What follows belongs to an exercise in optimizing a design on an open flow for small area and a short achievable clock period; a production flow would make more cautious choices.
Where RTL was checked, it was by simulation tests only, not by an equivalence proof against the original.
The series may have gaps, and a smaller design here may also do less where the tests do not look.
Function not checked in runs 7 to 11: the RTL went through the layout flow alone.

run_1/class_map.png
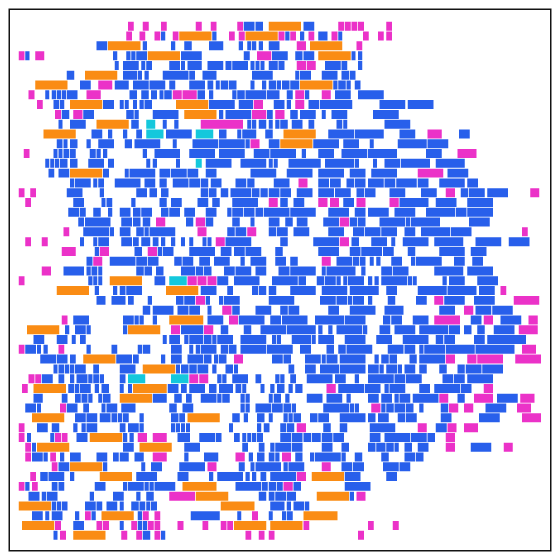
run_1/m2.png
Scale bar: 50 µm.
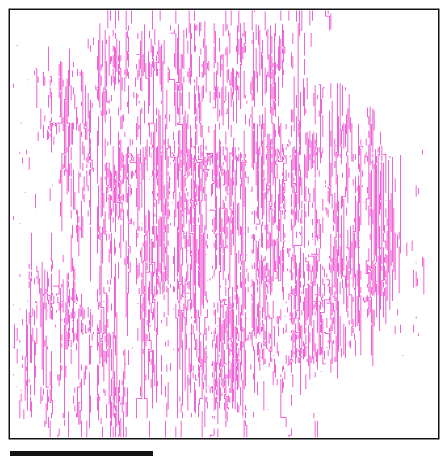
run_1/port_trees.png
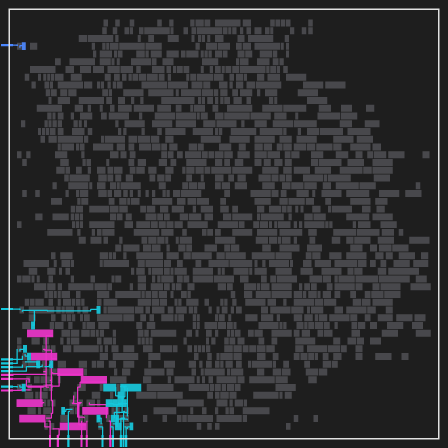
### config.mk
export PLATFORM = sky130hd
export DESIGN_NAME = processor
export DESIGN_NICKNAME = processor
export VERILOG_FILES = /design/flow/design.v
export SDC_FILE = /design/flow/constraint.sdc
export NUM_CORES = 4
export LEC_CHECK = 0
export ABC_AREA = 1
export CAP_MARGIN = 20
export CORE_MARGIN = 2
export CORE_UTILIZATION = 40
export CTS_BUF_LIST = sky130_fd_sc_hd__clkbuf_4 sky130_fd_sc_hd__clkbuf_8
export SETUP_SLACK_MARGIN = 4.5
export SLEW_MARGIN = 20
### constraint.sdc
create_clock -name core_clock -period 10.0 [get_ports {clk}]
set_input_delay 2.0000 -clock core_clock [delete_from_list [all_inputs] [get_ports {clk}]]
set_output_delay 2.0000 -clock core_clock [all_outputs]
set_load 0.01 [all_outputs]
### design.v
module alu (
    input  [31:0] m,       
    input  [31:0] acc,     
    input         sel_mul,  
    input         sel_m,    
    input         sel_a,    
    output [31:0] result
);
wire [17:0] b = {acc[15:0], 1'b0};
wire [7:0] one, two, ng;
genvar k;
generate for (k = 0; k < 8; k = k + 1) begin : enc
  assign one[k] = b[2*k+1] ^ b[2*k];
  assign two[k] = (b[2*k+2] & ~b[2*k+1] & ~b[2*k]) | (~b[2*k+2] & b[2*k+1] & b[2*k]);
  assign ng[k]  = b[2*k+2];
end endgenerate
wire [17:0] mx = {m[15], m[15:0], 1'b0};
wire pp0_0 = ((one[0] & mx[1]) | (two[0] & mx[0])) ^ ng[0];
wire pp0_1 = ((one[0] & mx[2]) | (two[0] & mx[1])) ^ ng[0];
wire pp0_2 = ((one[0] & mx[3]) | (two[0] & mx[2])) ^ ng[0];
wire pp0_3 = ((one[0] & mx[4]) | (two[0] & mx[3])) ^ ng[0];
wire pp0_4 = ((one[0] & mx[5]) | (two[0] & mx[4])) ^ ng[0];
wire pp0_5 = ((one[0] & mx[6]) | (two[0] & mx[5])) ^ ng[0];
wire pp0_6 = ((one[0] & mx[7]) | (two[0] & mx[6])) ^ ng[0];
wire pp0_7 = ((one[0] & mx[8]) | (two[0] & mx[7])) ^ ng[0];
wire pp0_8 = ((one[0] & mx[9]) | (two[0] & mx[8])) ^ ng[0];
wire pp0_9 = ((one[0] & mx[10]) | (two[0] & mx[9])) ^ ng[0];
wire pp0_10 = ((one[0] & mx[11]) | (two[0] & mx[10])) ^ ng[0];
wire pp0_11 = ((one[0] & mx[12]) | (two[0] & mx[11])) ^ ng[0];
wire pp0_12 = ((one[0] & mx[13]) | (two[0] & mx[12])) ^ ng[0];
wire pp0_13 = ((one[0] & mx[14]) | (two[0] & mx[13])) ^ ng[0];
wire pp0_14 = ((one[0] & mx[15]) | (two[0] & mx[14])) ^ ng[0];
wire pp0_15 = ((one[0] & mx[16]) | (two[0] & mx[15])) ^ ng[0];
wire pp0_16 = ~(((one[0] & mx[17]) | (two[0] & mx[16])) ^ ng[0]);
wire pp1_0 = ((one[1] & mx[1]) | (two[1] & mx[0])) ^ ng[1];
wire pp1_1 = ((one[1] & mx[2]) | (two[1] & mx[1])) ^ ng[1];
wire pp1_2 = ((one[1] & mx[3]) | (two[1] & mx[2])) ^ ng[1];
wire pp1_3 = ((one[1] & mx[4]) | (two[1] & mx[3])) ^ ng[1];
wire pp1_4 = ((one[1] & mx[5]) | (two[1] & mx[4])) ^ ng[1];
wire pp1_5 = ((one[1] & mx[6]) | (two[1] & mx[5])) ^ ng[1];
wire pp1_6 = ((one[1] & mx[7]) | (two[1] & mx[6])) ^ ng[1];
wire pp1_7 = ((one[1] & mx[8]) | (two[1] & mx[7])) ^ ng[1];
wire pp1_8 = ((one[1] & mx[9]) | (two[1] & mx[8])) ^ ng[1];
wire pp1_9 = ((one[1] & mx[10]) | (two[1] & mx[9])) ^ ng[1];
wire pp1_10 = ((one[1] & mx[11]) | (two[1] & mx[10])) ^ ng[1];
wire pp1_11 = ((one[1] & mx[12]) | (two[1] & mx[11])) ^ ng[1];
wire pp1_12 = ((one[1] & mx[13]) | (two[1] & mx[12])) ^ ng[1];
wire pp1_13 = ((one[1] & mx[14]) | (two[1] & mx[13])) ^ ng[1];
wire pp1_14 = ((one[1] & mx[15]) | (two[1] & mx[14])) ^ ng[1];
wire pp1_15 = ((one[1] & mx[16]) | (two[1] & mx[15])) ^ ng[1];
wire pp1_16 = ~(((one[1] & mx[17]) | (two[1] & mx[16])) ^ ng[1]);
wire pp2_0 = ((one[2] & mx[1]) | (two[2] & mx[0])) ^ ng[2];
wire pp2_1 = ((one[2] & mx[2]) | (two[2] & mx[1])) ^ ng[2];
wire pp2_2 = ((one[2] & mx[3]) | (two[2] & mx[2])) ^ ng[2];
wire pp2_3 = ((one[2] & mx[4]) | (two[2] & mx[3])) ^ ng[2];
wire pp2_4 = ((one[2] & mx[5]) | (two[2] & mx[4])) ^ ng[2];
wire pp2_5 = ((one[2] & mx[6]) | (two[2] & mx[5])) ^ ng[2];
wire pp2_6 = ((one[2] & mx[7]) | (two[2] & mx[6])) ^ ng[2];
wire pp2_7 = ((one[2] & mx[8]) | (two[2] & mx[7])) ^ ng[2];
wire pp2_8 = ((one[2] & mx[9]) | (two[2] & mx[8])) ^ ng[2];
wire pp2_9 = ((one[2] & mx[10]) | (two[2] & mx[9])) ^ ng[2];
wire pp2_10 = ((one[2] & mx[11]) | (two[2] & mx[10])) ^ ng[2];
wire pp2_11 = ((one[2] & mx[12]) | (two[2] & mx[11])) ^ ng[2];
wire pp2_12 = ((one[2] & mx[13]) | (two[2] & mx[12])) ^ ng[2];
wire pp2_13 = ((one[2] & mx[14]) | (two[2] & mx[13])) ^ ng[2];
wire pp2_14 = ((one[2] & mx[15]) | (two[2] & mx[14])) ^ ng[2];
wire pp2_15 = ((one[2] & mx[16]) | (two[2] & mx[15])) ^ ng[2];
wire pp2_16 = ~(((one[2] & mx[17]) | (two[2] & mx[16])) ^ ng[2]);
wire pp3_0 = ((one[3] & mx[1]) | (two[3] & mx[0])) ^ ng[3];
wire pp3_1 = ((one[3] & mx[2]) | (two[3] & mx[1])) ^ ng[3];
wire pp3_2 = ((one[3] & mx[3]) | (two[3] & mx[2])) ^ ng[3];
wire pp3_3 = ((one[3] & mx[4]) | (two[3] & mx[3])) ^ ng[3];
wire pp3_4 = ((one[3] & mx[5]) | (two[3] & mx[4])) ^ ng[3];
wire pp3_5 = ((one[3] & mx[6]) | (two[3] & mx[5])) ^ ng[3];
wire pp3_6 = ((one[3] & mx[7]) | (two[3] & mx[6])) ^ ng[3];
wire pp3_7 = ((one[3] & mx[8]) | (two[3] & mx[7])) ^ ng[3];
wire pp3_8 = ((one[3] & mx[9]) | (two[3] & mx[8])) ^ ng[3];
wire pp3_9 = ((one[3] & mx[10]) | (two[3] & mx[9])) ^ ng[3];
wire pp3_10 = ((one[3] & mx[11]) | (two[3] & mx[10])) ^ ng[3];
wire pp3_11 = ((one[3] & mx[12]) | (two[3] & mx[11])) ^ ng[3];
wire pp3_12 = ((one[3] & mx[13]) | (two[3] & mx[12])) ^ ng[3];
wire pp3_13 = ((one[3] & mx[14]) | (two[3] & mx[13])) ^ ng[3];
wire pp3_14 = ((one[3] & mx[15]) | (two[3] & mx[14])) ^ ng[3];
wire pp3_15 = ((one[3] & mx[16]) | (two[3] & mx[15])) ^ ng[3];
wire pp3_16 = ~(((one[3] & mx[17]) | (two[3] & mx[16])) ^ ng[3]);
wire pp4_0 = ((one[4] & mx[1]) | (two[4] & mx[0])) ^ ng[4];
wire pp4_1 = ((one[4] & mx[2]) | (two[4] & mx[1])) ^ ng[4];
wire pp4_2 = ((one[4] & mx[3]) | (two[4] & mx[2])) ^ ng[4];
wire pp4_3 = ((one[4] & mx[4]) | (two[4] & mx[3])) ^ ng[4];
wire pp4_4 = ((one[4] & mx[5]) | (two[4] & mx[4])) ^ ng[4];
wire pp4_5 = ((one[4] & mx[6]) | (two[4] & mx[5])) ^ ng[4];
wire pp4_6 = ((one[4] & mx[7]) | (two[4] & mx[6])) ^ ng[4];
wire pp4_7 = ((one[4] & mx[8]) | (two[4] & mx[7])) ^ ng[4];
wire pp4_8 = ((one[4] & mx[9]) | (two[4] & mx[8])) ^ ng[4];
wire pp4_9 = ((one[4] & mx[10]) | (two[4] & mx[9])) ^ ng[4];
wire pp4_10 = ((one[4] & mx[11]) | (two[4] & mx[10])) ^ ng[4];
wire pp4_11 = ((one[4] & mx[12]) | (two[4] & mx[11])) ^ ng[4];
wire pp4_12 = ((one[4] & mx[13]) | (two[4] & mx[12])) ^ ng[4];
wire pp4_13 = ((one[4] & mx[14]) | (two[4] & mx[13])) ^ ng[4];
wire pp4_14 = ((one[4] & mx[15]) | (two[4] & mx[14])) ^ ng[4];
wire pp4_15 = ((one[4] & mx[16]) | (two[4] & mx[15])) ^ ng[4];
wire pp4_16 = ~(((one[4] & mx[17]) | (two[4] & mx[16])) ^ ng[4]);
wire pp5_0 = ((one[5] & mx[1]) | (two[5] & mx[0])) ^ ng[5];
wire pp5_1 = ((one[5] & mx[2]) | (two[5] & mx[1])) ^ ng[5];
wire pp5_2 = ((one[5] & mx[3]) | (two[5] & mx[2])) ^ ng[5];
wire pp5_3 = ((one[5] & mx[4]) | (two[5] & mx[3])) ^ ng[5];
wire pp5_4 = ((one[5] & mx[5]) | (two[5] & mx[4])) ^ ng[5];
wire pp5_5 = ((one[5] & mx[6]) | (two[5] & mx[5])) ^ ng[5];
wire pp5_6 = ((one[5] & mx[7]) | (two[5] & mx[6])) ^ ng[5];
wire pp5_7 = ((one[5] & mx[8]) | (two[5] & mx[7])) ^ ng[5];
wire pp5_8 = ((one[5] & mx[9]) | (two[5] & mx[8])) ^ ng[5];
wire pp5_9 = ((one[5] & mx[10]) | (two[5] & mx[9])) ^ ng[5];
wire pp5_10 = ((one[5] & mx[11]) | (two[5] & mx[10])) ^ ng[5];
wire pp5_11 = ((one[5] & mx[12]) | (two[5] & mx[11])) ^ ng[5];
wire pp5_12 = ((one[5] & mx[13]) | (two[5] & mx[12])) ^ ng[5];
wire pp5_13 = ((one[5] & mx[14]) | (two[5] & mx[13])) ^ ng[5];
wire pp5_14 = ((one[5] & mx[15]) | (two[5] & mx[14])) ^ ng[5];
wire pp5_15 = ((one[5] & mx[16]) | (two[5] & mx[15])) ^ ng[5];
wire pp5_16 = ~(((one[5] & mx[17]) | (two[5] & mx[16])) ^ ng[5]);
wire pp6_0 = ((one[6] & mx[1]) | (two[6] & mx[0])) ^ ng[6];
wire pp6_1 = ((one[6] & mx[2]) | (two[6] & mx[1])) ^ ng[6];
wire pp6_2 = ((one[6] & mx[3]) | (two[6] & mx[2])) ^ ng[6];
wire pp6_3 = ((one[6] & mx[4]) | (two[6] & mx[3])) ^ ng[6];
wire pp6_4 = ((one[6] & mx[5]) | (two[6] & mx[4])) ^ ng[6];
wire pp6_5 = ((one[6] & mx[6]) | (two[6] & mx[5])) ^ ng[6];
wire pp6_6 = ((one[6] & mx[7]) | (two[6] & mx[6])) ^ ng[6];
wire pp6_7 = ((one[6] & mx[8]) | (two[6] & mx[7])) ^ ng[6];
wire pp6_8 = ((one[6] & mx[9]) | (two[6] & mx[8])) ^ ng[6];
wire pp6_9 = ((one[6] & mx[10]) | (two[6] & mx[9])) ^ ng[6];
wire pp6_10 = ((one[6] & mx[11]) | (two[6] & mx[10])) ^ ng[6];
wire pp6_11 = ((one[6] & mx[12]) | (two[6] & mx[11])) ^ ng[6];
wire pp6_12 = ((one[6] & mx[13]) | (two[6] & mx[12])) ^ ng[6];
wire pp6_13 = ((one[6] & mx[14]) | (two[6] & mx[13])) ^ ng[6];
wire pp6_14 = ((one[6] & mx[15]) | (two[6] & mx[14])) ^ ng[6];
wire pp6_15 = ((one[6] & mx[16]) | (two[6] & mx[15])) ^ ng[6];
wire pp6_16 = ~(((one[6] & mx[17]) | (two[6] & mx[16])) ^ ng[6]);
wire pp7_0 = ((one[7] & mx[1]) | (two[7] & mx[0])) ^ ng[7];
wire pp7_1 = ((one[7] & mx[2]) | (two[7] & mx[1])) ^ ng[7];
wire pp7_2 = ((one[7] & mx[3]) | (two[7] & mx[2])) ^ ng[7];
wire pp7_3 = ((one[7] & mx[4]) | (two[7] & mx[3])) ^ ng[7];
wire pp7_4 = ((one[7] & mx[5]) | (two[7] & mx[4])) ^ ng[7];
wire pp7_5 = ((one[7] & mx[6]) | (two[7] & mx[5])) ^ ng[7];
wire pp7_6 = ((one[7] & mx[7]) | (two[7] & mx[6])) ^ ng[7];
wire pp7_7 = ((one[7] & mx[8]) | (two[7] & mx[7])) ^ ng[7];
wire pp7_8 = ((one[7] & mx[9]) | (two[7] & mx[8])) ^ ng[7];
wire pp7_9 = ((one[7] & mx[10]) | (two[7] & mx[9])) ^ ng[7];
wire pp7_10 = ((one[7] & mx[11]) | (two[7] & mx[10])) ^ ng[7];
wire pp7_11 = ((one[7] & mx[12]) | (two[7] & mx[11])) ^ ng[7];
wire pp7_12 = ((one[7] & mx[13]) | (two[7] & mx[12])) ^ ng[7];
wire pp7_13 = ((one[7] & mx[14]) | (two[7] & mx[13])) ^ ng[7];
wire pp7_14 = ((one[7] & mx[15]) | (two[7] & mx[14])) ^ ng[7];
wire pp7_15 = ((one[7] & mx[16]) | (two[7] & mx[15])) ^ ng[7];
wire pp7_16 = ~(((one[7] & mx[17]) | (two[7] & mx[16])) ^ ng[7]);
wire ts5 = ng[6] ^ pp0_12;
wire s5 = ts5 ^ pp1_10;
wire c6 = (ng[6] & pp0_12) | (ts5 & pp1_10);
wire ts9 = pp0_13 ^ pp1_11;
wire s9 = ts9 ^ pp2_9;
wire c10 = (pp0_13 & pp1_11) | (ts9 & pp2_9);
wire ts13 = ng[7] ^ pp0_14;
wire s13 = ts13 ^ pp1_12;
wire c14 = (ng[7] & pp0_14) | (ts13 & pp1_12);
wire ts15 = pp2_10 ^ pp3_8;
wire s15 = ts15 ^ pp4_6;
wire c16 = (pp2_10 & pp3_8) | (ts15 & pp4_6);
wire ts19 = pp0_15 ^ pp1_13;
wire s19 = ts19 ^ pp2_11;
wire c20 = (pp0_15 & pp1_13) | (ts19 & pp2_11);
wire ts21 = pp3_9 ^ pp4_7;
wire s21 = ts21 ^ pp5_5;
wire c22 = (pp3_9 & pp4_7) | (ts21 & pp5_5);
wire ts25 = 1'b1 ^ pp0_16;
wire s25 = ts25 ^ pp1_14;
wire c26 = (1'b1 & pp0_16) | (ts25 & pp1_14);
wire ts27 = pp2_12 ^ pp3_10;
wire s27 = ts27 ^ pp4_8;
wire c28 = (pp2_12 & pp3_10) | (ts27 & pp4_8);
wire ts29 = pp5_6 ^ pp6_4;
wire s29 = ts29 ^ pp7_2;
wire c30 = (pp5_6 & pp6_4) | (ts29 & pp7_2);
wire ts31 = 1'b1 ^ pp1_15;
wire s31 = ts31 ^ pp2_13;
wire c32 = (1'b1 & pp1_15) | (ts31 & pp2_13);
wire ts33 = pp3_11 ^ pp4_9;
wire s33 = ts33 ^ pp5_7;
wire c34 = (pp3_11 & pp4_9) | (ts33 & pp5_7);
wire ts37 = pp1_16 ^ pp2_14;
wire s37 = ts37 ^ pp3_12;
wire c38 = (pp1_16 & pp2_14) | (ts37 & pp3_12);
wire ts39 = pp4_10 ^ pp5_8;
wire s39 = ts39 ^ pp6_6;
wire c40 = (pp4_10 & pp5_8) | (ts39 & pp6_6);
wire ts41 = 1'b1 ^ pp2_15;
wire s41 = ts41 ^ pp3_13;
wire c42 = (1'b1 & pp2_15) | (ts41 & pp3_13);
wire ts45 = pp2_16 ^ pp3_14;
wire s45 = ts45 ^ pp4_12;
wire c46 = (pp2_16 & pp3_14) | (ts45 & pp4_12);
wire ts53 = ng[4] ^ pp0_8;
wire s53 = ts53 ^ pp1_6;
wire c54 = (ng[4] & pp0_8) | (ts53 & pp1_6);
wire ts57 = pp0_9 ^ pp1_7;
wire s57 = ts57 ^ pp2_5;
wire c58 = (pp0_9 & pp1_7) | (ts57 & pp2_5);
wire ts61 = pp1_8 ^ pp2_6;
wire s61 = ts61 ^ pp3_4;
wire c62 = (pp1_8 & pp2_6) | (ts61 & pp3_4);
wire ts63 = pp4_2 ^ pp5_0;
wire s63 = ts63 ^ s1;
wire c64 = (pp4_2 & pp5_0) | (ts63 & s1);
wire ts65 = pp2_7 ^ pp3_5;
wire s65 = ts65 ^ pp4_3;
wire c66 = (pp2_7 & pp3_5) | (ts65 & pp4_3);
wire ts67 = pp5_1 ^ c2;
wire s67 = ts67 ^ s3;
wire c68 = (pp5_1 & c2) | (ts67 & s3);
wire ts69 = pp4_4 ^ pp5_2;
wire s69 = ts69 ^ pp6_0;
wire c70 = (pp4_4 & pp5_2) | (ts69 & pp6_0);
wire ts71 = c4 ^ s7;
wire s71 = ts71 ^ s5;
wire c72 = (c4 & s7) | (ts71 & s5);
wire ts73 = pp5_3 ^ pp6_1;
wire s73 = ts73 ^ c8;
wire c74 = (pp5_3 & pp6_1) | (ts73 & c8);
wire ts75 = s11 ^ c6;
wire s75 = ts75 ^ s9;
wire c76 = (s11 & c6) | (ts75 & s9);
wire ts77 = pp7_0 ^ c12;
wire s77 = ts77 ^ s17;
wire c78 = (pp7_0 & c12) | (ts77 & s17);
wire ts79 = c10 ^ s13;
wire s79 = ts79 ^ s15;
wire c80 = (c10 & s13) | (ts79 & s15);
wire ts81 = c18 ^ s23;
wire s81 = ts81 ^ c14;
wire c82 = (c18 & s23) | (ts81 & c14);
wire ts83 = c16 ^ s19;
wire s83 = ts83 ^ s21;
wire c84 = (c16 & s19) | (ts83 & s21);
wire ts85 = c24 ^ c20;
wire s85 = ts85 ^ c22;
wire c86 = (c24 & c20) | (ts85 & c22);
wire ts87 = s25 ^ s27;
wire s87 = ts87 ^ s29;
wire c88 = (s25 & s27) | (ts87 & s29);
wire ts89 = s35 ^ c26;
wire s89 = ts89 ^ c28;
wire c90 = (s35 & c26) | (ts89 & c28);
wire ts91 = c30 ^ s31;
wire s91 = ts91 ^ s33;
wire c92 = (c30 & s31) | (ts91 & s33);
wire ts93 = pp7_4 ^ c36;
wire s93 = ts93 ^ c32;
wire c94 = (pp7_4 & c36) | (ts93 & c32);
wire ts95 = c34 ^ s37;
wire s95 = ts95 ^ s39;
wire c96 = (c34 & s37) | (ts95 & s39);
wire ts97 = pp6_7 ^ pp7_5;
wire s97 = ts97 ^ s43;
wire c98 = (pp6_7 & pp7_5) | (ts97 & s43);
wire ts99 = c38 ^ c40;
wire s99 = ts99 ^ s41;
wire c100 = (c38 & c40) | (ts99 & s41);
wire ts101 = pp5_10 ^ pp6_8;
wire s101 = ts101 ^ pp7_6;
wire c102 = (pp5_10 & pp6_8) | (ts101 & pp7_6);
wire ts103 = c44 ^ c42;
wire s103 = ts103 ^ s45;
wire c104 = (c44 & c42) | (ts103 & s45);
wire ts105 = pp4_13 ^ pp5_11;
wire s105 = ts105 ^ pp6_9;
wire c106 = (pp4_13 & pp5_11) | (ts105 & pp6_9);
wire ts107 = pp7_7 ^ s47;
wire s107 = ts107 ^ c46;
wire c108 = (pp7_7 & s47) | (ts107 & c46);
wire ts109 = pp3_16 ^ pp4_14;
wire s109 = ts109 ^ pp5_12;
wire c110 = (pp3_16 & pp4_14) | (ts109 & pp5_12);
wire ts111 = pp6_10 ^ pp7_8;
wire s111 = ts111 ^ c48;
wire c112 = (pp6_10 & pp7_8) | (ts111 & c48);
wire ts113 = 1'b1 ^ pp4_15;
wire s113 = ts113 ^ pp5_13;
wire c114 = (1'b1 & pp4_15) | (ts113 & pp5_13);
wire ts117 = pp4_16 ^ pp5_14;
wire s117 = ts117 ^ pp6_12;
wire c118 = (pp4_16 & pp5_14) | (ts117 & pp6_12);
wire ts125 = pp1_4 ^ pp2_2;
wire s125 = ts125 ^ pp3_0;
wire c126 = (pp1_4 & pp2_2) | (ts125 & pp3_0);
wire ts127 = pp2_3 ^ pp3_1;
wire s127 = ts127 ^ c50;
wire c128 = (pp2_3 & pp3_1) | (ts127 & c50);
wire ts129 = pp4_0 ^ c52;
wire s129 = ts129 ^ s55;
wire c130 = (pp4_0 & c52) | (ts129 & s55);
wire ts131 = c56 ^ s59;
wire s131 = ts131 ^ c54;
wire c132 = (c56 & s59) | (ts131 & c54);
wire ts133 = c60 ^ c58;
wire s133 = ts133 ^ s61;
wire c134 = (c60 & c58) | (ts133 & s61);
wire ts135 = c62 ^ s65;
wire s135 = ts135 ^ c64;
wire c136 = (c62 & s65) | (ts135 & c64);
wire ts137 = c66 ^ s69;
wire s137 = ts137 ^ c68;
wire c138 = (c66 & s69) | (ts137 & c68);
wire ts139 = c70 ^ s73;
wire s139 = ts139 ^ c72;
wire c140 = (c70 & s73) | (ts139 & c72);
wire ts141 = c74 ^ s77;
wire s141 = ts141 ^ c76;
wire c142 = (c74 & s77) | (ts141 & c76);
wire ts143 = c78 ^ c80;
wire s143 = ts143 ^ s81;
wire c144 = (c78 & c80) | (ts143 & s81);
wire ts145 = c82 ^ c84;
wire s145 = ts145 ^ s85;
wire c146 = (c82 & c84) | (ts145 & s85);
wire ts147 = c86 ^ c88;
wire s147 = ts147 ^ s89;
wire c148 = (c86 & c88) | (ts147 & s89);
wire ts149 = c90 ^ c92;
wire s149 = ts149 ^ s93;
wire c150 = (c90 & c92) | (ts149 & s93);
wire ts151 = s97 ^ c94;
wire s151 = ts151 ^ c96;
wire c152 = (s97 & c94) | (ts151 & c96);
wire ts153 = s101 ^ c98;
wire s153 = ts153 ^ c100;
wire c154 = (s101 & c98) | (ts153 & c100);
wire ts155 = c102 ^ s105;
wire s155 = ts155 ^ c104;
wire c156 = (c102 & s105) | (ts155 & c104);
wire ts157 = c106 ^ s109;
wire s157 = ts157 ^ s111;
wire c158 = (c106 & s109) | (ts157 & s111);
wire ts159 = s115 ^ c110;
wire s159 = ts159 ^ s113;
wire c160 = (s115 & c110) | (ts159 & s113);
wire ts161 = pp7_10 ^ c116;
wire s161 = ts161 ^ c114;
wire c162 = (pp7_10 & c116) | (ts161 & c114);
wire ts163 = pp6_13 ^ pp7_11;
wire s163 = ts163 ^ s119;
wire c164 = (pp6_13 & pp7_11) | (ts163 & s119);
wire ts165 = pp5_16 ^ pp6_14;
wire s165 = ts165 ^ pp7_12;
wire c166 = (pp5_16 & pp6_14) | (ts165 & pp7_12);
wire ts173 = pp1_2 ^ pp2_0;
wire s173 = ts173 ^ s121;
wire c174 = (pp1_2 & pp2_0) | (ts173 & s121);
wire ts175 = pp2_1 ^ c122;
wire s175 = ts175 ^ s123;
wire c176 = (pp2_1 & c122) | (ts175 & s123);
wire ts177 = c124 ^ s49;
wire s177 = ts177 ^ s125;
wire c178 = (c124 & s49) | (ts177 & s125);
wire ts179 = s51 ^ c126;
wire s179 = ts179 ^ s127;
wire c180 = (s51 & c126) | (ts179 & s127);
wire ts181 = s53 ^ c128;
wire s181 = ts181 ^ s129;
wire c182 = (s53 & c128) | (ts181 & s129);
wire ts183 = s57 ^ c130;
wire s183 = ts183 ^ s131;
wire c184 = (s57 & c130) | (ts183 & s131);
wire ts185 = s63 ^ c132;
wire s185 = ts185 ^ s133;
wire c186 = (s63 & c132) | (ts185 & s133);
wire ts187 = s67 ^ c134;
wire s187 = ts187 ^ s135;
wire c188 = (s67 & c134) | (ts187 & s135);
wire ts189 = s71 ^ c136;
wire s189 = ts189 ^ s137;
wire c190 = (s71 & c136) | (ts189 & s137);
wire ts191 = s75 ^ c138;
wire s191 = ts191 ^ s139;
wire c192 = (s75 & c138) | (ts191 & s139);
wire ts193 = s79 ^ c140;
wire s193 = ts193 ^ s141;
wire c194 = (s79 & c140) | (ts193 & s141);
wire ts195 = s83 ^ c142;
wire s195 = ts195 ^ s143;
wire c196 = (s83 & c142) | (ts195 & s143);
wire ts197 = s87 ^ c144;
wire s197 = ts197 ^ s145;
wire c198 = (s87 & c144) | (ts197 & s145);
wire ts199 = s91 ^ c146;
wire s199 = ts199 ^ s147;
wire c200 = (s91 & c146) | (ts199 & s147);
wire ts201 = s95 ^ c148;
wire s201 = ts201 ^ s149;
wire c202 = (s95 & c148) | (ts201 & s149);
wire ts203 = s99 ^ c150;
wire s203 = ts203 ^ s151;
wire c204 = (s99 & c150) | (ts203 & s151);
wire ts205 = s103 ^ c152;
wire s205 = ts205 ^ s153;
wire c206 = (s103 & c152) | (ts205 & s153);
wire ts207 = s107 ^ c154;
wire s207 = ts207 ^ s155;
wire c208 = (s107 & c154) | (ts207 & s155);
wire ts209 = c108 ^ s157;
wire s209 = ts209 ^ c156;
wire c210 = (c108 & s157) | (ts209 & c156);
wire ts211 = c112 ^ s159;
wire s211 = ts211 ^ c158;
wire c212 = (c112 & s159) | (ts211 & c158);
wire ts213 = s117 ^ c160;
wire s213 = ts213 ^ s161;
wire c214 = (s117 & c160) | (ts213 & s161);
wire ts215 = c118 ^ s163;
wire s215 = ts215 ^ c162;
wire c216 = (c118 & s163) | (ts215 & c162);
wire ts217 = c120 ^ s165;
wire s217 = ts217 ^ c164;
wire c218 = (c120 & s165) | (ts217 & c164);
wire ts219 = pp7_13 ^ s167;
wire s219 = ts219 ^ c166;
wire c220 = (pp7_13 & s167) | (ts219 & c166);
wire ts221 = pp6_16 ^ pp7_14;
wire s221 = ts221 ^ c168;
wire c222 = (pp6_16 & pp7_14) | (ts221 & c168);
wire s1 = ng[5] ^ pp0_10;
wire c2 = ng[5] & pp0_10;
wire s3 = pp0_11 ^ pp1_9;
wire c4 = pp0_11 & pp1_9;
wire s7 = pp2_8 ^ pp3_6;
wire c8 = pp2_8 & pp3_6;
wire s11 = pp3_7 ^ pp4_5;
wire c12 = pp3_7 & pp4_5;
wire s17 = pp5_4 ^ pp6_2;
wire c18 = pp5_4 & pp6_2;
wire s23 = pp6_3 ^ pp7_1;
wire c24 = pp6_3 & pp7_1;
wire s35 = pp6_5 ^ pp7_3;
wire c36 = pp6_5 & pp7_3;
wire s43 = pp4_11 ^ pp5_9;
wire c44 = pp4_11 & pp5_9;
wire s47 = 1'b1 ^ pp3_15;
wire c48 = 1'b1 & pp3_15;
wire s49 = ng[3] ^ pp0_6;
wire c50 = ng[3] & pp0_6;
wire s51 = pp0_7 ^ pp1_5;
wire c52 = pp0_7 & pp1_5;
wire s55 = pp2_4 ^ pp3_2;
wire c56 = pp2_4 & pp3_2;
wire s59 = pp3_3 ^ pp4_1;
wire c60 = pp3_3 & pp4_1;
wire s115 = pp6_11 ^ pp7_9;
wire c116 = pp6_11 & pp7_9;
wire s119 = 1'b1 ^ pp5_15;
wire c120 = 1'b1 & pp5_15;
wire s121 = ng[2] ^ pp0_4;
wire c122 = ng[2] & pp0_4;
wire s123 = pp0_5 ^ pp1_3;
wire c124 = pp0_5 & pp1_3;
wire s167 = 1'b1 ^ pp6_15;
wire c168 = 1'b1 & pp6_15;
wire s169 = ng[1] ^ pp0_2;
wire c170 = ng[1] & pp0_2;
wire s171 = pp0_3 ^ pp1_1;
wire c172 = pp0_3 & pp1_1;
wire s223 = 1'b1 ^ pp7_15;
wire c224 = 1'b1 & pp7_15;
wire [31:0] tx = {1'b1, c224, c222, c220, c218, c216, c214, c212, c210, c208, c206, c204, c202, c200, c198, c196, c194, c192, c190, c188, c186, c184, c182, c180, c178, c176, c174, c172, c170, s169, pp0_1, ng[0]};
wire [31:0] ty = {1'b0, pp7_16, s223, s221, s219, s217, s215, s213, s211, s209, s207, s205, s203, s201, s199, s197, s195, s193, s191, s189, s187, s185, s183, s181, s179, s177, s175, s173, s171, pp1_0, 1'b0, pp0_0};
wire [31:0] x = sel_mul ? tx : (m & {32{sel_m}});
wire [31:0] y = sel_mul ? ty : (acc & {32{sel_a}});
wire [31:0] g = x & y;
wire [31:0] p = x ^ y;
wire [32:0] cy;
assign cy[0] = 1'b0;
assign cy[1] = g[0] | (p[0] & cy[0]);
assign cy[2] = g[1] | (p[1] & cy[1]);
assign cy[3] = g[2] | (p[2] & cy[2]);
assign cy[4] = g[3] | (p[3] & cy[3]);
assign cy[5] = g[4] | (p[4] & cy[4]);
assign cy[6] = g[5] | (p[5] & cy[5]);
wire G1_0 = g[7] | (p[7] & g[6]);
wire P1_0 = p[7] & p[6];
wire G3_2 = g[9] | (p[9] & g[8]);
wire P3_2 = p[9] & p[8];
wire G5_4 = g[11] | (p[11] & g[10]);
wire P5_4 = p[11] & p[10];
wire G7_6 = g[13] | (p[13] & g[12]);
wire P7_6 = p[13] & p[12];
wire G9_8 = g[15] | (p[15] & g[14]);
wire P9_8 = p[15] & p[14];
wire G11_10 = g[17] | (p[17] & g[16]);
wire P11_10 = p[17] & p[16];
wire G13_12 = g[19] | (p[19] & g[18]);
wire P13_12 = p[19] & p[18];
wire G15_14 = g[21] | (p[21] & g[20]);
wire P15_14 = p[21] & p[20];
wire G17_16 = g[23] | (p[23] & g[22]);
wire P17_16 = p[23] & p[22];
wire G19_18 = g[25] | (p[25] & g[24]);
wire P19_18 = p[25] & p[24];
wire G21_20 = g[27] | (p[27] & g[26]);
wire P21_20 = p[27] & p[26];
wire G23_22 = g[29] | (p[29] & g[28]);
wire P23_22 = p[29] & p[28];
wire G3_0 = G3_2 | (P3_2 & G1_0);
wire P3_0 = P3_2 & P1_0;
wire G7_4 = G7_6 | (P7_6 & G5_4);
wire P7_4 = P7_6 & P5_4;
wire G11_8 = G11_10 | (P11_10 & G9_8);
wire P11_8 = P11_10 & P9_8;
wire G15_12 = G15_14 | (P15_14 & G13_12);
wire P15_12 = P15_14 & P13_12;
wire G19_16 = G19_18 | (P19_18 & G17_16);
wire P19_16 = P19_18 & P17_16;
wire G23_20 = G23_22 | (P23_22 & G21_20);
wire P23_20 = P23_22 & P21_20;
wire G7_0 = G7_4 | (P7_4 & G3_0);
wire P7_0 = P7_4 & P3_0;
wire G15_8 = G15_12 | (P15_12 & G11_8);
wire P15_8 = P15_12 & P11_8;
wire G23_16 = G23_20 | (P23_20 & G19_16);
wire P23_16 = P23_20 & P19_16;
wire G15_0 = G15_8 | (P15_8 & G7_0);
wire P15_0 = P15_8 & P7_0;
wire G23_0 = G23_16 | (P23_16 & G15_0);
wire P23_0 = P23_16 & P15_0;
wire G11_0 = G11_8 | (P11_8 & G7_0);
wire P11_0 = P11_8 & P7_0;
wire G19_0 = G19_16 | (P19_16 & G15_0);
wire P19_0 = P19_16 & P15_0;
wire G5_0 = G5_4 | (P5_4 & G3_0);
wire P5_0 = P5_4 & P3_0;
wire G9_0 = G9_8 | (P9_8 & G7_0);
wire P9_0 = P9_8 & P7_0;
wire G13_0 = G13_12 | (P13_12 & G11_0);
wire P13_0 = P13_12 & P11_0;
wire G17_0 = G17_16 | (P17_16 & G15_0);
wire P17_0 = P17_16 & P15_0;
wire G21_0 = G21_20 | (P21_20 & G19_0);
wire P21_0 = P21_20 & P19_0;
wire G2_0 = g[8] | (p[8] & G1_0);
wire P2_0 = p[8] & P1_0;
wire G4_0 = g[10] | (p[10] & G3_0);
wire P4_0 = p[10] & P3_0;
wire G6_0 = g[12] | (p[12] & G5_0);
wire P6_0 = p[12] & P5_0;
wire G8_0 = g[14] | (p[14] & G7_0);
wire P8_0 = p[14] & P7_0;
wire G10_0 = g[16] | (p[16] & G9_0);
wire P10_0 = p[16] & P9_0;
wire G12_0 = g[18] | (p[18] & G11_0);
wire P12_0 = p[18] & P11_0;
wire G14_0 = g[20] | (p[20] & G13_0);
wire P14_0 = p[20] & P13_0;
wire G16_0 = g[22] | (p[22] & G15_0);
wire P16_0 = p[22] & P15_0;
wire G18_0 = g[24] | (p[24] & G17_0);
wire P18_0 = p[24] & P17_0;
wire G20_0 = g[26] | (p[26] & G19_0);
wire P20_0 = p[26] & P19_0;
wire G22_0 = g[28] | (p[28] & G21_0);
wire P22_0 = p[28] & P21_0;
wire G24_0 = g[30] | (p[30] & G23_0);
wire P24_0 = p[30] & P23_0;
assign cy[7] = g[6] | (p[6] & cy[6]);
assign cy[8] = G1_0 | (P1_0 & cy[6]);
assign cy[9] = G2_0 | (P2_0 & cy[6]);
assign cy[10] = G3_0 | (P3_0 & cy[6]);
assign cy[11] = G4_0 | (P4_0 & cy[6]);
assign cy[12] = G5_0 | (P5_0 & cy[6]);
assign cy[13] = G6_0 | (P6_0 & cy[6]);
assign cy[14] = G7_0 | (P7_0 & cy[6]);
assign cy[15] = G8_0 | (P8_0 & cy[6]);
assign cy[16] = G9_0 | (P9_0 & cy[6]);
assign cy[17] = G10_0 | (P10_0 & cy[6]);
assign cy[18] = G11_0 | (P11_0 & cy[6]);
assign cy[19] = G12_0 | (P12_0 & cy[6]);
assign cy[20] = G13_0 | (P13_0 & cy[6]);
assign cy[21] = G14_0 | (P14_0 & cy[6]);
assign cy[22] = G15_0 | (P15_0 & cy[6]);
assign cy[23] = G16_0 | (P16_0 & cy[6]);
assign cy[24] = G17_0 | (P17_0 & cy[6]);
assign cy[25] = G18_0 | (P18_0 & cy[6]);
assign cy[26] = G19_0 | (P19_0 & cy[6]);
assign cy[27] = G20_0 | (P20_0 & cy[6]);
assign cy[28] = G21_0 | (P21_0 & cy[6]);
assign cy[29] = G22_0 | (P22_0 & cy[6]);
assign cy[30] = G23_0 | (P23_0 & cy[6]);
assign cy[31] = G24_0 | (P24_0 & cy[6]);
assign result = p ^ cy[31:0];
endmodule
module instr_decoder
(
	input  [3:0] opcode,
	input        nzero,      
	output       sel_mul,    
	output       sel_m,      
	output       sel_a,      
	output       pc_load,
	output       mem_wr,
	output       push,
	output       pop
);
wire [15:0] d = 16'd1 << opcode;
assign sel_mul = d[4] | d[11];
assign sel_m   = d[1] | d[3] | d[9] | d[10];
assign sel_a   = ~(d[1] | d[9] | d[4] | d[11]);
assign pc_load = d[7] | (d[5] & nzero) | (d[6] & ~nzero);
assign mem_wr  = d[2] | d[8];
assign push    = d[8];
assign pop     = d[9] | d[10] | d[11];
endmodule
module pc
(
	input        clk, rst,
	input        load,
	input  [7:0] data,
	output [7:0] addr
);
reg [7:0] cnt;
always @ (posedge clk or posedge rst) begin
	if (rst)
		cnt <= 8'd0;
	else
		cnt <= load ? data : cnt + 8'd1;
end
assign addr = cnt;
endmodule
module stack_pointer
(
	input        clk, rst,
	input        push, pop,
	output [7:0] addr
);
reg  [7:0] top;                  
wire [7:0] top_dec = top - 8'd1;  
wire [7:0] top_inc = top + 8'd1;  
always @ (posedge clk or posedge rst) begin
	if (rst)
		top <= 8'd0;             
	else if (push)
		top <= top_dec;
	else if (pop)
		top <= top_inc;
end
assign addr = push ? top_dec : top;
endmodule
module processor
#(
	parameter DATA_WIDTH 	= 32,
	parameter OPCODE_WIDTH 	= 4,
	parameter ALU_OP_WIDTH  = 3,
	parameter DATAMEM_WIDTH = 8,
	parameter INSADDR_WIDTH	= 8,
	parameter INS_WIDTH		= OPCODE_WIDTH + DATAMEM_WIDTH
)
(
	input          clk, rst,
	input          [	INS_WIDTH-1:0] 	instr,
	output         [INSADDR_WIDTH-1:0] 	instr_addr,
	output         mem_wr,
	output         [ DATAMEM_WIDTH-1:0]	mem_addr,
	input  signed  [	DATA_WIDTH-1:0] mem_data_in,
	output signed  [	DATA_WIDTH-1:0] mem_data_out
);
wire sel_mul, sel_m, sel_a, pc_load, sp_push, sp_pop;
reg [DATA_WIDTH-1:0] acc;
instr_decoder id (.opcode(instr[11:8]), .nzero(|acc),
                  .sel_mul(sel_mul), .sel_m(sel_m), .sel_a(sel_a),
                  .pc_load(pc_load), .mem_wr(mem_wr),
                  .push(sp_push), .pop(sp_pop));
wire [DATA_WIDTH-1:0] alu_out;
alu alu (.m(mem_data_in), .acc(acc), .sel_mul(sel_mul), .sel_m(sel_m),
         .sel_a(sel_a), .result(alu_out));
always @ (posedge clk or posedge rst) begin
	if (rst)
		acc <= 0;
	else
		acc <= alu_out;
end
pc pc (.clk(clk), .rst(rst), .load(pc_load), .data(instr[7:0]), .addr(instr_addr));
wire [7:0] sp_addr;
stack_pointer data_sp (.clk(clk), .rst(rst), .push(sp_push), .pop(sp_pop), .addr(sp_addr));
assign mem_data_out = acc;
assign mem_addr     = (sp_push | sp_pop) ? sp_addr : instr[7:0];
endmodule
### flow/run.sh
#!/bin/bash
# Layout flow: the standard flow (standard.sh: ORFS synthesis to final
# layout, unchanged), with the port buffers made of plain buffers
# (sky130_fd_sc_hd__buf_N) instead of the delay buffer the resizer picks by
# default. Every input and output port still gets its own buffer.
export BUFFER_PORTS_ARGS="-buffer_cell sky130_fd_sc_hd__buf_${PORT_BUF:-2}"
bash standard.sh > standard.log 2>&1
### standard.sh
#!/bin/bash
# synth_recipe.tcl (not shown) runs the flow's synth.tcl, then flattens the netlist and writes it again
# the make line also repeats each setting of config.mk as NAME=value (left out here)
make -C /OpenROAD-flow-scripts/flow DESIGN_CONFIG=/design/flow/config.mk WORK_HOME=/design/flow/orfs CLKGATE_MAP_FILE= SYNTH_SCRIPT=/design/flow/synth_recipe.tcl "${@:-finish}"
==> flow_results.org, run 1 <==
** Outcome
- Run status :: finished clean

** STA
- For the pin with the worst max-slew slack, the measured transition is 0.940 ns.
- Final number of max-transition violations :: 0
- The final critical path takes up 57.1% of the cycle.

** Clock network
- Clock slew at the register clock pins of the worst setup and hold paths :: 0.11 ns
- TritonCTS clock tree :: yes
- In this run the clock root is driven by a sky130_fd_sc_hd__clkbuf_8.
- Post-CTS repair changed the size of 102 cells.
- Count of H-tree levels built during CTS :: 2
- For this design, the CTS-stage hold fixing added 0 buffers.

** Synth
- Among all flip-flop cells after synthesis, the most frequent one is sky130_fd_sc_hd__dfrtp_1.
- After synthesis, the cell types taking the most area are sky130_fd_sc_hd__fa_1 (22%), sky130_fd_sc_hd__xor2_1 (15%), sky130_fd_sc_hd__dfrtp_1 (14%).
- Fraction of the yosys area taken by sequential cells :: 14.1%
- Warnings from Yosys :: 3
- After synthesis, the share of cell area in mux cells is 0%.
- Syn Nets :: 1238
- After technology mapping, the gate count stands at 1047.
- Dominant combinational cell family by area after synthesis :: adder cells
- The synthesized netlist devotes 18.1% of its cell area to compound gates.
- Of the total synthesized cell area, the portion taken by full adders, half adders and majority gates is 29.4%.

** Placed design
- Detailed placer's ending HPWL :: 19200 µm

** Worst setup path
- Among the stages of the critical path, the cell type that occurs most often is sky130_fd_sc_hd__nand2_1.
- Among cell families on the critical path, the largest total delay comes from adder cells.
- Arrival @ worst endpoint :: 5.92 ns
- At the worst endpoint, the required time is 10.22 ns.
- Counting both buffers and inverters, the worst setup path holds a total of 5.
- Start-to-end type of the worst setup path :: input pin to register
- Crit-path max FO :: 7

** Die
- The floorplan step defined a die boundary enclosing 22500 µm².
- In this run the standard cell core region covers 21000 µm².
- Starting density of the core :: 40.7%
- From left edge to right edge, the die measures 150 µm.

** GRT
- Summed over all layers, the global routing overflow is 0.
- Busiest metal layer after global routing :: met2
- The initial antenna violation count is 0.

** Detailed routing
- Number of design rule violations left after detail routing :: 0
- After detailed routing, the average wire length per cell comes to 20.3 µm.
- Using the TritonRoute via totals, the vias-per-cell ratio works out to 5.75.
- Routed wl met3 :: 2800 µm

** Finish
- The layout has 2023 filler cells.
- In the layout the commonest cells are sky130_fd_sc_hd__xor2_1 (131), sky130_fd_sc_hd__nand2_1 (119), sky130_fd_sc_hd__inv_1 (119).
- With fillers left out, the area of the finished cells amounts to 11100 µm².
## Picture notes: class_map.png
legend:
  magenta:
    class: remaining buffers and delay cells
    cells: 175
    share_of_their_area: 12%
  blue:
    class: remaining logic cells
    cells: 941
    share_of_their_area: 76%
  cyan:
    class: clock drivers and dummy loads
    cells: 7
    share_of_their_area: 0.76%
  orange:
    class: registers
    cells: 48
    share_of_their_area: 11%
flip-flop and latch share of the layout cell area: 10.9%
utilization after layout: 53.0%

## Picture notes: m2.png
longest straight run: 70.4 µm
share of all routed wire: 47%
final routed wirelength across all metal layers: 29400 µm
number of vias after detailed routing: 8310
met2 Use GR: 42.2%

## Picture notes: port_trees.png
legend:
  magenta:
    port: instr_addr
    bits: 8
    direction: output
    end_cells: 8
    buffers: 8
    wire: 211 µm
  cyan:
    port: instr
    bits: 12
    direction: input
    end_cells: 21
    buffers: 12
    wire: 190 µm
  blue:
    port: rst
    bits: 1
    direction: input
    end_cells: 1
    buffers: 1
    wire: 3.80 µm

==> run 1: cell type report <==
class                   instances  area (µm²)  share of cell area, %
inverters                     153         826                   7.43
well taps                     275         344                   3.10
clock buffers                   5        68.8                  0.619
multi-input cells             783        7330                   65.9
clock inverters                 2        12.5                  0.113
repair inverters                5        42.5                  0.383
repair buffers                175        1290                   11.6
flip-flops and latches         48        1210                   10.9
==> run 1: worst paths after layout <==
kind	start	endpoint	slack [ns]	depth (start not counted)
worst max register to register	acc[0]	acc[21]	4.36	21
worst min-delay path	pc.cnt[7]	pc.cnt[7]	0.59	3
min in group asynchronous	rst	acc[22]	1.84	3
worst max-delay path	mem_data_in[8]	acc[31]	4.29	25
worst min register to register	pc.cnt[7]	pc.cnt[7]	0.59	3
max in group asynchronous	rst	acc[5]	7.64	3
==> run 1: synthesized netlist by cell type (2+ instances only) <==
cell type / instances
sky130_fd_sc_hd__a21o_1: 2
sky130_fd_sc_hd__a21oi_1: 20
sky130_fd_sc_hd__a22o_1: 2
sky130_fd_sc_hd__a31oi_1: 2
sky130_fd_sc_hd__and2_1: 2
sky130_fd_sc_hd__buf_1: 9
sky130_fd_sc_hd__buf_2: 10
sky130_fd_sc_hd__buf_6: 4
sky130_fd_sc_hd__clkbuf_1: 39
sky130_fd_sc_hd__clkinv_1: 15
sky130_fd_sc_hd__dfrtp_1: 48
sky130_fd_sc_hd__fa_1: 93
sky130_fd_sc_hd__ha_1: 52
sky130_fd_sc_hd__inv_1: 130
sky130_fd_sc_hd__inv_2: 4
sky130_fd_sc_hd__inv_6: 2
sky130_fd_sc_hd__nand2_1: 147
sky130_fd_sc_hd__nand2_2: 4
sky130_fd_sc_hd__nand2_4: 3
sky130_fd_sc_hd__nand3_1: 25
sky130_fd_sc_hd__nand4_1: 4
sky130_fd_sc_hd__nor2_1: 30
sky130_fd_sc_hd__nor3_1: 8
sky130_fd_sc_hd__nor4_1: 4
sky130_fd_sc_hd__nor4_2: 2
sky130_fd_sc_hd__o211ai_1: 3
sky130_fd_sc_hd__o21ai_0: 41
sky130_fd_sc_hd__o21ai_1: 2
sky130_fd_sc_hd__o21ai_2: 9
sky130_fd_sc_hd__o221ai_1: 12
sky130_fd_sc_hd__o22ai_1: 150
sky130_fd_sc_hd__xnor2_1: 10
sky130_fd_sc_hd__xor2_1: 150
run_1/m3.png
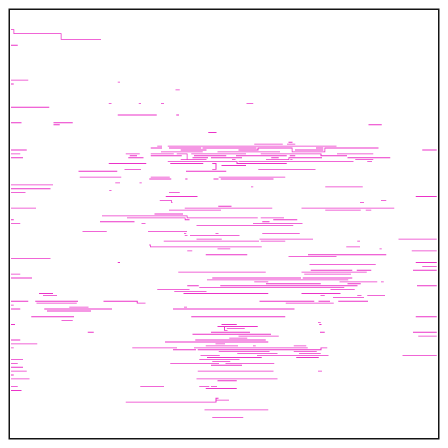

==> run 2: changes to the inputs <==
--- a/config.mk
+++ b/config.mk
@@ -10,5 +10,5 @@
 export CORE_MARGIN = 2
 export CORE_UTILIZATION = 40
 export CTS_BUF_LIST = sky130_fd_sc_hd__clkbuf_4 sky130_fd_sc_hd__clkbuf_8
-export SETUP_SLACK_MARGIN = 4.5
+export SETUP_SLACK_MARGIN = 3.6
 export SLEW_MARGIN = 20
run_2/m3.png
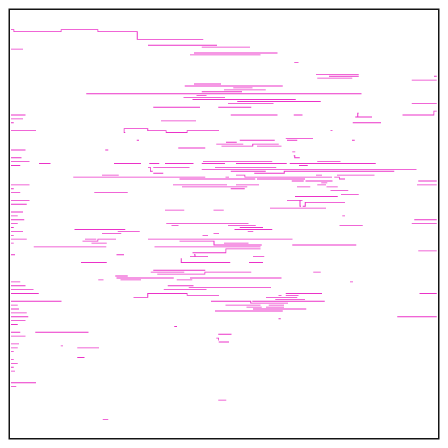
main direction: horizontal
wire length on this layer: 2330 µm
number of vias after detailed routing: 7858
final routed wirelength across all metal layers: 26600 µm

run_2/class_map.png
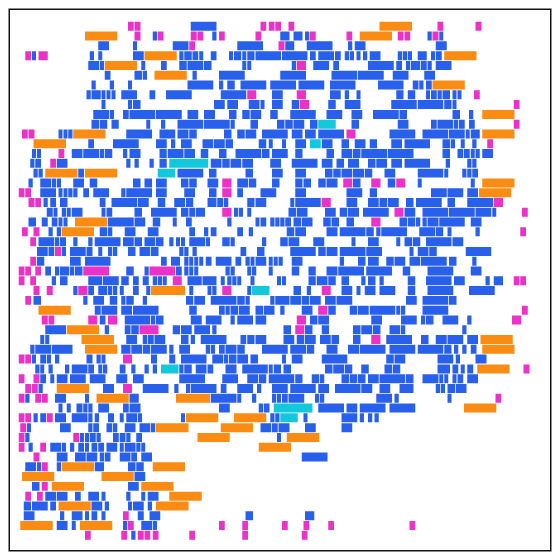
legend:
  cyan:
    class: clock drivers and dummy loads
    cells: 8
    share_of_their_area: 1.5%
  blue:
    class: remaining logic cells
    cells: 937
    share_of_their_area: 77%
  orange:
    class: registers
    cells: 48
    share_of_their_area: 13%
  magenta:
    class: remaining buffers and delay cells
    cells: 126
    share_of_their_area: 8.1%
final design area excluding fillers: 9570 µm²
area of the core region: 21000 µm²

run_2/m2.png
Scale bar: 50 µm.
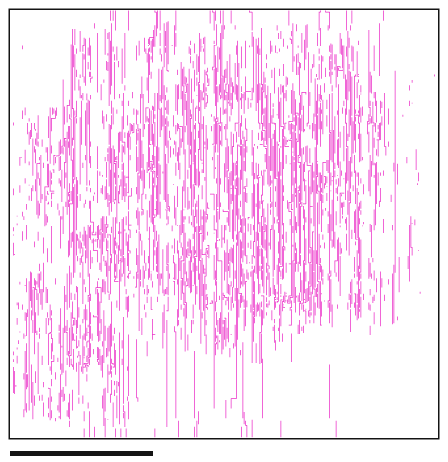
wire length on this layer: 12000 µm
share of all routed wire: 45%
met2 Use GR: 37.1%

==> run 2 against run 1 <==
Effect of this change: still clean; via count is 5.4% lower; clock-buffer cell count stayed put; global-route usage is 2.7 points lower; register-to-register slack worse by 0.30 ns; final cell count is 3.6% lower; routed wire length is 9.6% lower; sequential share of layout area is 1.7 points higher; final area is 14% lower; highest routed layer unchanged.
==> flow_results.org, run 2 <==
** GRT
- Number of antenna violations at the first check in global routing :: 0 (unchanged)
- The global route total overflow came to 0 (unchanged).
- The first global-routing pass estimated 41800 µm of wire.
- Entering global routing, the biggest net connects 49 pins.
- Global routing used 23.9% of the available tracks across all layers.

** Finish
- In the final layout, the registers with the most flip-flops are acc (32), data_sp.top (8), pc.cnt (8).
- For this run, the post-layout net count is 1309.
- Fraction of layout instances using a drive strength above 1 :: 16.8%
- Final-layout fill cell count :: 2182 (+7.9%)
- Leaving out fill and tap cells, the most frequent cells in the layout are sky130_fd_sc_hd__o22ai_1 (150), sky130_fd_sc_hd__xor2_1 (150), sky130_fd_sc_hd__nand2_1 (146).

** STA
- Crit path time final :: 6.09 ns
- The number of pins exceeding their max-slew limit in the final report came to 0 (unchanged).
- For the final routed database, the setup TNS stands at 0 ns.
- For this run, the top clock speed supported by timing is 0.164 GHz.
- The transition time at the pin with the least slew margin is 0.886 ns (-0.0542 ns).
- Clock skew on the completed layout was measured at 0.0253 ns.
- The part of the cycle the worst path needs is 60.9% (+3.8 points).
- Worst slew margin :: 40.8%

** Synth
- Commonest cells post-synth :: sky130_fd_sc_hd__o22ai_1 (150), sky130_fd_sc_hd__xor2_1 (150), sky130_fd_sc_hd__nand2_1 (147)
- Post-synthesis instance total :: 1047 (unchanged)
- Syn Nets :: 1238 (unchanged)
- The average instance in the mapped netlist occupies 8.15 µm².
- Fraction of the yosys area taken by sequential cells :: 14.1% (unchanged)
- In the synthesized netlist the async set-or-reset flop fraction comes to 100%.
- Synthesized area :: 8530 µm²
- Top post-synthesis cells by area :: sky130_fd_sc_hd__fa_1 (22%), sky130_fd_sc_hd__xor2_1 (15%), sky130_fd_sc_hd__dfrtp_1 (14%)
- The number of synthesis warnings came to 3 (unchanged).
- For this run, the leading register cell type out of synthesis is sky130_fd_sc_hd__dfrtp_1.

** Detailed routing
- Vias per cell :: 5.64 (-1.9%)
- Wire length per cell :: 19.1 µm (-6.2%)
- In this run, the number of DRC markers left after iteration 0 of detailed routing was 623.
- Number of design rule violations left after detail routing :: 0 (unchanged)

** Die
- During I/O placement, the number of pins put on the boundary was 95.
- The die area is 22500 µm² (unchanged).
- The starting utilization of the core area came to 40.7% (unchanged).
- The overall die width came to 150 µm (unchanged).
- Die H :: 150 µm

** Worst setup path
- The maximum fanout along the worst path is 14 (+7).
- Arrival @ worst endpoint :: 6.36 ns (+0.44 ns)
- The required time of the worst setup path is 10.27 ns (+0.05 ns).
- The worst setup path is captured at a register.
- The worst setup path is of the input pin to register kind.
- Most frequent CP cell :: sky130_fd_sc_hd__nand2_1
- The slowest stage of the critical path belongs to the cell sky130_fd_sc_hd__fa_1.
- In this design, the stage delay of the slowest critical-path cell is 0.50 ns.

** Clock network
- # clock sinks :: 48
- CTS Root Buffer Type :: sky130_fd_sc_hd__clkbuf_8
- Clock latency at the later pin of the worst-skew pair :: 0.36 ns
- TritonCTS built the clock tree.
- Clock slew at the register clock pins of the worst setup and hold paths :: 0.13 ns (+0.02 ns)
- Count of H-tree levels built during CTS :: 2 (unchanged)

** Placed design
- The HPWL after detailed placement is 19500 µm (+1.4%).
- Input and output buffers added on the ports amount to 94.

** Outcome
- Run status :: finished clean
[run 2: cell counts after synthesis]
No cell type changed its count.
[run 2: area by class of cell]
| type | instances | area [µm²] | area share [%] |
|---|---|---|---|
| Clock buffer | 5 | 68.8 | 0.719 |
| Clock inverter | 3 | 68.8 | 0.719 |
| Inverter | 153 | 659 | 6.89 |
| Multi-Input combinational cell | 783 | 6470 | 67.7 |
| Sequential cell | 48 | 1200 | 12.6 |
| Tap cell | 275 | 344 | 3.60 |
| Timing Repair Buffer | 126 | 743 | 7.77 |
| Timing Repair inverter | 1 | 5.00 | 0.0523 |
[run 2: final timing paths]
check / start / end / slack (ns) / cells past startpoint
max: mem_data_in[5] / acc[29] / 3.91 / 24
min: pc.cnt[7] / pc.cnt[7] / 0.60 / 3
max reg2reg: acc[13] / acc[29] / 4.06 / 25
min reg2reg: pc.cnt[7] / pc.cnt[7] / 0.60 / 3
max in group asynchronous: rst / acc[3] / 7.66 / 3
min in group asynchronous: rst / acc[25] / 1.81 / 3
[run 2: what timing repair did]
action / 4_1_cts / 5_1_grt
cloned: 0 / 1
pin swaps: 1 / 0
setup endpoints to repair: 26 / 13
buffers inserted: 2 / 24
gates resized for setup: 12 / 25
hold buffers: 0 / 0
[run 2: layer usage]
layer	track usage [%]	wire, µm
met5	0	0
met4	6.79	552
met3	4.66	2330
met2	37.1	12000
met1	33.8	11600
[run 2: worst max-delay path, delay by kind of cell]
kind,cells,cell delay [ns]
AO/OA/AOI/OAI,3,0.50
XOR/XNOR,1,0.20
adder cells (fa/ha/maj),5,2.23
buffers and inverters,2,0.38
AND/OR/NAND/NOR,13,0.99
[run 2: metrics by stage]
step | cells | worst slack (ns) | util (%)
3_3_place_gp | 1359 | 2.26 | 43.5
3_5_place_dp | 1359 | 2.14 | 43.5
5_1_grt | 1394 | 3.62 | 45.6
6_report | 1394 | 3.91 | 45.6
4_1_cts | 1369 | 3.60 | 44.3
2_1_floorplan | 1047 | 3.94 | -
[run 2: logic make-up after synthesis]
kind of cell / Yosys count / synth area share (%)
flip-flops: 48 / 14.1
AND/OR/NAND/NOR: 231 / 11.6
buffers and inverters: 216 / 10.4
AO/OA/AOI/OAI: 247 / 18.1
adder cells (fa/ha/maj): 145 / 29.4
XOR/XNOR: 160 / 16.4
run_2/port_trees.png
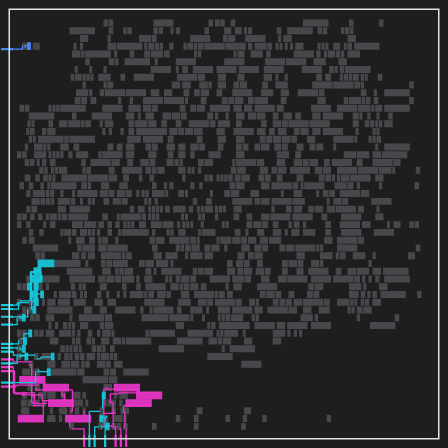

==> run 3: changes to the inputs <==
--- a/config.mk
+++ b/config.mk
@@ -10,5 +10,5 @@
 export CORE_MARGIN = 2
 export CORE_UTILIZATION = 40
 export CTS_BUF_LIST = sky130_fd_sc_hd__clkbuf_4 sky130_fd_sc_hd__clkbuf_8
-export SETUP_SLACK_MARGIN = 3.6
+export SETUP_SLACK_MARGIN = 3
 export SLEW_MARGIN = 20
run_3/port_trees.png
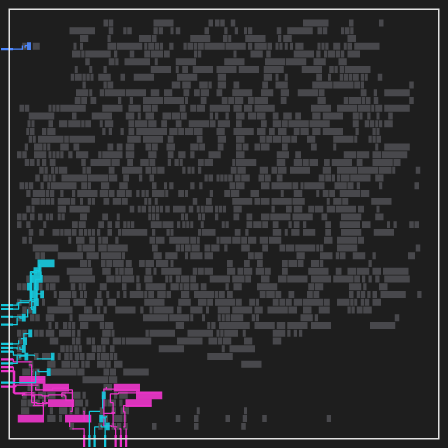
legend:
  blue:
    port: rst
    bits: 1
    direction: input
    end_cells: 1
    buffers: 1
    wire: 6.70 µm
  cyan:
    port: instr
    bits: 12
    direction: input
    end_cells: 21
    buffers: 12
    wire: 168 µm
  magenta:
    port: instr_addr
    bits: 8
    direction: output
    end_cells: 8
    buffers: 8
    wire: 252 µm
number of buffers added on ports: 94
total I/O pin count: 95

run_3/m2.png
Scale bar: 50 µm.
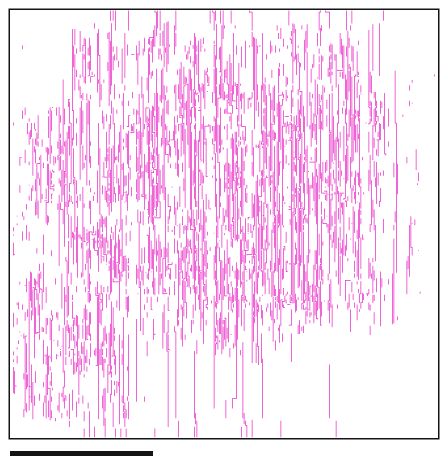
wire length on this layer: 11800 µm
main direction: vertical

run_3/m3.png
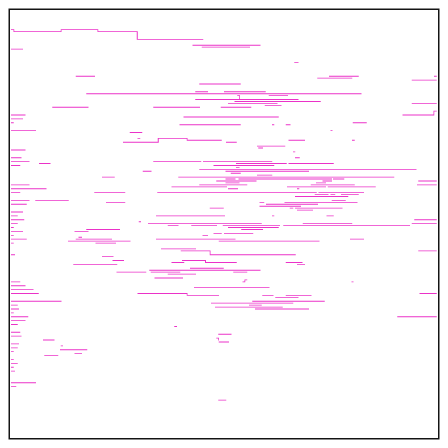
longest straight run: 96.1 µm
wire length on this layer: 2200 µm
main direction: horizontal
nets with wire on the layer: 146
share of all routed wire: 8.4%
met3 routing resource usage after global routing: 4.39%
number of vias after detailed routing: 7739
final routed wirelength across all metal layers: 26000 µm

==> run 3 against run 2 <==
Effect of this change: clock skew shrank 0.0034 ns; final cell count fell by 1.7%; via count decreased by 1.5%; routed wire length fell by 2.0%; register-to-register slack lost 0.39 ns; first-iteration DRC count rose by 12%; clock-buffer cell count did not move; synthesized cell count unchanged; utilization down 1.3 points; non-clock buffer count decreased by 23; critical endpoint is now acc[31].
==> flow_results.org, run 3 <==
** Finish
- Final-layout fill cell count :: 2201 (+0.87%)
- The area used by sequential logic in the layout came to 1200 µm² (-0.21%).
- In the final layout, the registers with the most flip-flops are acc (32), data_sp.top (8), pc.cnt (8).
- The final instance area was 9290 µm² (-2.9%).
- The number of nets in the layout is 1285 (-1.8%).
- The area taken by multi-input logic gates is 6460 µm² (-0.15%).
- Leading cell types in the layout, fill and taps excluded :: sky130_fd_sc_hd__o22ai_1 (150), sky130_fd_sc_hd__xor2_1 (150), sky130_fd_sc_hd__nand2_1 (147)

** Die
- Die H :: 150 µm (unchanged)
- The die area was 22500 µm² (unchanged).
- The starting utilization of the core area was 40.7% (unchanged).
- The area inside the core boundary is 21000 µm² (unchanged).
- The overall die width is 150 µm (unchanged).

** Clock network
- The number of levels in the clock H-tree is 2 (unchanged).
- # clock sinks :: 48 (unchanged)
- CTS Hold Buffers Added :: 0 (unchanged)
- Clock latency at the later pin of the worst-skew pair :: 0.36 ns (about the same)
- The tree is rooted in a sky130_fd_sc_hd__clkbuf_8.
- TritonCTS clock tree :: yes
- Clock slew at the register clock pins of the worst setup and hold paths :: 0.12 ns (about the same)

** Synth
- The synthesized area per cell came to 8.15 µm² (unchanged).
- Warnings from Yosys :: 3 (unchanged)
- The most used flip-flop cell after synthesis is sky130_fd_sc_hd__dfrtp_1.
- Synthesized area :: 8530 µm² (unchanged)
- Post-synthesis instance total :: 1047 (unchanged)
- The synthesized netlist net count is 1238 (unchanged).
- Counting instances in the post-synthesis netlist gives the leading cell types as sky130_fd_sc_hd__o22ai_1 (150), sky130_fd_sc_hd__xor2_1 (150), sky130_fd_sc_hd__nand2_1 (147).
- The sequential fraction of the synthesis area was 14.1% (unchanged).

** Detailed routing
- Wire length per cell :: 19.0 µm (-0.25%)
- The count of nets left with antenna violations once routing finished came out at 0.
- The DRC violation count after routing was 0 (unchanged).
- Vias per cell :: 5.65 (+0.21%)
- The initial DRC count is 695 (+12%).

** Worst setup path
- The largest stage delay on the critical path was 0.54 ns (+0.04 ns).
- The arrival time at the worst endpoint came to 6.91 ns (+0.55 ns).
- Grouping stages by cell kind, the critical path spends the most delay in adder cells.
- Most frequent CP cell :: sky130_fd_sc_hd__nand2_1
- Crit-path max FO :: 17 (+3)
- STA classifies the critical path endpoint as a register.
- The required time of the worst setup path came to 10.27 ns (about the same).
- For this design, the slowest cell found on the critical path is sky130_fd_sc_hd__fa_1.
- The combined buffer and inverter count along the critical path came to 3 (+1).

** Min path
- In this run the worst hold path is classified as register to register.

** Placed design
- The HPWL after detailed placement came to 19500 µm (unchanged).
- The pre-CTS worst setup slack is 2.14 ns (unchanged).

** STA
- The clock period minus worst slack is 6.64 ns (+0.554 ns).
- The clock skew came to 0.0219 ns (-0.00344 ns).
- Final number of max-transition violations :: 0 (unchanged)
- Portion of the clock cycle consumed by the worst path in the final layout :: 66.4% (+5.5 points)
- Least-Margin Pin Slew :: 0.901 ns (+0.0153 ns)
- Setup TNS :: 0 ns (unchanged)
- Worst slew margin :: 39.9% (-0.85 points)
- The highest clock frequency the design can meet is 0.151 GHz (-8.3%).

** GRT
- The initial antenna violation count was 0 (unchanged).
- The global route total overflow was 0 (unchanged).
- Total routing usage reported by global routing :: 23.9% (about the same)
- Maximum number of pins on one net before global-route repair :: 49 (unchanged)
- First-pass GRT wire length :: 41700 µm (-0.20%)

** Outcome
- Run status :: finished clean
## run 3: cell types whose count changed in the layout (fill, tap and decap cells not counted), moves of 2 or more
cell / before / now
sky130_fd_sc_hd__clkinvlp_4: 10 / 1
sky130_fd_sc_hd__dfrtp_2: 2 / 0
sky130_fd_sc_hd__buf_12: 2 / 0
sky130_fd_sc_hd__clkinv_1: 1 / 14
sky130_fd_sc_hd__inv_1: 126 / 129
sky130_fd_sc_hd__dfrtp_1: 46 / 48
sky130_fd_sc_hd__inv_4: 7 / 1
sky130_fd_sc_hd__buf_4: 29 / 8
## run 3: cell type report
cell class / instances / area share [%]
timing repair buffer: 103 / 5.83
tap: 275 / 3.70
multi-input combinational: 783 / 69.6
sequential: 48 / 12.9
clock inverter: 3 / 0.741
inverter: 153 / 6.49
clock buffer: 5 / 0.741
## run 3: cells by family after synthesis
family                     count (synthesis)  share of synthesized area, %
AOI/OAI and AO/OA                        247                          18.1
and+or+nand+nor                          231                          11.6
buffers and inverters                    216                          10.4
xor gates and xnor gates                 160                          16.4
adders and majority gates                145                          29.4
DFF                                       48                          14.1
## run 3: worst paths after layout
check	start	to	slack, ns	depth (start not counted)
min reg2reg	pc.cnt[7]	pc.cnt[7]	0.60	3
max reg2reg	acc[3]	acc[29]	3.67	24
min	pc.cnt[7]	pc.cnt[7]	0.60	3
min in group asynchronous	rst	acc[25]	1.80	3
max	mem_data_in[12]	acc[31]	3.36	24
max in group asynchronous	rst	acc[9]	7.71	3
## run 3: metrics by stage
stage / utilization, % / cells
detailed placement: 43.5 / 1359
global route: 44.3 / 1370
finish: 44.3 / 1370
global placement: 43.5 / 1359
CTS: 44.2 / 1367
floorplan: - / 1047
## run 3: per-layer routing
metal	track usage, %	vias up	wire, µm
met5	0	-	0
met3	4.39	38	2200
met4	6.56	0	508
met2	37.1	332	11800
li1	-	3586	-
met1	34.0	3783	11600
## run 3: repair_timing
item,in CTS,in global routing
setup buffers,0,3
resized for setup,2,3
pin swaps,1,1
endpoints found under the setup margin,18,17
run_3/class_map.png
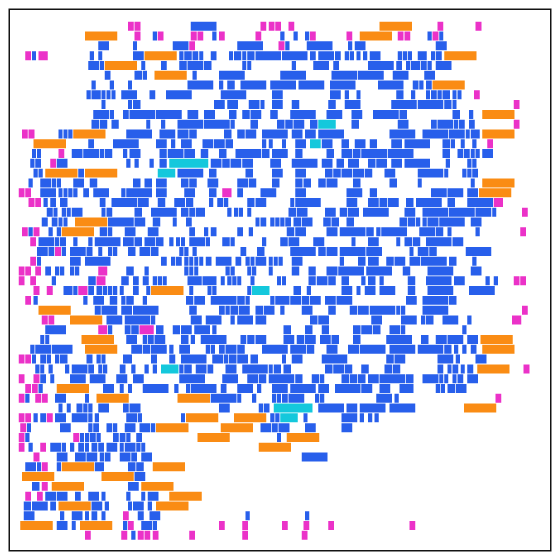

==> run 4: changes to the inputs <==
--- a/config.mk
+++ b/config.mk
@@ -10,5 +10,5 @@
 export CORE_MARGIN = 2
 export CORE_UTILIZATION = 40
 export CTS_BUF_LIST = sky130_fd_sc_hd__clkbuf_4 sky130_fd_sc_hd__clkbuf_8
-export SETUP_SLACK_MARGIN = 3
+export SETUP_SLACK_MARGIN = 4
 export SLEW_MARGIN = 20
run_4/class_map.png
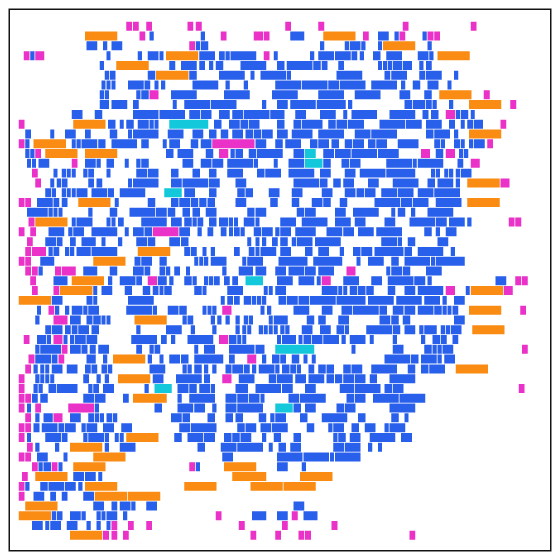
legend:
  orange:
    class: registers
    cells: 48
    share_of_their_area: 13%
  cyan:
    class: clock drivers and dummy loads
    cells: 8
    share_of_their_area: 1.4%
  magenta:
    class: remaining buffers and delay cells
    cells: 118
    share_of_their_area: 7.5%
  blue:
    class: remaining logic cells
    cells: 940
    share_of_their_area: 78%

run_4/port_trees.png
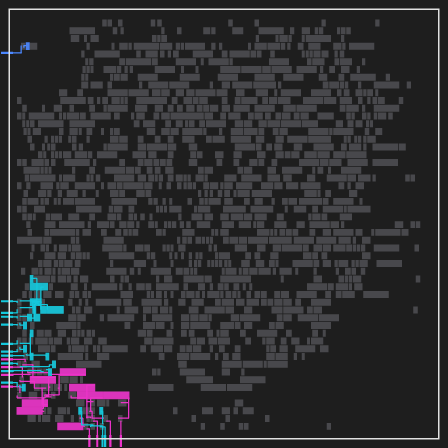
legend:
  cyan:
    port: instr
    bits: 12
    direction: input
    end_cells: 21
    buffers: 12
    wire: 162 µm
  magenta:
    port: instr_addr
    bits: 8
    direction: output
    end_cells: 8
    buffers: 8
    wire: 205 µm
  blue:
    port: rst
    bits: 1
    direction: input
    end_cells: 1
    buffers: 1
    wire: 7.60 µm

==> run 4 against run 3 <==
Effect of this change: still clean on timing, DRC and antenna; clock skew shrank 0.0019 ns; maximum frequency grew 14%; sequential cell count is the same; largest cell class unchanged.
==> flow_results.org, run 4 <==
** Outcome
- The flow ran to the end and the layout has no timing, DRC or antenna violations.

** Worst setup path
- The critical path is of the input pin to register type.
- The arrival time at the worst endpoint is 6.07 ns (-0.84 ns).
- Terminus of the critical flop-to-flop path :: acc[25]
- Number of cell instances on the worst register-to-register path :: 22 (-8.3%)
- The worst setup path is launched from an input pin.
- Crit path capture :: acc[17]
- Origin of the critical flop-to-flop path :: acc[13]
- The required time of the worst setup path came to 10.23 ns (-0.04 ns).
- Type of destination of the critical path :: register
- Worst setup slack for register-to-register paths :: 4.30 ns (+0.63 ns)
- Crit-path max FO :: 16 (-1)
- In this run the worst setup path begins at mem_data_in[11].

** Synth
- Top cell type by total area after synthesis :: sky130_fd_sc_hd__fa_1
- The synthesized netlist net count was 1238 (unchanged).
- Sorting the synthesized cells by area gives the leading types as sky130_fd_sc_hd__fa_1 (22%), sky130_fd_sc_hd__xor2_1 (15%), sky130_fd_sc_hd__dfrtp_1 (14%).
- Synthesized area :: 8530 µm² (unchanged)
- Count of state elements after synthesis :: 48
- Yosys mapped the design onto 42 distinct sky130hd cell types.
- Summed over its instances, the top area cell type makes up 21.8% of the synthesized netlist area.
- In this run, synthesis inferred 0 flip-flops with an integrated enable.
- Dominant synthesized flop cell :: sky130_fd_sc_hd__dfrtp_1
- Fraction of the yosys area taken by sequential cells :: 14.1% (unchanged)
- Fraction of registers with async set or reset after synthesis :: 100%
- Ranked by instance count, the synthesized netlist is headed by sky130_fd_sc_hd__o22ai_1 (150), sky130_fd_sc_hd__xor2_1 (150), sky130_fd_sc_hd__nand2_1 (147).
- Post-synthesis instance total :: 1047 (unchanged)
- The number of synthesis warnings came to 3 (unchanged).
- Syn_area_per_cell :: 8.15 µm² (unchanged)

** Detailed routing
- The total number of vias was 7923 (+2.4%).
- The remaining number of nets flagged by the antenna check after routing came to 0 (unchanged).
- Length of the first detailed-routing pass in iterations :: 5
- The detailed-routing wirelength on met1 is 11800 µm (+2.4%).
- Detailed Route Iter0 Violations :: 700 (+0.72%)
- Uppermost metal layer occupied by signal nets :: met4
- Number of design rule violations left after detail routing :: 0 (unchanged)
- The post-detailed-route via-to-cell ratio came to 5.70 (+0.98%).
- The met3 wirelength from detailed routing was 2180 µm (-0.82%).

** STA
- Worst Hold Margin :: 0.602 ns
- The clock skew was 0.0200 ns (-0.00189 ns).
- The part of the cycle the worst path needs was 58.4% (-8.0 points).
- Worst slew margin :: 29.2% (-11 points)
- The transition time at the pin with the least slew margin came to 1.05 ns (+0.154 ns).
- The clock period minus worst slack is 5.84 ns (-0.803 ns).
- Final number of max-transition violations :: 0 (unchanged)
- F_max :: 0.171 GHz (+14%)
- Setup violations remaining at the end of the flow were counted as 0.
- The final count of hold timing violations is 0.
- The final-layout setup total negative slack is 0 ns (unchanged).
- RSZ-0062 raised after global routing :: true

** Die
- The y dimension of the die was 150 µm (unchanged).
- Total I/O pin count :: 95 (unchanged)
- Area of the core region :: 21000 µm² (unchanged)
- Starting density of the core :: 40.7% (unchanged)
- The die area was 22500 µm² (unchanged).
- The overall die width is 150 µm (unchanged).
- Row count :: 53

** GRT
- The maximum number of pins on one net before global-route repair came to 49 (unchanged).
- The met3 capacity usage during global routing is 3.87% (-0.52 points).
- The met2 global-route usage came to 39.6% (+2.5 points).
- First-pass GRT wire length :: 43000 µm (+3.2%)
- Busiest metal layer after global routing :: met2
- The initial antenna violation count came to 0 (unchanged).
- The met1 demand-to-capacity share in global routing is 34.3% (+0.24 points).
- Overflow after GRT :: 0 (unchanged)
- The number of global-route vias before repair is 7836.

** Finish
- The register with the most flip-flops in the final layout is acc.
- The repair_antennas step left the layout with diodes totalling 0.
- Number of flip-flops in the largest register :: 32
- The number of nets in the layout is 1304 (+1.5%).
- Largest registers :: acc (32), data_sp.top (8), pc.cnt (8)
- Cells with a size suffix above 1 make up 21.0% of the layout.
- Leading cell types in the layout, fill and taps excluded :: sky130_fd_sc_hd__xor2_1 (145), sky130_fd_sc_hd__nand2_1 (139), sky130_fd_sc_hd__inv_1 (126), sky130_fd_sc_hd__o22ai_1 (126), sky130_fd_sc_hd__buf_2 (92)
- Commonest non-fill, non-tap cell in the layout :: sky130_fd_sc_hd__xor2_1
- Relative to the synthesized area, the layout overhead comes to 15.8%.

** Placed design
- At the end of routability-driven placement, the weighted congestion stood at 0.930.
- Number of buffers added on ports :: 94 (unchanged)
- The HPWL after detailed placement came to 19200 µm (-1.4%).

** Clock network
- Clock latency at the later pin of the worst-skew pair :: 0.35 ns (about the same)
- Maximum clock insertion buffer count :: 2
- The root buffer cell chosen for the clock tree is sky130_fd_sc_hd__clkbuf_8.
- The number of levels in the clock H-tree came to 2 (unchanged).
- The clock sink total is 48 (unchanged).
- TritonCTS clock tree :: yes
- TritonCTS created 5 clock buffers.
- CTS Hold Buffers Added :: 0 (unchanged)
- Clock slew at the register clock pins of the worst setup and hold paths :: 0.11 ns (about the same)

** Min path
- The startpoint identified for the worst hold timing path is pc.cnt[7].
- Min-Delay Path Class :: register to register
- The hold-critical path depth is 3 (unchanged).
- The path with the worst hold slack has its endpoint at pc.cnt[7].

** Run
- The tool flagged a number of max-cap violations equal to 0.
run_4/routed.png
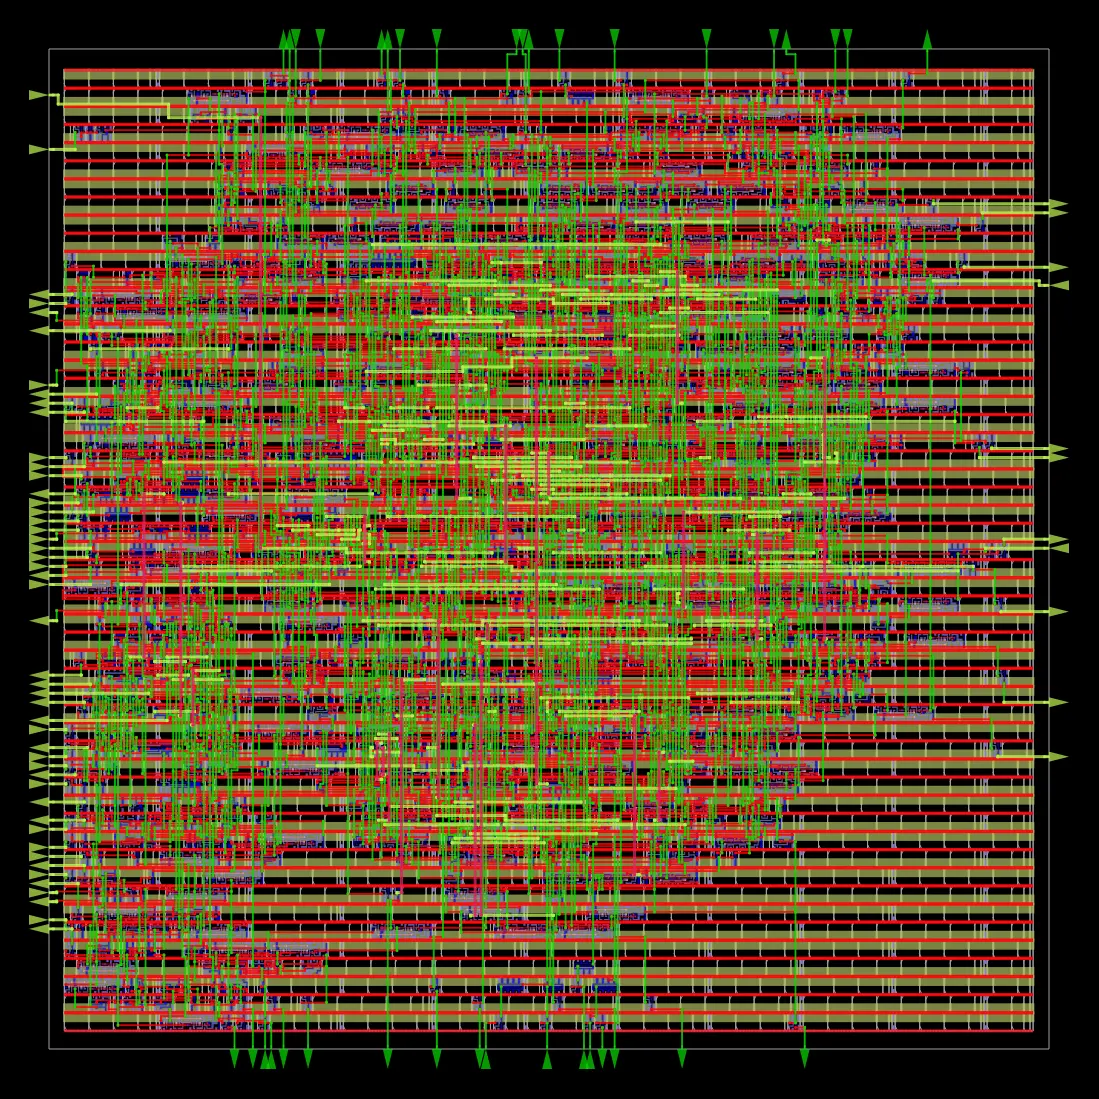
final routed wirelength across all metal layers: 27000 µm
DR WL met2: 12500 µm
total routing usage reported by global routing: 24.5%
wire length per cell: 19.5 µm

==> run 4: repair_timing <==
action,in CTS,in global routing
endpoints found under the hold margin,0,0
endpoints found under the setup margin,26,15
gates resized for setup,42,74
gates cloned,3,2
pin swaps,1,28
setup buffers,3,13
==> run 4: worst max-delay path, cell delays in order <==
cell and delay [ns]:
sky130_fd_sc_hd__buf_2 0.14, sky130_fd_sc_hd__inv_8 0.13, sky130_fd_sc_hd__o22ai_2 0.10, sky130_fd_sc_hd__xor2_1 0.20, sky130_fd_sc_hd__fa_1 0.51, sky130_fd_sc_hd__inv_1 0.05
sky130_fd_sc_hd__fa_2 0.35, sky130_fd_sc_hd__fa_1 0.46, sky130_fd_sc_hd__fa_1 0.51, sky130_fd_sc_hd__o22ai_2 0.09, sky130_fd_sc_hd__ha_1 0.37, sky130_fd_sc_hd__nand2_2 0.09
sky130_fd_sc_hd__a21oi_1 0.04, sky130_fd_sc_hd__nor2_1 0.12, sky130_fd_sc_hd__nand3_2 0.15, sky130_fd_sc_hd__buf_4 0.18, sky130_fd_sc_hd__nand2_1 0.05, sky130_fd_sc_hd__inv_1 0.05
sky130_fd_sc_hd__o21ai_0 0.15, sky130_fd_sc_hd__nand2_1 0.10, sky130_fd_sc_hd__nand2_1 0.09, sky130_fd_sc_hd__a21o_1 0.11, sky130_fd_sc_hd__nand2_1 0.04
==> run 4: cells by family after synthesis <==
logic type	count (synthesis)	share of synthesized area, %
XOR/XNOR	160	16.4
flip-flops	48	14.1
adder cells (fa/ha/maj)	145	29.4
buffers and inverters	216	10.4
AO/OA/AOI/OAI	247	18.1
AND/OR/NAND/NOR	231	11.6
==> run 4: per-stage QoR <==
step / util [%] / cell area, µm² / worst slack (ns) / std cells
2_1_floorplan: - / 8540 / 4.01 / 1047
3_3_place_gp: 43.5 / 9110 / 2.53 / 1360
3_5_place_dp: 43.5 / 9110 / 2.47 / 1360
4_1_cts: 45.0 / 9440 / 4.04 / 1374
5_1_grt: 47.1 / 9880 / 3.95 / 1389
6_report: 47.1 / 9880 / 4.16 / 1389
==> run 4: cell type report <==
cell class	count	area (µm²)
repair buffers	118	717
clock inverters	3	68.8
flip-flops and latches	48	1200
well taps	275	344
repair inverters	4	26.3
fillers	2130	11100
inverters	153	711
multi-input cells	783	6740
clock buffers	5	68.8
run_4/m2.png
Scale bar: 50 µm.
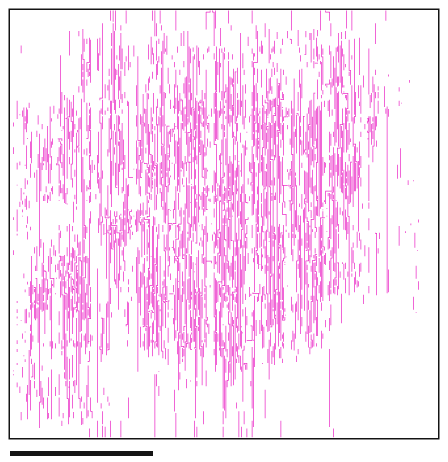

==> run 5: changes to the inputs <==
--- a/config.mk
+++ b/config.mk
@@ -8,7 +8,7 @@
 export ABC_AREA = 1
 export CAP_MARGIN = 20
 export CORE_MARGIN = 2
-export CORE_UTILIZATION = 40
+export CORE_UTILIZATION = 60
 export CTS_BUF_LIST = sky130_fd_sc_hd__clkbuf_4 sky130_fd_sc_hd__clkbuf_8
 export SETUP_SLACK_MARGIN = 4
 export SLEW_MARGIN = 20
run_5/m2.png
Scale bar: 20 µm.
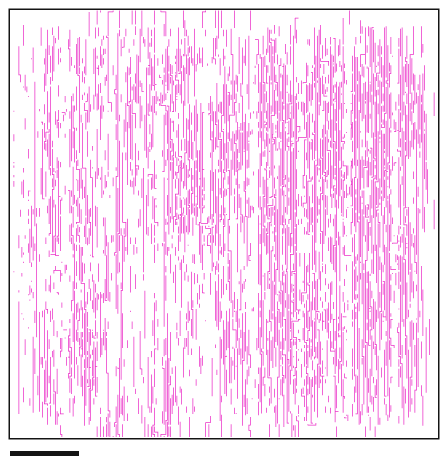
share of all routed wire: 44%
nets with wire on the layer: 1110

run_5/m3.png
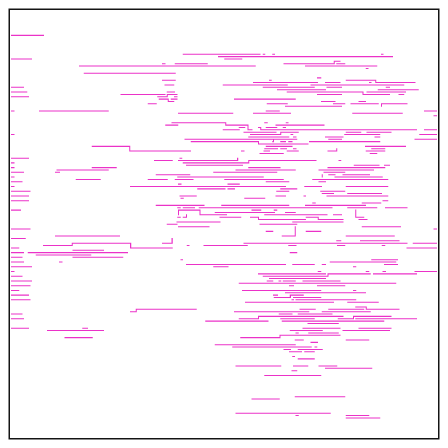
share of all routed wire: 10%
wire length on this layer: 2880 µm
main direction: horizontal
longest straight run: 50.6 µm
nets with wire on the layer: 187

run_5/port_trees.png
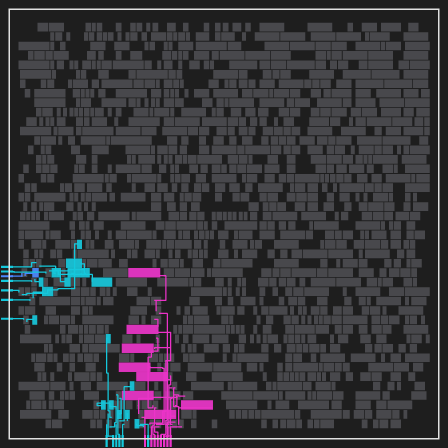
legend:
  magenta:
    port: instr_addr
    bits: 8
    direction: output
    end_cells: 8
    buffers: 8
    wire: 262 µm
  blue:
    port: rst
    bits: 1
    direction: input
    end_cells: 1
    buffers: 1
    wire: 6.80 µm
  cyan:
    port: instr
    bits: 12
    direction: input
    end_cells: 21
    buffers: 12
    wire: 221 µm

==> run 5 against run 4 <==
Effect of this change: sequential cell count unchanged; clock skew decreased by 0.0088 ns; final area increased by 2.3%; die area decreased by 33%; routed wire length increased by 1.7%; register-to-register slack got worse by 0.19 ns; critical endpoint is now acc[29].
==> flow_results.org, run 5 <==
** Outcome
- Run status :: finished clean

** Finish
- Utilization after layout :: 72.8% (+26 points)
- Commonest non-fill, non-tap cell in the layout :: sky130_fd_sc_hd__xor2_1
- Antenna Diode Count :: 0 (unchanged)
- The layout cell share with drive strength beyond 1 came to 24.6% (+3.6 points).
- Number of flip-flops in the largest register :: 32 (unchanged)
- Final design area excluding fillers :: 10100 µm² (+2.3%)

** Die
- The number of cell rows is 43 (-19%).
- Die Area :: 15200 µm² (-33%)
- Starting density of the core :: 61.5% (+21 points)
- Die H :: 123 µm (-18%)
- Area of the core region :: 13900 µm² (-34%)

** Clock network
- CTS Hold Buffers Added :: 0 (unchanged)
- Count of H-tree levels built during CTS :: 2 (unchanged)
- The clock-pin slew of the registers on the worst-case setup and hold paths was 0.10 ns (about the same).
- CTS placed an instance of sky130_fd_sc_hd__clkbuf_8 at the clock tree root.
- The number of buffers created by CTS was 5 (unchanged).
- The clock sink total came to 48 (unchanged).

** GRT
- The aggregate global-route resource usage is 35.3% (+11 points).
- Number of antenna violations at the first check in global routing :: 0 (unchanged)
- Overflow after GRT :: 0 (unchanged)

** Worst setup path
- Worst path buffer plus inverter count :: 3 (-2)
- Startpoint type of the worst setup path :: input pin
- The critical path is of the input pin to register type.
- The critical path goes through buf_2, inv_8, o22ai_2, xor2_1, fa_1, fa_2, fa_1, fa_1, o22ai_1, ha_1, buf_4, nand3_1, nand2_1, a21oi_2, nand2_2, nand2_1, nand2_2, nand2_1, nand2_2, nand2_1, nand2_1, nand2_1, nand2_1.
- The arrival time at the worst endpoint was 6.18 ns (+0.11 ns).
- Cell with the largest stage delay on the worst path :: sky130_fd_sc_hd__fa_1

** Run
- The number of max-cap violations is 0 (unchanged).

** Detailed routing
- Final routed wirelength across all metal layers :: 27500 µm (+1.7%)
- Number of vias after detailed routing :: 8288 (+4.6%)
- Wire length per cell :: 20.6 µm (+6.1%)

** STA
- The final-layout setup total negative slack is 0 ns (unchanged).
- Least-Margin Pin Slew :: 0.947 ns (-0.108 ns)
- Final Setup Violations :: 0 (unchanged)
- Crit path time final :: 5.97 ns (+0.133 ns)
- Final Hold Vio Count :: 0 (unchanged)
- The part of the cycle the worst path needs came to 59.7% (+1.3 points).
- Worst slew margin :: 36.7% (+7.5 points)

** Synth
- By count the netlist is led by sky130_fd_sc_hd__o22ai_1 (150), sky130_fd_sc_hd__xor2_1 (150), sky130_fd_sc_hd__nand2_1 (147).
- Top cell type by total area after synthesis :: sky130_fd_sc_hd__fa_1
- Post-synthesis instance total :: 1047 (unchanged)
- The synthesized area per cell came to 8.15 µm² (unchanged).
- Dominant combinational cell family by area after synthesis :: adder cells
- The flop and latch count out of synthesis was 48 (unchanged).
- Area share of fa/ha/maj cells after synthesis :: 29.4% (unchanged)
- Fraction of the yosys area taken by sequential cells :: 14.1% (unchanged)
- Fraction of registers with async set or reset after synthesis :: 100% (unchanged)

** Placed design
- The HPWL after detailed placement is 18500 µm (-3.8%).
- The count of port buffers added during placement is 94 (unchanged).
==> run 5: cell counts after synthesis <==
Identical to the previous run, type by type.
==> run 5: logic make-up (layout without fill, tap and decap cells) <==
kind of cell	count (synthesis)	count (layout)
AOI/OAI and AO/OA	247	247
xor gates and xnor gates	160	160
adders and majority gates	145	145
buffers and inverters	216	321
DFF	48	48
and+or+nand+nor	231	231
==> run 5: metrics by stage <==
step / hold WS [ns] / cells / setup slack (ns)
after floorplan: 0.563 / 1047 / 4.01
after global placement: 0.574 / 1262 / 3.17
after detailed placement: 0.583 / 1262 / 3.12
after CTS: 0.600 / 1275 / 4.00
after global routing: 0.636 / 1332 / 3.88
final: 0.603 / 1332 / 4.03
==> run 5: path summary, 6_finish.rpt <==
| path | startpoint | to | slack [ns] | cells after the start |
|---|---|---|---|---|
| setup / recovery | mem_data_in[2] | acc[29] | 4.03 | 23 |
| hold / removal | pc.cnt[0] | pc.cnt[0] | 0.60 | 3 |
| setup reg to reg | acc[5] | acc[29] | 4.11 | 25 |
| hold reg to reg | pc.cnt[0] | pc.cnt[0] | 0.60 | 3 |
| max in group asynchronous | rst | acc[7] | 7.60 | 2 |
| min in group asynchronous | rst | data_sp.top[3] | 1.82 | 2 |
==> run 5: metal layers <==
layer / vias up / global-route usage [%] / share of wire (%)
met4: 0 / 12.4 / 4.1
li1: 3692 / - / -
met2: 551 / 52.4 / 44
met3: 104 / 5.90 / 10
met1: 3941 / 52.2 / 42
met5: - / 0 / 0
==> run 5: layout make-up <==
type	count	area, µm²
fillers	1122	3770
inverters	153	761
flip-flops and latches	48	1200
clock inverters	2	13.8
repair inverters	2	13.8
well taps	180	225
multi-input cells	783	6800
clock buffers	6	82.6
repair buffers	158	1010
==> run 5: what timing repair did <==
item / 4_1_cts / 5_1_grt
setup endpoints to repair: 20 / 17
gates cloned: 1 / 2
setup buffers: 4 / 55
gates resized for setup: 48 / 97
pin swaps: 5 / 38
run_5/routed.png
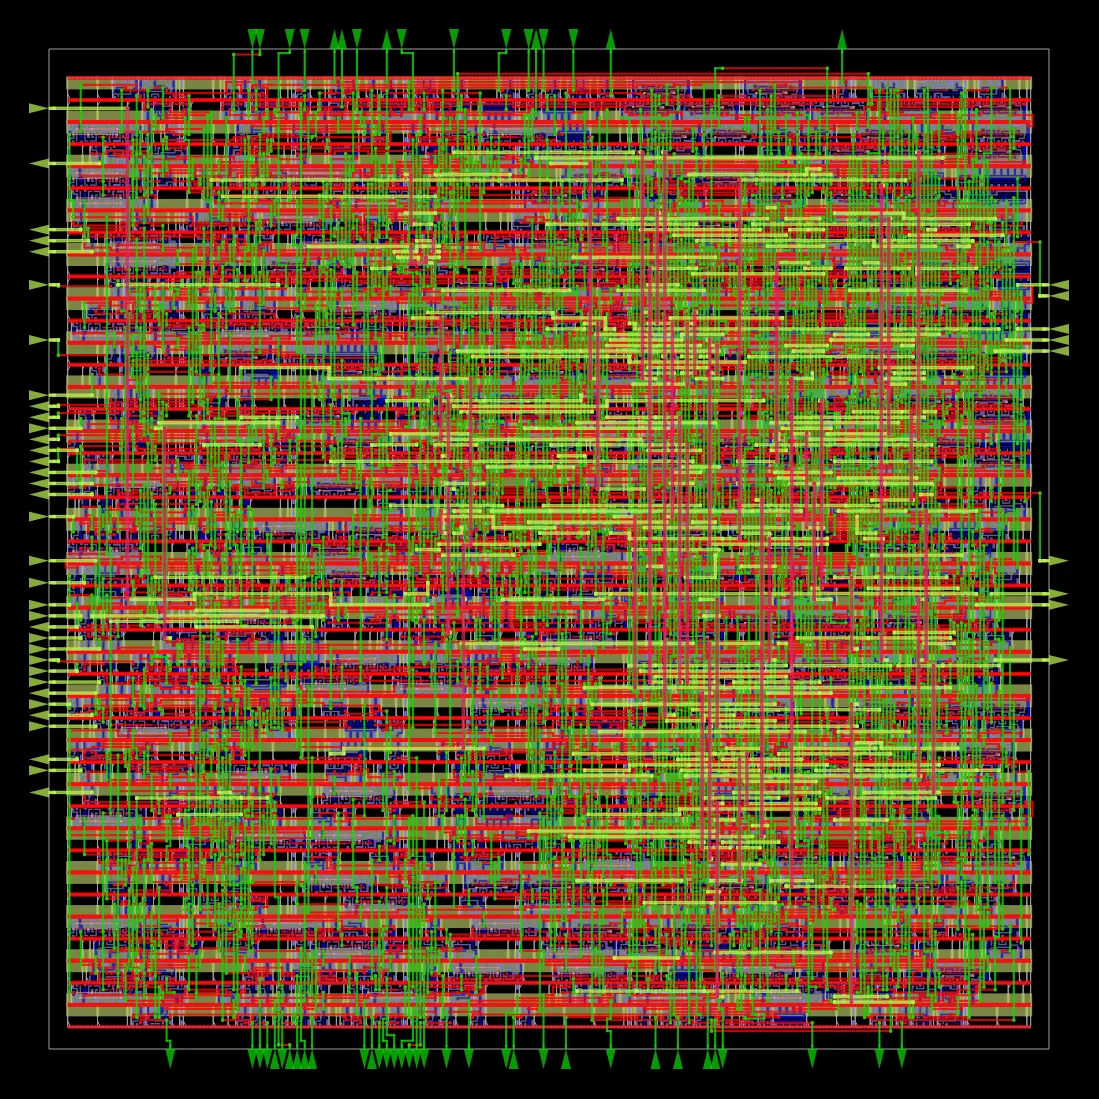

==> run 6: changes to the inputs <==
==> flow/run.sh (replaced) <==
#!/bin/bash
# Layout flow: the standard flow (standard.sh: ORFS synthesis to final
# layout, unchanged), with the port buffers made of plain buffers
# (sky130_fd_sc_hd__buf_N) instead of the delay buffer the resizer picks by
# default. Every input and output port still gets its own buffer.
export BUFFER_PORTS_ARGS="-buffer_cell sky130_fd_sc_hd__buf_1"
bash standard.sh > standard.log 2>&1
--- a/config.mk
+++ b/config.mk
@@ -8,7 +8,7 @@
 export ABC_AREA = 1
 export CAP_MARGIN = 20
 export CORE_MARGIN = 2
-export CORE_UTILIZATION = 60
+export CORE_UTILIZATION = 40
 export CTS_BUF_LIST = sky130_fd_sc_hd__clkbuf_4 sky130_fd_sc_hd__clkbuf_8
 export SETUP_SLACK_MARGIN = 4
 export SLEW_MARGIN = 20
run_6/routed.png
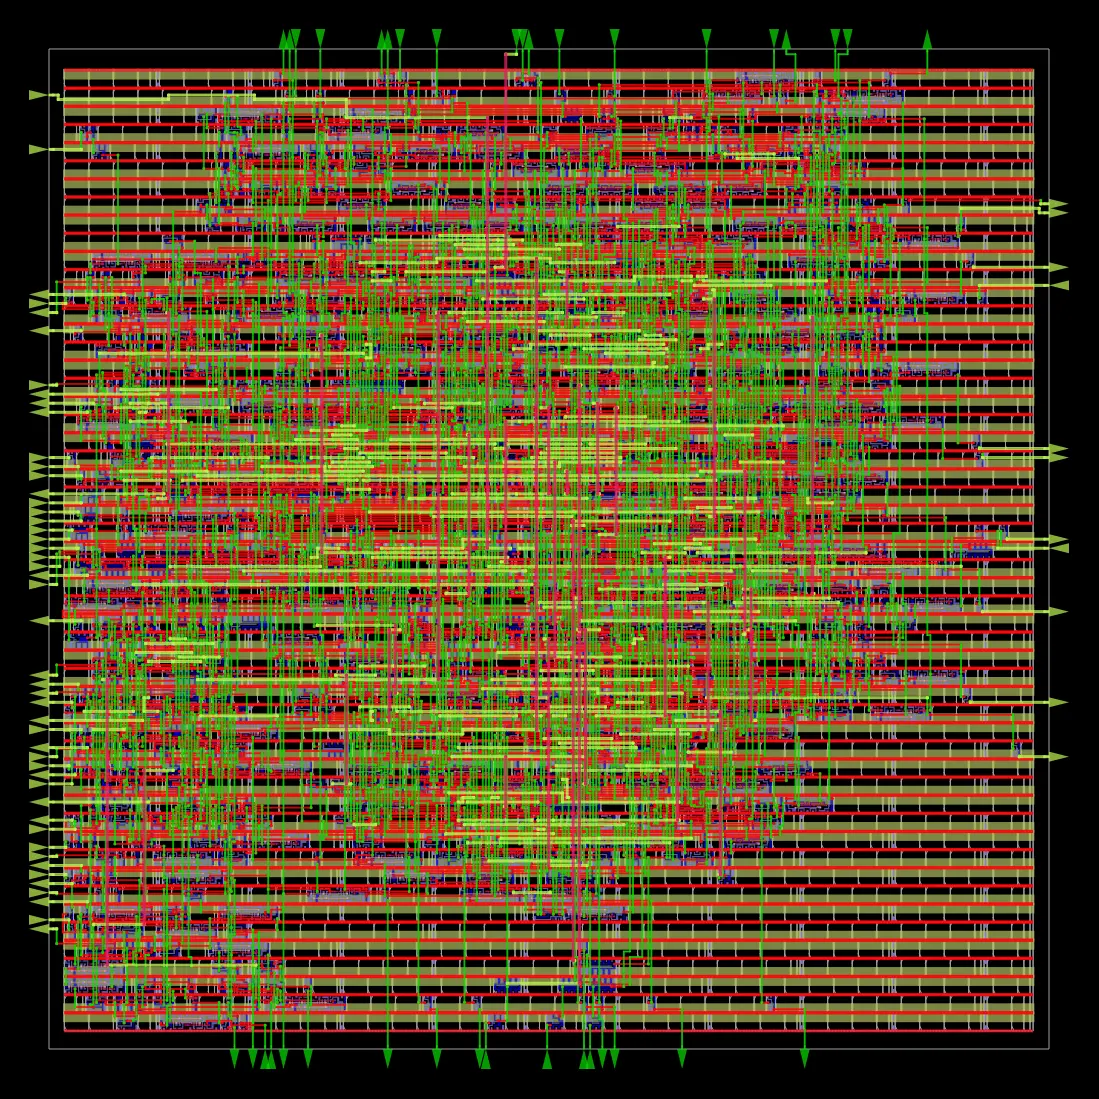
number of vias after detailed routing: 8339
DR WL met2: 13400 µm
WL met1: 12100 µm
final routed wirelength across all metal layers: 29300 µm

run_6/m3.png
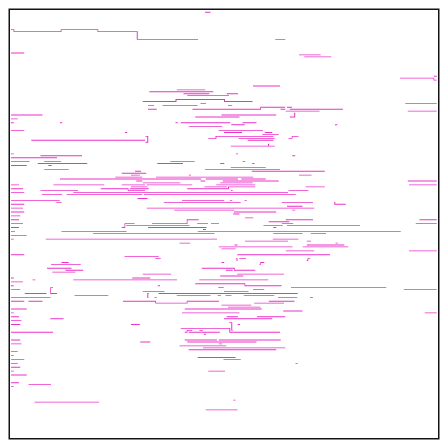
nets with wire on the layer: 188
main direction: horizontal
met3 routing resource usage after global routing: 5.24%

run_6/m2.png
Scale bar: 50 µm.
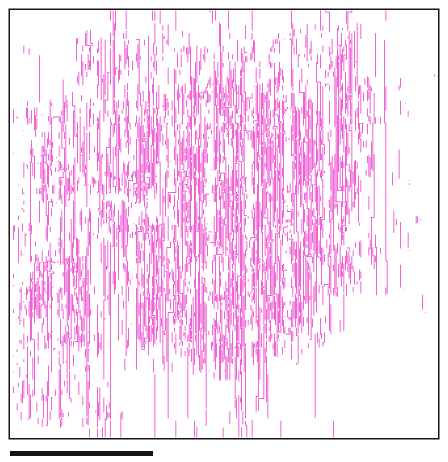
share of all routed wire: 46%
wire length on this layer: 13400 µm
main direction: vertical
met2 Use GR: 39.0%

==> run 6 against run 5 <==
Effect of this change: clock-buffer cell count decreased by 1; clock skew increased by 0.0059 ns; non-clock buffer count increased by 18; synthesized cell count unchanged; highest routed layer unchanged.
==> flow_results.org, run 6 <==
** Outcome
- Run status :: finished clean

** Worst setup path
- Startpoint type of the worst setup path :: input pin
- Worst path buffer plus inverter count :: 3 (unchanged)
- Start-to-end type of the worst setup path :: input pin to register
- Delay contributed by the slowest stage of the critical path :: 0.55 ns
- The worst setup path is captured at a register.
- Arrival @ worst endpoint :: 6.05 ns (-0.13 ns)
- Ordered list of cells on the worst path :: clkbuf_2, clkinv_4, buf_4, o22ai_2, xor2_1, fa_2, fa_2, fa_2, fa_1, o22ai_1, ha_1, nand3_1, nand2_2, a21oi_2, nand2_2, nand2_2, nand2_2, nand2_1, nand2_1, nand2_1, nand2_1, nand2_1, nand2_1
- Most frequent CP cell :: sky130_fd_sc_hd__nand2_1
- Cell with the largest stage delay on the worst path :: sky130_fd_sc_hd__fa_2

** Clock network
- The number of levels in the clock H-tree came to 2 (unchanged).
- No sink is reached through more buffers than the 2 on the longest clock path.
- The clock sink total came to 48 (unchanged).
- The number of buffers created by CTS was 5 (unchanged).
- Clock tree synthesis selected as its root buffer the cell sky130_fd_sc_hd__clkbuf_8.
- The clock-pin slew of the registers on the worst-case setup and hold paths came to 0.11 ns (about the same).

** STA
- The headroom to the max-slew limit came to 34.0% (-2.8 points).
- The final setup violation count was 0 (unchanged).
- The transition time at the pin with the least slew margin was 0.984 ns (+0.0372 ns).
- Setup TNS :: 0 ns (unchanged)
- The number of pins exceeding their max-slew limit in the final report is 0.
- The final count of hold timing violations is 0 (unchanged).
- Portion of the clock cycle consumed by the worst path in the final layout :: 58.0% (-1.8 points)
- F_max :: 0.173 GHz
- Final Skew :: 0.0171 ns
- Crit path time final :: 5.80 ns (-0.175 ns)

** Synth
- Count of state elements after synthesis :: 48 (unchanged)
- When the netlist entered floorplanning its net count stood at 1238.
- The synthesized design contains 0 enable-type register cells.
- Syn_area_per_cell :: 8.15 µm² (unchanged)
- Post-synthesis instance total :: 1047 (unchanged)
- Top post-synthesis cells by area :: sky130_fd_sc_hd__fa_1 (22%), sky130_fd_sc_hd__xor2_1 (15%), sky130_fd_sc_hd__dfrtp_1 (14%)
- In the synthesized netlist, the cells that appear most often are sky130_fd_sc_hd__o22ai_1 (150), sky130_fd_sc_hd__xor2_1 (150), sky130_fd_sc_hd__nand2_1 (147).
- Warnings from Yosys :: 3
- The share of synthesized flip-flops with an asynchronous set or reset is 100% (unchanged).
- Fraction of the yosys area taken by sequential cells :: 14.1% (unchanged)
- Summed over all instances, the cell type with the most area after synthesis is sky130_fd_sc_hd__fa_1.

** Finish
- The diode insertion count for antenna repair was 0 (unchanged).
- Commonest non-fill, non-tap cell in the layout :: sky130_fd_sc_hd__xor2_1
- The final non-filler cell total came to 1455 (+9.2%).
- In the final layout, the registers with the most flip-flops are acc (32), data_sp.top (8), pc.cnt (8).
- The flip-flop count of the largest register, all copies and words added is 32 (unchanged).
- Fraction of layout instances using a drive strength above 1 :: 20.2% (-4.4 points)
- Final-layout fill cell count :: 2065 (+84%)
- Register with the highest flop count :: acc
- From synthesis to final layout, the design area changed by 21.6%.
- Number of nets in the final layout :: 1370
- Leading cell types in the layout, fill and taps excluded :: sky130_fd_sc_hd__xor2_1 (147), sky130_fd_sc_hd__nand2_1 (138), sky130_fd_sc_hd__inv_1 (124)

** Die
- The y dimension of the die was 150 µm (+22%).
- The die area came to 22500 µm² (+48%).
- Row count :: 53 (+23%)
- The area inside the core boundary was 21000 µm² (+51%).
- The floorplan step set the die width to 150 µm.
- Starting density of the core :: 40.7% (-21 points)

** Placed design
- The count of port buffers added during placement is 94 (unchanged).
- The HPWL after detailed placement was 19200 µm (+4.1%).
- GP Congestion :: 0.933
- The count of placed standard cells including taps came to 1359 (+7.7%).

** GRT
- The global route total overflow was 0 (unchanged).
- Total routing usage reported by global routing :: 24.8% (-11 points)
- Number of global-route vias before repair :: 7848
- The initial antenna violation count was 0 (unchanged).
- Met1 Track Usage GR :: 34.3% (-18 points)
- First-pass GRT wire length :: 43200 µm
- The global routing stage identified its most utilized layer as met2.

** Min path
- Min-Delay Path Class :: register to register

** Detailed routing
- The wire length per cell after detailed routing was 20.1 µm (-2.6%).
- In this run the remaining antenna-violating nets after routing total 0.
- For this block, the initial DRC count from the detailed router was 1008.
- Using the TritonRoute via totals, the vias-per-cell ratio works out to 5.73.

** Run
- # Max-Cap Violations :: 0 (unchanged)
-- run 6: cells by family (layout without fill, tap and decap cells) --
| kind of cell | Yosys count | count (layout) | share of synthesized area, % |
|---|---|---|---|
| flops | 48 | 48 | 14.1 |
| compound gates | 247 | 247 | 18.1 |
| simple gates | 231 | 231 | 11.6 |
| xor+xnor | 160 | 160 | 16.4 |
| buf+inv | 216 | 349 | 10.4 |
| fa+ha+maj | 145 | 145 | 29.4 |
-- run 6: worst register-to-register path: cells and delay by family (launching register included) --
family	cells	cell delay, ns
AOI/OAI and AO/OA	3	0.44
xor gates and xnor gates	1	0.19
adders and majority gates	5	2.04
buffers and inverters	4	0.38
DFF	1	0.78
and+or+nand+nor	15	1.74
-- run 6: through the flow --
stage          utilization, %  cell area, µm²  hold slack (ns)  setup slack, ns
2_1_floorplan               -            8540            0.563             4.01
3_3_place_gp             42.9            8990            0.578             2.49
3_5_place_dp             42.9            8990            0.588             2.42
4_1_cts                  44.7            9370            0.605             4.00
5_1_grt                  49.5           10400            0.657             3.95
6_report                 49.5           10400            0.597             4.20
-- run 6: path summary, 6_finish.rpt --
path / from / to / slack (ns) / cells past startpoint
worst max-delay path: mem_data_in[6] / acc[29] / 4.20 / 23
worst min-delay path: pc.cnt[7] / pc.cnt[7] / 0.60 / 3
worst max register to register: acc[5] / acc[29] / 4.32 / 28
worst min register to register: pc.cnt[7] / pc.cnt[7] / 0.60 / 3
max in group asynchronous: rst / acc[3] / 7.70 / 3
min in group asynchronous: rst / acc[31] / 1.80 / 3
-- run 6: layout make-up --
cell class	instances	area (µm²)	share of cell area (%)
clock buffers	5	68.8	0.663
clock inverters	3	68.8	0.663
inverters	153	728	7.02
multi-input cells	783	6810	65.6
flip-flops and latches	48	1200	11.6
well taps	275	344	3.32
repair buffers	176	1080	10.4
repair inverters	12	71.3	0.687
-- run 6: what timing repair did --
action / 4_1_cts / 5_1_grt
endpoints found under the setup margin: 26 / 17
gates resized for setup: 44 / 138
pin swaps: 1 / 47
hold buffers: 0 / 0
setup buffers: 12 / 63
gates cloned: 1 / 12
-- run 6: layer usage --
layer  up-vias  wire, µm
li1       3763         -
met1      4049     12100
met2       456     13400
met3        71      2810
met4         0       937
met5         -         0
run_6/port_trees.png
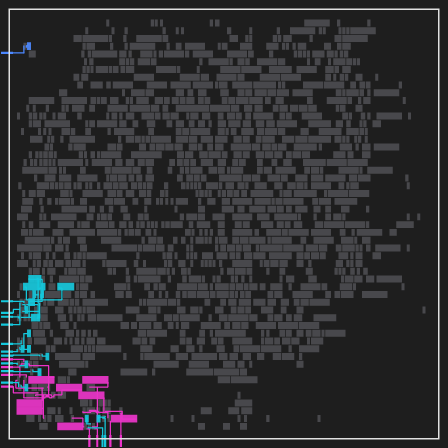

==> run 7: changes to the inputs <==
--- a/design.v
+++ b/design.v
@@ -504,66 +504,90 @@
 wire P21_20 = p[27] & p[26];
 wire G23_22 = g[29] | (p[29] & g[28]);
 wire P23_22 = p[29] & p[28];
+wire G2_0 = g[8] | (p[8] & G1_0);
+wire P2_0 = p[8] & P1_0;
 wire G3_0 = G3_2 | (P3_2 & G1_0);
 wire P3_0 = P3_2 & P1_0;
+wire G6_4 = g[12] | (p[12] & G5_4);
+wire P6_4 = p[12] & P5_4;
 wire G7_4 = G7_6 | (P7_6 & G5_4);
 wire P7_4 = P7_6 & P5_4;
+wire G10_8 = g[16] | (p[16] & G9_8);
+wire P10_8 = p[16] & P9_8;
 wire G11_8 = G11_10 | (P11_10 & G9_8);
 wire P11_8 = P11_10 & P9_8;
+wire G14_12 = g[20] | (p[20] & G13_12);
+wire P14_12 = p[20] & P13_12;
 wire G15_12 = G15_14 | (P15_14 & G13_12);
 wire P15_12 = P15_14 & P13_12;
+wire G18_16 = g[24] | (p[24] & G17_16);
+wire P18_16 = p[24] & P17_16;
 wire G19_16 = G19_18 | (P19_18 & G17_16);
 wire P19_16 = P19_18 & P17_16;
+wire G22_20 = g[28] | (p[28] & G21_20);
+wire P22_20 = p[28] & P21_20;
 wire G23_20 = G23_22 | (P23_22 & G21_20);
 wire P23_20 = P23_22 & P21_20;
+wire G4_0 = g[10] | (p[10] & G3_0);
+wire P4_0 = p[10] & P3_0;
+wire G5_0 = G5_4 | (P5_4 & G3_0);
+wire P5_0 = P5_4 & P3_0;
+wire G6_0 = G6_4 | (P6_4 & G3_0);
+wire P6_0 = P6_4 & P3_0;
 wire G7_0 = G7_4 | (P7_4 & G3_0);
 wire P7_0 = P7_4 & P3_0;
+wire G12_8 = g[18] | (p[18] & G11_8);
+wire P12_8 = p[18] & P11_8;
+wire G13_8 = G13_12 | (P13_12 & G11_8);
+wire P13_8 = P13_12 & P11_8;
+wire G14_8 = G14_12 | (P14_12 & G11_8);
+wire P14_8 = P14_12 & P11_8;
 wire G15_8 = G15_12 | (P15_12 & G11_8);
 wire P15_8 = P15_12 & P11_8;
+wire G20_16 = g[26] | (p[26] & G19_16);
+wire P20_16 = p[26] & P19_16;
+wire G21_16 = G21_20 | (P21_20 & G19_16);
+wire P21_16 = P21_20 & P19_16;
+wire G22_16 = G22_20 | (P22_20 & G19_16);
+wire P22_16 = P22_20 & P19_16;
 wire G23_16 = G23_20 | (P23_20 & G19_16);
 wire P23_16 = P23_20 & P19_16;
-wire G15_0 = G15_8 | (P15_8 & G7_0);
-wire P15_0 = P15_8 & P7_0;
-wire G23_0 = G23_16 | (P23_16 & G15_0);
-wire P23_0 = P23_16 & P15_0;
-wire G11_0 = G11_8 | (P11_8 & G7_0);
-wire P11_0 = P11_8 & P7_0;
-wire G19_0 = G19_16 | (P19_16 & G15_0);
-wire P19_0 = P19_16 & P15_0;
-wire G5_0 = G5_4 | (P5_4 & G3_0);
-wire P5_0 = P5_4 & P3_0;
-wire G9_0 = G9_8 | (P9_8 & G7_0);
-wire P9_0 = P9_8 & P7_0;
-wire G13_0 = G13_12 | (P13_12 & G11_0);
-wire P13_0 = P13_12 & P11_0;
-wire G17_0 = G17_16 | (P17_16 & G15_0);
-wire P17_0 = P17_16 & P15_0;
-wire G21_0 = G21_20 | (P21_20 & G19_0);
-wire P21_0 = P21_20 & P19_0;
-wire G2_0 = g[8] | (p[8] & G1_0);
-wire P2_0 = p[8] & P1_0;
-wire G4_0 = g[10] | (p[10] & G3_0);
-wire P4_0 = p[10] & P3_0;
-wire G6_0 = g[12] | (p[12] & G5_0);
-wire P6_0 = p[12] & P5_0;
 wire G8_0 = g[14] | (p[14] & G7_0);
 wire P8_0 = p[14] & P7_0;
-wire G10_0 = g[16] | (p[16] & G9_0);
-wire P10_0 = p[16] & P9_0;
-wire G12_0 = g[18] | (p[18] & G11_0);
-wire P12_0 = p[18] & P11_0;
-wire G14_0 = g[20] | (p[20] & G13_0);
-wire P14_0 = p[20] & P13_0;
+wire G9_0 = G9_8 | (P9_8 & G7_0);
+wire P9_0 = P9_8 & P7_0;
+wire G10_0 = G10_8 | (P10_8 & G7_0);
+wire P10_0 = P10_8 & P7_0;
+wire G11_0 = G11_8 | (P11_8 & G7_0);
+wire P11_0 = P11_8 & P7_0;
+wire G12_0 = G12_8 | (P12_8 & G7_0);
+wire P12_0 = P12_8 & P7_0;
+wire G13_0 = G13_8 | (P13_8 & G7_0);
+wire P13_0 = P13_8 & P7_0;
+wire G14_0 = G14_8 | (P14_8 & G7_0);
+wire P14_0 = P14_8 & P7_0;
+wire G15_0 = G15_8 | (P15_8 & G7_0);
+wire P15_0 = P15_8 & P7_0;
+wire G24_16 = g[30] | (p[30] & G23_16);
+wire P24_16 = p[30] & P23_16;
 wire G16_0 = g[22] | (p[22] & G15_0);
 wire P16_0 = p[22] & P15_0;
-wire G18_0 = g[24] | (p[24] & G17_0);
-wire P18_0 = p[24] & P17_0;
-wire G20_0 = g[26] | (p[26] & G19_0);
-wire P20_0 = p[26] & P19_0;
-wire G22_0 = g[28] | (p[28] & G21_0);
-wire P22_0 = p[28] & P21_0;
-wire G24_0 = g[30] | (p[30] & G23_0);
-wire P24_0 = p[30] & P23_0;
+wire G17_0 = G17_16 | (P17_16 & G15_0);
+wire P17_0 = P17_16 & P15_0;
+wire G18_0 = G18_16 | (P18_16 & G15_0);
+wire P18_0 = P18_16 & P15_0;
+wire G19_0 = G19_16 | (P19_16 & G15_0);
+wire P19_0 = P19_16 & P15_0;
+wire G20_0 = G20_16 | (P20_16 & G15_0);
+wire P20_0 = P20_16 & P15_0;
+wire G21_0 = G21_16 | (P21_16 & G15_0);
+wire P21_0 = P21_16 & P15_0;
+wire G22_0 = G22_16 | (P22_16 & G15_0);
+wire P22_0 = P22_16 & P15_0;
+wire G23_0 = G23_16 | (P23_16 & G15_0);
+wire P23_0 = P23_16 & P15_0;
+wire G24_0 = G24_16 | (P24_16 & G15_0);
+wire P24_0 = P24_16 & P15_0;
 assign cy[7] = g[6] | (p[6] & cy[6]);
 assign cy[8] = G1_0 | (P1_0 & cy[6]);
 assign cy[9] = G2_0 | (P2_0 & cy[6]);
==> flow/run.sh (replaced) <==
#!/bin/bash
# Layout flow: the standard flow (standard.sh: ORFS synthesis to final
# layout, unchanged), with the port buffers made of plain buffers
# (sky130_fd_sc_hd__buf_N) instead of the delay buffer the resizer picks by
# default. Every input and output port still gets its own buffer.
export BUFFER_PORTS_ARGS="-buffer_cell sky130_fd_sc_hd__buf_${PORT_BUF:-2}"
bash standard.sh > standard.log 2>&1
--- a/config.mk
+++ b/config.mk
@@ -10,5 +10,5 @@
 export CORE_MARGIN = 2
 export CORE_UTILIZATION = 40
 export CTS_BUF_LIST = sky130_fd_sc_hd__clkbuf_4 sky130_fd_sc_hd__clkbuf_8
-export SETUP_SLACK_MARGIN = 4
+export SETUP_SLACK_MARGIN = 3
 export SLEW_MARGIN = 20
run_7/port_trees.png
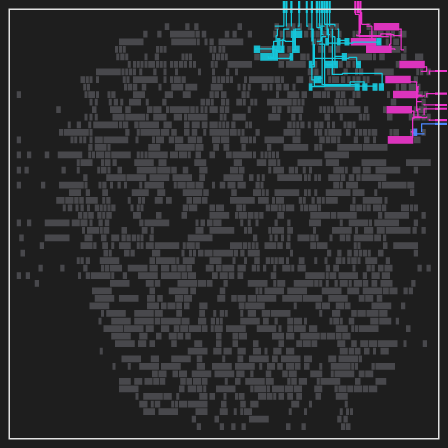
legend:
  magenta:
    port: instr_addr
    bits: 8
    direction: output
    end_cells: 8
    buffers: 8
    wire: 158 µm
  cyan:
    port: instr
    bits: 12
    direction: input
    end_cells: 29
    buffers: 12
    wire: 403 µm
  blue:
    port: rst
    bits: 1
    direction: input
    end_cells: 1
    buffers: 1
    wire: 13.0 µm

run_7/m2.png
Scale bar: 50 µm.
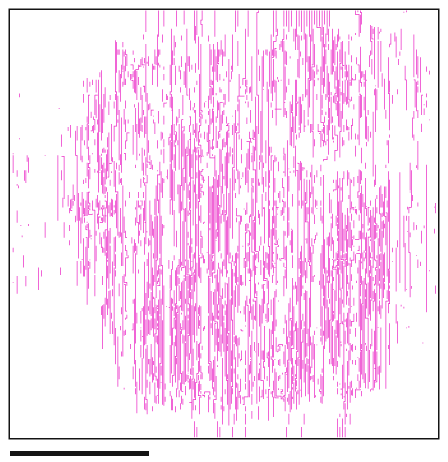
wire length on this layer: 13100 µm
share of all routed wire: 46%
met2 Use GR: 40.1%
number of vias after detailed routing: 8458
final routed wirelength across all metal layers: 28600 µm

run_7/class_map.png
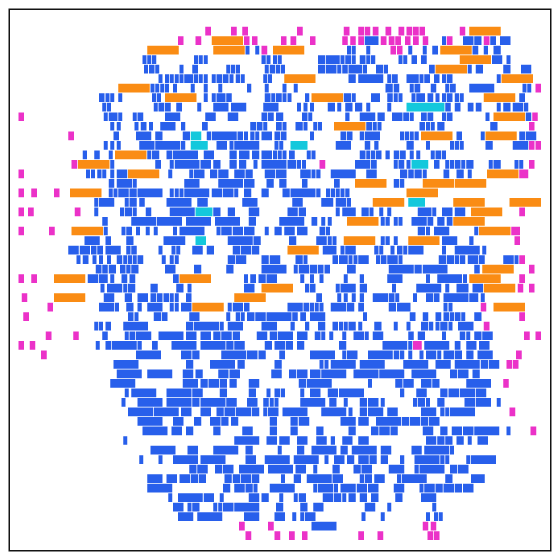
legend:
  blue:
    class: remaining logic cells
    cells: 1049
    share_of_their_area: 81%
  cyan:
    class: clock drivers and dummy loads
    cells: 8
    share_of_their_area: 1.2%
  orange:
    class: registers
    cells: 48
    share_of_their_area: 13%
  magenta:
    class: remaining buffers and delay cells
    cells: 97
    share_of_their_area: 5.3%

==> run 7 against run 6 <==
Effect of this change: final cell count grew 1.9%; largest cell class unchanged; utilization shrank 5.4 points; non-clock buffer count shrank 79; still clean; highest routed layer unchanged; final area shrank 6.7%; maximum frequency shrank 11%.
==> flow_results.org, run 7 <==
** Outcome
- The flow ran to the end and the layout has no timing, DRC or antenna violations.

** Finish
- Leaving out fill and tap cells, the most frequent cells in the layout are sky130_fd_sc_hd__nand2_1 (184), sky130_fd_sc_hd__o22ai_1 (143), sky130_fd_sc_hd__xor2_1 (141).
- The final core area utilization came to 44.1% (-5.4 points).
- The flip-flop count of the largest register, all copies and words added came to 32 (unchanged).
- Final-layout fill cell count :: 2170 (+5.1%)
- Antenna Diode Count :: 0 (unchanged)
- The final non-filler cell total was 1482 (+1.9%).

** STA
- Crit path time final :: 6.53 ns (+0.734 ns)
- Final number of max-transition violations :: 0 (unchanged)
- The highest clock frequency the design can meet came to 0.153 GHz (-11%).
- Worst slew margin :: 43.7% (+9.8 points)
- Worst Hold Margin :: 0.578 ns (-0.0183 ns)
- Portion of the clock cycle consumed by the worst path in the final layout :: 65.3% (+7.3 points)
- Final Setup Violations :: 0 (unchanged)

** Worst setup path
- Startpoint type of the worst setup path :: input pin
- Type of destination of the critical path :: register
- Ordered list of cells on the worst path :: buf_2, clkinv_1, o22ai_1, xor2_1, fa_1, inv_1, fa_1, fa_1, inv_1, fa_1, nand2_1, o21ai_0, ha_1, nand2_1, inv_1, a21oi_1, nand2_1, nand2_1, nand3_4, nand2_1, nand2_1, nand2_1, nand2_1
- The combined buffer and inverter count along the critical path came to 5 (+2).
- Start-to-end type of the worst setup path :: input pin to register
- Arrival @ worst endpoint :: 6.76 ns (+0.71 ns)

** Detailed routing
- Signal routing reaches up to met4.
- Wire length per cell :: 19.3 µm (-3.9%)
- The initial DRC count was 669 (-34%).
- The total met2 wirelength after detailed routing was 13100 µm (-1.9%).

** Placed design
- Number of buffers added on ports :: 94 (unchanged)
- The weighted congestion reported at the end of routability-driven placement came to 0.891 (-4.5%).

** Clock network
- CTS Hold Buffers Added :: 0 (unchanged)
- Clock slew at the register clock pins of the worst setup and hold paths :: 0.10 ns (about the same)
- Buffers inserted by post-CTS timing repair :: 0 (-12)

** Die
- Area of the core region :: 22000 µm² (+4.8%)

** Synth
- Syn_area_per_cell :: 7.79 µm² (-4.4%)
- Post-synth EDFFs :: 0 (unchanged)
- sky130_fd_sc_hd__fa_1 takes more of the synthesized area than any other cell.
- Sorting the synthesized cells by how often they occur yields sky130_fd_sc_hd__nand2_1 (184), sky130_fd_sc_hd__o22ai_1 (143), sky130_fd_sc_hd__xor2_1 (141).

** Run
- # Max-Cap Violations :: 0 (unchanged)
run 7: kinds of logic after synthesis:
kind of cell / Yosys count / share of synthesized area (%)
AOI/OAI and AO/OA: 254 / 17.0
xor gates and xnor gates: 148 / 14.4
adders and majority gates: 145 / 27.8
buffers and inverters: 227 / 10.4
DFF: 48 / 13.3
muxes: 1 / 0.111
and+or+nand+nor: 336 / 17.0
run 7: path summary, 6_finish.rpt:
kind | start | endpoint | slack [ns] | depth (start not counted)
worst max-delay path | mem_data_in[12] | acc[24] | 3.47 | 23
worst min-delay path | pc.cnt[0] | pc.cnt[0] | 0.58 | 3
worst max register to register | acc[13] | acc[24] | 3.78 | 21
worst min register to register | pc.cnt[0] | pc.cnt[0] | 0.58 | 3
max in group asynchronous | rst | acc[23] | 7.71 | 3
min in group asynchronous | rst | pc.cnt[0] | 1.83 | 3
run 7: final cells by class:
type	instances	area (µm²)	area share (%)
clock buffer	5	68.8	0.711
clock inverter	3	47.5	0.491
inverter	165	627	6.48
multi-input combinational	884	6890	71.2
sequential	48	1200	12.4
tap	280	350	3.62
timing repair buffer	97	493	5.10
run 7: routing by layer:
layer	vias to the layer above	track usage (%)
li1	3920	-
met4	0	7.41
met3	53	4.76
met5	-	0
met1	4072	34.3
met2	413	40.1
run 7: worst reg2reg max path, stage by stage (launching register included):
cell and delay, ns:
sky130_fd_sc_hd__dfrtp_1 0.86, sky130_fd_sc_hd__inv_1 0.56, sky130_fd_sc_hd__o21ai_2 0.82, sky130_fd_sc_hd__o22ai_1 0.19
sky130_fd_sc_hd__xor2_1 0.26, sky130_fd_sc_hd__fa_1 0.47, sky130_fd_sc_hd__fa_1 0.40, sky130_fd_sc_hd__fa_1 0.53
sky130_fd_sc_hd__inv_1 0.05, sky130_fd_sc_hd__fa_1 0.45, sky130_fd_sc_hd__nand2_1 0.07, sky130_fd_sc_hd__o21ai_0 0.10
sky130_fd_sc_hd__ha_1 0.37, sky130_fd_sc_hd__nand2_1 0.09, sky130_fd_sc_hd__nor2_2 0.21, sky130_fd_sc_hd__nand2_1 0.10
sky130_fd_sc_hd__nor2_1 0.11, sky130_fd_sc_hd__nor2_1 0.07, sky130_fd_sc_hd__nand3_4 0.17, sky130_fd_sc_hd__nand2_1 0.11
sky130_fd_sc_hd__nand3_1 0.08, sky130_fd_sc_hd__nand2_1 0.05
run_7/m3.png
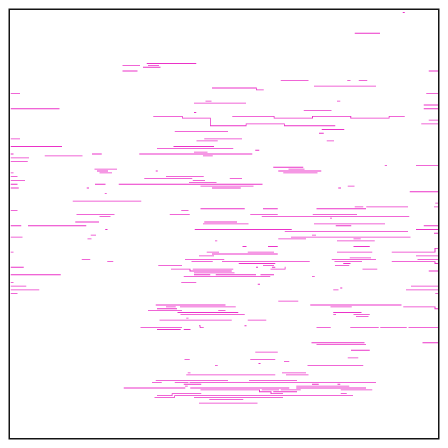

==> run 8: changes to the inputs <==
--- a/config.mk
+++ b/config.mk
@@ -10,5 +10,5 @@
 export CORE_MARGIN = 2
 export CORE_UTILIZATION = 40
 export CTS_BUF_LIST = sky130_fd_sc_hd__clkbuf_4 sky130_fd_sc_hd__clkbuf_8
-export SETUP_SLACK_MARGIN = 3
+export SETUP_SLACK_MARGIN = 4
 export SLEW_MARGIN = 20
run_8/m3.png
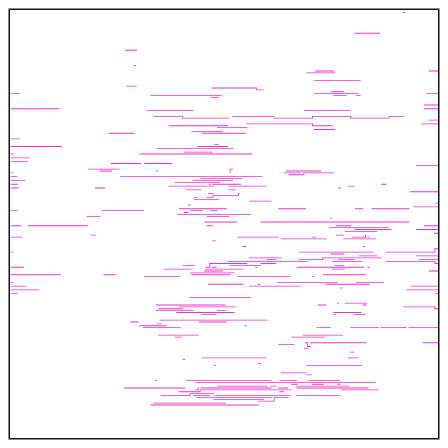
wire length on this layer: 2530 µm
nets with wire on the layer: 167
longest straight run: 64.9 µm
share of all routed wire: 8.4%
main direction: horizontal
number of vias after detailed routing: 8640
final routed wirelength across all metal layers: 30100 µm

run_8/port_trees.png
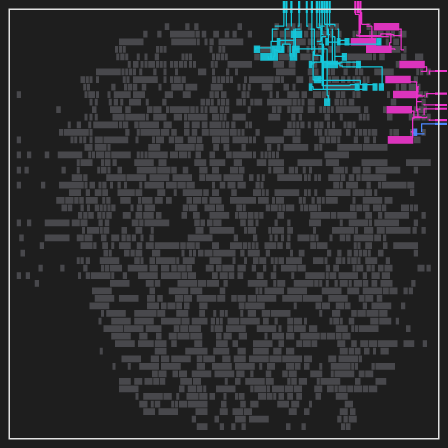
legend:
  magenta:
    port: instr_addr
    bits: 8
    direction: output
    end_cells: 8
    buffers: 8
    wire: 158 µm
  blue:
    port: rst
    bits: 1
    direction: input
    end_cells: 1
    buffers: 1
    wire: 13.0 µm
  cyan:
    port: instr
    bits: 12
    direction: input
    end_cells: 30
    buffers: 12
    wire: 441 µm

run_8/routed.png
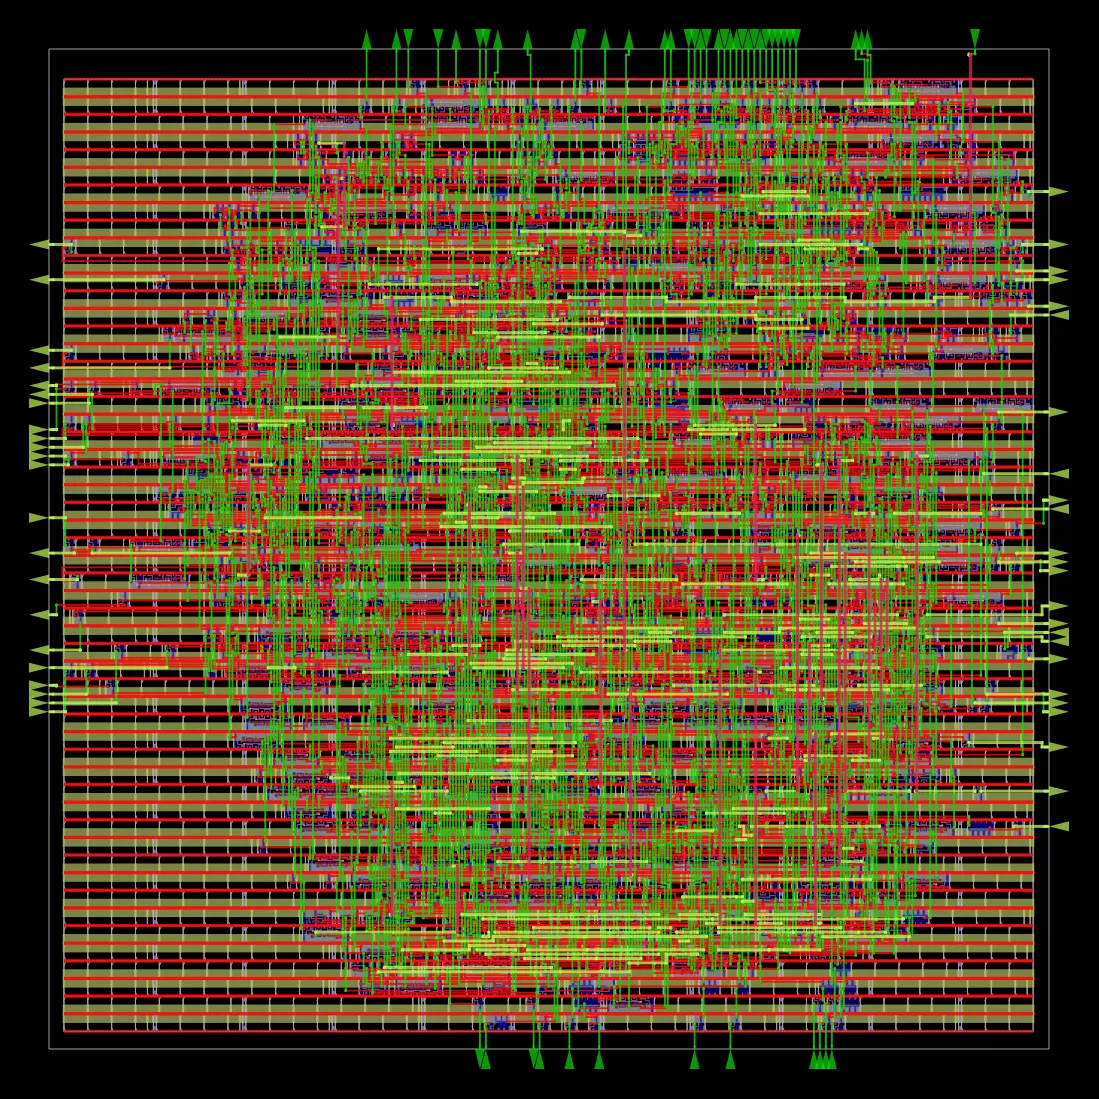
WL met1: 12600 µm
routed wl met3: 2530 µm
uppermost metal layer occupied by signal nets: met4
wire length per cell: 19.9 µm
DR WL met2: 14100 µm

==> run 8 against run 7 <==
Effect of this change: synthesized area unchanged; utilization up 3.0 points; clock skew up 0.0038 ns; die area unchanged; first-iteration DRC count up 10%; sequential cell count unchanged.
==> flow_results.org, run 8 <==
** Synth
- The post-synthesis adder-cell area fraction came to 27.8% (unchanged).
- The synthesized-area fraction occupied by ao, oa, aoi and oai cells is 17.0% (unchanged).
- By area the synthesized netlist is led by sky130_fd_sc_hd__fa_1 (21%), sky130_fd_sc_hd__xor2_1 (14%), sky130_fd_sc_hd__dfrtp_1 (13%).
- The number of synthesized flops with an enable pin is 0 (unchanged).
- Top cell type by total area after synthesis :: sky130_fd_sc_hd__fa_1
- In the synthesized netlist the dominant register cell turns out to be sky130_fd_sc_hd__dfrtp_1.
- Multiplexer area fraction after synthesis :: 0.111% (unchanged)
- For this run, asynchronously set or reset flops after synthesis account for 100%.
- Simple logic cell fraction of the synthesized area :: 17.0% (unchanged)
- The synthesized area per cell is 7.79 µm² (unchanged).
- By count the netlist is led by sky130_fd_sc_hd__nand2_1 (184), sky130_fd_sc_hd__o22ai_1 (143), sky130_fd_sc_hd__xor2_1 (141).
- Synth Area in XOR/XNOR :: 14.4% (unchanged)

** Finish
- The share of cell area taken by flip-flops and latches came to 11.6% (-0.77 points).
- The final-layout fill cell count was 2126 (-2.0%).
- The number of ordinary inverters in the final layout was 166 (+0.61%).
- Count of clock-net buffers in the final layout :: 5 (unchanged)
- In the final design, more cell area goes to multi-input gates than to any other class.
- The layout sequential cell count was 48 (unchanged).
- The share of cell area taken by multi-input logic gates came to 70.1% (-1.1 points).
- The final core area utilization is 47.1% (+3.0 points).
- The count of buffers not belonging to the clock network in the layout is 121 (+25%).
- The fraction of cell area in non-clock buffers came to 6.65% (+1.6 points).
- Antenna Diode Count :: 0 (unchanged)
- The clock network area share was 1.13% (-0.077 points).
- The area used by sequential logic in the layout was 1200 µm² (+0.21%).
- Commonest non-fill, non-tap cell in the layout :: sky130_fd_sc_hd__nand2_1
- Number of flip-flops in the largest register :: 32 (unchanged)
- Leading cell types in the layout, fill and taps excluded :: sky130_fd_sc_hd__nand2_1 (173), sky130_fd_sc_hd__xor2_1 (135), sky130_fd_sc_hd__inv_1 (134)
- Multi-input gates :: 888 (+0.45%)
- Area of the multi-input gates :: 7250 µm² (+5.2%)

** Worst setup path
- Traced cell by cell, the critical path runs through buf_2, inv_8, o22ai_1, xor2_1, fa_1, fa_1, fa_1, inv_1, fa_1, a22o_1, ha_1, nand2_2, nor2_4, nand2_1, nor2_2, nor2_4, nand3_4, nand2_1, nand2_1, nand2_1, nand2_1.
- The critical path is of the input pin to register type.
- The arrival time at the worst endpoint was 6.06 ns (-0.70 ns).
- Worst path buffer plus inverter count :: 3 (-2)
- Type of destination of the critical path :: register

** STA
- Least-Margin Pin Slew :: 0.925 ns
- Crit path time final :: 5.84 ns (-0.689 ns)
- F_max :: 0.171 GHz (+12%)
- Final number of max-transition violations :: 0 (unchanged)
- The final setup violation count is 0 (unchanged).
- Portion of the clock cycle consumed by the worst path in the final layout :: 58.4% (-6.9 points)

** Die
- The count of inserted tapcells was 280 (unchanged).
- Total I/O pin count :: 95
- The area inside the core boundary was 22000 µm² (unchanged).
- The floorplan step defined a die boundary enclosing 23800 µm².
- The die is 154 µm tall.

** Placed design
- The count of port buffers added during placement was 94 (unchanged).
- Detailed placer's ending HPWL :: 21500 µm
- GP Congestion :: 0.891 (unchanged)

** Detailed routing
- The initial DRC count is 739 (+10%).

** Clock network
- # clock sinks :: 48
- The clock-pin slew of the registers on the worst-case setup and hold paths came to 0.10 ns (about the same).

** Outcome
- The run finished with no timing, DRC or antenna violations.

** Run
- # Max-Cap Violations :: 0 (unchanged)
[run 8: cell count changes in the layout (fill, tap and decap cells not counted), moves of 5 or more]
cell | before | now
sky130_fd_sc_hd__buf_4 | 3 | 26
sky130_fd_sc_hd__clkinv_1 | 16 | 2
sky130_fd_sc_hd__clkinv_4 | 2 | 8
sky130_fd_sc_hd__nand2_1 | 184 | 173
sky130_fd_sc_hd__nand2_2 | 11 | 18
sky130_fd_sc_hd__nor2_4 | 4 | 11
sky130_fd_sc_hd__o21ai_0 | 49 | 44
sky130_fd_sc_hd__o21ai_1 | 2 | 7
sky130_fd_sc_hd__o22ai_1 | 143 | 125
sky130_fd_sc_hd__o22ai_2 | 0 | 16
sky130_fd_sc_hd__xor2_1 | 141 | 135
sky130_fd_sc_hd__xor2_2 | 0 | 6
[run 8: path summary, 6_finish.rpt]
| kind | startpoint | end | slack, ns | depth (start not counted) |
|---|---|---|---|---|
| worst max-delay path | mem_data_in[8] | acc[29] | 4.16 | 21 |
| worst min-delay path | pc.cnt[0] | pc.cnt[0] | 0.58 | 3 |
| worst max register to register | acc[7] | acc[29] | 4.23 | 22 |
| worst min register to register | pc.cnt[0] | pc.cnt[0] | 0.58 | 3 |
| max in group asynchronous | rst | acc[9] | 7.70 | 3 |
| min in group asynchronous | rst | pc.cnt[0] | 1.83 | 3 |
[run 8: what timing repair did]
item	in CTS	in global routing
hold endpoints to repair	0	0
pin swaps	2	23
endpoints found under the setup margin	19	19
resized for setup	33	80
setup buffers	2	22
gates cloned	2	3
hold buffers	0	0
[run 8: routing by layer]
| metal | routed length [µm] | part of all wire [%] | up-vias | GRT usage, % |
|---|---|---|---|---|
| met2 | 14100 | 47 | 426 | 41.0 |
| met3 | 2530 | 8.4 | 58 | 4.93 |
| met1 | 12600 | 42 | 4182 | 34.8 |
| met5 | 0 | 0 | - | 0 |
| met4 | 847 | 2.8 | 0 | 7.58 |
| li1 | - | - | 3974 | - |
[run 8: through the flow]
step	hold WS [ns]	cells
2_1_floorplan	0.565	1159
3_3_place_gp	0.562	1474
3_5_place_dp	0.568	1474
4_1_cts	0.585	1486
5_1_grt	0.657	1511
6_report	0.579	1511
[run 8: tightest hold or removal path, stage by stage, from the launching register on]
cell                      delay (ns)
sky130_fd_sc_hd__dfrtp_1        0.40
sky130_fd_sc_hd__inv_1          0.06
sky130_fd_sc_hd__nand2_2        0.06
sky130_fd_sc_hd__nand2_1        0.04
run_8/class_map.png
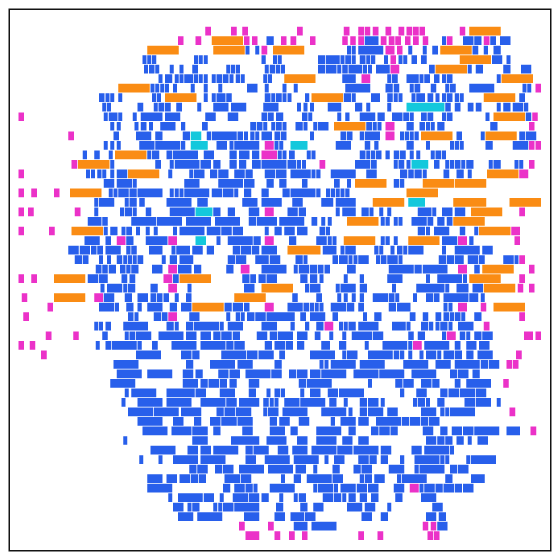

==> run 9: changes to the inputs <==
--- a/design.v
+++ b/design.v
@@ -480,139 +480,103 @@
 assign cy[4] = g[3] | (p[3] & cy[3]);
 assign cy[5] = g[4] | (p[4] & cy[4]);
 assign cy[6] = g[5] | (p[5] & cy[5]);
-wire G1_0 = g[7] | (p[7] & g[6]);
-wire P1_0 = p[7] & p[6];
-wire G3_2 = g[9] | (p[9] & g[8]);
-wire P3_2 = p[9] & p[8];
-wire G5_4 = g[11] | (p[11] & g[10]);
-wire P5_4 = p[11] & p[10];
-wire G7_6 = g[13] | (p[13] & g[12]);
-wire P7_6 = p[13] & p[12];
-wire G9_8 = g[15] | (p[15] & g[14]);
-wire P9_8 = p[15] & p[14];
-wire G11_10 = g[17] | (p[17] & g[16]);
-wire P11_10 = p[17] & p[16];
-wire G13_12 = g[19] | (p[19] & g[18]);
-wire P13_12 = p[19] & p[18];
-wire G15_14 = g[21] | (p[21] & g[20]);
-wire P15_14 = p[21] & p[20];
-wire G17_16 = g[23] | (p[23] & g[22]);
-wire P17_16 = p[23] & p[22];
-wire G19_18 = g[25] | (p[25] & g[24]);
-wire P19_18 = p[25] & p[24];
-wire G21_20 = g[27] | (p[27] & g[26]);
-wire P21_20 = p[27] & p[26];
-wire G23_22 = g[29] | (p[29] & g[28]);
-wire P23_22 = p[29] & p[28];
-wire G2_0 = g[8] | (p[8] & G1_0);
-wire P2_0 = p[8] & P1_0;
+assign cy[7] = g[6] | (p[6] & cy[6]);
+assign cy[8] = g[7] | (p[7] & cy[7]);
+assign cy[9] = g[8] | (p[8] & cy[8]);
+wire G1_0 = g[10] | (p[10] & g[9]);
+wire P1_0 = p[10] & p[9];
+wire G3_2 = g[12] | (p[12] & g[11]);
+wire P3_2 = p[12] & p[11];
+wire G5_4 = g[14] | (p[14] & g[13]);
+wire P5_4 = p[14] & p[13];
+wire G7_6 = g[16] | (p[16] & g[15]);
+wire P7_6 = p[16] & p[15];
+wire G9_8 = g[18] | (p[18] & g[17]);
+wire P9_8 = p[18] & p[17];
+wire G11_10 = g[20] | (p[20] & g[19]);
+wire P11_10 = p[20] & p[19];
+wire G13_12 = g[22] | (p[22] & g[21]);
+wire P13_12 = p[22] & p[21];
+wire G15_14 = g[24] | (p[24] & g[23]);
+wire P15_14 = p[24] & p[23];
+wire G17_16 = g[26] | (p[26] & g[25]);
+wire P17_16 = p[26] & p[25];
+wire G19_18 = g[28] | (p[28] & g[27]);
+wire P19_18 = p[28] & p[27];
+wire G21_20 = g[30] | (p[30] & g[29]);
+wire P21_20 = p[30] & p[29];
 wire G3_0 = G3_2 | (P3_2 & G1_0);
 wire P3_0 = P3_2 & P1_0;
-wire G6_4 = g[12] | (p[12] & G5_4);
-wire P6_4 = p[12] & P5_4;
 wire G7_4 = G7_6 | (P7_6 & G5_4);
 wire P7_4 = P7_6 & P5_4;
-wire G10_8 = g[16] | (p[16] & G9_8);
-wire P10_8 = p[16] & P9_8;
 wire G11_8 = G11_10 | (P11_10 & G9_8);
 wire P11_8 = P11_10 & P9_8;
-wire G14_12 = g[20] | (p[20] & G13_12);
-wire P14_12 = p[20] & P13_12;
 wire G15_12 = G15_14 | (P15_14 & G13_12);
 wire P15_12 = P15_14 & P13_12;
-wire G18_16 = g[24] | (p[24] & G17_16);
-wire P18_16 = p[24] & P17_16;
 wire G19_16 = G19_18 | (P19_18 & G17_16);
 wire P19_16 = P19_18 & P17_16;
-wire G22_20 = g[28] | (p[28] & G21_20);
-wire P22_20 = p[28] & P21_20;
-wire G23_20 = G23_22 | (P23_22 & G21_20);
-wire P23_20 = P23_22 & P21_20;
-wire G4_0 = g[10] | (p[10] & G3_0);
-wire P4_0 = p[10] & P3_0;
-wire G5_0 = G5_4 | (P5_4 & G3_0);
-wire P5_0 = P5_4 & P3_0;
-wire G6_0 = G6_4 | (P6_4 & G3_0);
-wire P6_0 = P6_4 & P3_0;
 wire G7_0 = G7_4 | (P7_4 & G3_0);
 wire P7_0 = P7_4 & P3_0;
-wire G12_8 = g[18] | (p[18] & G11_8);
-wire P12_8 = p[18] & P11_8;
-wire G13_8 = G13_12 | (P13_12 & G11_8);
-wire P13_8 = P13_12 & P11_8;
-wire G14_8 = G14_12 | (P14_12 & G11_8);
-wire P14_8 = P14_12 & P11_8;
 wire G15_8 = G15_12 | (P15_12 & G11_8);
 wire P15_8 = P15_12 & P11_8;
-wire G20_16 = g[26] | (p[26] & G19_16);
-wire P20_16 = p[26] & P19_16;
-wire G21_16 = G21_20 | (P21_20 & G19_16);
-wire P21_16 = P21_20 & P19_16;
-wire G22_16 = G22_20 | (P22_20 & G19_16);
-wire P22_16 = P22_20 & P19_16;
-wire G23_16 = G23_20 | (P23_20 & G19_16);
-wire P23_16 = P23_20 & P19_16;
-wire G8_0 = g[14] | (p[14] & G7_0);
-wire P8_0 = p[14] & P7_0;
-wire G9_0 = G9_8 | (P9_8 & G7_0);
-wire P9_0 = P9_8 & P7_0;
-wire G10_0 = G10_8 | (P10_8 & G7_0);
-wire P10_0 = P10_8 & P7_0;
-wire G11_0 = G11_8 | (P11_8 & G7_0);
-wire P11_0 = P11_8 & P7_0;
-wire G12_0 = G12_8 | (P12_8 & G7_0);
-wire P12_0 = P12_8 & P7_0;
-wire G13_0 = G13_8 | (P13_8 & G7_0);
-wire P13_0 = P13_8 & P7_0;
-wire G14_0 = G14_8 | (P14_8 & G7_0);
-wire P14_0 = P14_8 & P7_0;
 wire G15_0 = G15_8 | (P15_8 & G7_0);
 wire P15_0 = P15_8 & P7_0;
-wire G24_16 = g[30] | (p[30] & G23_16);
-wire P24_16 = p[30] & P23_16;
-wire G16_0 = g[22] | (p[22] & G15_0);
-wire P16_0 = p[22] & P15_0;
-wire G17_0 = G17_16 | (P17_16 & G15_0);
-wire P17_0 = P17_16 & P15_0;
-wire G18_0 = G18_16 | (P18_16 & G15_0);
-wire P18_0 = P18_16 & P15_0;
+wire G11_0 = G11_8 | (P11_8 & G7_0);
+wire P11_0 = P11_8 & P7_0;
 wire G19_0 = G19_16 | (P19_16 & G15_0);
 wire P19_0 = P19_16 & P15_0;
-wire G20_0 = G20_16 | (P20_16 & G15_0);
-wire P20_0 = P20_16 & P15_0;
-wire G21_0 = G21_16 | (P21_16 & G15_0);
-wire P21_0 = P21_16 & P15_0;
-wire G22_0 = G22_16 | (P22_16 & G15_0);
-wire P22_0 = P22_16 & P15_0;
-wire G23_0 = G23_16 | (P23_16 & G15_0);
-wire P23_0 = P23_16 & P15_0;
-wire G24_0 = G24_16 | (P24_16 & G15_0);
-wire P24_0 = P24_16 & P15_0;
-assign cy[7] = g[6] | (p[6] & cy[6]);
-assign cy[8] = G1_0 | (P1_0 & cy[6]);
-assign cy[9] = G2_0 | (P2_0 & cy[6]);
-assign cy[10] = G3_0 | (P3_0 & cy[6]);
-assign cy[11] = G4_0 | (P4_0 & cy[6]);
-assign cy[12] = G5_0 | (P5_0 & cy[6]);
-assign cy[13] = G6_0 | (P6_0 & cy[6]);
-assign cy[14] = G7_0 | (P7_0 & cy[6]);
-assign cy[15] = G8_0 | (P8_0 & cy[6]);
-assign cy[16] = G9_0 | (P9_0 & cy[6]);
-assign cy[17] = G10_0 | (P10_0 & cy[6]);
-assign cy[18] = G11_0 | (P11_0 & cy[6]);
-assign cy[19] = G12_0 | (P12_0 & cy[6]);
-assign cy[20] = G13_0 | (P13_0 & cy[6]);
-assign cy[21] = G14_0 | (P14_0 & cy[6]);
-assign cy[22] = G15_0 | (P15_0 & cy[6]);
-assign cy[23] = G16_0 | (P16_0 & cy[6]);
-assign cy[24] = G17_0 | (P17_0 & cy[6]);
-assign cy[25] = G18_0 | (P18_0 & cy[6]);
-assign cy[26] = G19_0 | (P19_0 & cy[6]);
-assign cy[27] = G20_0 | (P20_0 & cy[6]);
-assign cy[28] = G21_0 | (P21_0 & cy[6]);
-assign cy[29] = G22_0 | (P22_0 & cy[6]);
-assign cy[30] = G23_0 | (P23_0 & cy[6]);
-assign cy[31] = G24_0 | (P24_0 & cy[6]);
+wire G5_0 = G5_4 | (P5_4 & G3_0);
+wire P5_0 = P5_4 & P3_0;
+wire G9_0 = G9_8 | (P9_8 & G7_0);
+wire P9_0 = P9_8 & P7_0;
+wire G13_0 = G13_12 | (P13_12 & G11_0);
+wire P13_0 = P13_12 & P11_0;
+wire G17_0 = G17_16 | (P17_16 & G15_0);
+wire P17_0 = P17_16 & P15_0;
+wire G21_0 = G21_20 | (P21_20 & G19_0);
+wire P21_0 = P21_20 & P19_0;
+wire G2_0 = g[11] | (p[11] & G1_0);
+wire P2_0 = p[11] & P1_0;
+wire G4_0 = g[13] | (p[13] & G3_0);
+wire P4_0 = p[13] & P3_0;
+wire G6_0 = g[15] | (p[15] & G5_0);
+wire P6_0 = p[15] & P5_0;
+wire G8_0 = g[17] | (p[17] & G7_0);
+wire P8_0 = p[17] & P7_0;
+wire G10_0 = g[19] | (p[19] & G9_0);
+wire P10_0 = p[19] & P9_0;
+wire G12_0 = g[21] | (p[21] & G11_0);
+wire P12_0 = p[21] & P11_0;
+wire G14_0 = g[23] | (p[23] & G13_0);
+wire P14_0 = p[23] & P13_0;
+wire G16_0 = g[25] | (p[25] & G15_0);
+wire P16_0 = p[25] & P15_0;
+wire G18_0 = g[27] | (p[27] & G17_0);
+wire P18_0 = p[27] & P17_0;
+wire G20_0 = g[29] | (p[29] & G19_0);
+wire P20_0 = p[29] & P19_0;
+assign cy[10] = g[9] | (p[9] & cy[9]);
+assign cy[11] = G1_0 | (P1_0 & cy[9]);
+assign cy[12] = G2_0 | (P2_0 & cy[9]);
+assign cy[13] = G3_0 | (P3_0 & cy[9]);
+assign cy[14] = G4_0 | (P4_0 & cy[9]);
+assign cy[15] = G5_0 | (P5_0 & cy[9]);
+assign cy[16] = G6_0 | (P6_0 & cy[9]);
+assign cy[17] = G7_0 | (P7_0 & cy[9]);
+assign cy[18] = G8_0 | (P8_0 & cy[9]);
+assign cy[19] = G9_0 | (P9_0 & cy[9]);
+assign cy[20] = G10_0 | (P10_0 & cy[9]);
+assign cy[21] = G11_0 | (P11_0 & cy[9]);
+assign cy[22] = G12_0 | (P12_0 & cy[9]);
+assign cy[23] = G13_0 | (P13_0 & cy[9]);
+assign cy[24] = G14_0 | (P14_0 & cy[9]);
+assign cy[25] = G15_0 | (P15_0 & cy[9]);
+assign cy[26] = G16_0 | (P16_0 & cy[9]);
+assign cy[27] = G17_0 | (P17_0 & cy[9]);
+assign cy[28] = G18_0 | (P18_0 & cy[9]);
+assign cy[29] = G19_0 | (P19_0 & cy[9]);
+assign cy[30] = G20_0 | (P20_0 & cy[9]);
+assign cy[31] = G21_0 | (P21_0 & cy[9]);
 assign result = p ^ cy[31:0];
 endmodule
 module instr_decoder
run_9/class_map.png
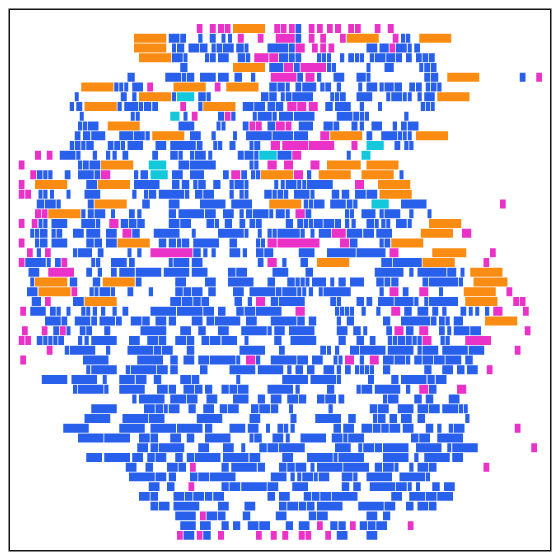
legend:
  magenta:
    class: remaining buffers and delay cells
    cells: 140
    share_of_their_area: 10%
  orange:
    class: registers
    cells: 48
    share_of_their_area: 12%
  blue:
    class: remaining logic cells
    cells: 959
    share_of_their_area: 77%
  cyan:
    class: clock drivers and dummy loads
    cells: 8
    share_of_their_area: 1.0%

run_9/routed.png
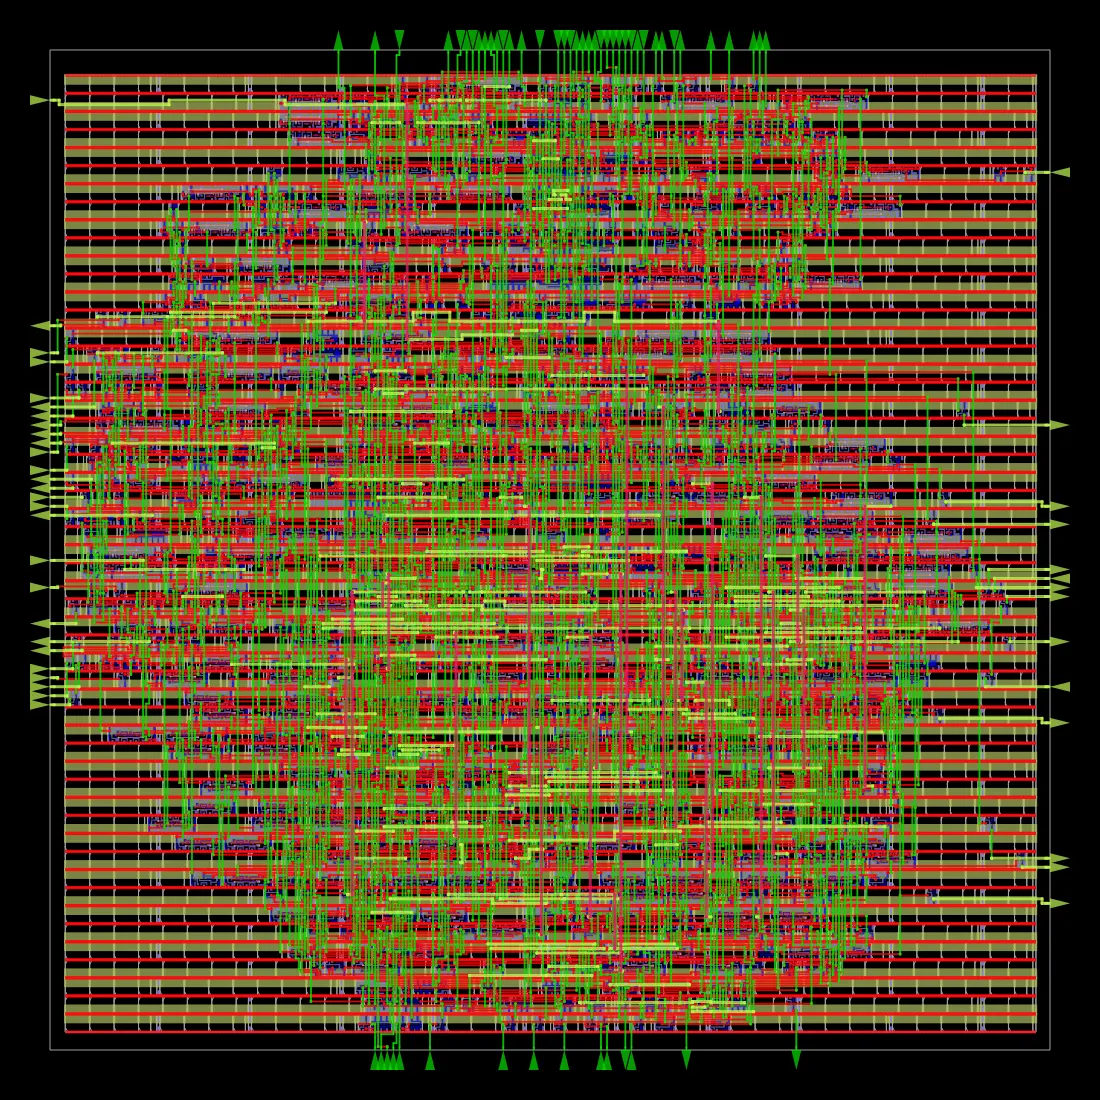
DR WL met2: 13600 µm
total routing usage reported by global routing: 25.8%
routed wl met3: 1980 µm
number of vias after detailed routing: 8104
WL met1: 12400 µm

run_9/m3.png
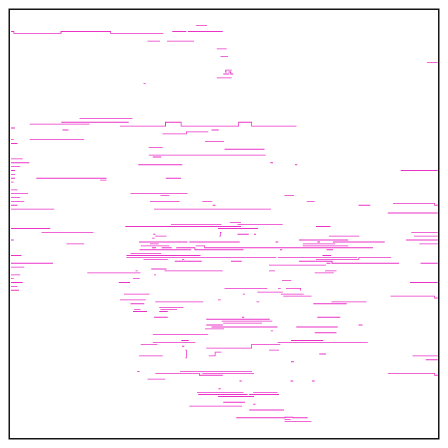
wire length on this layer: 1980 µm
longest straight run: 59.1 µm
share of all routed wire: 6.9%

==> run 9 against run 8 <==
Effect of this change: via count shrank 6.2%; critical path depth rose by 8; clock-buffer cell count increased by 3; die area is 4.6% lower; worst hold slack better by 0.017 ns; critical endpoint is now acc[31]; largest cell class unchanged.
==> flow_results.org, run 9 <==
** Outcome
- Run status :: finished clean

** Placed design
- GP Congestion :: 0.884 (-0.83%)
- Number of buffers added on ports :: 94 (unchanged)

** Finish
- The diode insertion count for antenna repair is 0 (unchanged).
- Leading cell types in the layout, fill and taps excluded :: sky130_fd_sc_hd__nand2_1 (148), sky130_fd_sc_hd__xor2_1 (144), sky130_fd_sc_hd__o22ai_1 (139)
- Post-route non-filler standard cell count :: 1430 (-5.4%)
- Number of flip-flops in the largest register :: 32 (unchanged)
- Commonest non-fill, non-tap cell in the layout :: sky130_fd_sc_hd__nand2_1
- Register with the highest flop count :: acc

** Worst setup path
- Among the stages of the critical path, the cell type that occurs most often is sky130_fd_sc_hd__fa_2.
- The arrival time at the worst endpoint is 6.22 ns (+0.16 ns).
- The combined buffer and inverter count along the critical path is 5 (+2).
- Origin of the critical flop-to-flop path :: acc[5]
- The critical path in this run is classified as input pin to register.
- Type of destination of the critical path :: register
- The most critical setup path has its startpoint at instr[9].

** Run
- The number of max-cap violations is 0 (unchanged).

** Synth
- The commonest cells after synthesis are sky130_fd_sc_hd__nand2_1 (164), sky130_fd_sc_hd__xor2_1 (145), sky130_fd_sc_hd__o22ai_1 (141).
- Post-synth EDFFs :: 0 (unchanged)
- Dominant synthesized flop cell :: sky130_fd_sc_hd__dfrtp_1
- Summed over all instances, the cell type with the most area after synthesis is sky130_fd_sc_hd__fa_1.
- Top post-synthesis cells by area :: sky130_fd_sc_hd__fa_1 (22%), sky130_fd_sc_hd__xor2_1 (15%), sky130_fd_sc_hd__dfrtp_1 (14%)
- Fraction of registers with async set or reset after synthesis :: 100% (unchanged)

** Detailed routing
- Detailed Route Iter0 Violations :: 723 (-2.2%)
- Wire length per cell :: 20.1 µm (+0.91%)
- Final routed wirelength across all metal layers :: 28800 µm (-4.5%)

** STA
- Final number of max-transition violations :: 0 (unchanged)
- The highest clock frequency the design can meet came to 0.166 GHz (-3.0%).
- Worst Hold Margin :: 0.596 ns (+0.0168 ns)
- Final Skew :: 0.0104 ns
- The part of the cycle the worst path needs is 60.2% (+1.8 points).
- Final Setup Violations :: 0 (unchanged)
- Crit path time final :: 6.02 ns (+0.178 ns)
- The transition time at the pin with the least slew margin came to 0.904 ns (-0.0205 ns).
- After routing, the total negative slack on setup checks comes to 0 ns.

** Die
- The die area was 22700 µm² (-4.6%).
- The y dimension of the die was 151 µm (-2.3%).
- Total I/O pin count :: 95 (unchanged)

** Min path
- Worst Min Path Start :: pc.cnt[7]

** Clock network
- The count of hold-fix buffers inserted at cts was 0 (unchanged).
- The clock sink total is 48 (unchanged).
- The clock-pin slew of the registers on the worst-case setup and hold paths was 0.08 ns (-0.02 ns).
## run 9: path summary, 6_finish.rpt
path	endpoint	slack (ns)	depth (start not counted)
max	acc[31]	3.98	29
min	pc.cnt[7]	0.60	3
max reg2reg	acc[31]	4.25	23
min reg2reg	pc.cnt[7]	0.60	3
max in group asynchronous	acc[13]	7.59	2
min in group asynchronous	data_sp.top[6]	1.83	2
## run 9: kinds of logic (layout without fill, tap and decap cells)
family	count (synthesis)	in the layout	share of synthesized area (%)
xor+xnor	152	152	15.5
compound gates	245	245	17.2
buf+inv	207	293	9.90
simple gates	271	272	14.1
flops	48	48	14.0
fa+ha+maj	145	145	29.4
## run 9: per-layer routing
| metal | GRT usage (%) | share of wire (%) | vias up | routed length, µm |
|---|---|---|---|---|
| met5 | 0 | 0 | - | 0 |
| met4 | 7.15 | 2.8 | 0 | 798 |
| met3 | 3.48 | 6.9 | 53 | 1980 |
| met2 | 42.3 | 47 | 353 | 13600 |
| met1 | 35.8 | 43 | 3965 | 12400 |
| li1 | - | - | 3733 | - |
## run 9: repair_timing
item,CTS,global route
resized for setup,60,41
setup endpoints to repair,24,18
gates cloned,3,0
setup buffers,21,17
pin swaps,11,15
## run 9: stage by stage
stage	utilization, %	setup slack, ns
floorplan	-	3.65
global placement	43.9	2.85
detailed placement	43.9	2.83
CTS	46.4	4.00
global route	47.8	3.81
finish	47.8	3.98
## run 9: layout make-up
class	instances	area, µm²
Clock buffer	8	97.6
Timing Repair Buffer	140	968
Tap cell	275	344
Fill cell	2091	11000
Inverter	145	657
Multi-Input combinational cell	814	6800
Sequential cell	48	1200
run_9/m2.png
Scale bar: 50 µm.
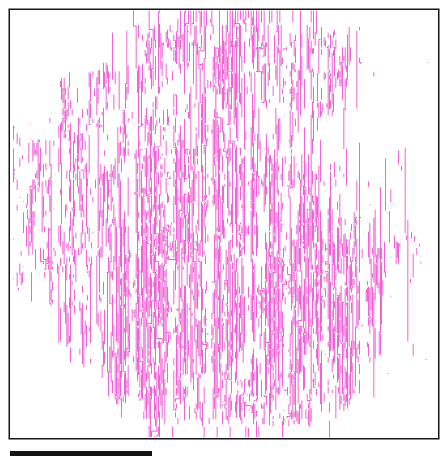

==> run 10: changes to the inputs <==
--- a/design.v
+++ b/design.v
@@ -1,10 +1,10 @@
 module alu (
-    input  [31:0] m,       
-    input  [31:0] acc,     
+    input  [31:0] m,        
+    input  [31:0] acc,      
     input         sel_mul,  
     input         sel_m,    
     input         sel_a,    
-    output [31:0] result
+    output [31:0] nx, ny
 );
 wire [17:0] b = {acc[15:0], 1'b0};
 wire [7:0] one, two, ng;
@@ -468,172 +468,177 @@
 wire c224 = 1'b1 & pp7_15;
 wire [31:0] tx = {1'b1, c224, c222, c220, c218, c216, c214, c212, c210, c208, c206, c204, c202, c200, c198, c196, c194, c192, c190, c188, c186, c184, c182, c180, c178, c176, c174, c172, c170, s169, pp0_1, ng[0]};
 wire [31:0] ty = {1'b0, pp7_16, s223, s221, s219, s217, s215, s213, s211, s209, s207, s205, s203, s201, s199, s197, s195, s193, s191, s189, s187, s185, s183, s181, s179, s177, s175, s173, s171, pp1_0, 1'b0, pp0_0};
-wire [31:0] x = sel_mul ? tx : (m & {32{sel_m}});
-wire [31:0] y = sel_mul ? ty : (acc & {32{sel_a}});
-wire [31:0] g = x & y;
-wire [31:0] p = x ^ y;
-wire [32:0] cy;
+assign nx = sel_mul ? tx : (m & {32{sel_m}});
+assign ny = sel_mul ? ty : (acc & {32{sel_a}});
+endmodule
+module add32 (
+    input  [31:0] a, b,
+    output [31:0] s
+);
+wire [31:0] g = a & b;
+wire [31:0] p = a ^ b;
+wire [31:0] cy;    
 assign cy[0] = 1'b0;
-assign cy[1] = g[0] | (p[0] & cy[0]);
-assign cy[2] = g[1] | (p[1] & cy[1]);
-assign cy[3] = g[2] | (p[2] & cy[2]);
-assign cy[4] = g[3] | (p[3] & cy[3]);
-assign cy[5] = g[4] | (p[4] & cy[4]);
-assign cy[6] = g[5] | (p[5] & cy[5]);
-assign cy[7] = g[6] | (p[6] & cy[6]);
-assign cy[8] = g[7] | (p[7] & cy[7]);
-assign cy[9] = g[8] | (p[8] & cy[8]);
-wire G1_0 = g[10] | (p[10] & g[9]);
-wire P1_0 = p[10] & p[9];
-wire G3_2 = g[12] | (p[12] & g[11]);
-wire P3_2 = p[12] & p[11];
-wire G5_4 = g[14] | (p[14] & g[13]);
-wire P5_4 = p[14] & p[13];
-wire G7_6 = g[16] | (p[16] & g[15]);
-wire P7_6 = p[16] & p[15];
-wire G9_8 = g[18] | (p[18] & g[17]);
-wire P9_8 = p[18] & p[17];
-wire G11_10 = g[20] | (p[20] & g[19]);
-wire P11_10 = p[20] & p[19];
-wire G13_12 = g[22] | (p[22] & g[21]);
-wire P13_12 = p[22] & p[21];
-wire G15_14 = g[24] | (p[24] & g[23]);
-wire P15_14 = p[24] & p[23];
-wire G17_16 = g[26] | (p[26] & g[25]);
-wire P17_16 = p[26] & p[25];
-wire G19_18 = g[28] | (p[28] & g[27]);
-wire P19_18 = p[28] & p[27];
-wire G21_20 = g[30] | (p[30] & g[29]);
-wire P21_20 = p[30] & p[29];
-wire G3_0 = G3_2 | (P3_2 & G1_0);
-wire P3_0 = P3_2 & P1_0;
-wire G7_4 = G7_6 | (P7_6 & G5_4);
-wire P7_4 = P7_6 & P5_4;
+wire G14_13 = g[14] | (p[14] & g[13]);
+wire P14_13 = p[14] & p[13];
+wire G13_12 = g[13] | (p[13] & g[12]);
+wire P13_12 = p[13] & p[12];
+wire G12_11 = g[12] | (p[12] & g[11]);
+wire P12_11 = p[12] & p[11];
+wire G11_10 = g[11] | (p[11] & g[10]);
+wire P11_10 = p[11] & p[10];
+wire G10_9 = g[10] | (p[10] & g[9]);
+wire P10_9 = p[10] & p[9];
+wire G9_8 = g[9] | (p[9] & g[8]);
+wire P9_8 = p[9] & p[8];
+wire G8_7 = g[8] | (p[8] & g[7]);
+wire P8_7 = p[8] & p[7];
+wire G7_6 = g[7] | (p[7] & g[6]);
+wire P7_6 = p[7] & p[6];
+wire G6_5 = g[6] | (p[6] & g[5]);
+wire P6_5 = p[6] & p[5];
+wire G5_4 = g[5] | (p[5] & g[4]);
+wire P5_4 = p[5] & p[4];
+wire G4_3 = g[4] | (p[4] & g[3]);
+wire P4_3 = p[4] & p[3];
+wire G3_2 = g[3] | (p[3] & g[2]);
+wire P3_2 = p[3] & p[2];
+wire G2_1 = g[2] | (p[2] & g[1]);
+wire P2_1 = p[2] & p[1];
+wire G1_0 = g[1] | (p[1] & g[0]);
+wire G14_11 = G14_13 | (P14_13 & G12_11);
+wire P14_11 = P14_13 & P12_11;
+wire G13_10 = G13_12 | (P13_12 & G11_10);
+wire P13_10 = P13_12 & P11_10;
+wire G12_9 = G12_11 | (P12_11 & G10_9);
+wire P12_9 = P12_11 & P10_9;
 wire G11_8 = G11_10 | (P11_10 & G9_8);
 wire P11_8 = P11_10 & P9_8;
-wire G15_12 = G15_14 | (P15_14 & G13_12);
-wire P15_12 = P15_14 & P13_12;
-wire G19_16 = G19_18 | (P19_18 & G17_16);
-wire P19_16 = P19_18 & P17_16;
+wire G10_7 = G10_9 | (P10_9 & G8_7);
+wire P10_7 = P10_9 & P8_7;
+wire G9_6 = G9_8 | (P9_8 & G7_6);
+wire P9_6 = P9_8 & P7_6;
+wire G8_5 = G8_7 | (P8_7 & G6_5);
+wire P8_5 = P8_7 & P6_5;
+wire G7_4 = G7_6 | (P7_6 & G5_4);
+wire P7_4 = P7_6 & P5_4;
+wire G6_3 = G6_5 | (P6_5 & G4_3);
+wire P6_3 = P6_5 & P4_3;
+wire G5_2 = G5_4 | (P5_4 & G3_2);
+wire P5_2 = P5_4 & P3_2;
+wire G4_1 = G4_3 | (P4_3 & G2_1);
+wire P4_1 = P4_3 & P2_1;
+wire G3_0 = G3_2 | (P3_2 & G1_0);
+wire G2_0 = G2_1 | (P2_1 & g[0]);
+wire G14_7 = G14_11 | (P14_11 & G10_7);
+wire P14_7 = P14_11 & P10_7;
+wire G13_6 = G13_10 | (P13_10 & G9_6);
+wire P13_6 = P13_10 & P9_6;
+wire G12_5 = G12_9 | (P12_9 & G8_5);
+wire P12_5 = P12_9 & P8_5;
+wire G11_4 = G11_8 | (P11_8 & G7_4);
+wire P11_4 = P11_8 & P7_4;
+wire G10_3 = G10_7 | (P10_7 & G6_3);
+wire P10_3 = P10_7 & P6_3;
+wire G9_2 = G9_6 | (P9_6 & G5_2);
+wire P9_2 = P9_6 & P5_2;
+wire G8_1 = G8_5 | (P8_5 & G4_1);
+wire P8_1 = P8_5 & P4_1;
 wire G7_0 = G7_4 | (P7_4 & G3_0);
-wire P7_0 = P7_4 & P3_0;
-wire G15_8 = G15_12 | (P15_12 & G11_8);
-wire P15_8 = P15_12 & P11_8;
-wire G15_0 = G15_8 | (P15_8 & G7_0);
-wire P15_0 = P15_8 & P7_0;
-wire G11_0 = G11_8 | (P11_8 & G7_0);
-wire P11_0 = P11_8 & P7_0;
-wire G19_0 = G19_16 | (P19_16 & G15_0);
-wire P19_0 = P19_16 & P15_0;
-wire G5_0 = G5_4 | (P5_4 & G3_0);
-wire P5_0 = P5_4 & P3_0;
-wire G9_0 = G9_8 | (P9_8 & G7_0);
-wire P9_0 = P9_8 & P7_0;
-wire G13_0 = G13_12 | (P13_12 & G11_0);
-wire P13_0 = P13_12 & P11_0;
-wire G17_0 = G17_16 | (P17_16 & G15_0);
-wire P17_0 = P17_16 & P15_0;
-wire G21_0 = G21_20 | (P21_20 & G19_0);
-wire P21_0 = P21_20 & P19_0;
-wire G2_0 = g[11] | (p[11] & G1_0);
-wire P2_0 = p[11] & P1_0;
-wire G4_0 = g[13] | (p[13] & G3_0);
-wire P4_0 = p[13] & P3_0;
-wire G6_0 = g[15] | (p[15] & G5_0);
-wire P6_0 = p[15] & P5_0;
-wire G8_0 = g[17] | (p[17] & G7_0);
-wire P8_0 = p[17] & P7_0;
-wire G10_0 = g[19] | (p[19] & G9_0);
-wire P10_0 = p[19] & P9_0;
-wire G12_0 = g[21] | (p[21] & G11_0);
-wire P12_0 = p[21] & P11_0;
-wire G14_0 = g[23] | (p[23] & G13_0);
-wire P14_0 = p[23] & P13_0;
-wire G16_0 = g[25] | (p[25] & G15_0);
-wire P16_0 = p[25] & P15_0;
-wire G18_0 = g[27] | (p[27] & G17_0);
-wire P18_0 = p[27] & P17_0;
-wire G20_0 = g[29] | (p[29] & G19_0);
-wire P20_0 = p[29] & P19_0;
-assign cy[10] = g[9] | (p[9] & cy[9]);
-assign cy[11] = G1_0 | (P1_0 & cy[9]);
-assign cy[12] = G2_0 | (P2_0 & cy[9]);
-assign cy[13] = G3_0 | (P3_0 & cy[9]);
-assign cy[14] = G4_0 | (P4_0 & cy[9]);
-assign cy[15] = G5_0 | (P5_0 & cy[9]);
-assign cy[16] = G6_0 | (P6_0 & cy[9]);
-assign cy[17] = G7_0 | (P7_0 & cy[9]);
-assign cy[18] = G8_0 | (P8_0 & cy[9]);
-assign cy[19] = G9_0 | (P9_0 & cy[9]);
-assign cy[20] = G10_0 | (P10_0 & cy[9]);
-assign cy[21] = G11_0 | (P11_0 & cy[9]);
-assign cy[22] = G12_0 | (P12_0 & cy[9]);
-assign cy[23] = G13_0 | (P13_0 & cy[9]);
-assign cy[24] = G14_0 | (P14_0 & cy[9]);
-assign cy[25] = G15_0 | (P15_0 & cy[9]);
-assign cy[26] = G16_0 | (P16_0 & cy[9]);
-assign cy[27] = G17_0 | (P17_0 & cy[9]);
-assign cy[28] = G18_0 | (P18_0 & cy[9]);
-assign cy[29] = G19_0 | (P19_0 & cy[9]);
-assign cy[30] = G20_0 | (P20_0 & cy[9]);
-assign cy[31] = G21_0 | (P21_0 & cy[9]);
-assign result = p ^ cy[31:0];
-endmodule
-module instr_decoder
-(
-	input  [3:0] opcode,
-	input        nzero,      
-	output       sel_mul,    
-	output       sel_m,      
-	output       sel_a,      
-	output       pc_load,
-	output       mem_wr,
-	output       push,
-	output       pop
-);
-wire [15:0] d = 16'd1 << opcode;
-assign sel_mul = d[4] | d[11];
-assign sel_m   = d[1] | d[3] | d[9] | d[10];
-assign sel_a   = ~(d[1] | d[9] | d[4] | d[11]);
-assign pc_load = d[7] | (d[5] & nzero) | (d[6] & ~nzero);
-assign mem_wr  = d[2] | d[8];
-assign push    = d[8];
-assign pop     = d[9] | d[10] | d[11];
-endmodule
-module pc
-(
-	input        clk, rst,
-	input        load,
-	input  [7:0] data,
-	output [7:0] addr
-);
-reg [7:0] cnt;
-always @ (posedge clk or posedge rst) begin
-	if (rst)
-		cnt <= 8'd0;
-	else
-		cnt <= load ? data : cnt + 8'd1;
-end
-assign addr = cnt;
-endmodule
-module stack_pointer
-(
-	input        clk, rst,
-	input        push, pop,
-	output [7:0] addr
-);
-reg  [7:0] top;                  
-wire [7:0] top_dec = top - 8'd1;  
-wire [7:0] top_inc = top + 8'd1;  
-always @ (posedge clk or posedge rst) begin
-	if (rst)
-		top <= 8'd0;             
-	else if (push)
-		top <= top_dec;
-	else if (pop)
-		top <= top_inc;
-end
-assign addr = push ? top_dec : top;
+wire G6_0 = G6_3 | (P6_3 & G2_0);
+wire G5_0 = G5_2 | (P5_2 & G1_0);
+wire G4_0 = G4_1 | (P4_1 & g[0]);
+wire G14_0 = G14_7 | (P14_7 & G6_0);
+wire G13_0 = G13_6 | (P13_6 & G5_0);
+wire G12_0 = G12_5 | (P12_5 & G4_0);
+wire G11_0 = G11_4 | (P11_4 & G3_0);
+wire G10_0 = G10_3 | (P10_3 & G2_0);
+wire G9_0 = G9_2 | (P9_2 & G1_0);
+wire G8_0 = G8_1 | (P8_1 & g[0]);
+assign cy[1] = g[0];
+assign cy[2] = G1_0;
+assign cy[3] = G2_0;
+assign cy[4] = G3_0;
+assign cy[5] = G4_0;
+assign cy[6] = G5_0;
+assign cy[7] = G6_0;
+assign cy[8] = G7_0;
+assign cy[9] = G8_0;
+assign cy[10] = G9_0;
+assign cy[11] = G10_0;
+assign cy[12] = G11_0;
+assign cy[13] = G12_0;
+assign cy[14] = G13_0;
+assign cy[15] = G14_0;
+wire H1_0 = g[16] | (p[16] & g[15]);
+wire Q1_0 = p[16] & p[15];
+wire H3_2 = g[18] | (p[18] & g[17]);
+wire Q3_2 = p[18] & p[17];
+wire H5_4 = g[20] | (p[20] & g[19]);
+wire Q5_4 = p[20] & p[19];
+wire H7_6 = g[22] | (p[22] & g[21]);
+wire Q7_6 = p[22] & p[21];
+wire H9_8 = g[24] | (p[24] & g[23]);
+wire Q9_8 = p[24] & p[23];
+wire H11_10 = g[26] | (p[26] & g[25]);
+wire Q11_10 = p[26] & p[25];
+wire H13_12 = g[28] | (p[28] & g[27]);
+wire Q13_12 = p[28] & p[27];
+wire H15_14 = g[30] | (p[30] & g[29]);
+wire Q15_14 = p[30] & p[29];
+wire H3_0 = H3_2 | (Q3_2 & H1_0);
+wire Q3_0 = Q3_2 & Q1_0;
+wire H7_4 = H7_6 | (Q7_6 & H5_4);
+wire Q7_4 = Q7_6 & Q5_4;
+wire H11_8 = H11_10 | (Q11_10 & H9_8);
+wire Q11_8 = Q11_10 & Q9_8;
+wire H15_12 = H15_14 | (Q15_14 & H13_12);
+wire Q15_12 = Q15_14 & Q13_12;
+wire H7_0 = H7_4 | (Q7_4 & H3_0);
+wire Q7_0 = Q7_4 & Q3_0;
+wire H15_8 = H15_12 | (Q15_12 & H11_8);
+wire Q15_8 = Q15_12 & Q11_8;
+wire H15_0 = H15_8 | (Q15_8 & H7_0);
+wire Q15_0 = Q15_8 & Q7_0;
+wire H11_0 = H11_8 | (Q11_8 & H7_0);
+wire Q11_0 = Q11_8 & Q7_0;
+wire H5_0 = H5_4 | (Q5_4 & H3_0);
+wire Q5_0 = Q5_4 & Q3_0;
+wire H9_0 = H9_8 | (Q9_8 & H7_0);
+wire Q9_0 = Q9_8 & Q7_0;
+wire H13_0 = H13_12 | (Q13_12 & H11_0);
+wire Q13_0 = Q13_12 & Q11_0;
+wire H2_0 = g[17] | (p[17] & H1_0);
+wire Q2_0 = p[17] & Q1_0;
+wire H4_0 = g[19] | (p[19] & H3_0);
+wire Q4_0 = p[19] & Q3_0;
+wire H6_0 = g[21] | (p[21] & H5_0);
+wire Q6_0 = p[21] & Q5_0;
+wire H8_0 = g[23] | (p[23] & H7_0);
+wire Q8_0 = p[23] & Q7_0;
+wire H10_0 = g[25] | (p[25] & H9_0);
+wire Q10_0 = p[25] & Q9_0;
+wire H12_0 = g[27] | (p[27] & H11_0);
+wire Q12_0 = p[27] & Q11_0;
+wire H14_0 = g[29] | (p[29] & H13_0);
+wire Q14_0 = p[29] & Q13_0;
+assign cy[16] = g[15] | (p[15] & cy[15]);
+assign cy[17] = H1_0 | (Q1_0 & cy[15]);
+assign cy[18] = H2_0 | (Q2_0 & cy[15]);
+assign cy[19] = H3_0 | (Q3_0 & cy[15]);
+assign cy[20] = H4_0 | (Q4_0 & cy[15]);
+assign cy[21] = H5_0 | (Q5_0 & cy[15]);
+assign cy[22] = H6_0 | (Q6_0 & cy[15]);
+assign cy[23] = H7_0 | (Q7_0 & cy[15]);
+assign cy[24] = H8_0 | (Q8_0 & cy[15]);
+assign cy[25] = H9_0 | (Q9_0 & cy[15]);
+assign cy[26] = H10_0 | (Q10_0 & cy[15]);
+assign cy[27] = H11_0 | (Q11_0 & cy[15]);
+assign cy[28] = H12_0 | (Q12_0 & cy[15]);
+assign cy[29] = H13_0 | (Q13_0 & cy[15]);
+assign cy[30] = H14_0 | (Q14_0 & cy[15]);
+assign cy[31] = H15_0 | (Q15_0 & cy[15]);
+assign s = p ^ cy;
 endmodule
 module processor
 #(
@@ -653,24 +658,51 @@
 	input  signed  [	DATA_WIDTH-1:0] mem_data_in,
 	output signed  [	DATA_WIDTH-1:0] mem_data_out
 );
-wire sel_mul, sel_m, sel_a, pc_load, sp_push, sp_pop;
-reg [DATA_WIDTH-1:0] acc;
-instr_decoder id (.opcode(instr[11:8]), .nzero(|acc),
-                  .sel_mul(sel_mul), .sel_m(sel_m), .sel_a(sel_a),
-                  .pc_load(pc_load), .mem_wr(mem_wr),
-                  .push(sp_push), .pop(sp_pop));
-wire [DATA_WIDTH-1:0] alu_out;
+wire [3:0]  op      = instr[11:8];
+wire [7:0]  operand = instr[7:0];
+wire [15:0] d = 16'd1 << op;
+wire sel_mul = d[4] | d[11];
+wire sel_m   = d[1] | d[3] | d[9] | d[10];
+wire sel_a   = ~(d[1] | d[9] | d[4] | d[11]);
+wire push    = d[8];
+wire pop     = d[9] | d[10] | d[11];
+reg  [DATA_WIDTH-1:0] acc_x, acc_y;    
+wire [DATA_WIDTH-1:0] acc;
+wire [DATA_WIDTH-1:0] nx, ny;
+add32 acc_add (.a(acc_x), .b(acc_y), .s(acc));
 alu alu (.m(mem_data_in), .acc(acc), .sel_mul(sel_mul), .sel_m(sel_m),
-         .sel_a(sel_a), .result(alu_out));
+         .sel_a(sel_a), .nx(nx), .ny(ny));
+always @ (posedge clk or posedge rst) begin
+	if (rst) begin
+		acc_x <= 0;
+		acc_y <= 0;
+	end else begin
+		acc_x <= nx;
+		acc_y <= ny;
+	end
+end
+wire nzero   = |acc;
+wire pc_load = d[7] | (d[5] & nzero) | (d[6] & ~nzero);
+reg [7:0] pc;
 always @ (posedge clk or posedge rst) begin
 	if (rst)
-		acc <= 0;
+		pc <= 8'd0;
 	else
-		acc <= alu_out;
+		pc <= pc_load ? operand : pc + 8'd1;
+end
+reg  [7:0] top;                   
+wire [7:0] top_dec = top - 8'd1;  
+wire [7:0] top_inc = top + 8'd1;  
+always @ (posedge clk or posedge rst) begin
+	if (rst)
+		top <= 8'd0;              
+	else if (push)
+		top <= top_dec;
+	else if (pop)
+		top <= top_inc;
 end
-pc pc (.clk(clk), .rst(rst), .load(pc_load), .data(instr[7:0]), .addr(instr_addr));
-wire [7:0] sp_addr;
-stack_pointer data_sp (.clk(clk), .rst(rst), .push(sp_push), .pop(sp_pop), .addr(sp_addr));
+assign instr_addr   = pc;
 assign mem_data_out = acc;
-assign mem_addr     = (sp_push | sp_pop) ? sp_addr : instr[7:0];
+assign mem_wr       = d[2] | d[8];
+assign mem_addr     = op[3] ? ((op[1] | op[0]) ? top : top_dec) : operand;
 endmodule
--- a/config.mk
+++ b/config.mk
@@ -10,5 +10,5 @@
 export CORE_MARGIN = 2
 export CORE_UTILIZATION = 40
 export CTS_BUF_LIST = sky130_fd_sc_hd__clkbuf_4 sky130_fd_sc_hd__clkbuf_8
-export SETUP_SLACK_MARGIN = 4
+export SETUP_SLACK_MARGIN = 5
 export SLEW_MARGIN = 20
run_10/m2.png
Scale bar: 50 µm.
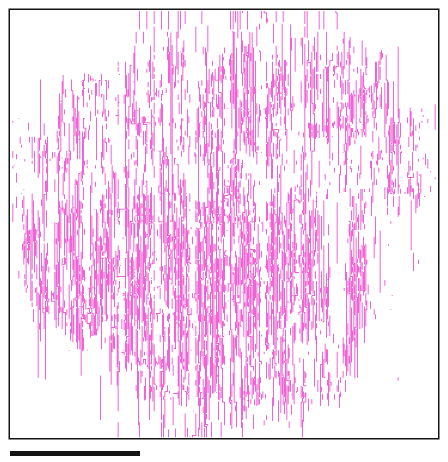
nets with wire on the layer: 1319
share of all routed wire: 46%
wire length on this layer: 15400 µm
main direction: vertical

run_10/class_map.png
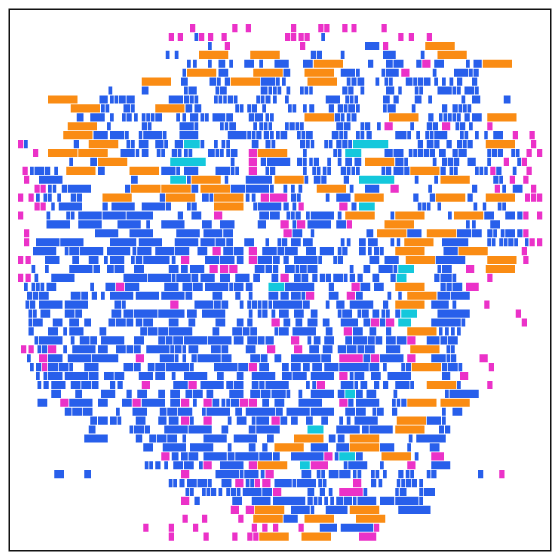
legend:
  magenta:
    class: remaining buffers and delay cells
    cells: 173
    share_of_their_area: 9.5%
  blue:
    class: remaining logic cells
    cells: 1125
    share_of_their_area: 71%
  cyan:
    class: clock drivers and dummy loads
    cells: 16
    share_of_their_area: 2.1%
  orange:
    class: registers
    cells: 80
    share_of_their_area: 17%
area of the core region: 25300 µm²
utilization after layout: 48.4%
flip-flop and latch share of the layout cell area: 16.4%
row count: 58

==> run 10 against run 9 <==
Effect of this change: critical path depth shrank 22; maximum frequency up 21%; global-route usage shrank 0.70 points; final area up 21%; worst hold slack got worse by 0.043 ns.
==> flow_results.org, run 10 <==
** Clock network
- The total of cells resized after clock tree synthesis came to 42 (-30%).
- Buffers inserted by post-CTS timing repair :: 38 (+81%)
- Clock slew at the register clock pins of the worst setup and hold paths :: 0.10 ns (+0.02 ns)
- # clock sinks :: 80 (+67%)
- The count of hold-fix buffers inserted at cts is 0 (unchanged).
- CTS Root Buffer Type :: sky130_fd_sc_hd__clkbuf_8

** GRT
- The aggregate global-route resource usage is 25.1% (-0.70 points).
- Maximum number of pins on one net before global-route repair :: 61
- Number of global-route vias before repair :: 9383

** Synth
- The most used flip-flop cell after synthesis is sky130_fd_sc_hd__dfrtp_1.
- The synthesized design spends more area on one cell type than any other, namely sky130_fd_sc_hd__dfrtp_1.
- Sorting the synthesized cells by how often they occur yields sky130_fd_sc_hd__nand2_1 (238), sky130_fd_sc_hd__inv_1 (146), sky130_fd_sc_hd__xor2_1 (144).
- Synthesized area :: 10300 µm²
- Syn Nets :: 1464
- Warnings from Yosys :: 1
- By instance count, the leading cell after synthesis is sky130_fd_sc_hd__nand2_1.
- In this run, synthesis produced a sequential element count of 80.
- Post-synthesis instance total :: 1267
- Top post-synthesis cells by area :: sky130_fd_sc_hd__dfrtp_1 (19%), sky130_fd_sc_hd__fa_1 (17%), sky130_fd_sc_hd__xor2_1 (12%)
- Fraction of registers with async set or reset after synthesis :: 100% (unchanged)
- Post-synth EDFFs :: 0 (unchanged)

** Run
- The number of max-cap violations is 0 (unchanged).

** Finish
- Post-route non-filler standard cell count :: 1724 (+21%)
- The library cell used most frequently in the layout, excluding fill and tap cells, is sky130_fd_sc_hd__nand2_1.
- Antenna Diode Count :: 0 (unchanged)
- Post-synthesis to final-layout area growth :: 18.4%
- In the final layout, the registers with the most flip-flops are acc_x (32), acc_y (32).
- The final-layout fill cell count came to 2475 (+18%).
- In the layout the commonest cells are sky130_fd_sc_hd__nand2_1 (234), sky130_fd_sc_hd__xor2_1 (139), sky130_fd_sc_hd__inv_1 (136).

** STA
- Final Setup Violations :: 0 (unchanged)
- F_max :: 0.202 GHz (+21%)
- Final worst-path setup slack :: 5.04 ns (+1.06 ns)
- The final-layout setup total negative slack is 0 ns (unchanged).
- The clock period minus worst slack is 4.96 ns (-1.06 ns).
- The final count of hold timing violations is 0.
- Final Skew :: 0.0298 ns (+0.0194 ns)
- Final number of max-transition violations :: 0 (unchanged)
- Portion of the clock cycle consumed by the worst path in the final layout :: 49.6% (-11 points)
- In this run the tightest slew margin relative to its limit is 45.8%.
- Worst Hold Margin :: 0.553 ns (-0.0428 ns)
- The transition time at the pin with the least slew margin came to 0.813 ns (-0.0913 ns).

** Worst setup path
- Type of destination of the critical path :: primary output
- The arrival time at the worst endpoint is 2.96 ns (-3.26 ns).
- Start-to-end type of the worst setup path :: input pin to primary output

** Placed design
- In this run, placement finished with an instance count of 1638.
- GP Congestion :: 0.884 (about the same)
- The HPWL after detailed placement is 24100 µm.
- Pre-CTS setup slack :: 3.81 ns (+0.986 ns)
- The count of port buffers added during placement came to 94 (unchanged).

** Detailed routing
- Wire length per cell :: 19.5 µm (-2.9%)
- Detailed Route Iter0 Violations :: 827 (+14%)

** Die
- Die H :: 165 µm (+9.3%)
- The count of boundary I/O pins was 95 (unchanged).
- The die area is 27100 µm² (+19%).

** Outcome
- Run status :: finished clean

** Min path
- The worst hold path belongs to the class register to register.
run_10/m3.png
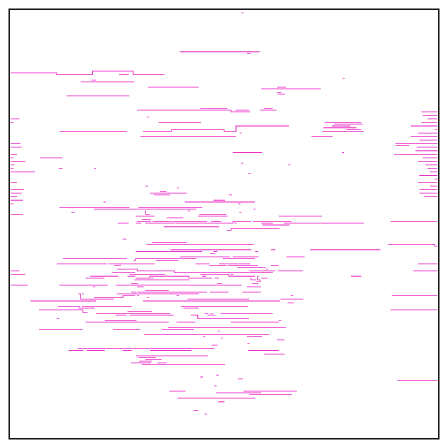
wire length on this layer: 2750 µm
longest straight run: 52.4 µm
share of all routed wire: 8.2%
nets with wire on the layer: 178
main direction: horizontal
number of vias after detailed routing: 9619
final routed wirelength across all metal layers: 33700 µm

## run 10: cell types whose count changed in the layout (fill, tap and decap cells not counted), sizes merged, moves of 6 or more
cell	previous run	this run
nand2	174	264
buf	137	173
nand3	31	67
dfrtp	48	80
inv	132	149
nor2	36	51
ha	49	62
a21oi	25	35
o22ai	141	132
fa	96	89
nand3b	0	6
nand4	14	8
## run 10: path summary, 6_finish.rpt
kind	slack, ns	to	from	depth (start not counted)
worst min-delay path	0.55	top[0]	top[0]	1
max in group asynchronous	7.29	acc_x[22]	rst	3
worst max-delay path	5.04	mem_addr[5]	instr[8]	7
worst max register to register	5.14	acc_y[15]	acc_y[0]	19
min in group asynchronous	1.58	acc_y[6]	rst	2
worst min register to register	0.55	top[0]	top[0]	1
## run 10: logic make-up (layout without fill, tap and decap cells)
kind of cell / after synthesis / count (layout) / share of synthesized area [%]
simple gates: 409 / 409 / 17.5
compound gates: 246 / 246 / 15.4
buf+inv: 222 / 349 / 8.56
xor+xnor: 159 / 159 / 14.4
fa+ha+maj: 151 / 151 / 24.8
flops: 80 / 80 / 19.4
## run 10: area by class of cell
class                      instances  area, µm²  share of cell area [%]
clock inverter                     7        128                    1.04
timing repair buffer             173       1120                    9.15
tap                              330        413                    3.38
inverter                         159        641                    5.24
timing repair inverter             1       5.00                  0.0410
multi-input combinational        965       7790                    63.7
sequential                        80       2000                    16.4
clock buffer                       9        124                    1.01
## run 10: routing by layer
layer | vias to the layer above | routed length [µm] | part of all wire, % | track usage (%)
met3 | 88 | 2750 | 8.2 | 3.34
li1 | 4421 | - | - | -
met4 | 0 | 1400 | 4.2 | 10.5
met1 | 4677 | 14100 | 42 | 34.5
met5 | - | 0 | 0 | 0
met2 | 433 | 15400 | 46 | 39.9
## run 10: critical path, stage by stage
cell and delay, ns:
sky130_fd_sc_hd__buf_2 0.14, sky130_fd_sc_hd__nor2_4 0.13, sky130_fd_sc_hd__buf_4 0.22, sky130_fd_sc_hd__nand3_1 0.14
sky130_fd_sc_hd__o211ai_1 0.12, sky130_fd_sc_hd__nand2_1 0.07, sky130_fd_sc_hd__buf_2 0.14
run_10/routed.png
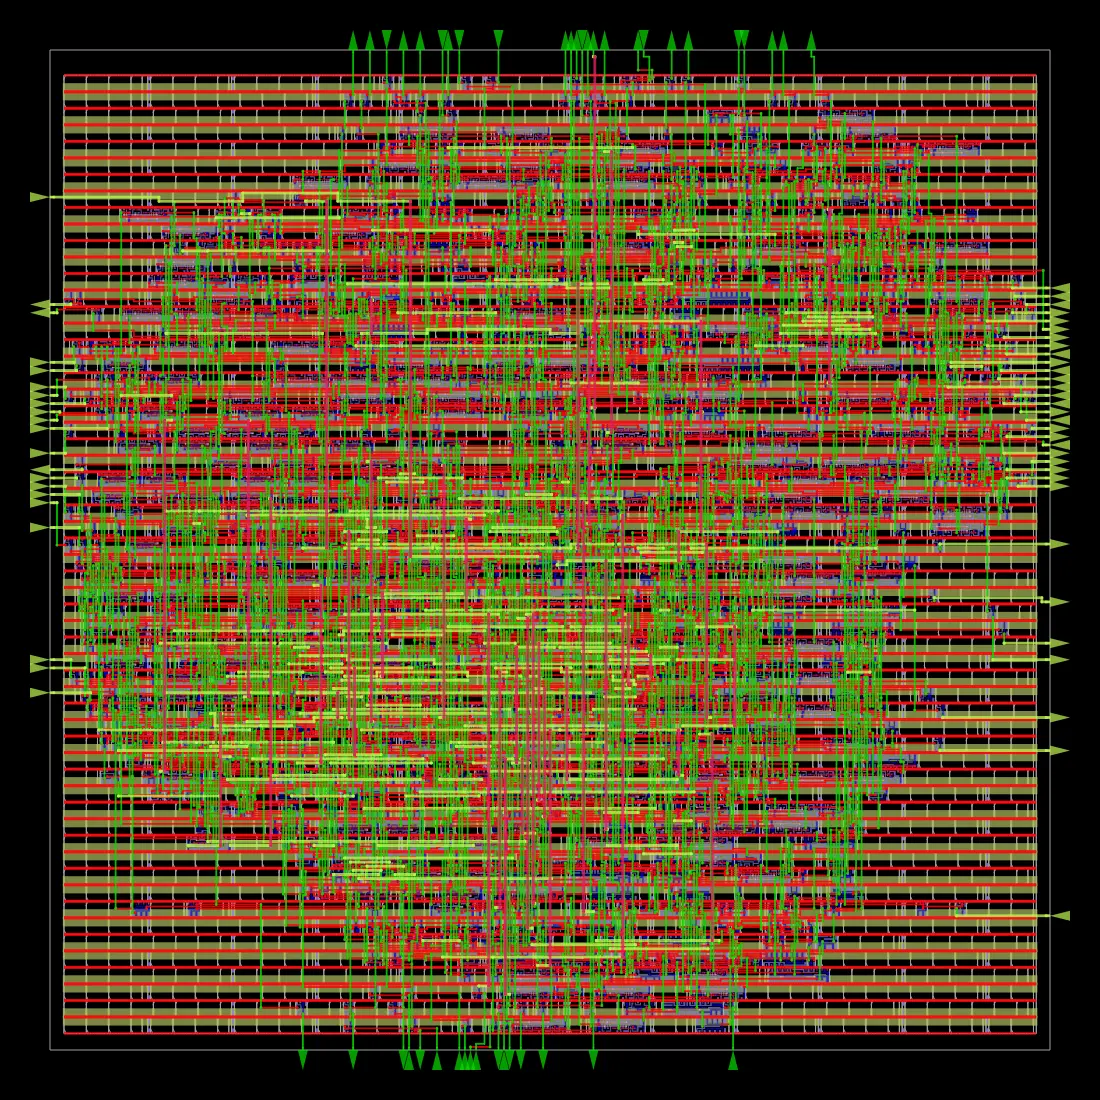

==> run 11: changes to the inputs <==
--- a/config.mk
+++ b/config.mk
@@ -8,7 +8,7 @@
 export ABC_AREA = 1
 export CAP_MARGIN = 20
 export CORE_MARGIN = 2
-export CORE_UTILIZATION = 40
+export CORE_UTILIZATION = 55
 export CTS_BUF_LIST = sky130_fd_sc_hd__clkbuf_4 sky130_fd_sc_hd__clkbuf_8
 export SETUP_SLACK_MARGIN = 5
 export SLEW_MARGIN = 20
run_11/routed.png
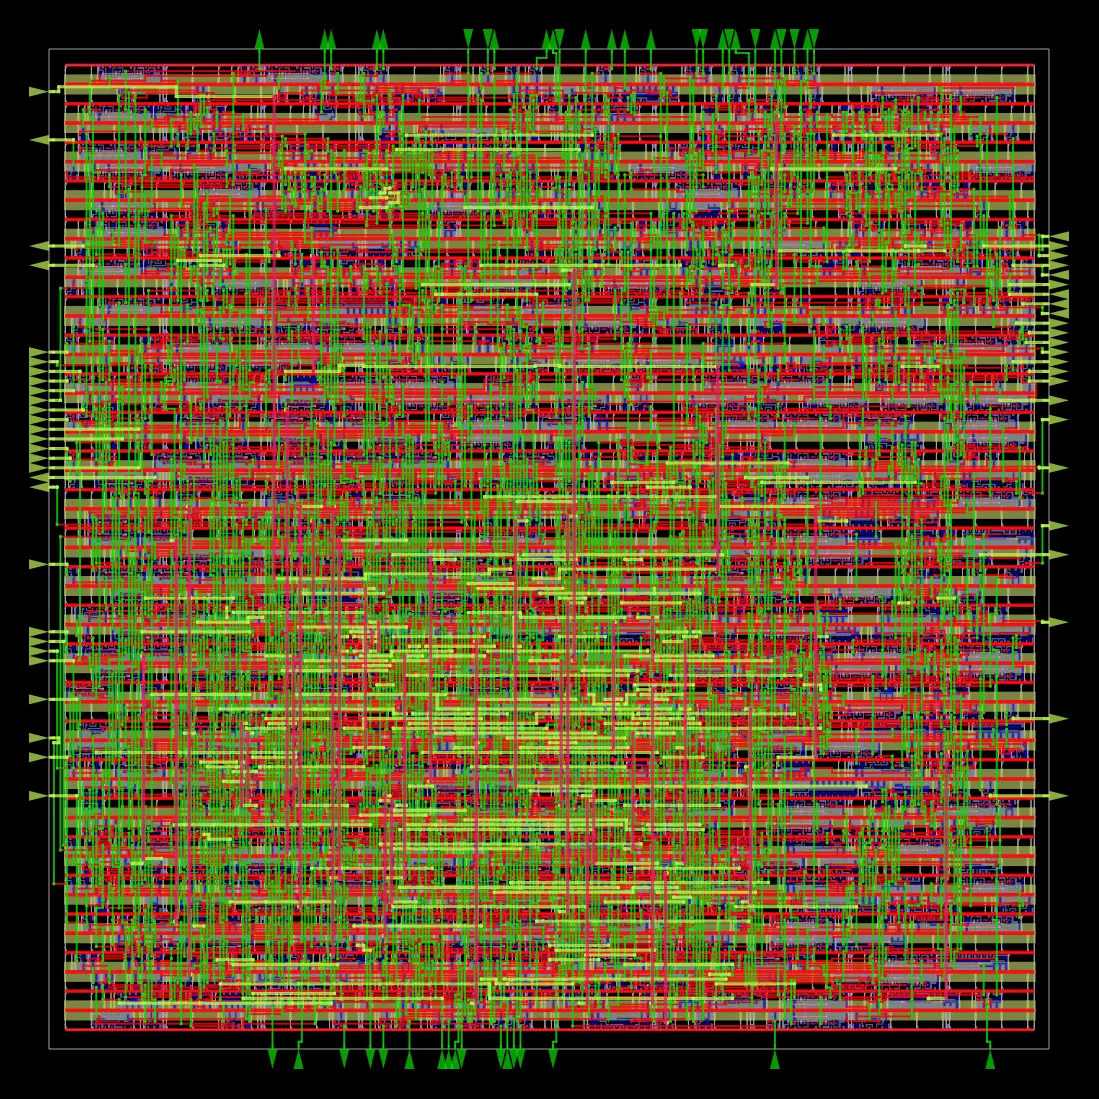
total routing usage reported by global routing: 32.9%
DR WL met2: 14900 µm
final routed wirelength across all metal layers: 32500 µm
wire length per cell: 19.7 µm
routed wl met3: 2600 µm

run_11/m3.png
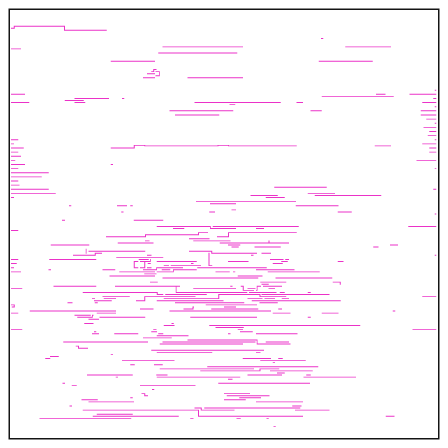
longest straight run: 49.5 µm
share of all routed wire: 8.0%
wire length on this layer: 2600 µm
nets with wire on the layer: 184
main direction: horizontal
met3 routing resource usage after global routing: 5.60%
number of vias after detailed routing: 9610

run_11/m2.png
Scale bar: 50 µm.
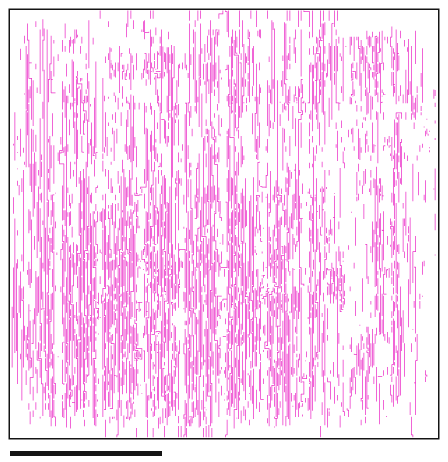
nets with wire on the layer: 1327
share of all routed wire: 46%
longest straight run: 70.0 µm
met2 Use GR: 52.4%

==> run 11 against run 10 <==
Effect of this change: synthesized area unchanged; first-iteration DRC count up 5.7%; critical endpoint is now mem_addr[3]; largest cell class unchanged.
==> flow_results.org, run 11 <==
** STA
- The final setup violation count came to 0 (unchanged).
- Final Hold Vio Count :: 0 (unchanged)
- The number of pins exceeding their max-slew limit in the final report was 0 (unchanged).
- The clock period minus worst slack is 4.95 ns (-0.0115 ns).
- Final worst-path setup slack :: 5.05 ns (+0.0115 ns)
- The clock skew was 0.0203 ns (-0.00954 ns).
- F_max :: 0.202 GHz (+0.23%)
- The headroom to the max-slew limit came to 41.1% (-4.7 points).
- The part of the cycle the worst path needs was 49.5% (-0.11 points).
- RSZ-0062 raised after global routing :: true
- The transition time at the pin with the least slew margin is 0.884 ns (+0.0712 ns).
- Setup TNS :: 0 ns (unchanged)

** Worst setup path
- Number of cell instances on the worst register-to-register path :: 18 (-1)
- The worst setup path is of the input pin to primary output kind.
- The most critical setup path has its startpoint at instr[8].
- Terminus of the critical flop-to-flop path :: acc_y[21]
- The worst setup path is captured at a primary output.
- The most critical setup path has its endpoint at mem_addr[3].
- The worst setup path is launched from an input pin.
- CP Data Required Time :: 8.00 ns
- The arrival time at the worst endpoint is 2.95 ns (about the same).
- Delay contributed by the slowest stage of the critical path :: 0.22 ns (about the same)
- Crit-path max FO :: 16
- Ordered list of cells on the worst path :: buf_2, nor2_4, buf_4, nand3_1, a22o_1, buf_2
- The slowest stage of the critical path is the sky130_fd_sc_hd__buf_4 cell.
- Most frequent CP cell :: sky130_fd_sc_hd__buf_2
- Worst setup slack for register-to-register paths :: 5.17 ns (+0.03 ns)
- The worst register-to-register path begins at acc_y[0].

** Clock network
- TritonCTS built the clock tree.
- The clock-pin slew of the registers on the worst-case setup and hold paths is 0.10 ns (about the same).
- Count of H-tree levels built during CTS :: 3
- CTS Root Buffer Type :: sky130_fd_sc_hd__clkbuf_8
- CTS Hold Buffers Added :: 0 (unchanged)
- Maximum clock insertion buffer count :: 2
- # clock sinks :: 80 (unchanged)
- The clock reaches the later pin of the worst-skew pair after 0.39 ns.
- In this run, CTS created clock tree buffers numbering 9.

** Die
- Row count :: 50 (-14%)
- The count of boundary I/O pins came to 95 (unchanged).
- Starting density of the core :: 55.6%
- Area of the core region :: 18600 µm² (-26%)
- Die H :: 141 µm (-14%)
- Measured along the x axis, the die boundary spans 141 µm.
- The die area came to 19900 µm² (-27%).

** Detailed routing
- Number of design rule violations left after detail routing :: 0
- The detail route stage leaves a number of antenna-violating nets equal to 0.
- Detailed Route Iter0 Violations :: 874 (+5.7%)
- Vias per cell :: 5.83
- The first detailed-routing pass ran for 5 iterations.

** Synth
- The combined area of all synthesized cells was 10300 µm² (unchanged).
- Most used standard cell by instance count after synthesis :: sky130_fd_sc_hd__nand2_1
- Yosys cell types :: 54
- For this run, the register share of the synthesized area comes to 19.4%.
- The post-synthesis cell count was 1267 (unchanged).
- sky130_fd_sc_hd__dfrtp_1 takes more of the synthesized area than any other cell.
- The share of synthesized flip-flops with an asynchronous set or reset is 100% (unchanged).
- Post-synth EDFFs :: 0 (unchanged)
- Syn_area_per_cell :: 8.15 µm²
- Top post-synthesis cells by area :: sky130_fd_sc_hd__dfrtp_1 (19%), sky130_fd_sc_hd__fa_1 (17%), sky130_fd_sc_hd__xor2_1 (12%)
- The commonest cells after synthesis are sky130_fd_sc_hd__nand2_1 (238), sky130_fd_sc_hd__inv_1 (146), sky130_fd_sc_hd__xor2_1 (144).
- Warnings from Yosys :: 1 (unchanged)
- Syn Nets :: 1464 (unchanged)
- The most used flip-flop cell after synthesis is sky130_fd_sc_hd__dfrtp_1.
- The flop and latch count out of synthesis came to 80 (unchanged).
- The share of synthesized area in the top cell type comes to 19.4%.

** Min path
- The hold-critical path depth was 1 (unchanged).
- Worst Min Path Start :: top[0]
- The worst hold path belongs to the class register to register.
- For hold timing, the worst endpoint is top[0].

** Finish
- Largest registers :: acc_x (32), acc_y (32)
- Leaving out fill and tap cells, the most frequent cell in the layout is sky130_fd_sc_hd__nand2_1.
- Post-synthesis to final-layout area growth :: 19.0%
- Antenna Diode Count :: 0 (unchanged)
- The top cell types in the final layout, fill and taps aside, are sky130_fd_sc_hd__nand2_1 (234), sky130_fd_sc_hd__xor2_1 (138), sky130_fd_sc_hd__inv_1 (135).
- Fraction of layout instances using a drive strength above 1 :: 24.4%
- Number of nets in the final layout :: 1606

** Placed design
- Number of buffers added on ports :: 94 (unchanged)
- GP Congestion :: 0.861 (-2.5%)
- Pre-CTS setup slack :: 3.77 ns (-0.0459 ns)
- Detailed placer's ending HPWL :: 22900 µm (-5.1%)

** GRT
- First-pass GRT wire length :: 50300 µm
- The maximum number of pins on one net before global-route repair came to 70 (+15%).
- The number of global-route vias before repair came to 9197 (-2.0%).
- After global routing the overflow that remains totals 0.
- Number of antenna violations at the first check in global routing :: 0

** Outcome
- Run status :: finished clean

** Run
- # Max-Cap Violations :: 0 (unchanged)
[run 11: changes by cell type in the layout (fill, tap and decap cells not counted), moves of 3 or more]
cell,previous run,this run
sky130_fd_sc_hd__buf_4,72,93
sky130_fd_sc_hd__clkinv_4,3,0
sky130_fd_sc_hd__clkinvlp_4,7,12
sky130_fd_sc_hd__ha_4,9,13
sky130_fd_sc_hd__o22ai_2,16,19
[run 11: cells by family after synthesis]
kind of cell | after synthesis | synth area share (%)
AO/OA/AOI/OAI | 246 | 15.4
XOR/XNOR | 159 | 14.4
adder cells (fa/ha/maj) | 151 | 24.8
buffers and inverters | 222 | 8.56
flip-flops | 80 | 19.4
AND/OR/NAND/NOR | 409 | 17.5
[run 11: metal layers]
metal | wire length (µm) | up-vias | share of wire (%) | track usage [%]
met4 | 1180 | 0 | 3.6 | 12.2
met2 | 14900 | 471 | 46 | 52.4
met3 | 2600 | 84 | 8.0 | 5.60
met1 | 13800 | 4608 | 42 | 45.6
li1 | - | 4447 | - | -
met5 | 0 | - | 0 | 0
[run 11: cell type report]
type | instances | area, µm²
Clock buffer | 9 | 124
Clock inverter | 7 | 110
Fill cell | 1639 | 6290
Inverter | 159 | 652
Multi-Input combinational cell | 966 | 7870
Sequential cell | 80 | 2000
Tap cell | 234 | 293
Timing Repair Buffer | 191 | 1220
Timing Repair inverter | 2 | 15.0
[run 11: metrics by stage]
step	hold slack [ns]	instances	cell area [µm²]	util, %
after floorplan	0.506	1267	10300	-
after global placement	0.536	1541	10900	58.5
after detailed placement	0.546	1541	10900	58.5
after CTS	0.567	1593	11600	62.2
after global routing	0.589	1648	12300	66.1
final	0.566	1648	12300	66.1
[run 11: timing repair]
action | in CTS | in global routing
resized for setup | 37 | 59
pin swaps | 10 | 19
endpoints found under the setup margin | 50 | 33
setup buffers | 35 | 53
gates cloned | 1 | 2
[run 11: worst max-delay path, delay by kind of cell]
family	cells	cell delay, ns
buf+inv	3	0.51
simple gates	2	0.26
compound gates	1	0.19
run_11/class_map.png
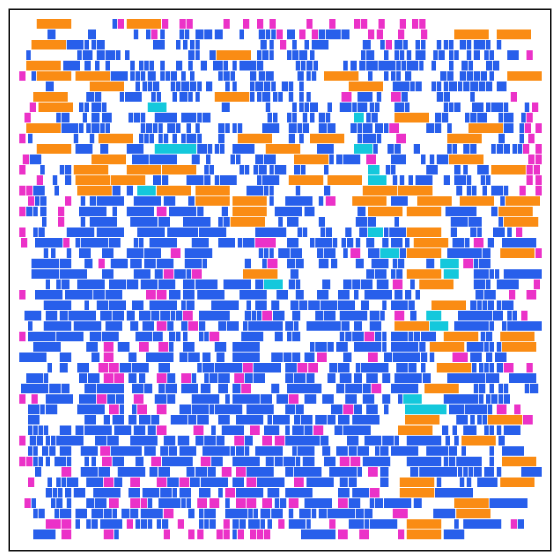

==> run 12: changes to the inputs <==
--- a/design.v
+++ b/design.v
@@ -471,14 +471,15 @@
 assign nx = sel_mul ? tx : (m & {32{sel_m}});
 assign ny = sel_mul ? ty : (acc & {32{sel_a}});
 endmodule
-module add32 (
-    input  [31:0] a, b,
-    output [31:0] s
+module add16 (
+    input  [15:0] a, b,
+    output [15:0] s,
+    output        co
 );
-wire [31:0] g = a & b;
-wire [31:0] p = a ^ b;
-wire [31:0] cy;    
-assign cy[0] = 1'b0;
+wire [15:0] g = a & b;
+wire [15:0] p = a ^ b;
+wire G15_14 = g[15] | (p[15] & g[14]);
+wire P15_14 = p[15] & p[14];
 wire G14_13 = g[14] | (p[14] & g[13]);
 wire P14_13 = p[14] & p[13];
 wire G13_12 = g[13] | (p[13] & g[12]);
@@ -506,6 +507,9 @@
 wire G2_1 = g[2] | (p[2] & g[1]);
 wire P2_1 = p[2] & p[1];
 wire G1_0 = g[1] | (p[1] & g[0]);
+wire P1_0 = p[1] & p[0];
+wire G15_12 = G15_14 | (P15_14 & G13_12);
+wire P15_12 = P15_14 & P13_12;
 wire G14_11 = G14_13 | (P14_13 & G12_11);
 wire P14_11 = P14_13 & P12_11;
 wire G13_10 = G13_12 | (P13_12 & G11_10);
@@ -529,7 +533,11 @@
 wire G4_1 = G4_3 | (P4_3 & G2_1);
 wire P4_1 = P4_3 & P2_1;
 wire G3_0 = G3_2 | (P3_2 & G1_0);
+wire P3_0 = P3_2 & P1_0;
 wire G2_0 = G2_1 | (P2_1 & g[0]);
+wire P2_0 = P2_1 & p[0];
+wire G15_8 = G15_12 | (P15_12 & G11_8);
+wire P15_8 = P15_12 & P11_8;
 wire G14_7 = G14_11 | (P14_11 & G10_7);
 wire P14_7 = P14_11 & P10_7;
 wire G13_6 = G13_10 | (P13_10 & G9_6);
@@ -545,16 +553,31 @@
 wire G8_1 = G8_5 | (P8_5 & G4_1);
 wire P8_1 = P8_5 & P4_1;
 wire G7_0 = G7_4 | (P7_4 & G3_0);
+wire P7_0 = P7_4 & P3_0;
 wire G6_0 = G6_3 | (P6_3 & G2_0);
+wire P6_0 = P6_3 & P2_0;
 wire G5_0 = G5_2 | (P5_2 & G1_0);
+wire P5_0 = P5_2 & P1_0;
 wire G4_0 = G4_1 | (P4_1 & g[0]);
+wire P4_0 = P4_1 & p[0];
+wire G15_0 = G15_8 | (P15_8 & G7_0);
+wire P15_0 = P15_8 & P7_0;
 wire G14_0 = G14_7 | (P14_7 & G6_0);
+wire P14_0 = P14_7 & P6_0;
 wire G13_0 = G13_6 | (P13_6 & G5_0);
+wire P13_0 = P13_6 & P5_0;
 wire G12_0 = G12_5 | (P12_5 & G4_0);
+wire P12_0 = P12_5 & P4_0;
 wire G11_0 = G11_4 | (P11_4 & G3_0);
+wire P11_0 = P11_4 & P3_0;
 wire G10_0 = G10_3 | (P10_3 & G2_0);
+wire P10_0 = P10_3 & P2_0;
 wire G9_0 = G9_2 | (P9_2 & G1_0);
+wire P9_0 = P9_2 & P1_0;
 wire G8_0 = G8_1 | (P8_1 & g[0]);
+wire P8_0 = P8_1 & p[0];
+wire [16:0] cy;
+assign cy[0] = 1'b0;
 assign cy[1] = g[0];
 assign cy[2] = G1_0;
 assign cy[3] = G2_0;
@@ -570,75 +593,88 @@
 assign cy[13] = G12_0;
 assign cy[14] = G13_0;
 assign cy[15] = G14_0;
-wire H1_0 = g[16] | (p[16] & g[15]);
-wire Q1_0 = p[16] & p[15];
-wire H3_2 = g[18] | (p[18] & g[17]);
-wire Q3_2 = p[18] & p[17];
-wire H5_4 = g[20] | (p[20] & g[19]);
-wire Q5_4 = p[20] & p[19];
-wire H7_6 = g[22] | (p[22] & g[21]);
-wire Q7_6 = p[22] & p[21];
-wire H9_8 = g[24] | (p[24] & g[23]);
-wire Q9_8 = p[24] & p[23];
-wire H11_10 = g[26] | (p[26] & g[25]);
-wire Q11_10 = p[26] & p[25];
-wire H13_12 = g[28] | (p[28] & g[27]);
-wire Q13_12 = p[28] & p[27];
-wire H15_14 = g[30] | (p[30] & g[29]);
-wire Q15_14 = p[30] & p[29];
-wire H3_0 = H3_2 | (Q3_2 & H1_0);
-wire Q3_0 = Q3_2 & Q1_0;
-wire H7_4 = H7_6 | (Q7_6 & H5_4);
-wire Q7_4 = Q7_6 & Q5_4;
-wire H11_8 = H11_10 | (Q11_10 & H9_8);
-wire Q11_8 = Q11_10 & Q9_8;
-wire H15_12 = H15_14 | (Q15_14 & H13_12);
-wire Q15_12 = Q15_14 & Q13_12;
-wire H7_0 = H7_4 | (Q7_4 & H3_0);
-wire Q7_0 = Q7_4 & Q3_0;
-wire H15_8 = H15_12 | (Q15_12 & H11_8);
-wire Q15_8 = Q15_12 & Q11_8;
-wire H15_0 = H15_8 | (Q15_8 & H7_0);
-wire Q15_0 = Q15_8 & Q7_0;
-wire H11_0 = H11_8 | (Q11_8 & H7_0);
-wire Q11_0 = Q11_8 & Q7_0;
-wire H5_0 = H5_4 | (Q5_4 & H3_0);
-wire Q5_0 = Q5_4 & Q3_0;
-wire H9_0 = H9_8 | (Q9_8 & H7_0);
-wire Q9_0 = Q9_8 & Q7_0;
-wire H13_0 = H13_12 | (Q13_12 & H11_0);
-wire Q13_0 = Q13_12 & Q11_0;
-wire H2_0 = g[17] | (p[17] & H1_0);
-wire Q2_0 = p[17] & Q1_0;
-wire H4_0 = g[19] | (p[19] & H3_0);
-wire Q4_0 = p[19] & Q3_0;
-wire H6_0 = g[21] | (p[21] & H5_0);
-wire Q6_0 = p[21] & Q5_0;
-wire H8_0 = g[23] | (p[23] & H7_0);
-wire Q8_0 = p[23] & Q7_0;
-wire H10_0 = g[25] | (p[25] & H9_0);
-wire Q10_0 = p[25] & Q9_0;
-wire H12_0 = g[27] | (p[27] & H11_0);
-wire Q12_0 = p[27] & Q11_0;
-wire H14_0 = g[29] | (p[29] & H13_0);
-wire Q14_0 = p[29] & Q13_0;
-assign cy[16] = g[15] | (p[15] & cy[15]);
-assign cy[17] = H1_0 | (Q1_0 & cy[15]);
-assign cy[18] = H2_0 | (Q2_0 & cy[15]);
-assign cy[19] = H3_0 | (Q3_0 & cy[15]);
-assign cy[20] = H4_0 | (Q4_0 & cy[15]);
-assign cy[21] = H5_0 | (Q5_0 & cy[15]);
-assign cy[22] = H6_0 | (Q6_0 & cy[15]);
-assign cy[23] = H7_0 | (Q7_0 & cy[15]);
-assign cy[24] = H8_0 | (Q8_0 & cy[15]);
-assign cy[25] = H9_0 | (Q9_0 & cy[15]);
-assign cy[26] = H10_0 | (Q10_0 & cy[15]);
-assign cy[27] = H11_0 | (Q11_0 & cy[15]);
-assign cy[28] = H12_0 | (Q12_0 & cy[15]);
-assign cy[29] = H13_0 | (Q13_0 & cy[15]);
-assign cy[30] = H14_0 | (Q14_0 & cy[15]);
-assign cy[31] = H15_0 | (Q15_0 & cy[15]);
-assign s = p ^ cy;
+assign cy[16] = G15_0;
+assign s = p ^ cy[15:0];
+assign co = cy[16];
+endmodule
+module add16c (
+    input  [15:0] a, b,
+    input         ci,
+    output [15:0] s
+);
+wire [15:0] g = a & b;
+wire [15:0] p = a ^ b;
+wire G1_0 = g[1] | (p[1] & g[0]);
+wire P1_0 = p[1] & p[0];
+wire G3_2 = g[3] | (p[3] & g[2]);
+wire P3_2 = p[3] & p[2];
+wire G5_4 = g[5] | (p[5] & g[4]);
+wire P5_4 = p[5] & p[4];
+wire G7_6 = g[7] | (p[7] & g[6]);
+wire P7_6 = p[7] & p[6];
+wire G9_8 = g[9] | (p[9] & g[8]);
+wire P9_8 = p[9] & p[8];
+wire G11_10 = g[11] | (p[11] & g[10]);
+wire P11_10 = p[11] & p[10];
+wire G13_12 = g[13] | (p[13] & g[12]);
+wire P13_12 = p[13] & p[12];
+wire G15_14 = g[15] | (p[15] & g[14]);
+wire P15_14 = p[15] & p[14];
+wire G3_0 = G3_2 | (P3_2 & G1_0);
+wire P3_0 = P3_2 & P1_0;
+wire G7_4 = G7_6 | (P7_6 & G5_4);
+wire P7_4 = P7_6 & P5_4;
+wire G11_8 = G11_10 | (P11_10 & G9_8);
+wire P11_8 = P11_10 & P9_8;
+wire G15_12 = G15_14 | (P15_14 & G13_12);
+wire P15_12 = P15_14 & P13_12;
+wire G7_0 = G7_4 | (P7_4 & G3_0);
+wire P7_0 = P7_4 & P3_0;
+wire G15_8 = G15_12 | (P15_12 & G11_8);
+wire P15_8 = P15_12 & P11_8;
+wire G15_0 = G15_8 | (P15_8 & G7_0);
+wire P15_0 = P15_8 & P7_0;
+wire G11_0 = G11_8 | (P11_8 & G7_0);
+wire P11_0 = P11_8 & P7_0;
+wire G5_0 = G5_4 | (P5_4 & G3_0);
+wire P5_0 = P5_4 & P3_0;
+wire G9_0 = G9_8 | (P9_8 & G7_0);
+wire P9_0 = P9_8 & P7_0;
+wire G13_0 = G13_12 | (P13_12 & G11_0);
+wire P13_0 = P13_12 & P11_0;
+wire G2_0 = g[2] | (p[2] & G1_0);
+wire P2_0 = p[2] & P1_0;
+wire G4_0 = g[4] | (p[4] & G3_0);
+wire P4_0 = p[4] & P3_0;
+wire G6_0 = g[6] | (p[6] & G5_0);
+wire P6_0 = p[6] & P5_0;
+wire G8_0 = g[8] | (p[8] & G7_0);
+wire P8_0 = p[8] & P7_0;
+wire G10_0 = g[10] | (p[10] & G9_0);
+wire P10_0 = p[10] & P9_0;
+wire G12_0 = g[12] | (p[12] & G11_0);
+wire P12_0 = p[12] & P11_0;
+wire G14_0 = g[14] | (p[14] & G13_0);
+wire P14_0 = p[14] & P13_0;
+wire [16:0] cy;
+assign cy[0] = ci;
+assign cy[1] = g[0] | (p[0] & ci);
+assign cy[2] = G1_0 | (P1_0 & ci);
+assign cy[3] = G2_0 | (P2_0 & ci);
+assign cy[4] = G3_0 | (P3_0 & ci);
+assign cy[5] = G4_0 | (P4_0 & ci);
+assign cy[6] = G5_0 | (P5_0 & ci);
+assign cy[7] = G6_0 | (P6_0 & ci);
+assign cy[8] = G7_0 | (P7_0 & ci);
+assign cy[9] = G8_0 | (P8_0 & ci);
+assign cy[10] = G9_0 | (P9_0 & ci);
+assign cy[11] = G10_0 | (P10_0 & ci);
+assign cy[12] = G11_0 | (P11_0 & ci);
+assign cy[13] = G12_0 | (P12_0 & ci);
+assign cy[14] = G13_0 | (P13_0 & ci);
+assign cy[15] = G14_0 | (P14_0 & ci);
+assign cy[16] = G15_0 | (P15_0 & ci);
+assign s = p ^ cy[15:0];
 endmodule
 module processor
 #(
@@ -666,19 +702,29 @@
 wire sel_a   = ~(d[1] | d[9] | d[4] | d[11]);
 wire push    = d[8];
 wire pop     = d[9] | d[10] | d[11];
-reg  [DATA_WIDTH-1:0] acc_x, acc_y;    
-wire [DATA_WIDTH-1:0] acc;
+reg  [15:0] acc_lo;            
+reg  [15:0] acc_hx, acc_hy;    
+reg         acc_hc;
+wire [15:0] acc_hi;
+wire [DATA_WIDTH-1:0] acc = {acc_hi, acc_lo};
+add16c acc_add (.a(acc_hx), .b(acc_hy), .ci(acc_hc), .s(acc_hi));
 wire [DATA_WIDTH-1:0] nx, ny;
-add32 acc_add (.a(acc_x), .b(acc_y), .s(acc));
 alu alu (.m(mem_data_in), .acc(acc), .sel_mul(sel_mul), .sel_m(sel_m),
          .sel_a(sel_a), .nx(nx), .ny(ny));
+wire [15:0] lo_sum;
+wire        lo_carry;
+add16 lo_add (.a(nx[15:0]), .b(ny[15:0]), .s(lo_sum), .co(lo_carry));
 always @ (posedge clk or posedge rst) begin
 	if (rst) begin
-		acc_x <= 0;
-		acc_y <= 0;
+		acc_lo <= 16'd0;
+		acc_hx <= 16'd0;
+		acc_hy <= 16'd0;
+		acc_hc <= 1'b0;
 	end else begin
-		acc_x <= nx;
-		acc_y <= ny;
+		acc_lo <= lo_sum;
+		acc_hx <= nx[31:16];
+		acc_hy <= ny[31:16];
+		acc_hc <= lo_carry;
 	end
 end
 wire nzero   = |acc;
--- a/config.mk
+++ b/config.mk
@@ -8,7 +8,7 @@
 export ABC_AREA = 1
 export CAP_MARGIN = 20
 export CORE_MARGIN = 2
-export CORE_UTILIZATION = 55
+export CORE_UTILIZATION = 40
 export CTS_BUF_LIST = sky130_fd_sc_hd__clkbuf_4 sky130_fd_sc_hd__clkbuf_8
-export SETUP_SLACK_MARGIN = 5
+export SETUP_SLACK_MARGIN = 4.75
 export SLEW_MARGIN = 20
run_12/class_map.png
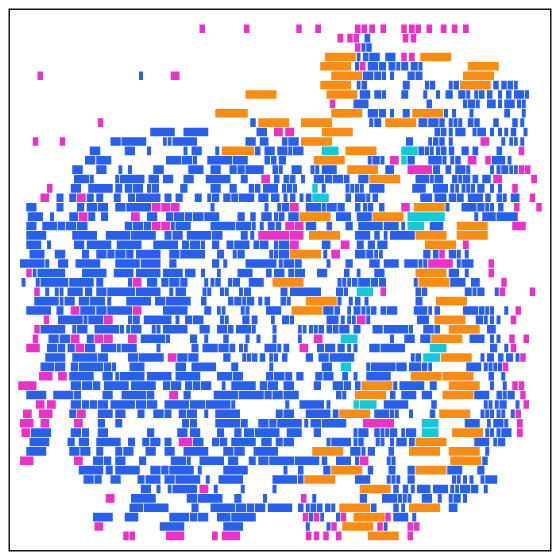
legend:
  blue:
    class: remaining logic cells
    cells: 1016
    share_of_their_area: 73%
  cyan:
    class: clock drivers and dummy loads
    cells: 16
    share_of_their_area: 1.9%
  magenta:
    class: remaining buffers and delay cells
    cells: 149
    share_of_their_area: 9.5%
  orange:
    class: registers
    cells: 65
    share_of_their_area: 15%
utilization after layout: 48.8%
flip-flop and latch share of the layout cell area: 14.7%

run_12/m2.png
Scale bar: 50 µm.
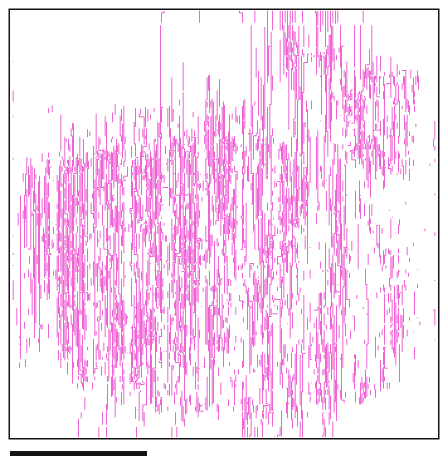
share of all routed wire: 45%
wire length on this layer: 14000 µm

run_12/m3.png
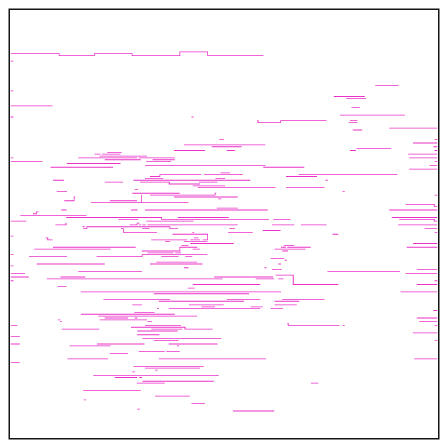
share of all routed wire: 9.0%
main direction: horizontal

==> run 12 against run 11 <==
Effect of this change: still clean on timing, DRC and antenna; sequential cell count fell by 15; final cell count fell by 7.1%; clock skew fell by 0.0087 ns; utilization fell by 17 points; critical path type is now input pin to register; largest cell class unchanged; highest routed layer is now met5.
==> flow_results.org, run 12 <==
** Synth
- Area share of the leading cell type in the synthesized netlist :: 19.2% (-0.21 points)
- The largest total area in the synthesized netlist belongs to sky130_fd_sc_hd__fa_1.
- Yosys cell types :: 45 (-17%)
- Most used standard cell by instance count after synthesis :: sky130_fd_sc_hd__nand2_1
- Sorting the synthesized cells by how often they occur yields sky130_fd_sc_hd__nand2_1 (160), sky130_fd_sc_hd__xor2_1 (148), sky130_fd_sc_hd__o22ai_1 (147).
- Syn Nets :: 1336 (-8.7%)
- Syn_area_per_cell :: 8.11 µm² (-0.51%)
- Fraction of the yosys area taken by sequential cells :: 17.5% (-1.9 points)
- Count of state elements after synthesis :: 65 (-19%)
- Synthesized area :: 9290 µm² (-10%)
- Warnings from Yosys :: 1 (unchanged)

** Placed design
- The HPWL after detailed placement is 22300 µm (-2.5%).
- GP Congestion :: 0.937 (+8.8%)
- The post-placement cell area was 10000 µm² (-8.1%).

** Clock network
- CTS Root Buffer Type :: sky130_fd_sc_hd__clkbuf_8
- The clock-pin slew of the registers on the worst-case setup and hold paths is 0.07 ns (-0.03 ns).
- The number of levels in the clock H-tree was 3 (unchanged).
- # clock sinks :: 65 (-19%)
- TritonCTS clock tree :: yes
- Clock buffers created by TritonCTS :: 9 (unchanged)
- The latest clock arrival within the worst-skew pair came to 0.35 ns (-0.04 ns).

** Detailed routing
- The detailed-routing wirelength on met1 came to 13500 µm (-1.9%).
- The highest metal layer carrying signal wires in the routed design is met5.
- Wire length per cell :: 20.3 µm (+2.7%)
- The met3 wirelength from detailed routing was 2780 µm (+7.1%).
- Final routed wirelength across all metal layers :: 31000 µm (-4.6%)
- Number of design rule violations left after detail routing :: 0 (unchanged)
- The iteration count of the initial detailed-routing pass is 5 (unchanged).
- The total number of vias is 8750 (-8.9%).
- The initial DRC count is 777 (-11%).

** GRT
- Total routing usage reported by global routing :: 25.8% (-7.2 points)
- The global route total overflow came to 0 (unchanged).
- The met1 demand-to-capacity share in global routing was 36.6% (-8.9 points).
- Busiest metal layer after global routing :: met2
- Met2 Use GR :: 39.9% (-13 points)
- Number of global-route vias before repair :: 8612 (-6.4%)
- The initial antenna violation count came to 2 (+2).

** STA
- The transition time at the pin with the least slew margin was 0.839 ns (-0.0450 ns).
- The highest clock frequency the design can meet was 0.191 GHz (-5.7%).
- Worst slew margin :: 44.1% (+3.0 points)
- The worst setup margin is 4.75 ns (-0.300 ns).
- The final-layout setup total negative slack came to 0 ns (unchanged).
- Portion of the clock cycle consumed by the worst path in the final layout :: 52.5% (+3.0 points)
- The number of pins exceeding their max-slew limit in the final report is 0 (unchanged).
- The clock skew came to 0.0115 ns (-0.00874 ns).

** Worst setup path
- Type of destination of the critical path :: register
- Worst setup path start :: mem_data_in[7]
- Arrival @ worst endpoint :: 5.49 ns (+2.54 ns)
- Following the worst setup path forward leads to its endpoint at acc_lo[15].
- Terminus of the critical flop-to-flop path :: acc_lo[15]

** Finish
- The diode insertion count for antenna repair was 0 (unchanged).
- The layout cell share with drive strength beyond 1 was 22.2% (-2.2 points).
- The area used by sequential logic in the layout was 1630 µm² (-19%).
- The library cell used most frequently in the layout, excluding fill and tap cells, is sky130_fd_sc_hd__nand2_1.
- Post-synthesis to final-layout area growth :: 19.4%
- Final-layout fill cell count :: 2214 (+35%)
- The largest registers in the layout are acc_hx (16), acc_hy (16), acc_lo (16).
- The area taken by multi-input logic gates was 7100 µm² (-9.8%).

** Die
- Starting density of the core :: 40.9% (-15 points)
- Row count :: 55 (+10%)
- The overall die width is 156 µm (+11%).

** Run
- The number of max-cap violations was 0 (unchanged).

** Min path
- For hold timing, the worst endpoint is top[0].
- In this run the worst hold path is classified as register to register.

** Outcome
- Run status :: finished clean
## run 12: cell types whose count changed in the layout (fill, tap and decap cells not counted), sizes merged, moves of 4 or more
cell      delta
buf         -44
ha           -7
inv         -16
nand2       -87
clkinv      +13
nand3       -28
clkinvlp     -8
nand3b       -4
dfrtp       -15
clkbuf       +4
o22ai       +15
nand4       +10
## run 12: area by class of cell
cell class / count / area share, %
multi-input combinational: 865 / 64.0
clock buffer: 11 / 1.37
tap: 285 / 3.22
clock inverter: 5 / 0.485
inverter: 151 / 6.99
sequential: 65 / 14.7
timing repair buffer: 149 / 9.23
## run 12: critical path: stages
cell,delay [ns]
sky130_fd_sc_hd__buf_2,0.13
sky130_fd_sc_hd__inv_8,0.13
sky130_fd_sc_hd__o22ai_2,0.11
sky130_fd_sc_hd__xor2_1,0.17
sky130_fd_sc_hd__ha_1,0.24
sky130_fd_sc_hd__fa_1,0.51
sky130_fd_sc_hd__inv_2,0.04
sky130_fd_sc_hd__fa_1,0.52
sky130_fd_sc_hd__inv_2,0.05
sky130_fd_sc_hd__fa_1,0.50
sky130_fd_sc_hd__a22o_1,0.29
sky130_fd_sc_hd__ha_4,0.31
sky130_fd_sc_hd__nand2_2,0.06
sky130_fd_sc_hd__nor2_2,0.11
sky130_fd_sc_hd__nand2_1,0.06
sky130_fd_sc_hd__nand3_1,0.06
sky130_fd_sc_hd__a31oi_1,0.05
sky130_fd_sc_hd__xnor2_1,0.14
## run 12: cells by family after synthesis
logic type	Yosys count	synth area share, %
AOI/OAI and AO/OA	263	17.0
xor gates and xnor gates	157	14.8
adders and majority gates	144	26.6
buffers and inverters	216	9.32
DFF	65	17.5
and+or+nand+nor	301	14.8
## run 12: what timing repair did
action                                  4_1_cts  5_1_grt
pin swaps                                    13       18
gates cloned                                  0        2
endpoints found under the setup margin       22        7
setup buffers                                30       12
resized for setup                            54       75
run_12/port_trees.png
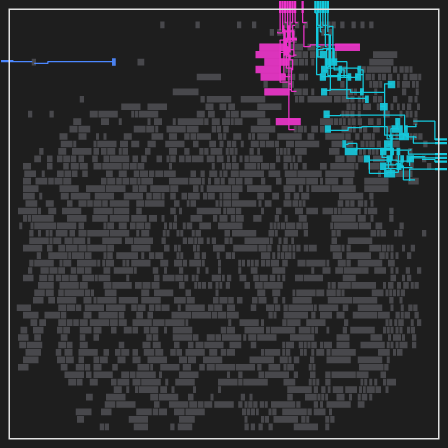

==> run 13: changes to the inputs <==
--- a/config.mk
+++ b/config.mk
@@ -10,5 +10,5 @@
 export CORE_MARGIN = 2
 export CORE_UTILIZATION = 40
 export CTS_BUF_LIST = sky130_fd_sc_hd__clkbuf_4 sky130_fd_sc_hd__clkbuf_8
-export SETUP_SLACK_MARGIN = 4.75
+export SETUP_SLACK_MARGIN = 4.5
 export SLEW_MARGIN = 20
run_13/port_trees.png
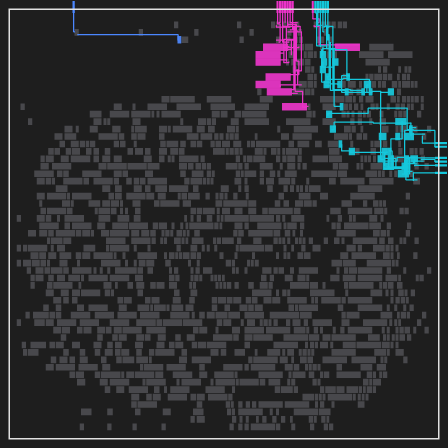
legend:
  magenta:
    port: instr_addr
    bits: 8
    direction: output
    end_cells: 8
    buffers: 8
    wire: 278 µm
  cyan:
    port: instr
    bits: 12
    direction: input
    end_cells: 35
    buffers: 12
    wire: 599 µm
  blue:
    port: rst
    bits: 1
    direction: input
    end_cells: 1
    buffers: 1
    wire: 47.0 µm

run_13/class_map.png
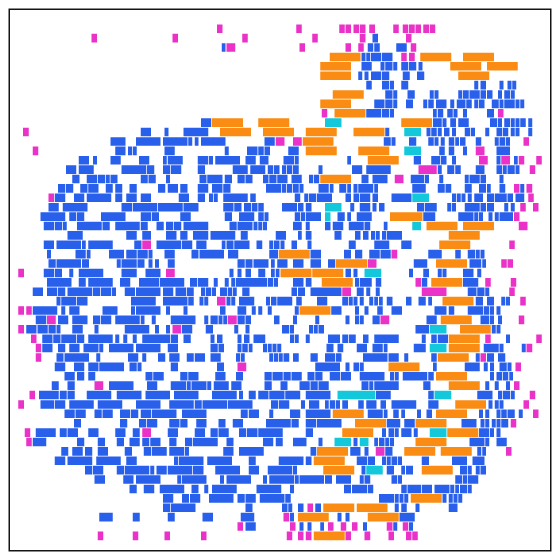
legend:
  blue:
    class: remaining logic cells
    cells: 1016
    share_of_their_area: 75%
  orange:
    class: registers
    cells: 65
    share_of_their_area: 16%
  cyan:
    class: clock drivers and dummy loads
    cells: 16
    share_of_their_area: 2.1%
  magenta:
    class: remaining buffers and delay cells
    cells: 116
    share_of_their_area: 6.5%
utilization after layout: 46.1%
row count: 55
flip-flop and latch share of the layout cell area: 15.5%
final design area excluding fillers: 10500 µm²

==> run 13 against run 12 <==
Effect of this change: still clean; maximum frequency down 3.6%; final cell count down 2.2%; sequential share of layout area up 0.84 points; synthesized cell count unchanged; die area unchanged; synthesized area unchanged.
==> flow_results.org, run 13 <==
** STA
- Final hold analysis gives a worst-case slack of 0.569 ns.
- Portion of the clock cycle consumed by the worst path in the final layout :: 54.5% (+2.0 points)
- F_max :: 0.184 GHz (-3.6%)
- Least-Margin Pin Slew :: 0.826 ns (-0.0132 ns)
- The clock skew came to 0.0137 ns (+0.00218 ns).
- The number of pins exceeding their max-slew limit in the final report came to 0 (unchanged).
- The headroom to the max-slew limit is 44.9% (+0.88 points).
- The final-layout setup total negative slack came to 0 ns (unchanged).
- The routed design could run at a clock period as short as 5.45 ns.

** Placed design
- Detailed placer's ending HPWL :: 22200 µm (-0.37%)
- GP Congestion :: 0.913 (-2.6%)
- Instance area at placement :: 9920 µm² (-0.81%)
- After detailed placement, the design holds a cell count of 1470.

** Worst setup path
- Ordered list of cells on the worst path :: buf_2, clkinv_8, o22ai_2, xor2_1, fa_1, inv_1, fa_1, fa_1, inv_1, fa_1, a22o_1, ha_4, nand2_1, nor2_2, nand2_1, nand3_1, a31oi_2, xnor2_1
- The combined buffer and inverter count along the critical path was 4 (unchanged).
- Crit-path max FO :: 8
- The worst register-to-register path ends at acc_lo[15].
- Cell type group with the largest total delay on the critical path :: adder cells
- Most frequent CP cell :: sky130_fd_sc_hd__fa_1
- Arrival @ worst endpoint :: 5.69 ns (+0.20 ns)
- Tracing the worst setup path back leads to its startpoint at mem_data_in[12].
- STA classifies the critical path endpoint as a register.
- The largest stage delay on the critical path is 0.54 ns (+0.02 ns).

** Synth
- Synthesized area :: 9290 µm² (unchanged)
- Multiplexer area fraction after synthesis :: 0% (unchanged)
- Dominant combinational cell family by area after synthesis :: adder cells
- Commonest cells post-synth :: sky130_fd_sc_hd__nand2_1 (160), sky130_fd_sc_hd__xor2_1 (148), sky130_fd_sc_hd__o22ai_1 (147)
- Count of state elements after synthesis :: 65 (unchanged)
- Syn Nets :: 1336 (unchanged)
- The share of the synthesized area in the top cell type came to 19.2% (unchanged).
- Syn_area_per_cell :: 8.11 µm² (unchanged)
- The post-synthesis cell type count came to 45 (unchanged).
- By instance count, the leading cell after synthesis is sky130_fd_sc_hd__nand2_1.
- Summed over all instances, the cell type with the most area after synthesis is sky130_fd_sc_hd__fa_1.
- Compound-cell area share of the yosys netlist :: 17.0% (unchanged)
- Synth Area in XOR/XNOR :: 14.8% (unchanged)
- Warnings from Yosys :: 1 (unchanged)
- Area share of fa/ha/maj cells after synthesis :: 26.6% (unchanged)
- The simple-gate share of the synthesized area is 14.8% (unchanged).
- The sequential fraction of the synthesis area is 17.5% (unchanged).

** Clock network
- The clock sink total was 65 (unchanged).
- Clock buffers created by TritonCTS :: 9 (unchanged)
- TritonCTS built the clock tree.
- The cell sitting at the root of the clock tree is a sky130_fd_sc_hd__clkbuf_8.
- Clock slew at the register clock pins of the worst setup and hold paths :: 0.07 ns (about the same)
- The latest clock arrival within the worst-skew pair was 0.36 ns (about the same).
- The number of levels in the clock H-tree came to 3 (unchanged).

** Detailed routing
- Number of design rule violations left after detail routing :: 0 (unchanged)
- Number of vias after detailed routing :: 8529 (-2.5%)
- Detailed Route Iter0 Violations :: 797 (+2.6%)
- Length of the first detailed-routing pass in iterations :: 5 (unchanged)

** Finish
- Final-layout fill cell count :: 2282 (+3.1%)
- Post-synthesis to final-layout area growth :: 12.8%
- Leading cell types in the layout, fill and taps excluded :: sky130_fd_sc_hd__nand2_1 (157), sky130_fd_sc_hd__xor2_1 (147), sky130_fd_sc_hd__o22ai_1 (141)
- Antenna Diode Count :: 0 (unchanged)
- The area taken by multi-input logic gates was 6920 µm² (-2.5%).
- The layout cell share with drive strength beyond 1 was 17.6% (-4.7 points).
- The area used by sequential logic in the layout was 1630 µm² (about the same).
- The largest registers in the layout are acc_hx (16), acc_hy (16), acc_lo (16).
- The library cell used most frequently in the layout, excluding fill and tap cells, is sky130_fd_sc_hd__nand2_1.

** GRT
- Number of antenna violations at the first check in global routing :: 0 (-2)
- Overflow after GRT :: 0 (unchanged)
- The number of global-route vias before repair came to 8285 (-3.8%).
- The aggregate global-route resource usage was 25.1% (-0.66 points).

** Die
- Starting density of the core :: 40.9% (unchanged)
- After floorplanning, the core was sized to cover 22700 µm².
- Die H :: 156 µm
- The overall die width came to 156 µm (unchanged).

** Run
- # Max-Cap Violations :: 0 (unchanged)

** Outcome
- The flow ran to the end and the layout has no timing, DRC or antenna violations.

** Min path
- The path with the worst hold slack has its endpoint at top[0].
run_13/routed.png
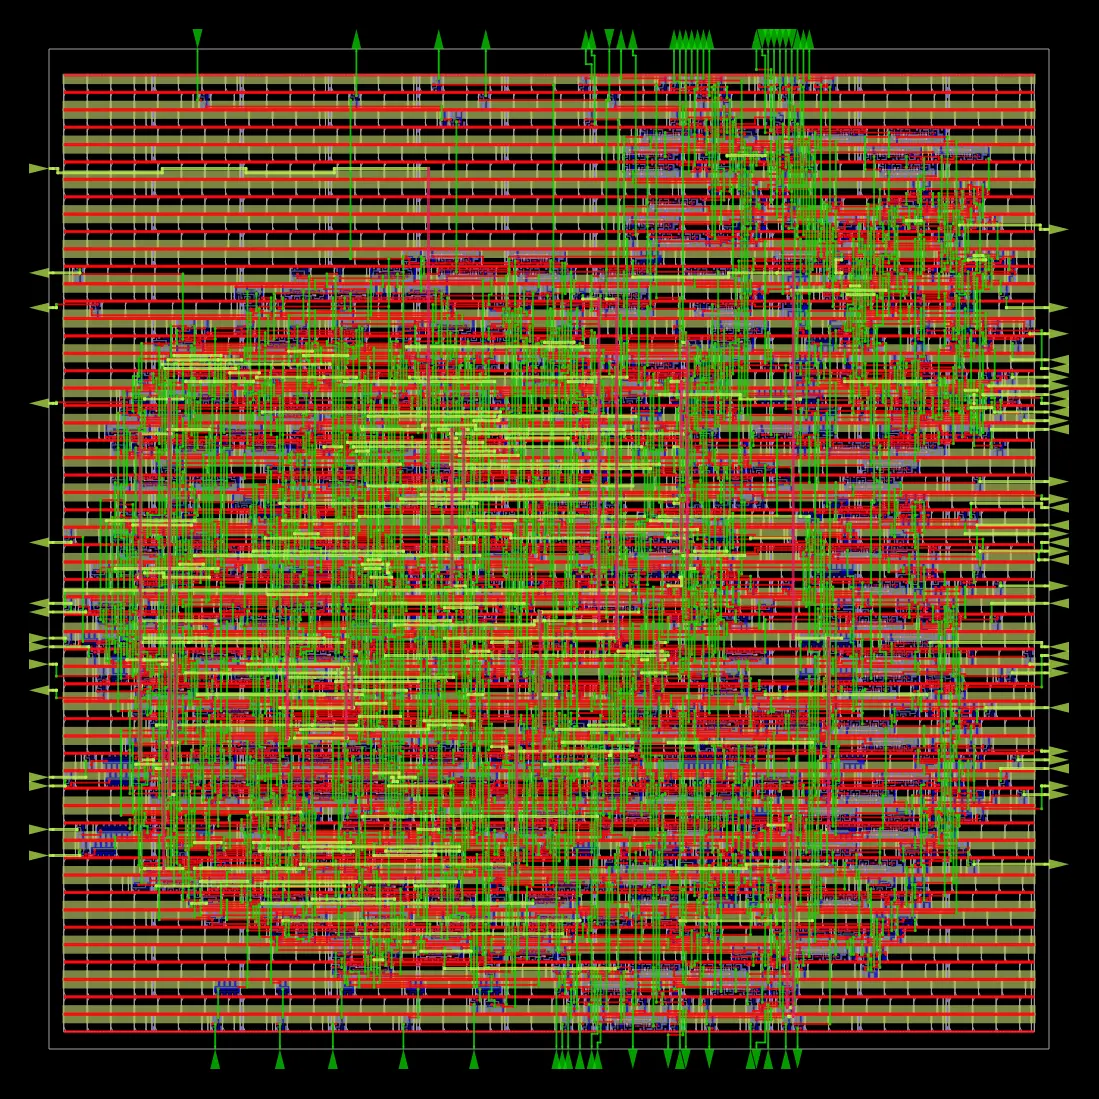
final routed wirelength across all metal layers: 30500 µm
wire length per cell: 20.3 µm
routed wl met3: 2630 µm
DR WL met2: 13500 µm

[run 13: cell counts after synthesis]
Identical to the previous run, type by type.
[run 13: how the worst max path moves through the flow]
stage / end / slack [ns] / cells after the start
finish: acc_lo[15] / 4.55 / 18
global route: acc_lo[15] / 4.39 / 18
CTS: acc_lo[13] / 4.51 / 14
detailed placement: acc_lo[14] / 3.03 / 25
global placement: acc_lo[14] / 3.17 / 24
floorplan: acc_lo[15] / 4.52 / 17
[run 13: area by class of cell]
| class | count | area share, % |
|---|---|---|
| sequential | 65 | 15.5 |
| timing repair buffer | 116 | 6.28 |
| tap | 285 | 3.40 |
| clock buffer | 12 | 1.58 |
| multi-input combinational | 865 | 66.0 |
| clock inverter | 4 | 0.478 |
| inverter | 151 | 6.69 |
[run 13: logic make-up (layout without fill, tap and decap cells)]
| group | count (synthesis) | after routing |
|---|---|---|
| and+or+nand+nor | 301 | 301 |
| AOI/OAI and AO/OA | 263 | 263 |
| buffers and inverters | 216 | 283 |
| xor gates and xnor gates | 157 | 157 |
| adders and majority gates | 144 | 144 |
| DFF | 65 | 65 |
[run 13: through the flow]
stage	util, %	setup WS [ns]
final	46.1	4.55
after global routing	46.1	4.39
after CTS	45.0	4.51
after detailed placement	43.7	3.03
after global placement	43.7	3.17
after floorplan	-	4.52
[run 13: what timing repair did]
item,in CTS,in global routing
endpoints found under the setup margin,19,8
hold buffers,0,0
setup buffers,1,11
gates resized for setup,33,47
pin swaps,0,8
[run 13: routing by layer]
metal,wire length (µm),part of all wire [%],up-vias,global-route usage [%]
met5,0,0,-,0
met4,634,2.1,0,6.29
met3,2630,8.6,54,3.96
met2,13500,44,400,38.4
met1,13700,45,4118,37.0
li1,-,-,3957,-
run_13/m3.png
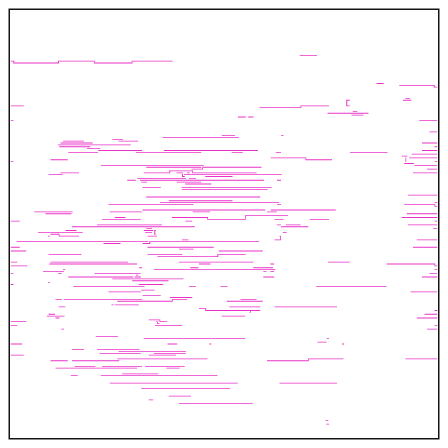

==> run 14: changes to the inputs <==
--- a/design.v
+++ b/design.v
@@ -471,21 +471,13 @@
 assign nx = sel_mul ? tx : (m & {32{sel_m}});
 assign ny = sel_mul ? ty : (acc & {32{sel_a}});
 endmodule
-module add16 (
-    input  [15:0] a, b,
-    output [15:0] s,
+module add12 (
+    input  [11:0] a, b,
+    output [11:0] s,
     output        co
 );
-wire [15:0] g = a & b;
-wire [15:0] p = a ^ b;
-wire G15_14 = g[15] | (p[15] & g[14]);
-wire P15_14 = p[15] & p[14];
-wire G14_13 = g[14] | (p[14] & g[13]);
-wire P14_13 = p[14] & p[13];
-wire G13_12 = g[13] | (p[13] & g[12]);
-wire P13_12 = p[13] & p[12];
-wire G12_11 = g[12] | (p[12] & g[11]);
-wire P12_11 = p[12] & p[11];
+wire [11:0] g = a & b;
+wire [11:0] p = a ^ b;
 wire G11_10 = g[11] | (p[11] & g[10]);
 wire P11_10 = p[11] & p[10];
 wire G10_9 = g[10] | (p[10] & g[9]);
@@ -508,14 +500,6 @@
 wire P2_1 = p[2] & p[1];
 wire G1_0 = g[1] | (p[1] & g[0]);
 wire P1_0 = p[1] & p[0];
-wire G15_12 = G15_14 | (P15_14 & G13_12);
-wire P15_12 = P15_14 & P13_12;
-wire G14_11 = G14_13 | (P14_13 & G12_11);
-wire P14_11 = P14_13 & P12_11;
-wire G13_10 = G13_12 | (P13_12 & G11_10);
-wire P13_10 = P13_12 & P11_10;
-wire G12_9 = G12_11 | (P12_11 & G10_9);
-wire P12_9 = P12_11 & P10_9;
 wire G11_8 = G11_10 | (P11_10 & G9_8);
 wire P11_8 = P11_10 & P9_8;
 wire G10_7 = G10_9 | (P10_9 & G8_7);
@@ -536,14 +520,6 @@
 wire P3_0 = P3_2 & P1_0;
 wire G2_0 = G2_1 | (P2_1 & g[0]);
 wire P2_0 = P2_1 & p[0];
-wire G15_8 = G15_12 | (P15_12 & G11_8);
-wire P15_8 = P15_12 & P11_8;
-wire G14_7 = G14_11 | (P14_11 & G10_7);
-wire P14_7 = P14_11 & P10_7;
-wire G13_6 = G13_10 | (P13_10 & G9_6);
-wire P13_6 = P13_10 & P9_6;
-wire G12_5 = G12_9 | (P12_9 & G8_5);
-wire P12_5 = P12_9 & P8_5;
 wire G11_4 = G11_8 | (P11_8 & G7_4);
 wire P11_4 = P11_8 & P7_4;
 wire G10_3 = G10_7 | (P10_7 & G6_3);
@@ -560,14 +536,6 @@
 wire P5_0 = P5_2 & P1_0;
 wire G4_0 = G4_1 | (P4_1 & g[0]);
 wire P4_0 = P4_1 & p[0];
-wire G15_0 = G15_8 | (P15_8 & G7_0);
-wire P15_0 = P15_8 & P7_0;
-wire G14_0 = G14_7 | (P14_7 & G6_0);
-wire P14_0 = P14_7 & P6_0;
-wire G13_0 = G13_6 | (P13_6 & G5_0);
-wire P13_0 = P13_6 & P5_0;
-wire G12_0 = G12_5 | (P12_5 & G4_0);
-wire P12_0 = P12_5 & P4_0;
 wire G11_0 = G11_4 | (P11_4 & G3_0);
 wire P11_0 = P11_4 & P3_0;
 wire G10_0 = G10_3 | (P10_3 & G2_0);
@@ -576,7 +544,7 @@
 wire P9_0 = P9_2 & P1_0;
 wire G8_0 = G8_1 | (P8_1 & g[0]);
 wire P8_0 = P8_1 & p[0];
-wire [16:0] cy;
+wire [12:0] cy;
 assign cy[0] = 1'b0;
 assign cy[1] = g[0];
 assign cy[2] = G1_0;
@@ -590,20 +558,16 @@
 assign cy[10] = G9_0;
 assign cy[11] = G10_0;
 assign cy[12] = G11_0;
-assign cy[13] = G12_0;
-assign cy[14] = G13_0;
-assign cy[15] = G14_0;
-assign cy[16] = G15_0;
-assign s = p ^ cy[15:0];
-assign co = cy[16];
+assign s = p ^ cy[11:0];
+assign co = cy[12];
 endmodule
-module add16c (
-    input  [15:0] a, b,
+module add20c (
+    input  [19:0] a, b,
     input         ci,
-    output [15:0] s
+    output [19:0] s
 );
-wire [15:0] g = a & b;
-wire [15:0] p = a ^ b;
+wire [19:0] g = a & b;
+wire [19:0] p = a ^ b;
 wire G1_0 = g[1] | (p[1] & g[0]);
 wire P1_0 = p[1] & p[0];
 wire G3_2 = g[3] | (p[3] & g[2]);
@@ -620,6 +584,10 @@
 wire P13_12 = p[13] & p[12];
 wire G15_14 = g[15] | (p[15] & g[14]);
 wire P15_14 = p[15] & p[14];
+wire G17_16 = g[17] | (p[17] & g[16]);
+wire P17_16 = p[17] & p[16];
+wire G19_18 = g[19] | (p[19] & g[18]);
+wire P19_18 = p[19] & p[18];
 wire G3_0 = G3_2 | (P3_2 & G1_0);
 wire P3_0 = P3_2 & P1_0;
 wire G7_4 = G7_6 | (P7_6 & G5_4);
@@ -628,6 +596,8 @@
 wire P11_8 = P11_10 & P9_8;
 wire G15_12 = G15_14 | (P15_14 & G13_12);
 wire P15_12 = P15_14 & P13_12;
+wire G19_16 = G19_18 | (P19_18 & G17_16);
+wire P19_16 = P19_18 & P17_16;
 wire G7_0 = G7_4 | (P7_4 & G3_0);
 wire P7_0 = P7_4 & P3_0;
 wire G15_8 = G15_12 | (P15_12 & G11_8);
@@ -636,12 +606,16 @@
 wire P15_0 = P15_8 & P7_0;
 wire G11_0 = G11_8 | (P11_8 & G7_0);
 wire P11_0 = P11_8 & P7_0;
+wire G19_0 = G19_16 | (P19_16 & G15_0);
+wire P19_0 = P19_16 & P15_0;
 wire G5_0 = G5_4 | (P5_4 & G3_0);
 wire P5_0 = P5_4 & P3_0;
 wire G9_0 = G9_8 | (P9_8 & G7_0);
 wire P9_0 = P9_8 & P7_0;
 wire G13_0 = G13_12 | (P13_12 & G11_0);
 wire P13_0 = P13_12 & P11_0;
+wire G17_0 = G17_16 | (P17_16 & G15_0);
+wire P17_0 = P17_16 & P15_0;
 wire G2_0 = g[2] | (p[2] & G1_0);
 wire P2_0 = p[2] & P1_0;
 wire G4_0 = g[4] | (p[4] & G3_0);
@@ -656,7 +630,11 @@
 wire P12_0 = p[12] & P11_0;
 wire G14_0 = g[14] | (p[14] & G13_0);
 wire P14_0 = p[14] & P13_0;
-wire [16:0] cy;
+wire G16_0 = g[16] | (p[16] & G15_0);
+wire P16_0 = p[16] & P15_0;
+wire G18_0 = g[18] | (p[18] & G17_0);
+wire P18_0 = p[18] & P17_0;
+wire [20:0] cy;
 assign cy[0] = ci;
 assign cy[1] = g[0] | (p[0] & ci);
 assign cy[2] = G1_0 | (P1_0 & ci);
@@ -674,7 +652,11 @@
 assign cy[14] = G13_0 | (P13_0 & ci);
 assign cy[15] = G14_0 | (P14_0 & ci);
 assign cy[16] = G15_0 | (P15_0 & ci);
-assign s = p ^ cy[15:0];
+assign cy[17] = G16_0 | (P16_0 & ci);
+assign cy[18] = G17_0 | (P17_0 & ci);
+assign cy[19] = G18_0 | (P18_0 & ci);
+assign cy[20] = G19_0 | (P19_0 & ci);
+assign s = p ^ cy[19:0];
 endmodule
 module processor
 #(
@@ -702,28 +684,28 @@
 wire sel_a   = ~(d[1] | d[9] | d[4] | d[11]);
 wire push    = d[8];
 wire pop     = d[9] | d[10] | d[11];
-reg  [15:0] acc_lo;            
-reg  [15:0] acc_hx, acc_hy;    
+reg  [11:0] acc_lo;            
+reg  [19:0] acc_hx, acc_hy;    
 reg         acc_hc;
-wire [15:0] acc_hi;
+wire [19:0] acc_hi;
 wire [DATA_WIDTH-1:0] acc = {acc_hi, acc_lo};
-add16c acc_add (.a(acc_hx), .b(acc_hy), .ci(acc_hc), .s(acc_hi));
+add20c acc_add (.a(acc_hx), .b(acc_hy), .ci(acc_hc), .s(acc_hi));
 wire [DATA_WIDTH-1:0] nx, ny;
 alu alu (.m(mem_data_in), .acc(acc), .sel_mul(sel_mul), .sel_m(sel_m),
          .sel_a(sel_a), .nx(nx), .ny(ny));
-wire [15:0] lo_sum;
+wire [11:0] lo_sum;
 wire        lo_carry;
-add16 lo_add (.a(nx[15:0]), .b(ny[15:0]), .s(lo_sum), .co(lo_carry));
+add12 lo_add (.a(nx[11:0]), .b(ny[11:0]), .s(lo_sum), .co(lo_carry));
 always @ (posedge clk or posedge rst) begin
 	if (rst) begin
-		acc_lo <= 16'd0;
-		acc_hx <= 16'd0;
-		acc_hy <= 16'd0;
+		acc_lo <= 12'd0;
+		acc_hx <= 20'd0;
+		acc_hy <= 20'd0;
 		acc_hc <= 1'b0;
 	end else begin
 		acc_lo <= lo_sum;
-		acc_hx <= nx[31:16];
-		acc_hy <= ny[31:16];
+		acc_hx <= nx[31:12];
+		acc_hy <= ny[31:12];
 		acc_hc <= lo_carry;
 	end
 end
--- a/config.mk
+++ b/config.mk
@@ -10,5 +10,5 @@
 export CORE_MARGIN = 2
 export CORE_UTILIZATION = 40
 export CTS_BUF_LIST = sky130_fd_sc_hd__clkbuf_4 sky130_fd_sc_hd__clkbuf_8
-export SETUP_SLACK_MARGIN = 4.5
+export SETUP_SLACK_MARGIN = 4.8
 export SLEW_MARGIN = 20
run_14/m3.png
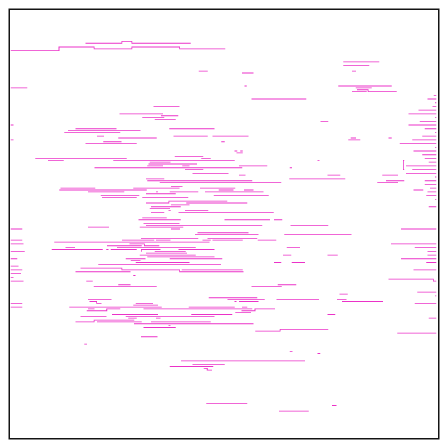
wire length on this layer: 2730 µm
main direction: horizontal
nets with wire on the layer: 170
longest straight run: 56.6 µm
share of all routed wire: 9.4%

run_14/routed.png
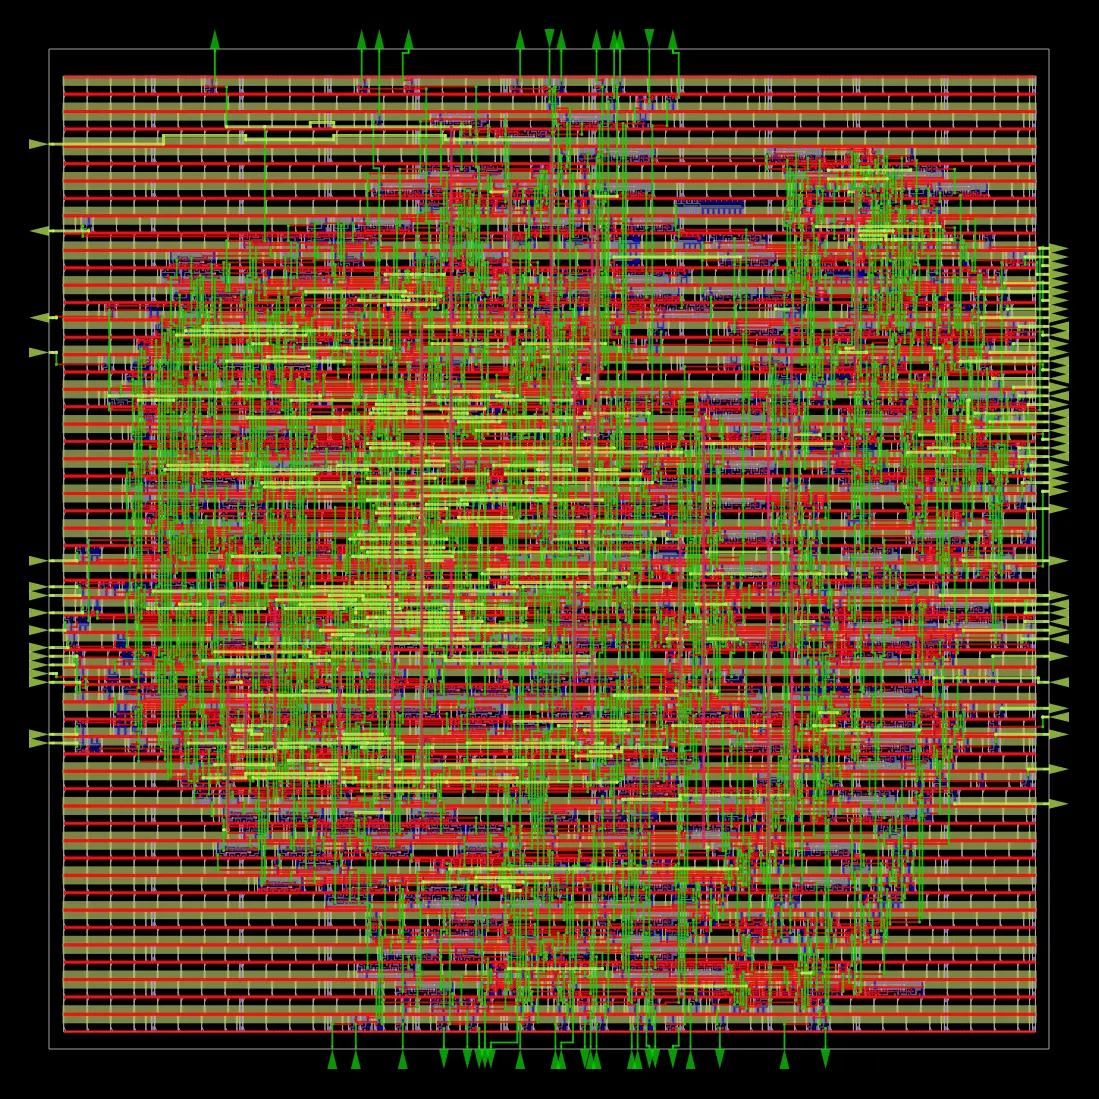
number of vias after detailed routing: 8568
DR WL met2: 12800 µm
total routing usage reported by global routing: 24.4%

run_14/port_trees.png
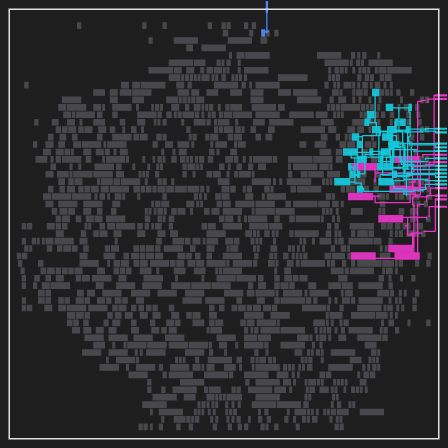
legend:
  magenta:
    port: instr_addr
    bits: 8
    direction: output
    end_cells: 8
    buffers: 8
    wire: 305 µm
  blue:
    port: rst
    bits: 1
    direction: input
    end_cells: 1
    buffers: 1
    wire: 11.5 µm
  cyan:
    port: instr
    bits: 12
    direction: input
    end_cells: 38
    buffers: 12
    wire: 596 µm

==> run 14 against run 13 <==
Effect of this change: still clean; sequential share of layout area rose by 0.96 points; die area rose by 0.38%; first-iteration DRC count rose by 4.8%.
==> flow_results.org, run 14 <==
** Clock network
- The number of levels in the clock H-tree was 3 (unchanged).
- Clock slew at the register clock pins of the worst setup and hold paths :: 0.08 ns (about the same)
- Clock buffers created by TritonCTS :: 9 (unchanged)
- CTS Root Buffer Type :: sky130_fd_sc_hd__clkbuf_8
- TritonCTS built the clock tree.
- Clock latency at the later pin of the worst-skew pair :: 0.36 ns (about the same)
- The clock sink total was 69 (+6.2%).
- The count of hold-fix buffers inserted at cts came to 0 (unchanged).

** Detailed routing
- Final routed wirelength across all metal layers :: 29200 µm (-4.2%)
- Wire length per cell :: 18.8 µm (-7.6%)
- Length of the first detailed-routing pass in iterations :: 5 (unchanged)
- The initial DRC count was 835 (+4.8%).
- The DRC violation count after routing is 0 (unchanged).

** Synth
- Syn Nets :: 1355 (+1.4%)
- Area share of the leading cell type in the synthesized netlist :: 19.1% (-0.075 points)
- Synthesized area :: 9330 µm² (+0.39%)
- Count of state elements after synthesis :: 69 (+6.2%)
- The biggest area contributor in the post-synthesis netlist is sky130_fd_sc_hd__fa_1.
- Warnings from Yosys :: 1 (unchanged)
- The synthesized area per cell was 8.00 µm² (-1.2%).
- Yosys cell types :: 43 (-4.4%)
- Yosys instantiated no cell more often than sky130_fd_sc_hd__nand2_1.
- Synthesis handed over a netlist of 1165 instances.
- Fraction of the yosys area taken by sequential cells :: 18.5% (+1.0 points)
- Commonest cells post-synth :: sky130_fd_sc_hd__nand2_1 (188), sky130_fd_sc_hd__xor2_1 (145), sky130_fd_sc_hd__o22ai_1 (137)

** Worst setup path
- Worst path buffer plus inverter count :: 2 (-2)
- The maximum fanout along the worst path came to 17 (+9).
- In this run the critical register-to-register path is captured at acc_hy[5].
- STA puts the critical path data required time at 10.28 ns.
- Most frequent CP cell :: sky130_fd_sc_hd__fa_1
- Logic depth of the worst setup path including buffers :: 9 (-9)
- The worst setup path is captured at a register.
- Delay contributed by the slowest stage of the critical path :: 0.54 ns (about the same)
- The arrival time at the worst endpoint is 5.36 ns (-0.33 ns).
- Cell type group with the largest total delay on the critical path :: adder cells
- The most critical setup path has its startpoint at mem_data_in[12].
- Crit path capture :: acc_hy[5]
- Ordered list of cells on the worst path :: buf_2, clkinv_1, o22ai_1, xor2_1, fa_1, fa_1, fa_1, fa_1, o22ai_1

** GRT
- Entering global routing, the biggest net connects 70 pins.
- Overflow after GRT :: 0 (unchanged)
- Number of antenna violations at the first check in global routing :: 0 (unchanged)
- The number of global-route vias before repair came to 8454 (+2.0%).

** Placed design
- The HPWL after detailed placement was 21300 µm (-4.1%).
- The weighted congestion reported at the end of routability-driven placement was 0.905 (-0.88%).
- The post-placement cell area is 10000 µm² (+1.2%).

** STA
- The clock skew came to 0.0157 ns (+0.00197 ns).
- The transition time at the pin with the least slew margin was 0.897 ns (+0.0711 ns).
- Worst slew margin :: 40.2% (-4.7 points)
- Final number of max-transition violations :: 0 (unchanged)
- Portion of the clock cycle consumed by the worst path in the final layout :: 50.8% (-3.7 points)
- The final-layout setup total negative slack is 0 ns (unchanged).
- F_max :: 0.197 GHz (+7.3%)
- Crit path time final :: 5.08 ns (-0.368 ns)

** Finish
- Final design area excluding fillers :: 10500 µm² (-0.13%)
- Leaving out fill and tap cells, the most frequent cells in the layout are sky130_fd_sc_hd__nand2_1 (187), sky130_fd_sc_hd__xor2_1 (145), sky130_fd_sc_hd__o22ai_1 (137).
- The library cell used most frequently in the layout, excluding fill and tap cells, is sky130_fd_sc_hd__nand2_1.
- The layout cell share with drive strength beyond 1 is 15.8% (-1.7 points).
- Post-synthesis to final-layout area growth :: 12.2%
- The largest registers in the layout are acc_hx (20), acc_hy (20), acc_lo (12).
- The diode insertion count for antenna repair was 0 (unchanged).

** Die
- Starting density of the core :: 40.9% (about the same)
- Horizontal die dimension :: 157 µm (+0.19%)
- Die H :: 157 µm (+0.19%)
- The area inside the core boundary came to 22800 µm² (+0.30%).
- The number of cell rows was 55 (unchanged).

** Run
- # Max-Cap Violations :: 0 (unchanged)

** Min path
- Cell count of the worst hold path :: 1

** Outcome
- The flow ran to the end and the layout has no timing, DRC or antenna violations.
-- run 14: cell types whose count changed after synthesis, moves of 6 or more --
cell                      change
sky130_fd_sc_hd__a21oi_1     -11
sky130_fd_sc_hd__o22ai_1     -10
sky130_fd_sc_hd__nand2_1     +28
sky130_fd_sc_hd__nor2_1      +12
sky130_fd_sc_hd__buf_1        +6
sky130_fd_sc_hd__o21ai_0     +19
-- run 14: layer usage --
metal / routed length [µm] / global-route usage (%) / vias up
li1: - / - / 4010
met2: 12800 / 37.3 / 428
met5: 0 / 0 / -
met1: 12900 / 34.4 / 4082
met4: 756 / 8.13 / 0
met3: 2730 / 5.04 / 48
-- run 14: stage by stage --
| step | hold WS [ns] | instances | util (%) | worst slack, ns |
|---|---|---|---|---|
| detailed placement | 0.540 | 1521 | 44.1 | 3.03 |
| floorplan | 0.489 | 1165 | - | 4.80 |
| global placement | 0.539 | 1521 | 44.1 | 3.22 |
| finish | 0.555 | 1552 | 45.9 | 4.92 |
| global route | 0.589 | 1552 | 45.9 | 4.75 |
| CTS | 0.552 | 1545 | 45.4 | 4.80 |
-- run 14: logic make-up (layout without fill, tap and decap cells) --
family,Yosys count,in the layout,share of synthesized area (%)
buf+inv,215,289,8.75
flops,69,69,18.5
simple gates,327,327,15.3
xor+xnor,151,151,14.3
compound gates,259,259,16.6
fa+ha+maj,144,144,26.5
-- run 14: final cells by class --
class	instances	area [µm²]
Sequential cell	69	1730
Multi-Input combinational cell	881	6820
Timing Repair Buffer	121	696
Tap cell	313	392
Clock inverter	3	42.5
Fill cell	2287	12300
Clock buffer	13	173
Inverter	152	622
-- run 14: worst min-delay path by stage --
stage,start,to,slack [ns]
2_1_floorplan,top[0],top[0],0.49
3_3_place_gp,top[0],top[0],0.54
3_5_place_dp,top[0],top[0],0.54
4_1_cts,top[0],top[0],0.55
5_1_grt,top[0],top[0],0.59
6_report,top[0],top[0],0.56
-- run 14: repair_timing --
action	CTS	global route
gates resized for setup	16	25
hold endpoints to repair	0	0
pin swaps	2	0
endpoints found under the setup margin	27	9
setup buffers	8	7

-- separate check: timing with driven ports --
The results above use ideal ports. As a check the final layouts listed here were re-extracted and re-timed, cells and wires unchanged. Step 1: set_driving_cell puts a clkbuf_16 on clk and a buf_2 on each other input, an assumption about the parent block. Step 2 times the ports against the registers' clock, not the clock port: input delays grow and output delays shrink by t, the midpoint of the rising clock arrivals with the driver on. a / b / c = no drivers / after step 1 / after step 2; a / b = the first two.
| run | shift t [ns] | slack for setup (ns) | hold WS [ns] | latest minus earliest clock arrival (ns) | worst slew at a driven data input, ns |
|---|---|---|---|---|---|
| run 1 | 0.356 | 4.294 / 4.269 / 3.913 | 0.591 / 0.591 / 0.591 | 0.008 / 0.008 | 0.06 |
| run 2 | 0.390 | 3.913 / 3.936 / 3.546 | 0.602 / 0.602 / 0.602 | 0.026 / 0.025 | 0.03 |
| run 3 | 0.388 | 3.359 / 3.382 / 2.994 | 0.604 / 0.604 / 0.604 | 0.022 / 0.021 | 0.03 |
| run 4 | 0.381 | 4.162 / 4.186 / 3.805 | 0.602 / 0.602 / 0.602 | 0.020 / 0.020 | 0.04 |
| run 5 | 0.353 | 4.029 / 4.045 / 3.692 | 0.603 / 0.603 / 0.603 | 0.012 / 0.012 | 0.05 |
| run 6 | 0.390 | 4.204 / 4.224 / 3.834 | 0.597 / 0.597 / 0.597 | 0.018 / 0.018 | 0.06 |
| run 7 | 0.358 | 3.470 / 3.470 / 3.112 | 0.578 / 0.578 / 0.578 | 0.011 / 0.011 | 0.04 |
| run 8 | 0.354 | 4.158 / 4.171 / 3.817 | 0.579 / 0.579 / 0.579 | 0.015 / 0.015 | 0.04 |
| run 9 | 0.342 | 3.980 / 3.959 / 3.618 | 0.596 / 0.596 / 0.596 | 0.011 / 0.011 | 0.07 |
| run 10 | 0.422 | 5.040 / 5.018 / 4.733 | 0.553 / 0.553 / 0.553 | 0.030 / 0.030 | 0.07 |
| run 11 | 0.421 | 5.052 / 5.033 / 4.678 | 0.566 / 0.566 / 0.566 | 0.020 / 0.020 | 0.04 |
| run 12 | 0.391 | 4.751 / 4.749 / 4.358 | 0.561 / 0.561 / 0.561 | 0.011 / 0.012 | 0.06 |
| run 13 | 0.398 | 4.553 / 4.579 / 4.181 | 0.569 / 0.569 / 0.569 | 0.014 / 0.014 | 0.05 |
| run 14 | 0.393 | 4.921 / 4.947 / 4.554 | 0.555 / 0.555 / 0.555 | 0.016 / 0.016 | 0.05 |
After both steps every run listed still meets setup and hold. The setup slack of run 12, which loses most, moves by -0.002 ns with the drivers and by -0.393 ns with both steps.
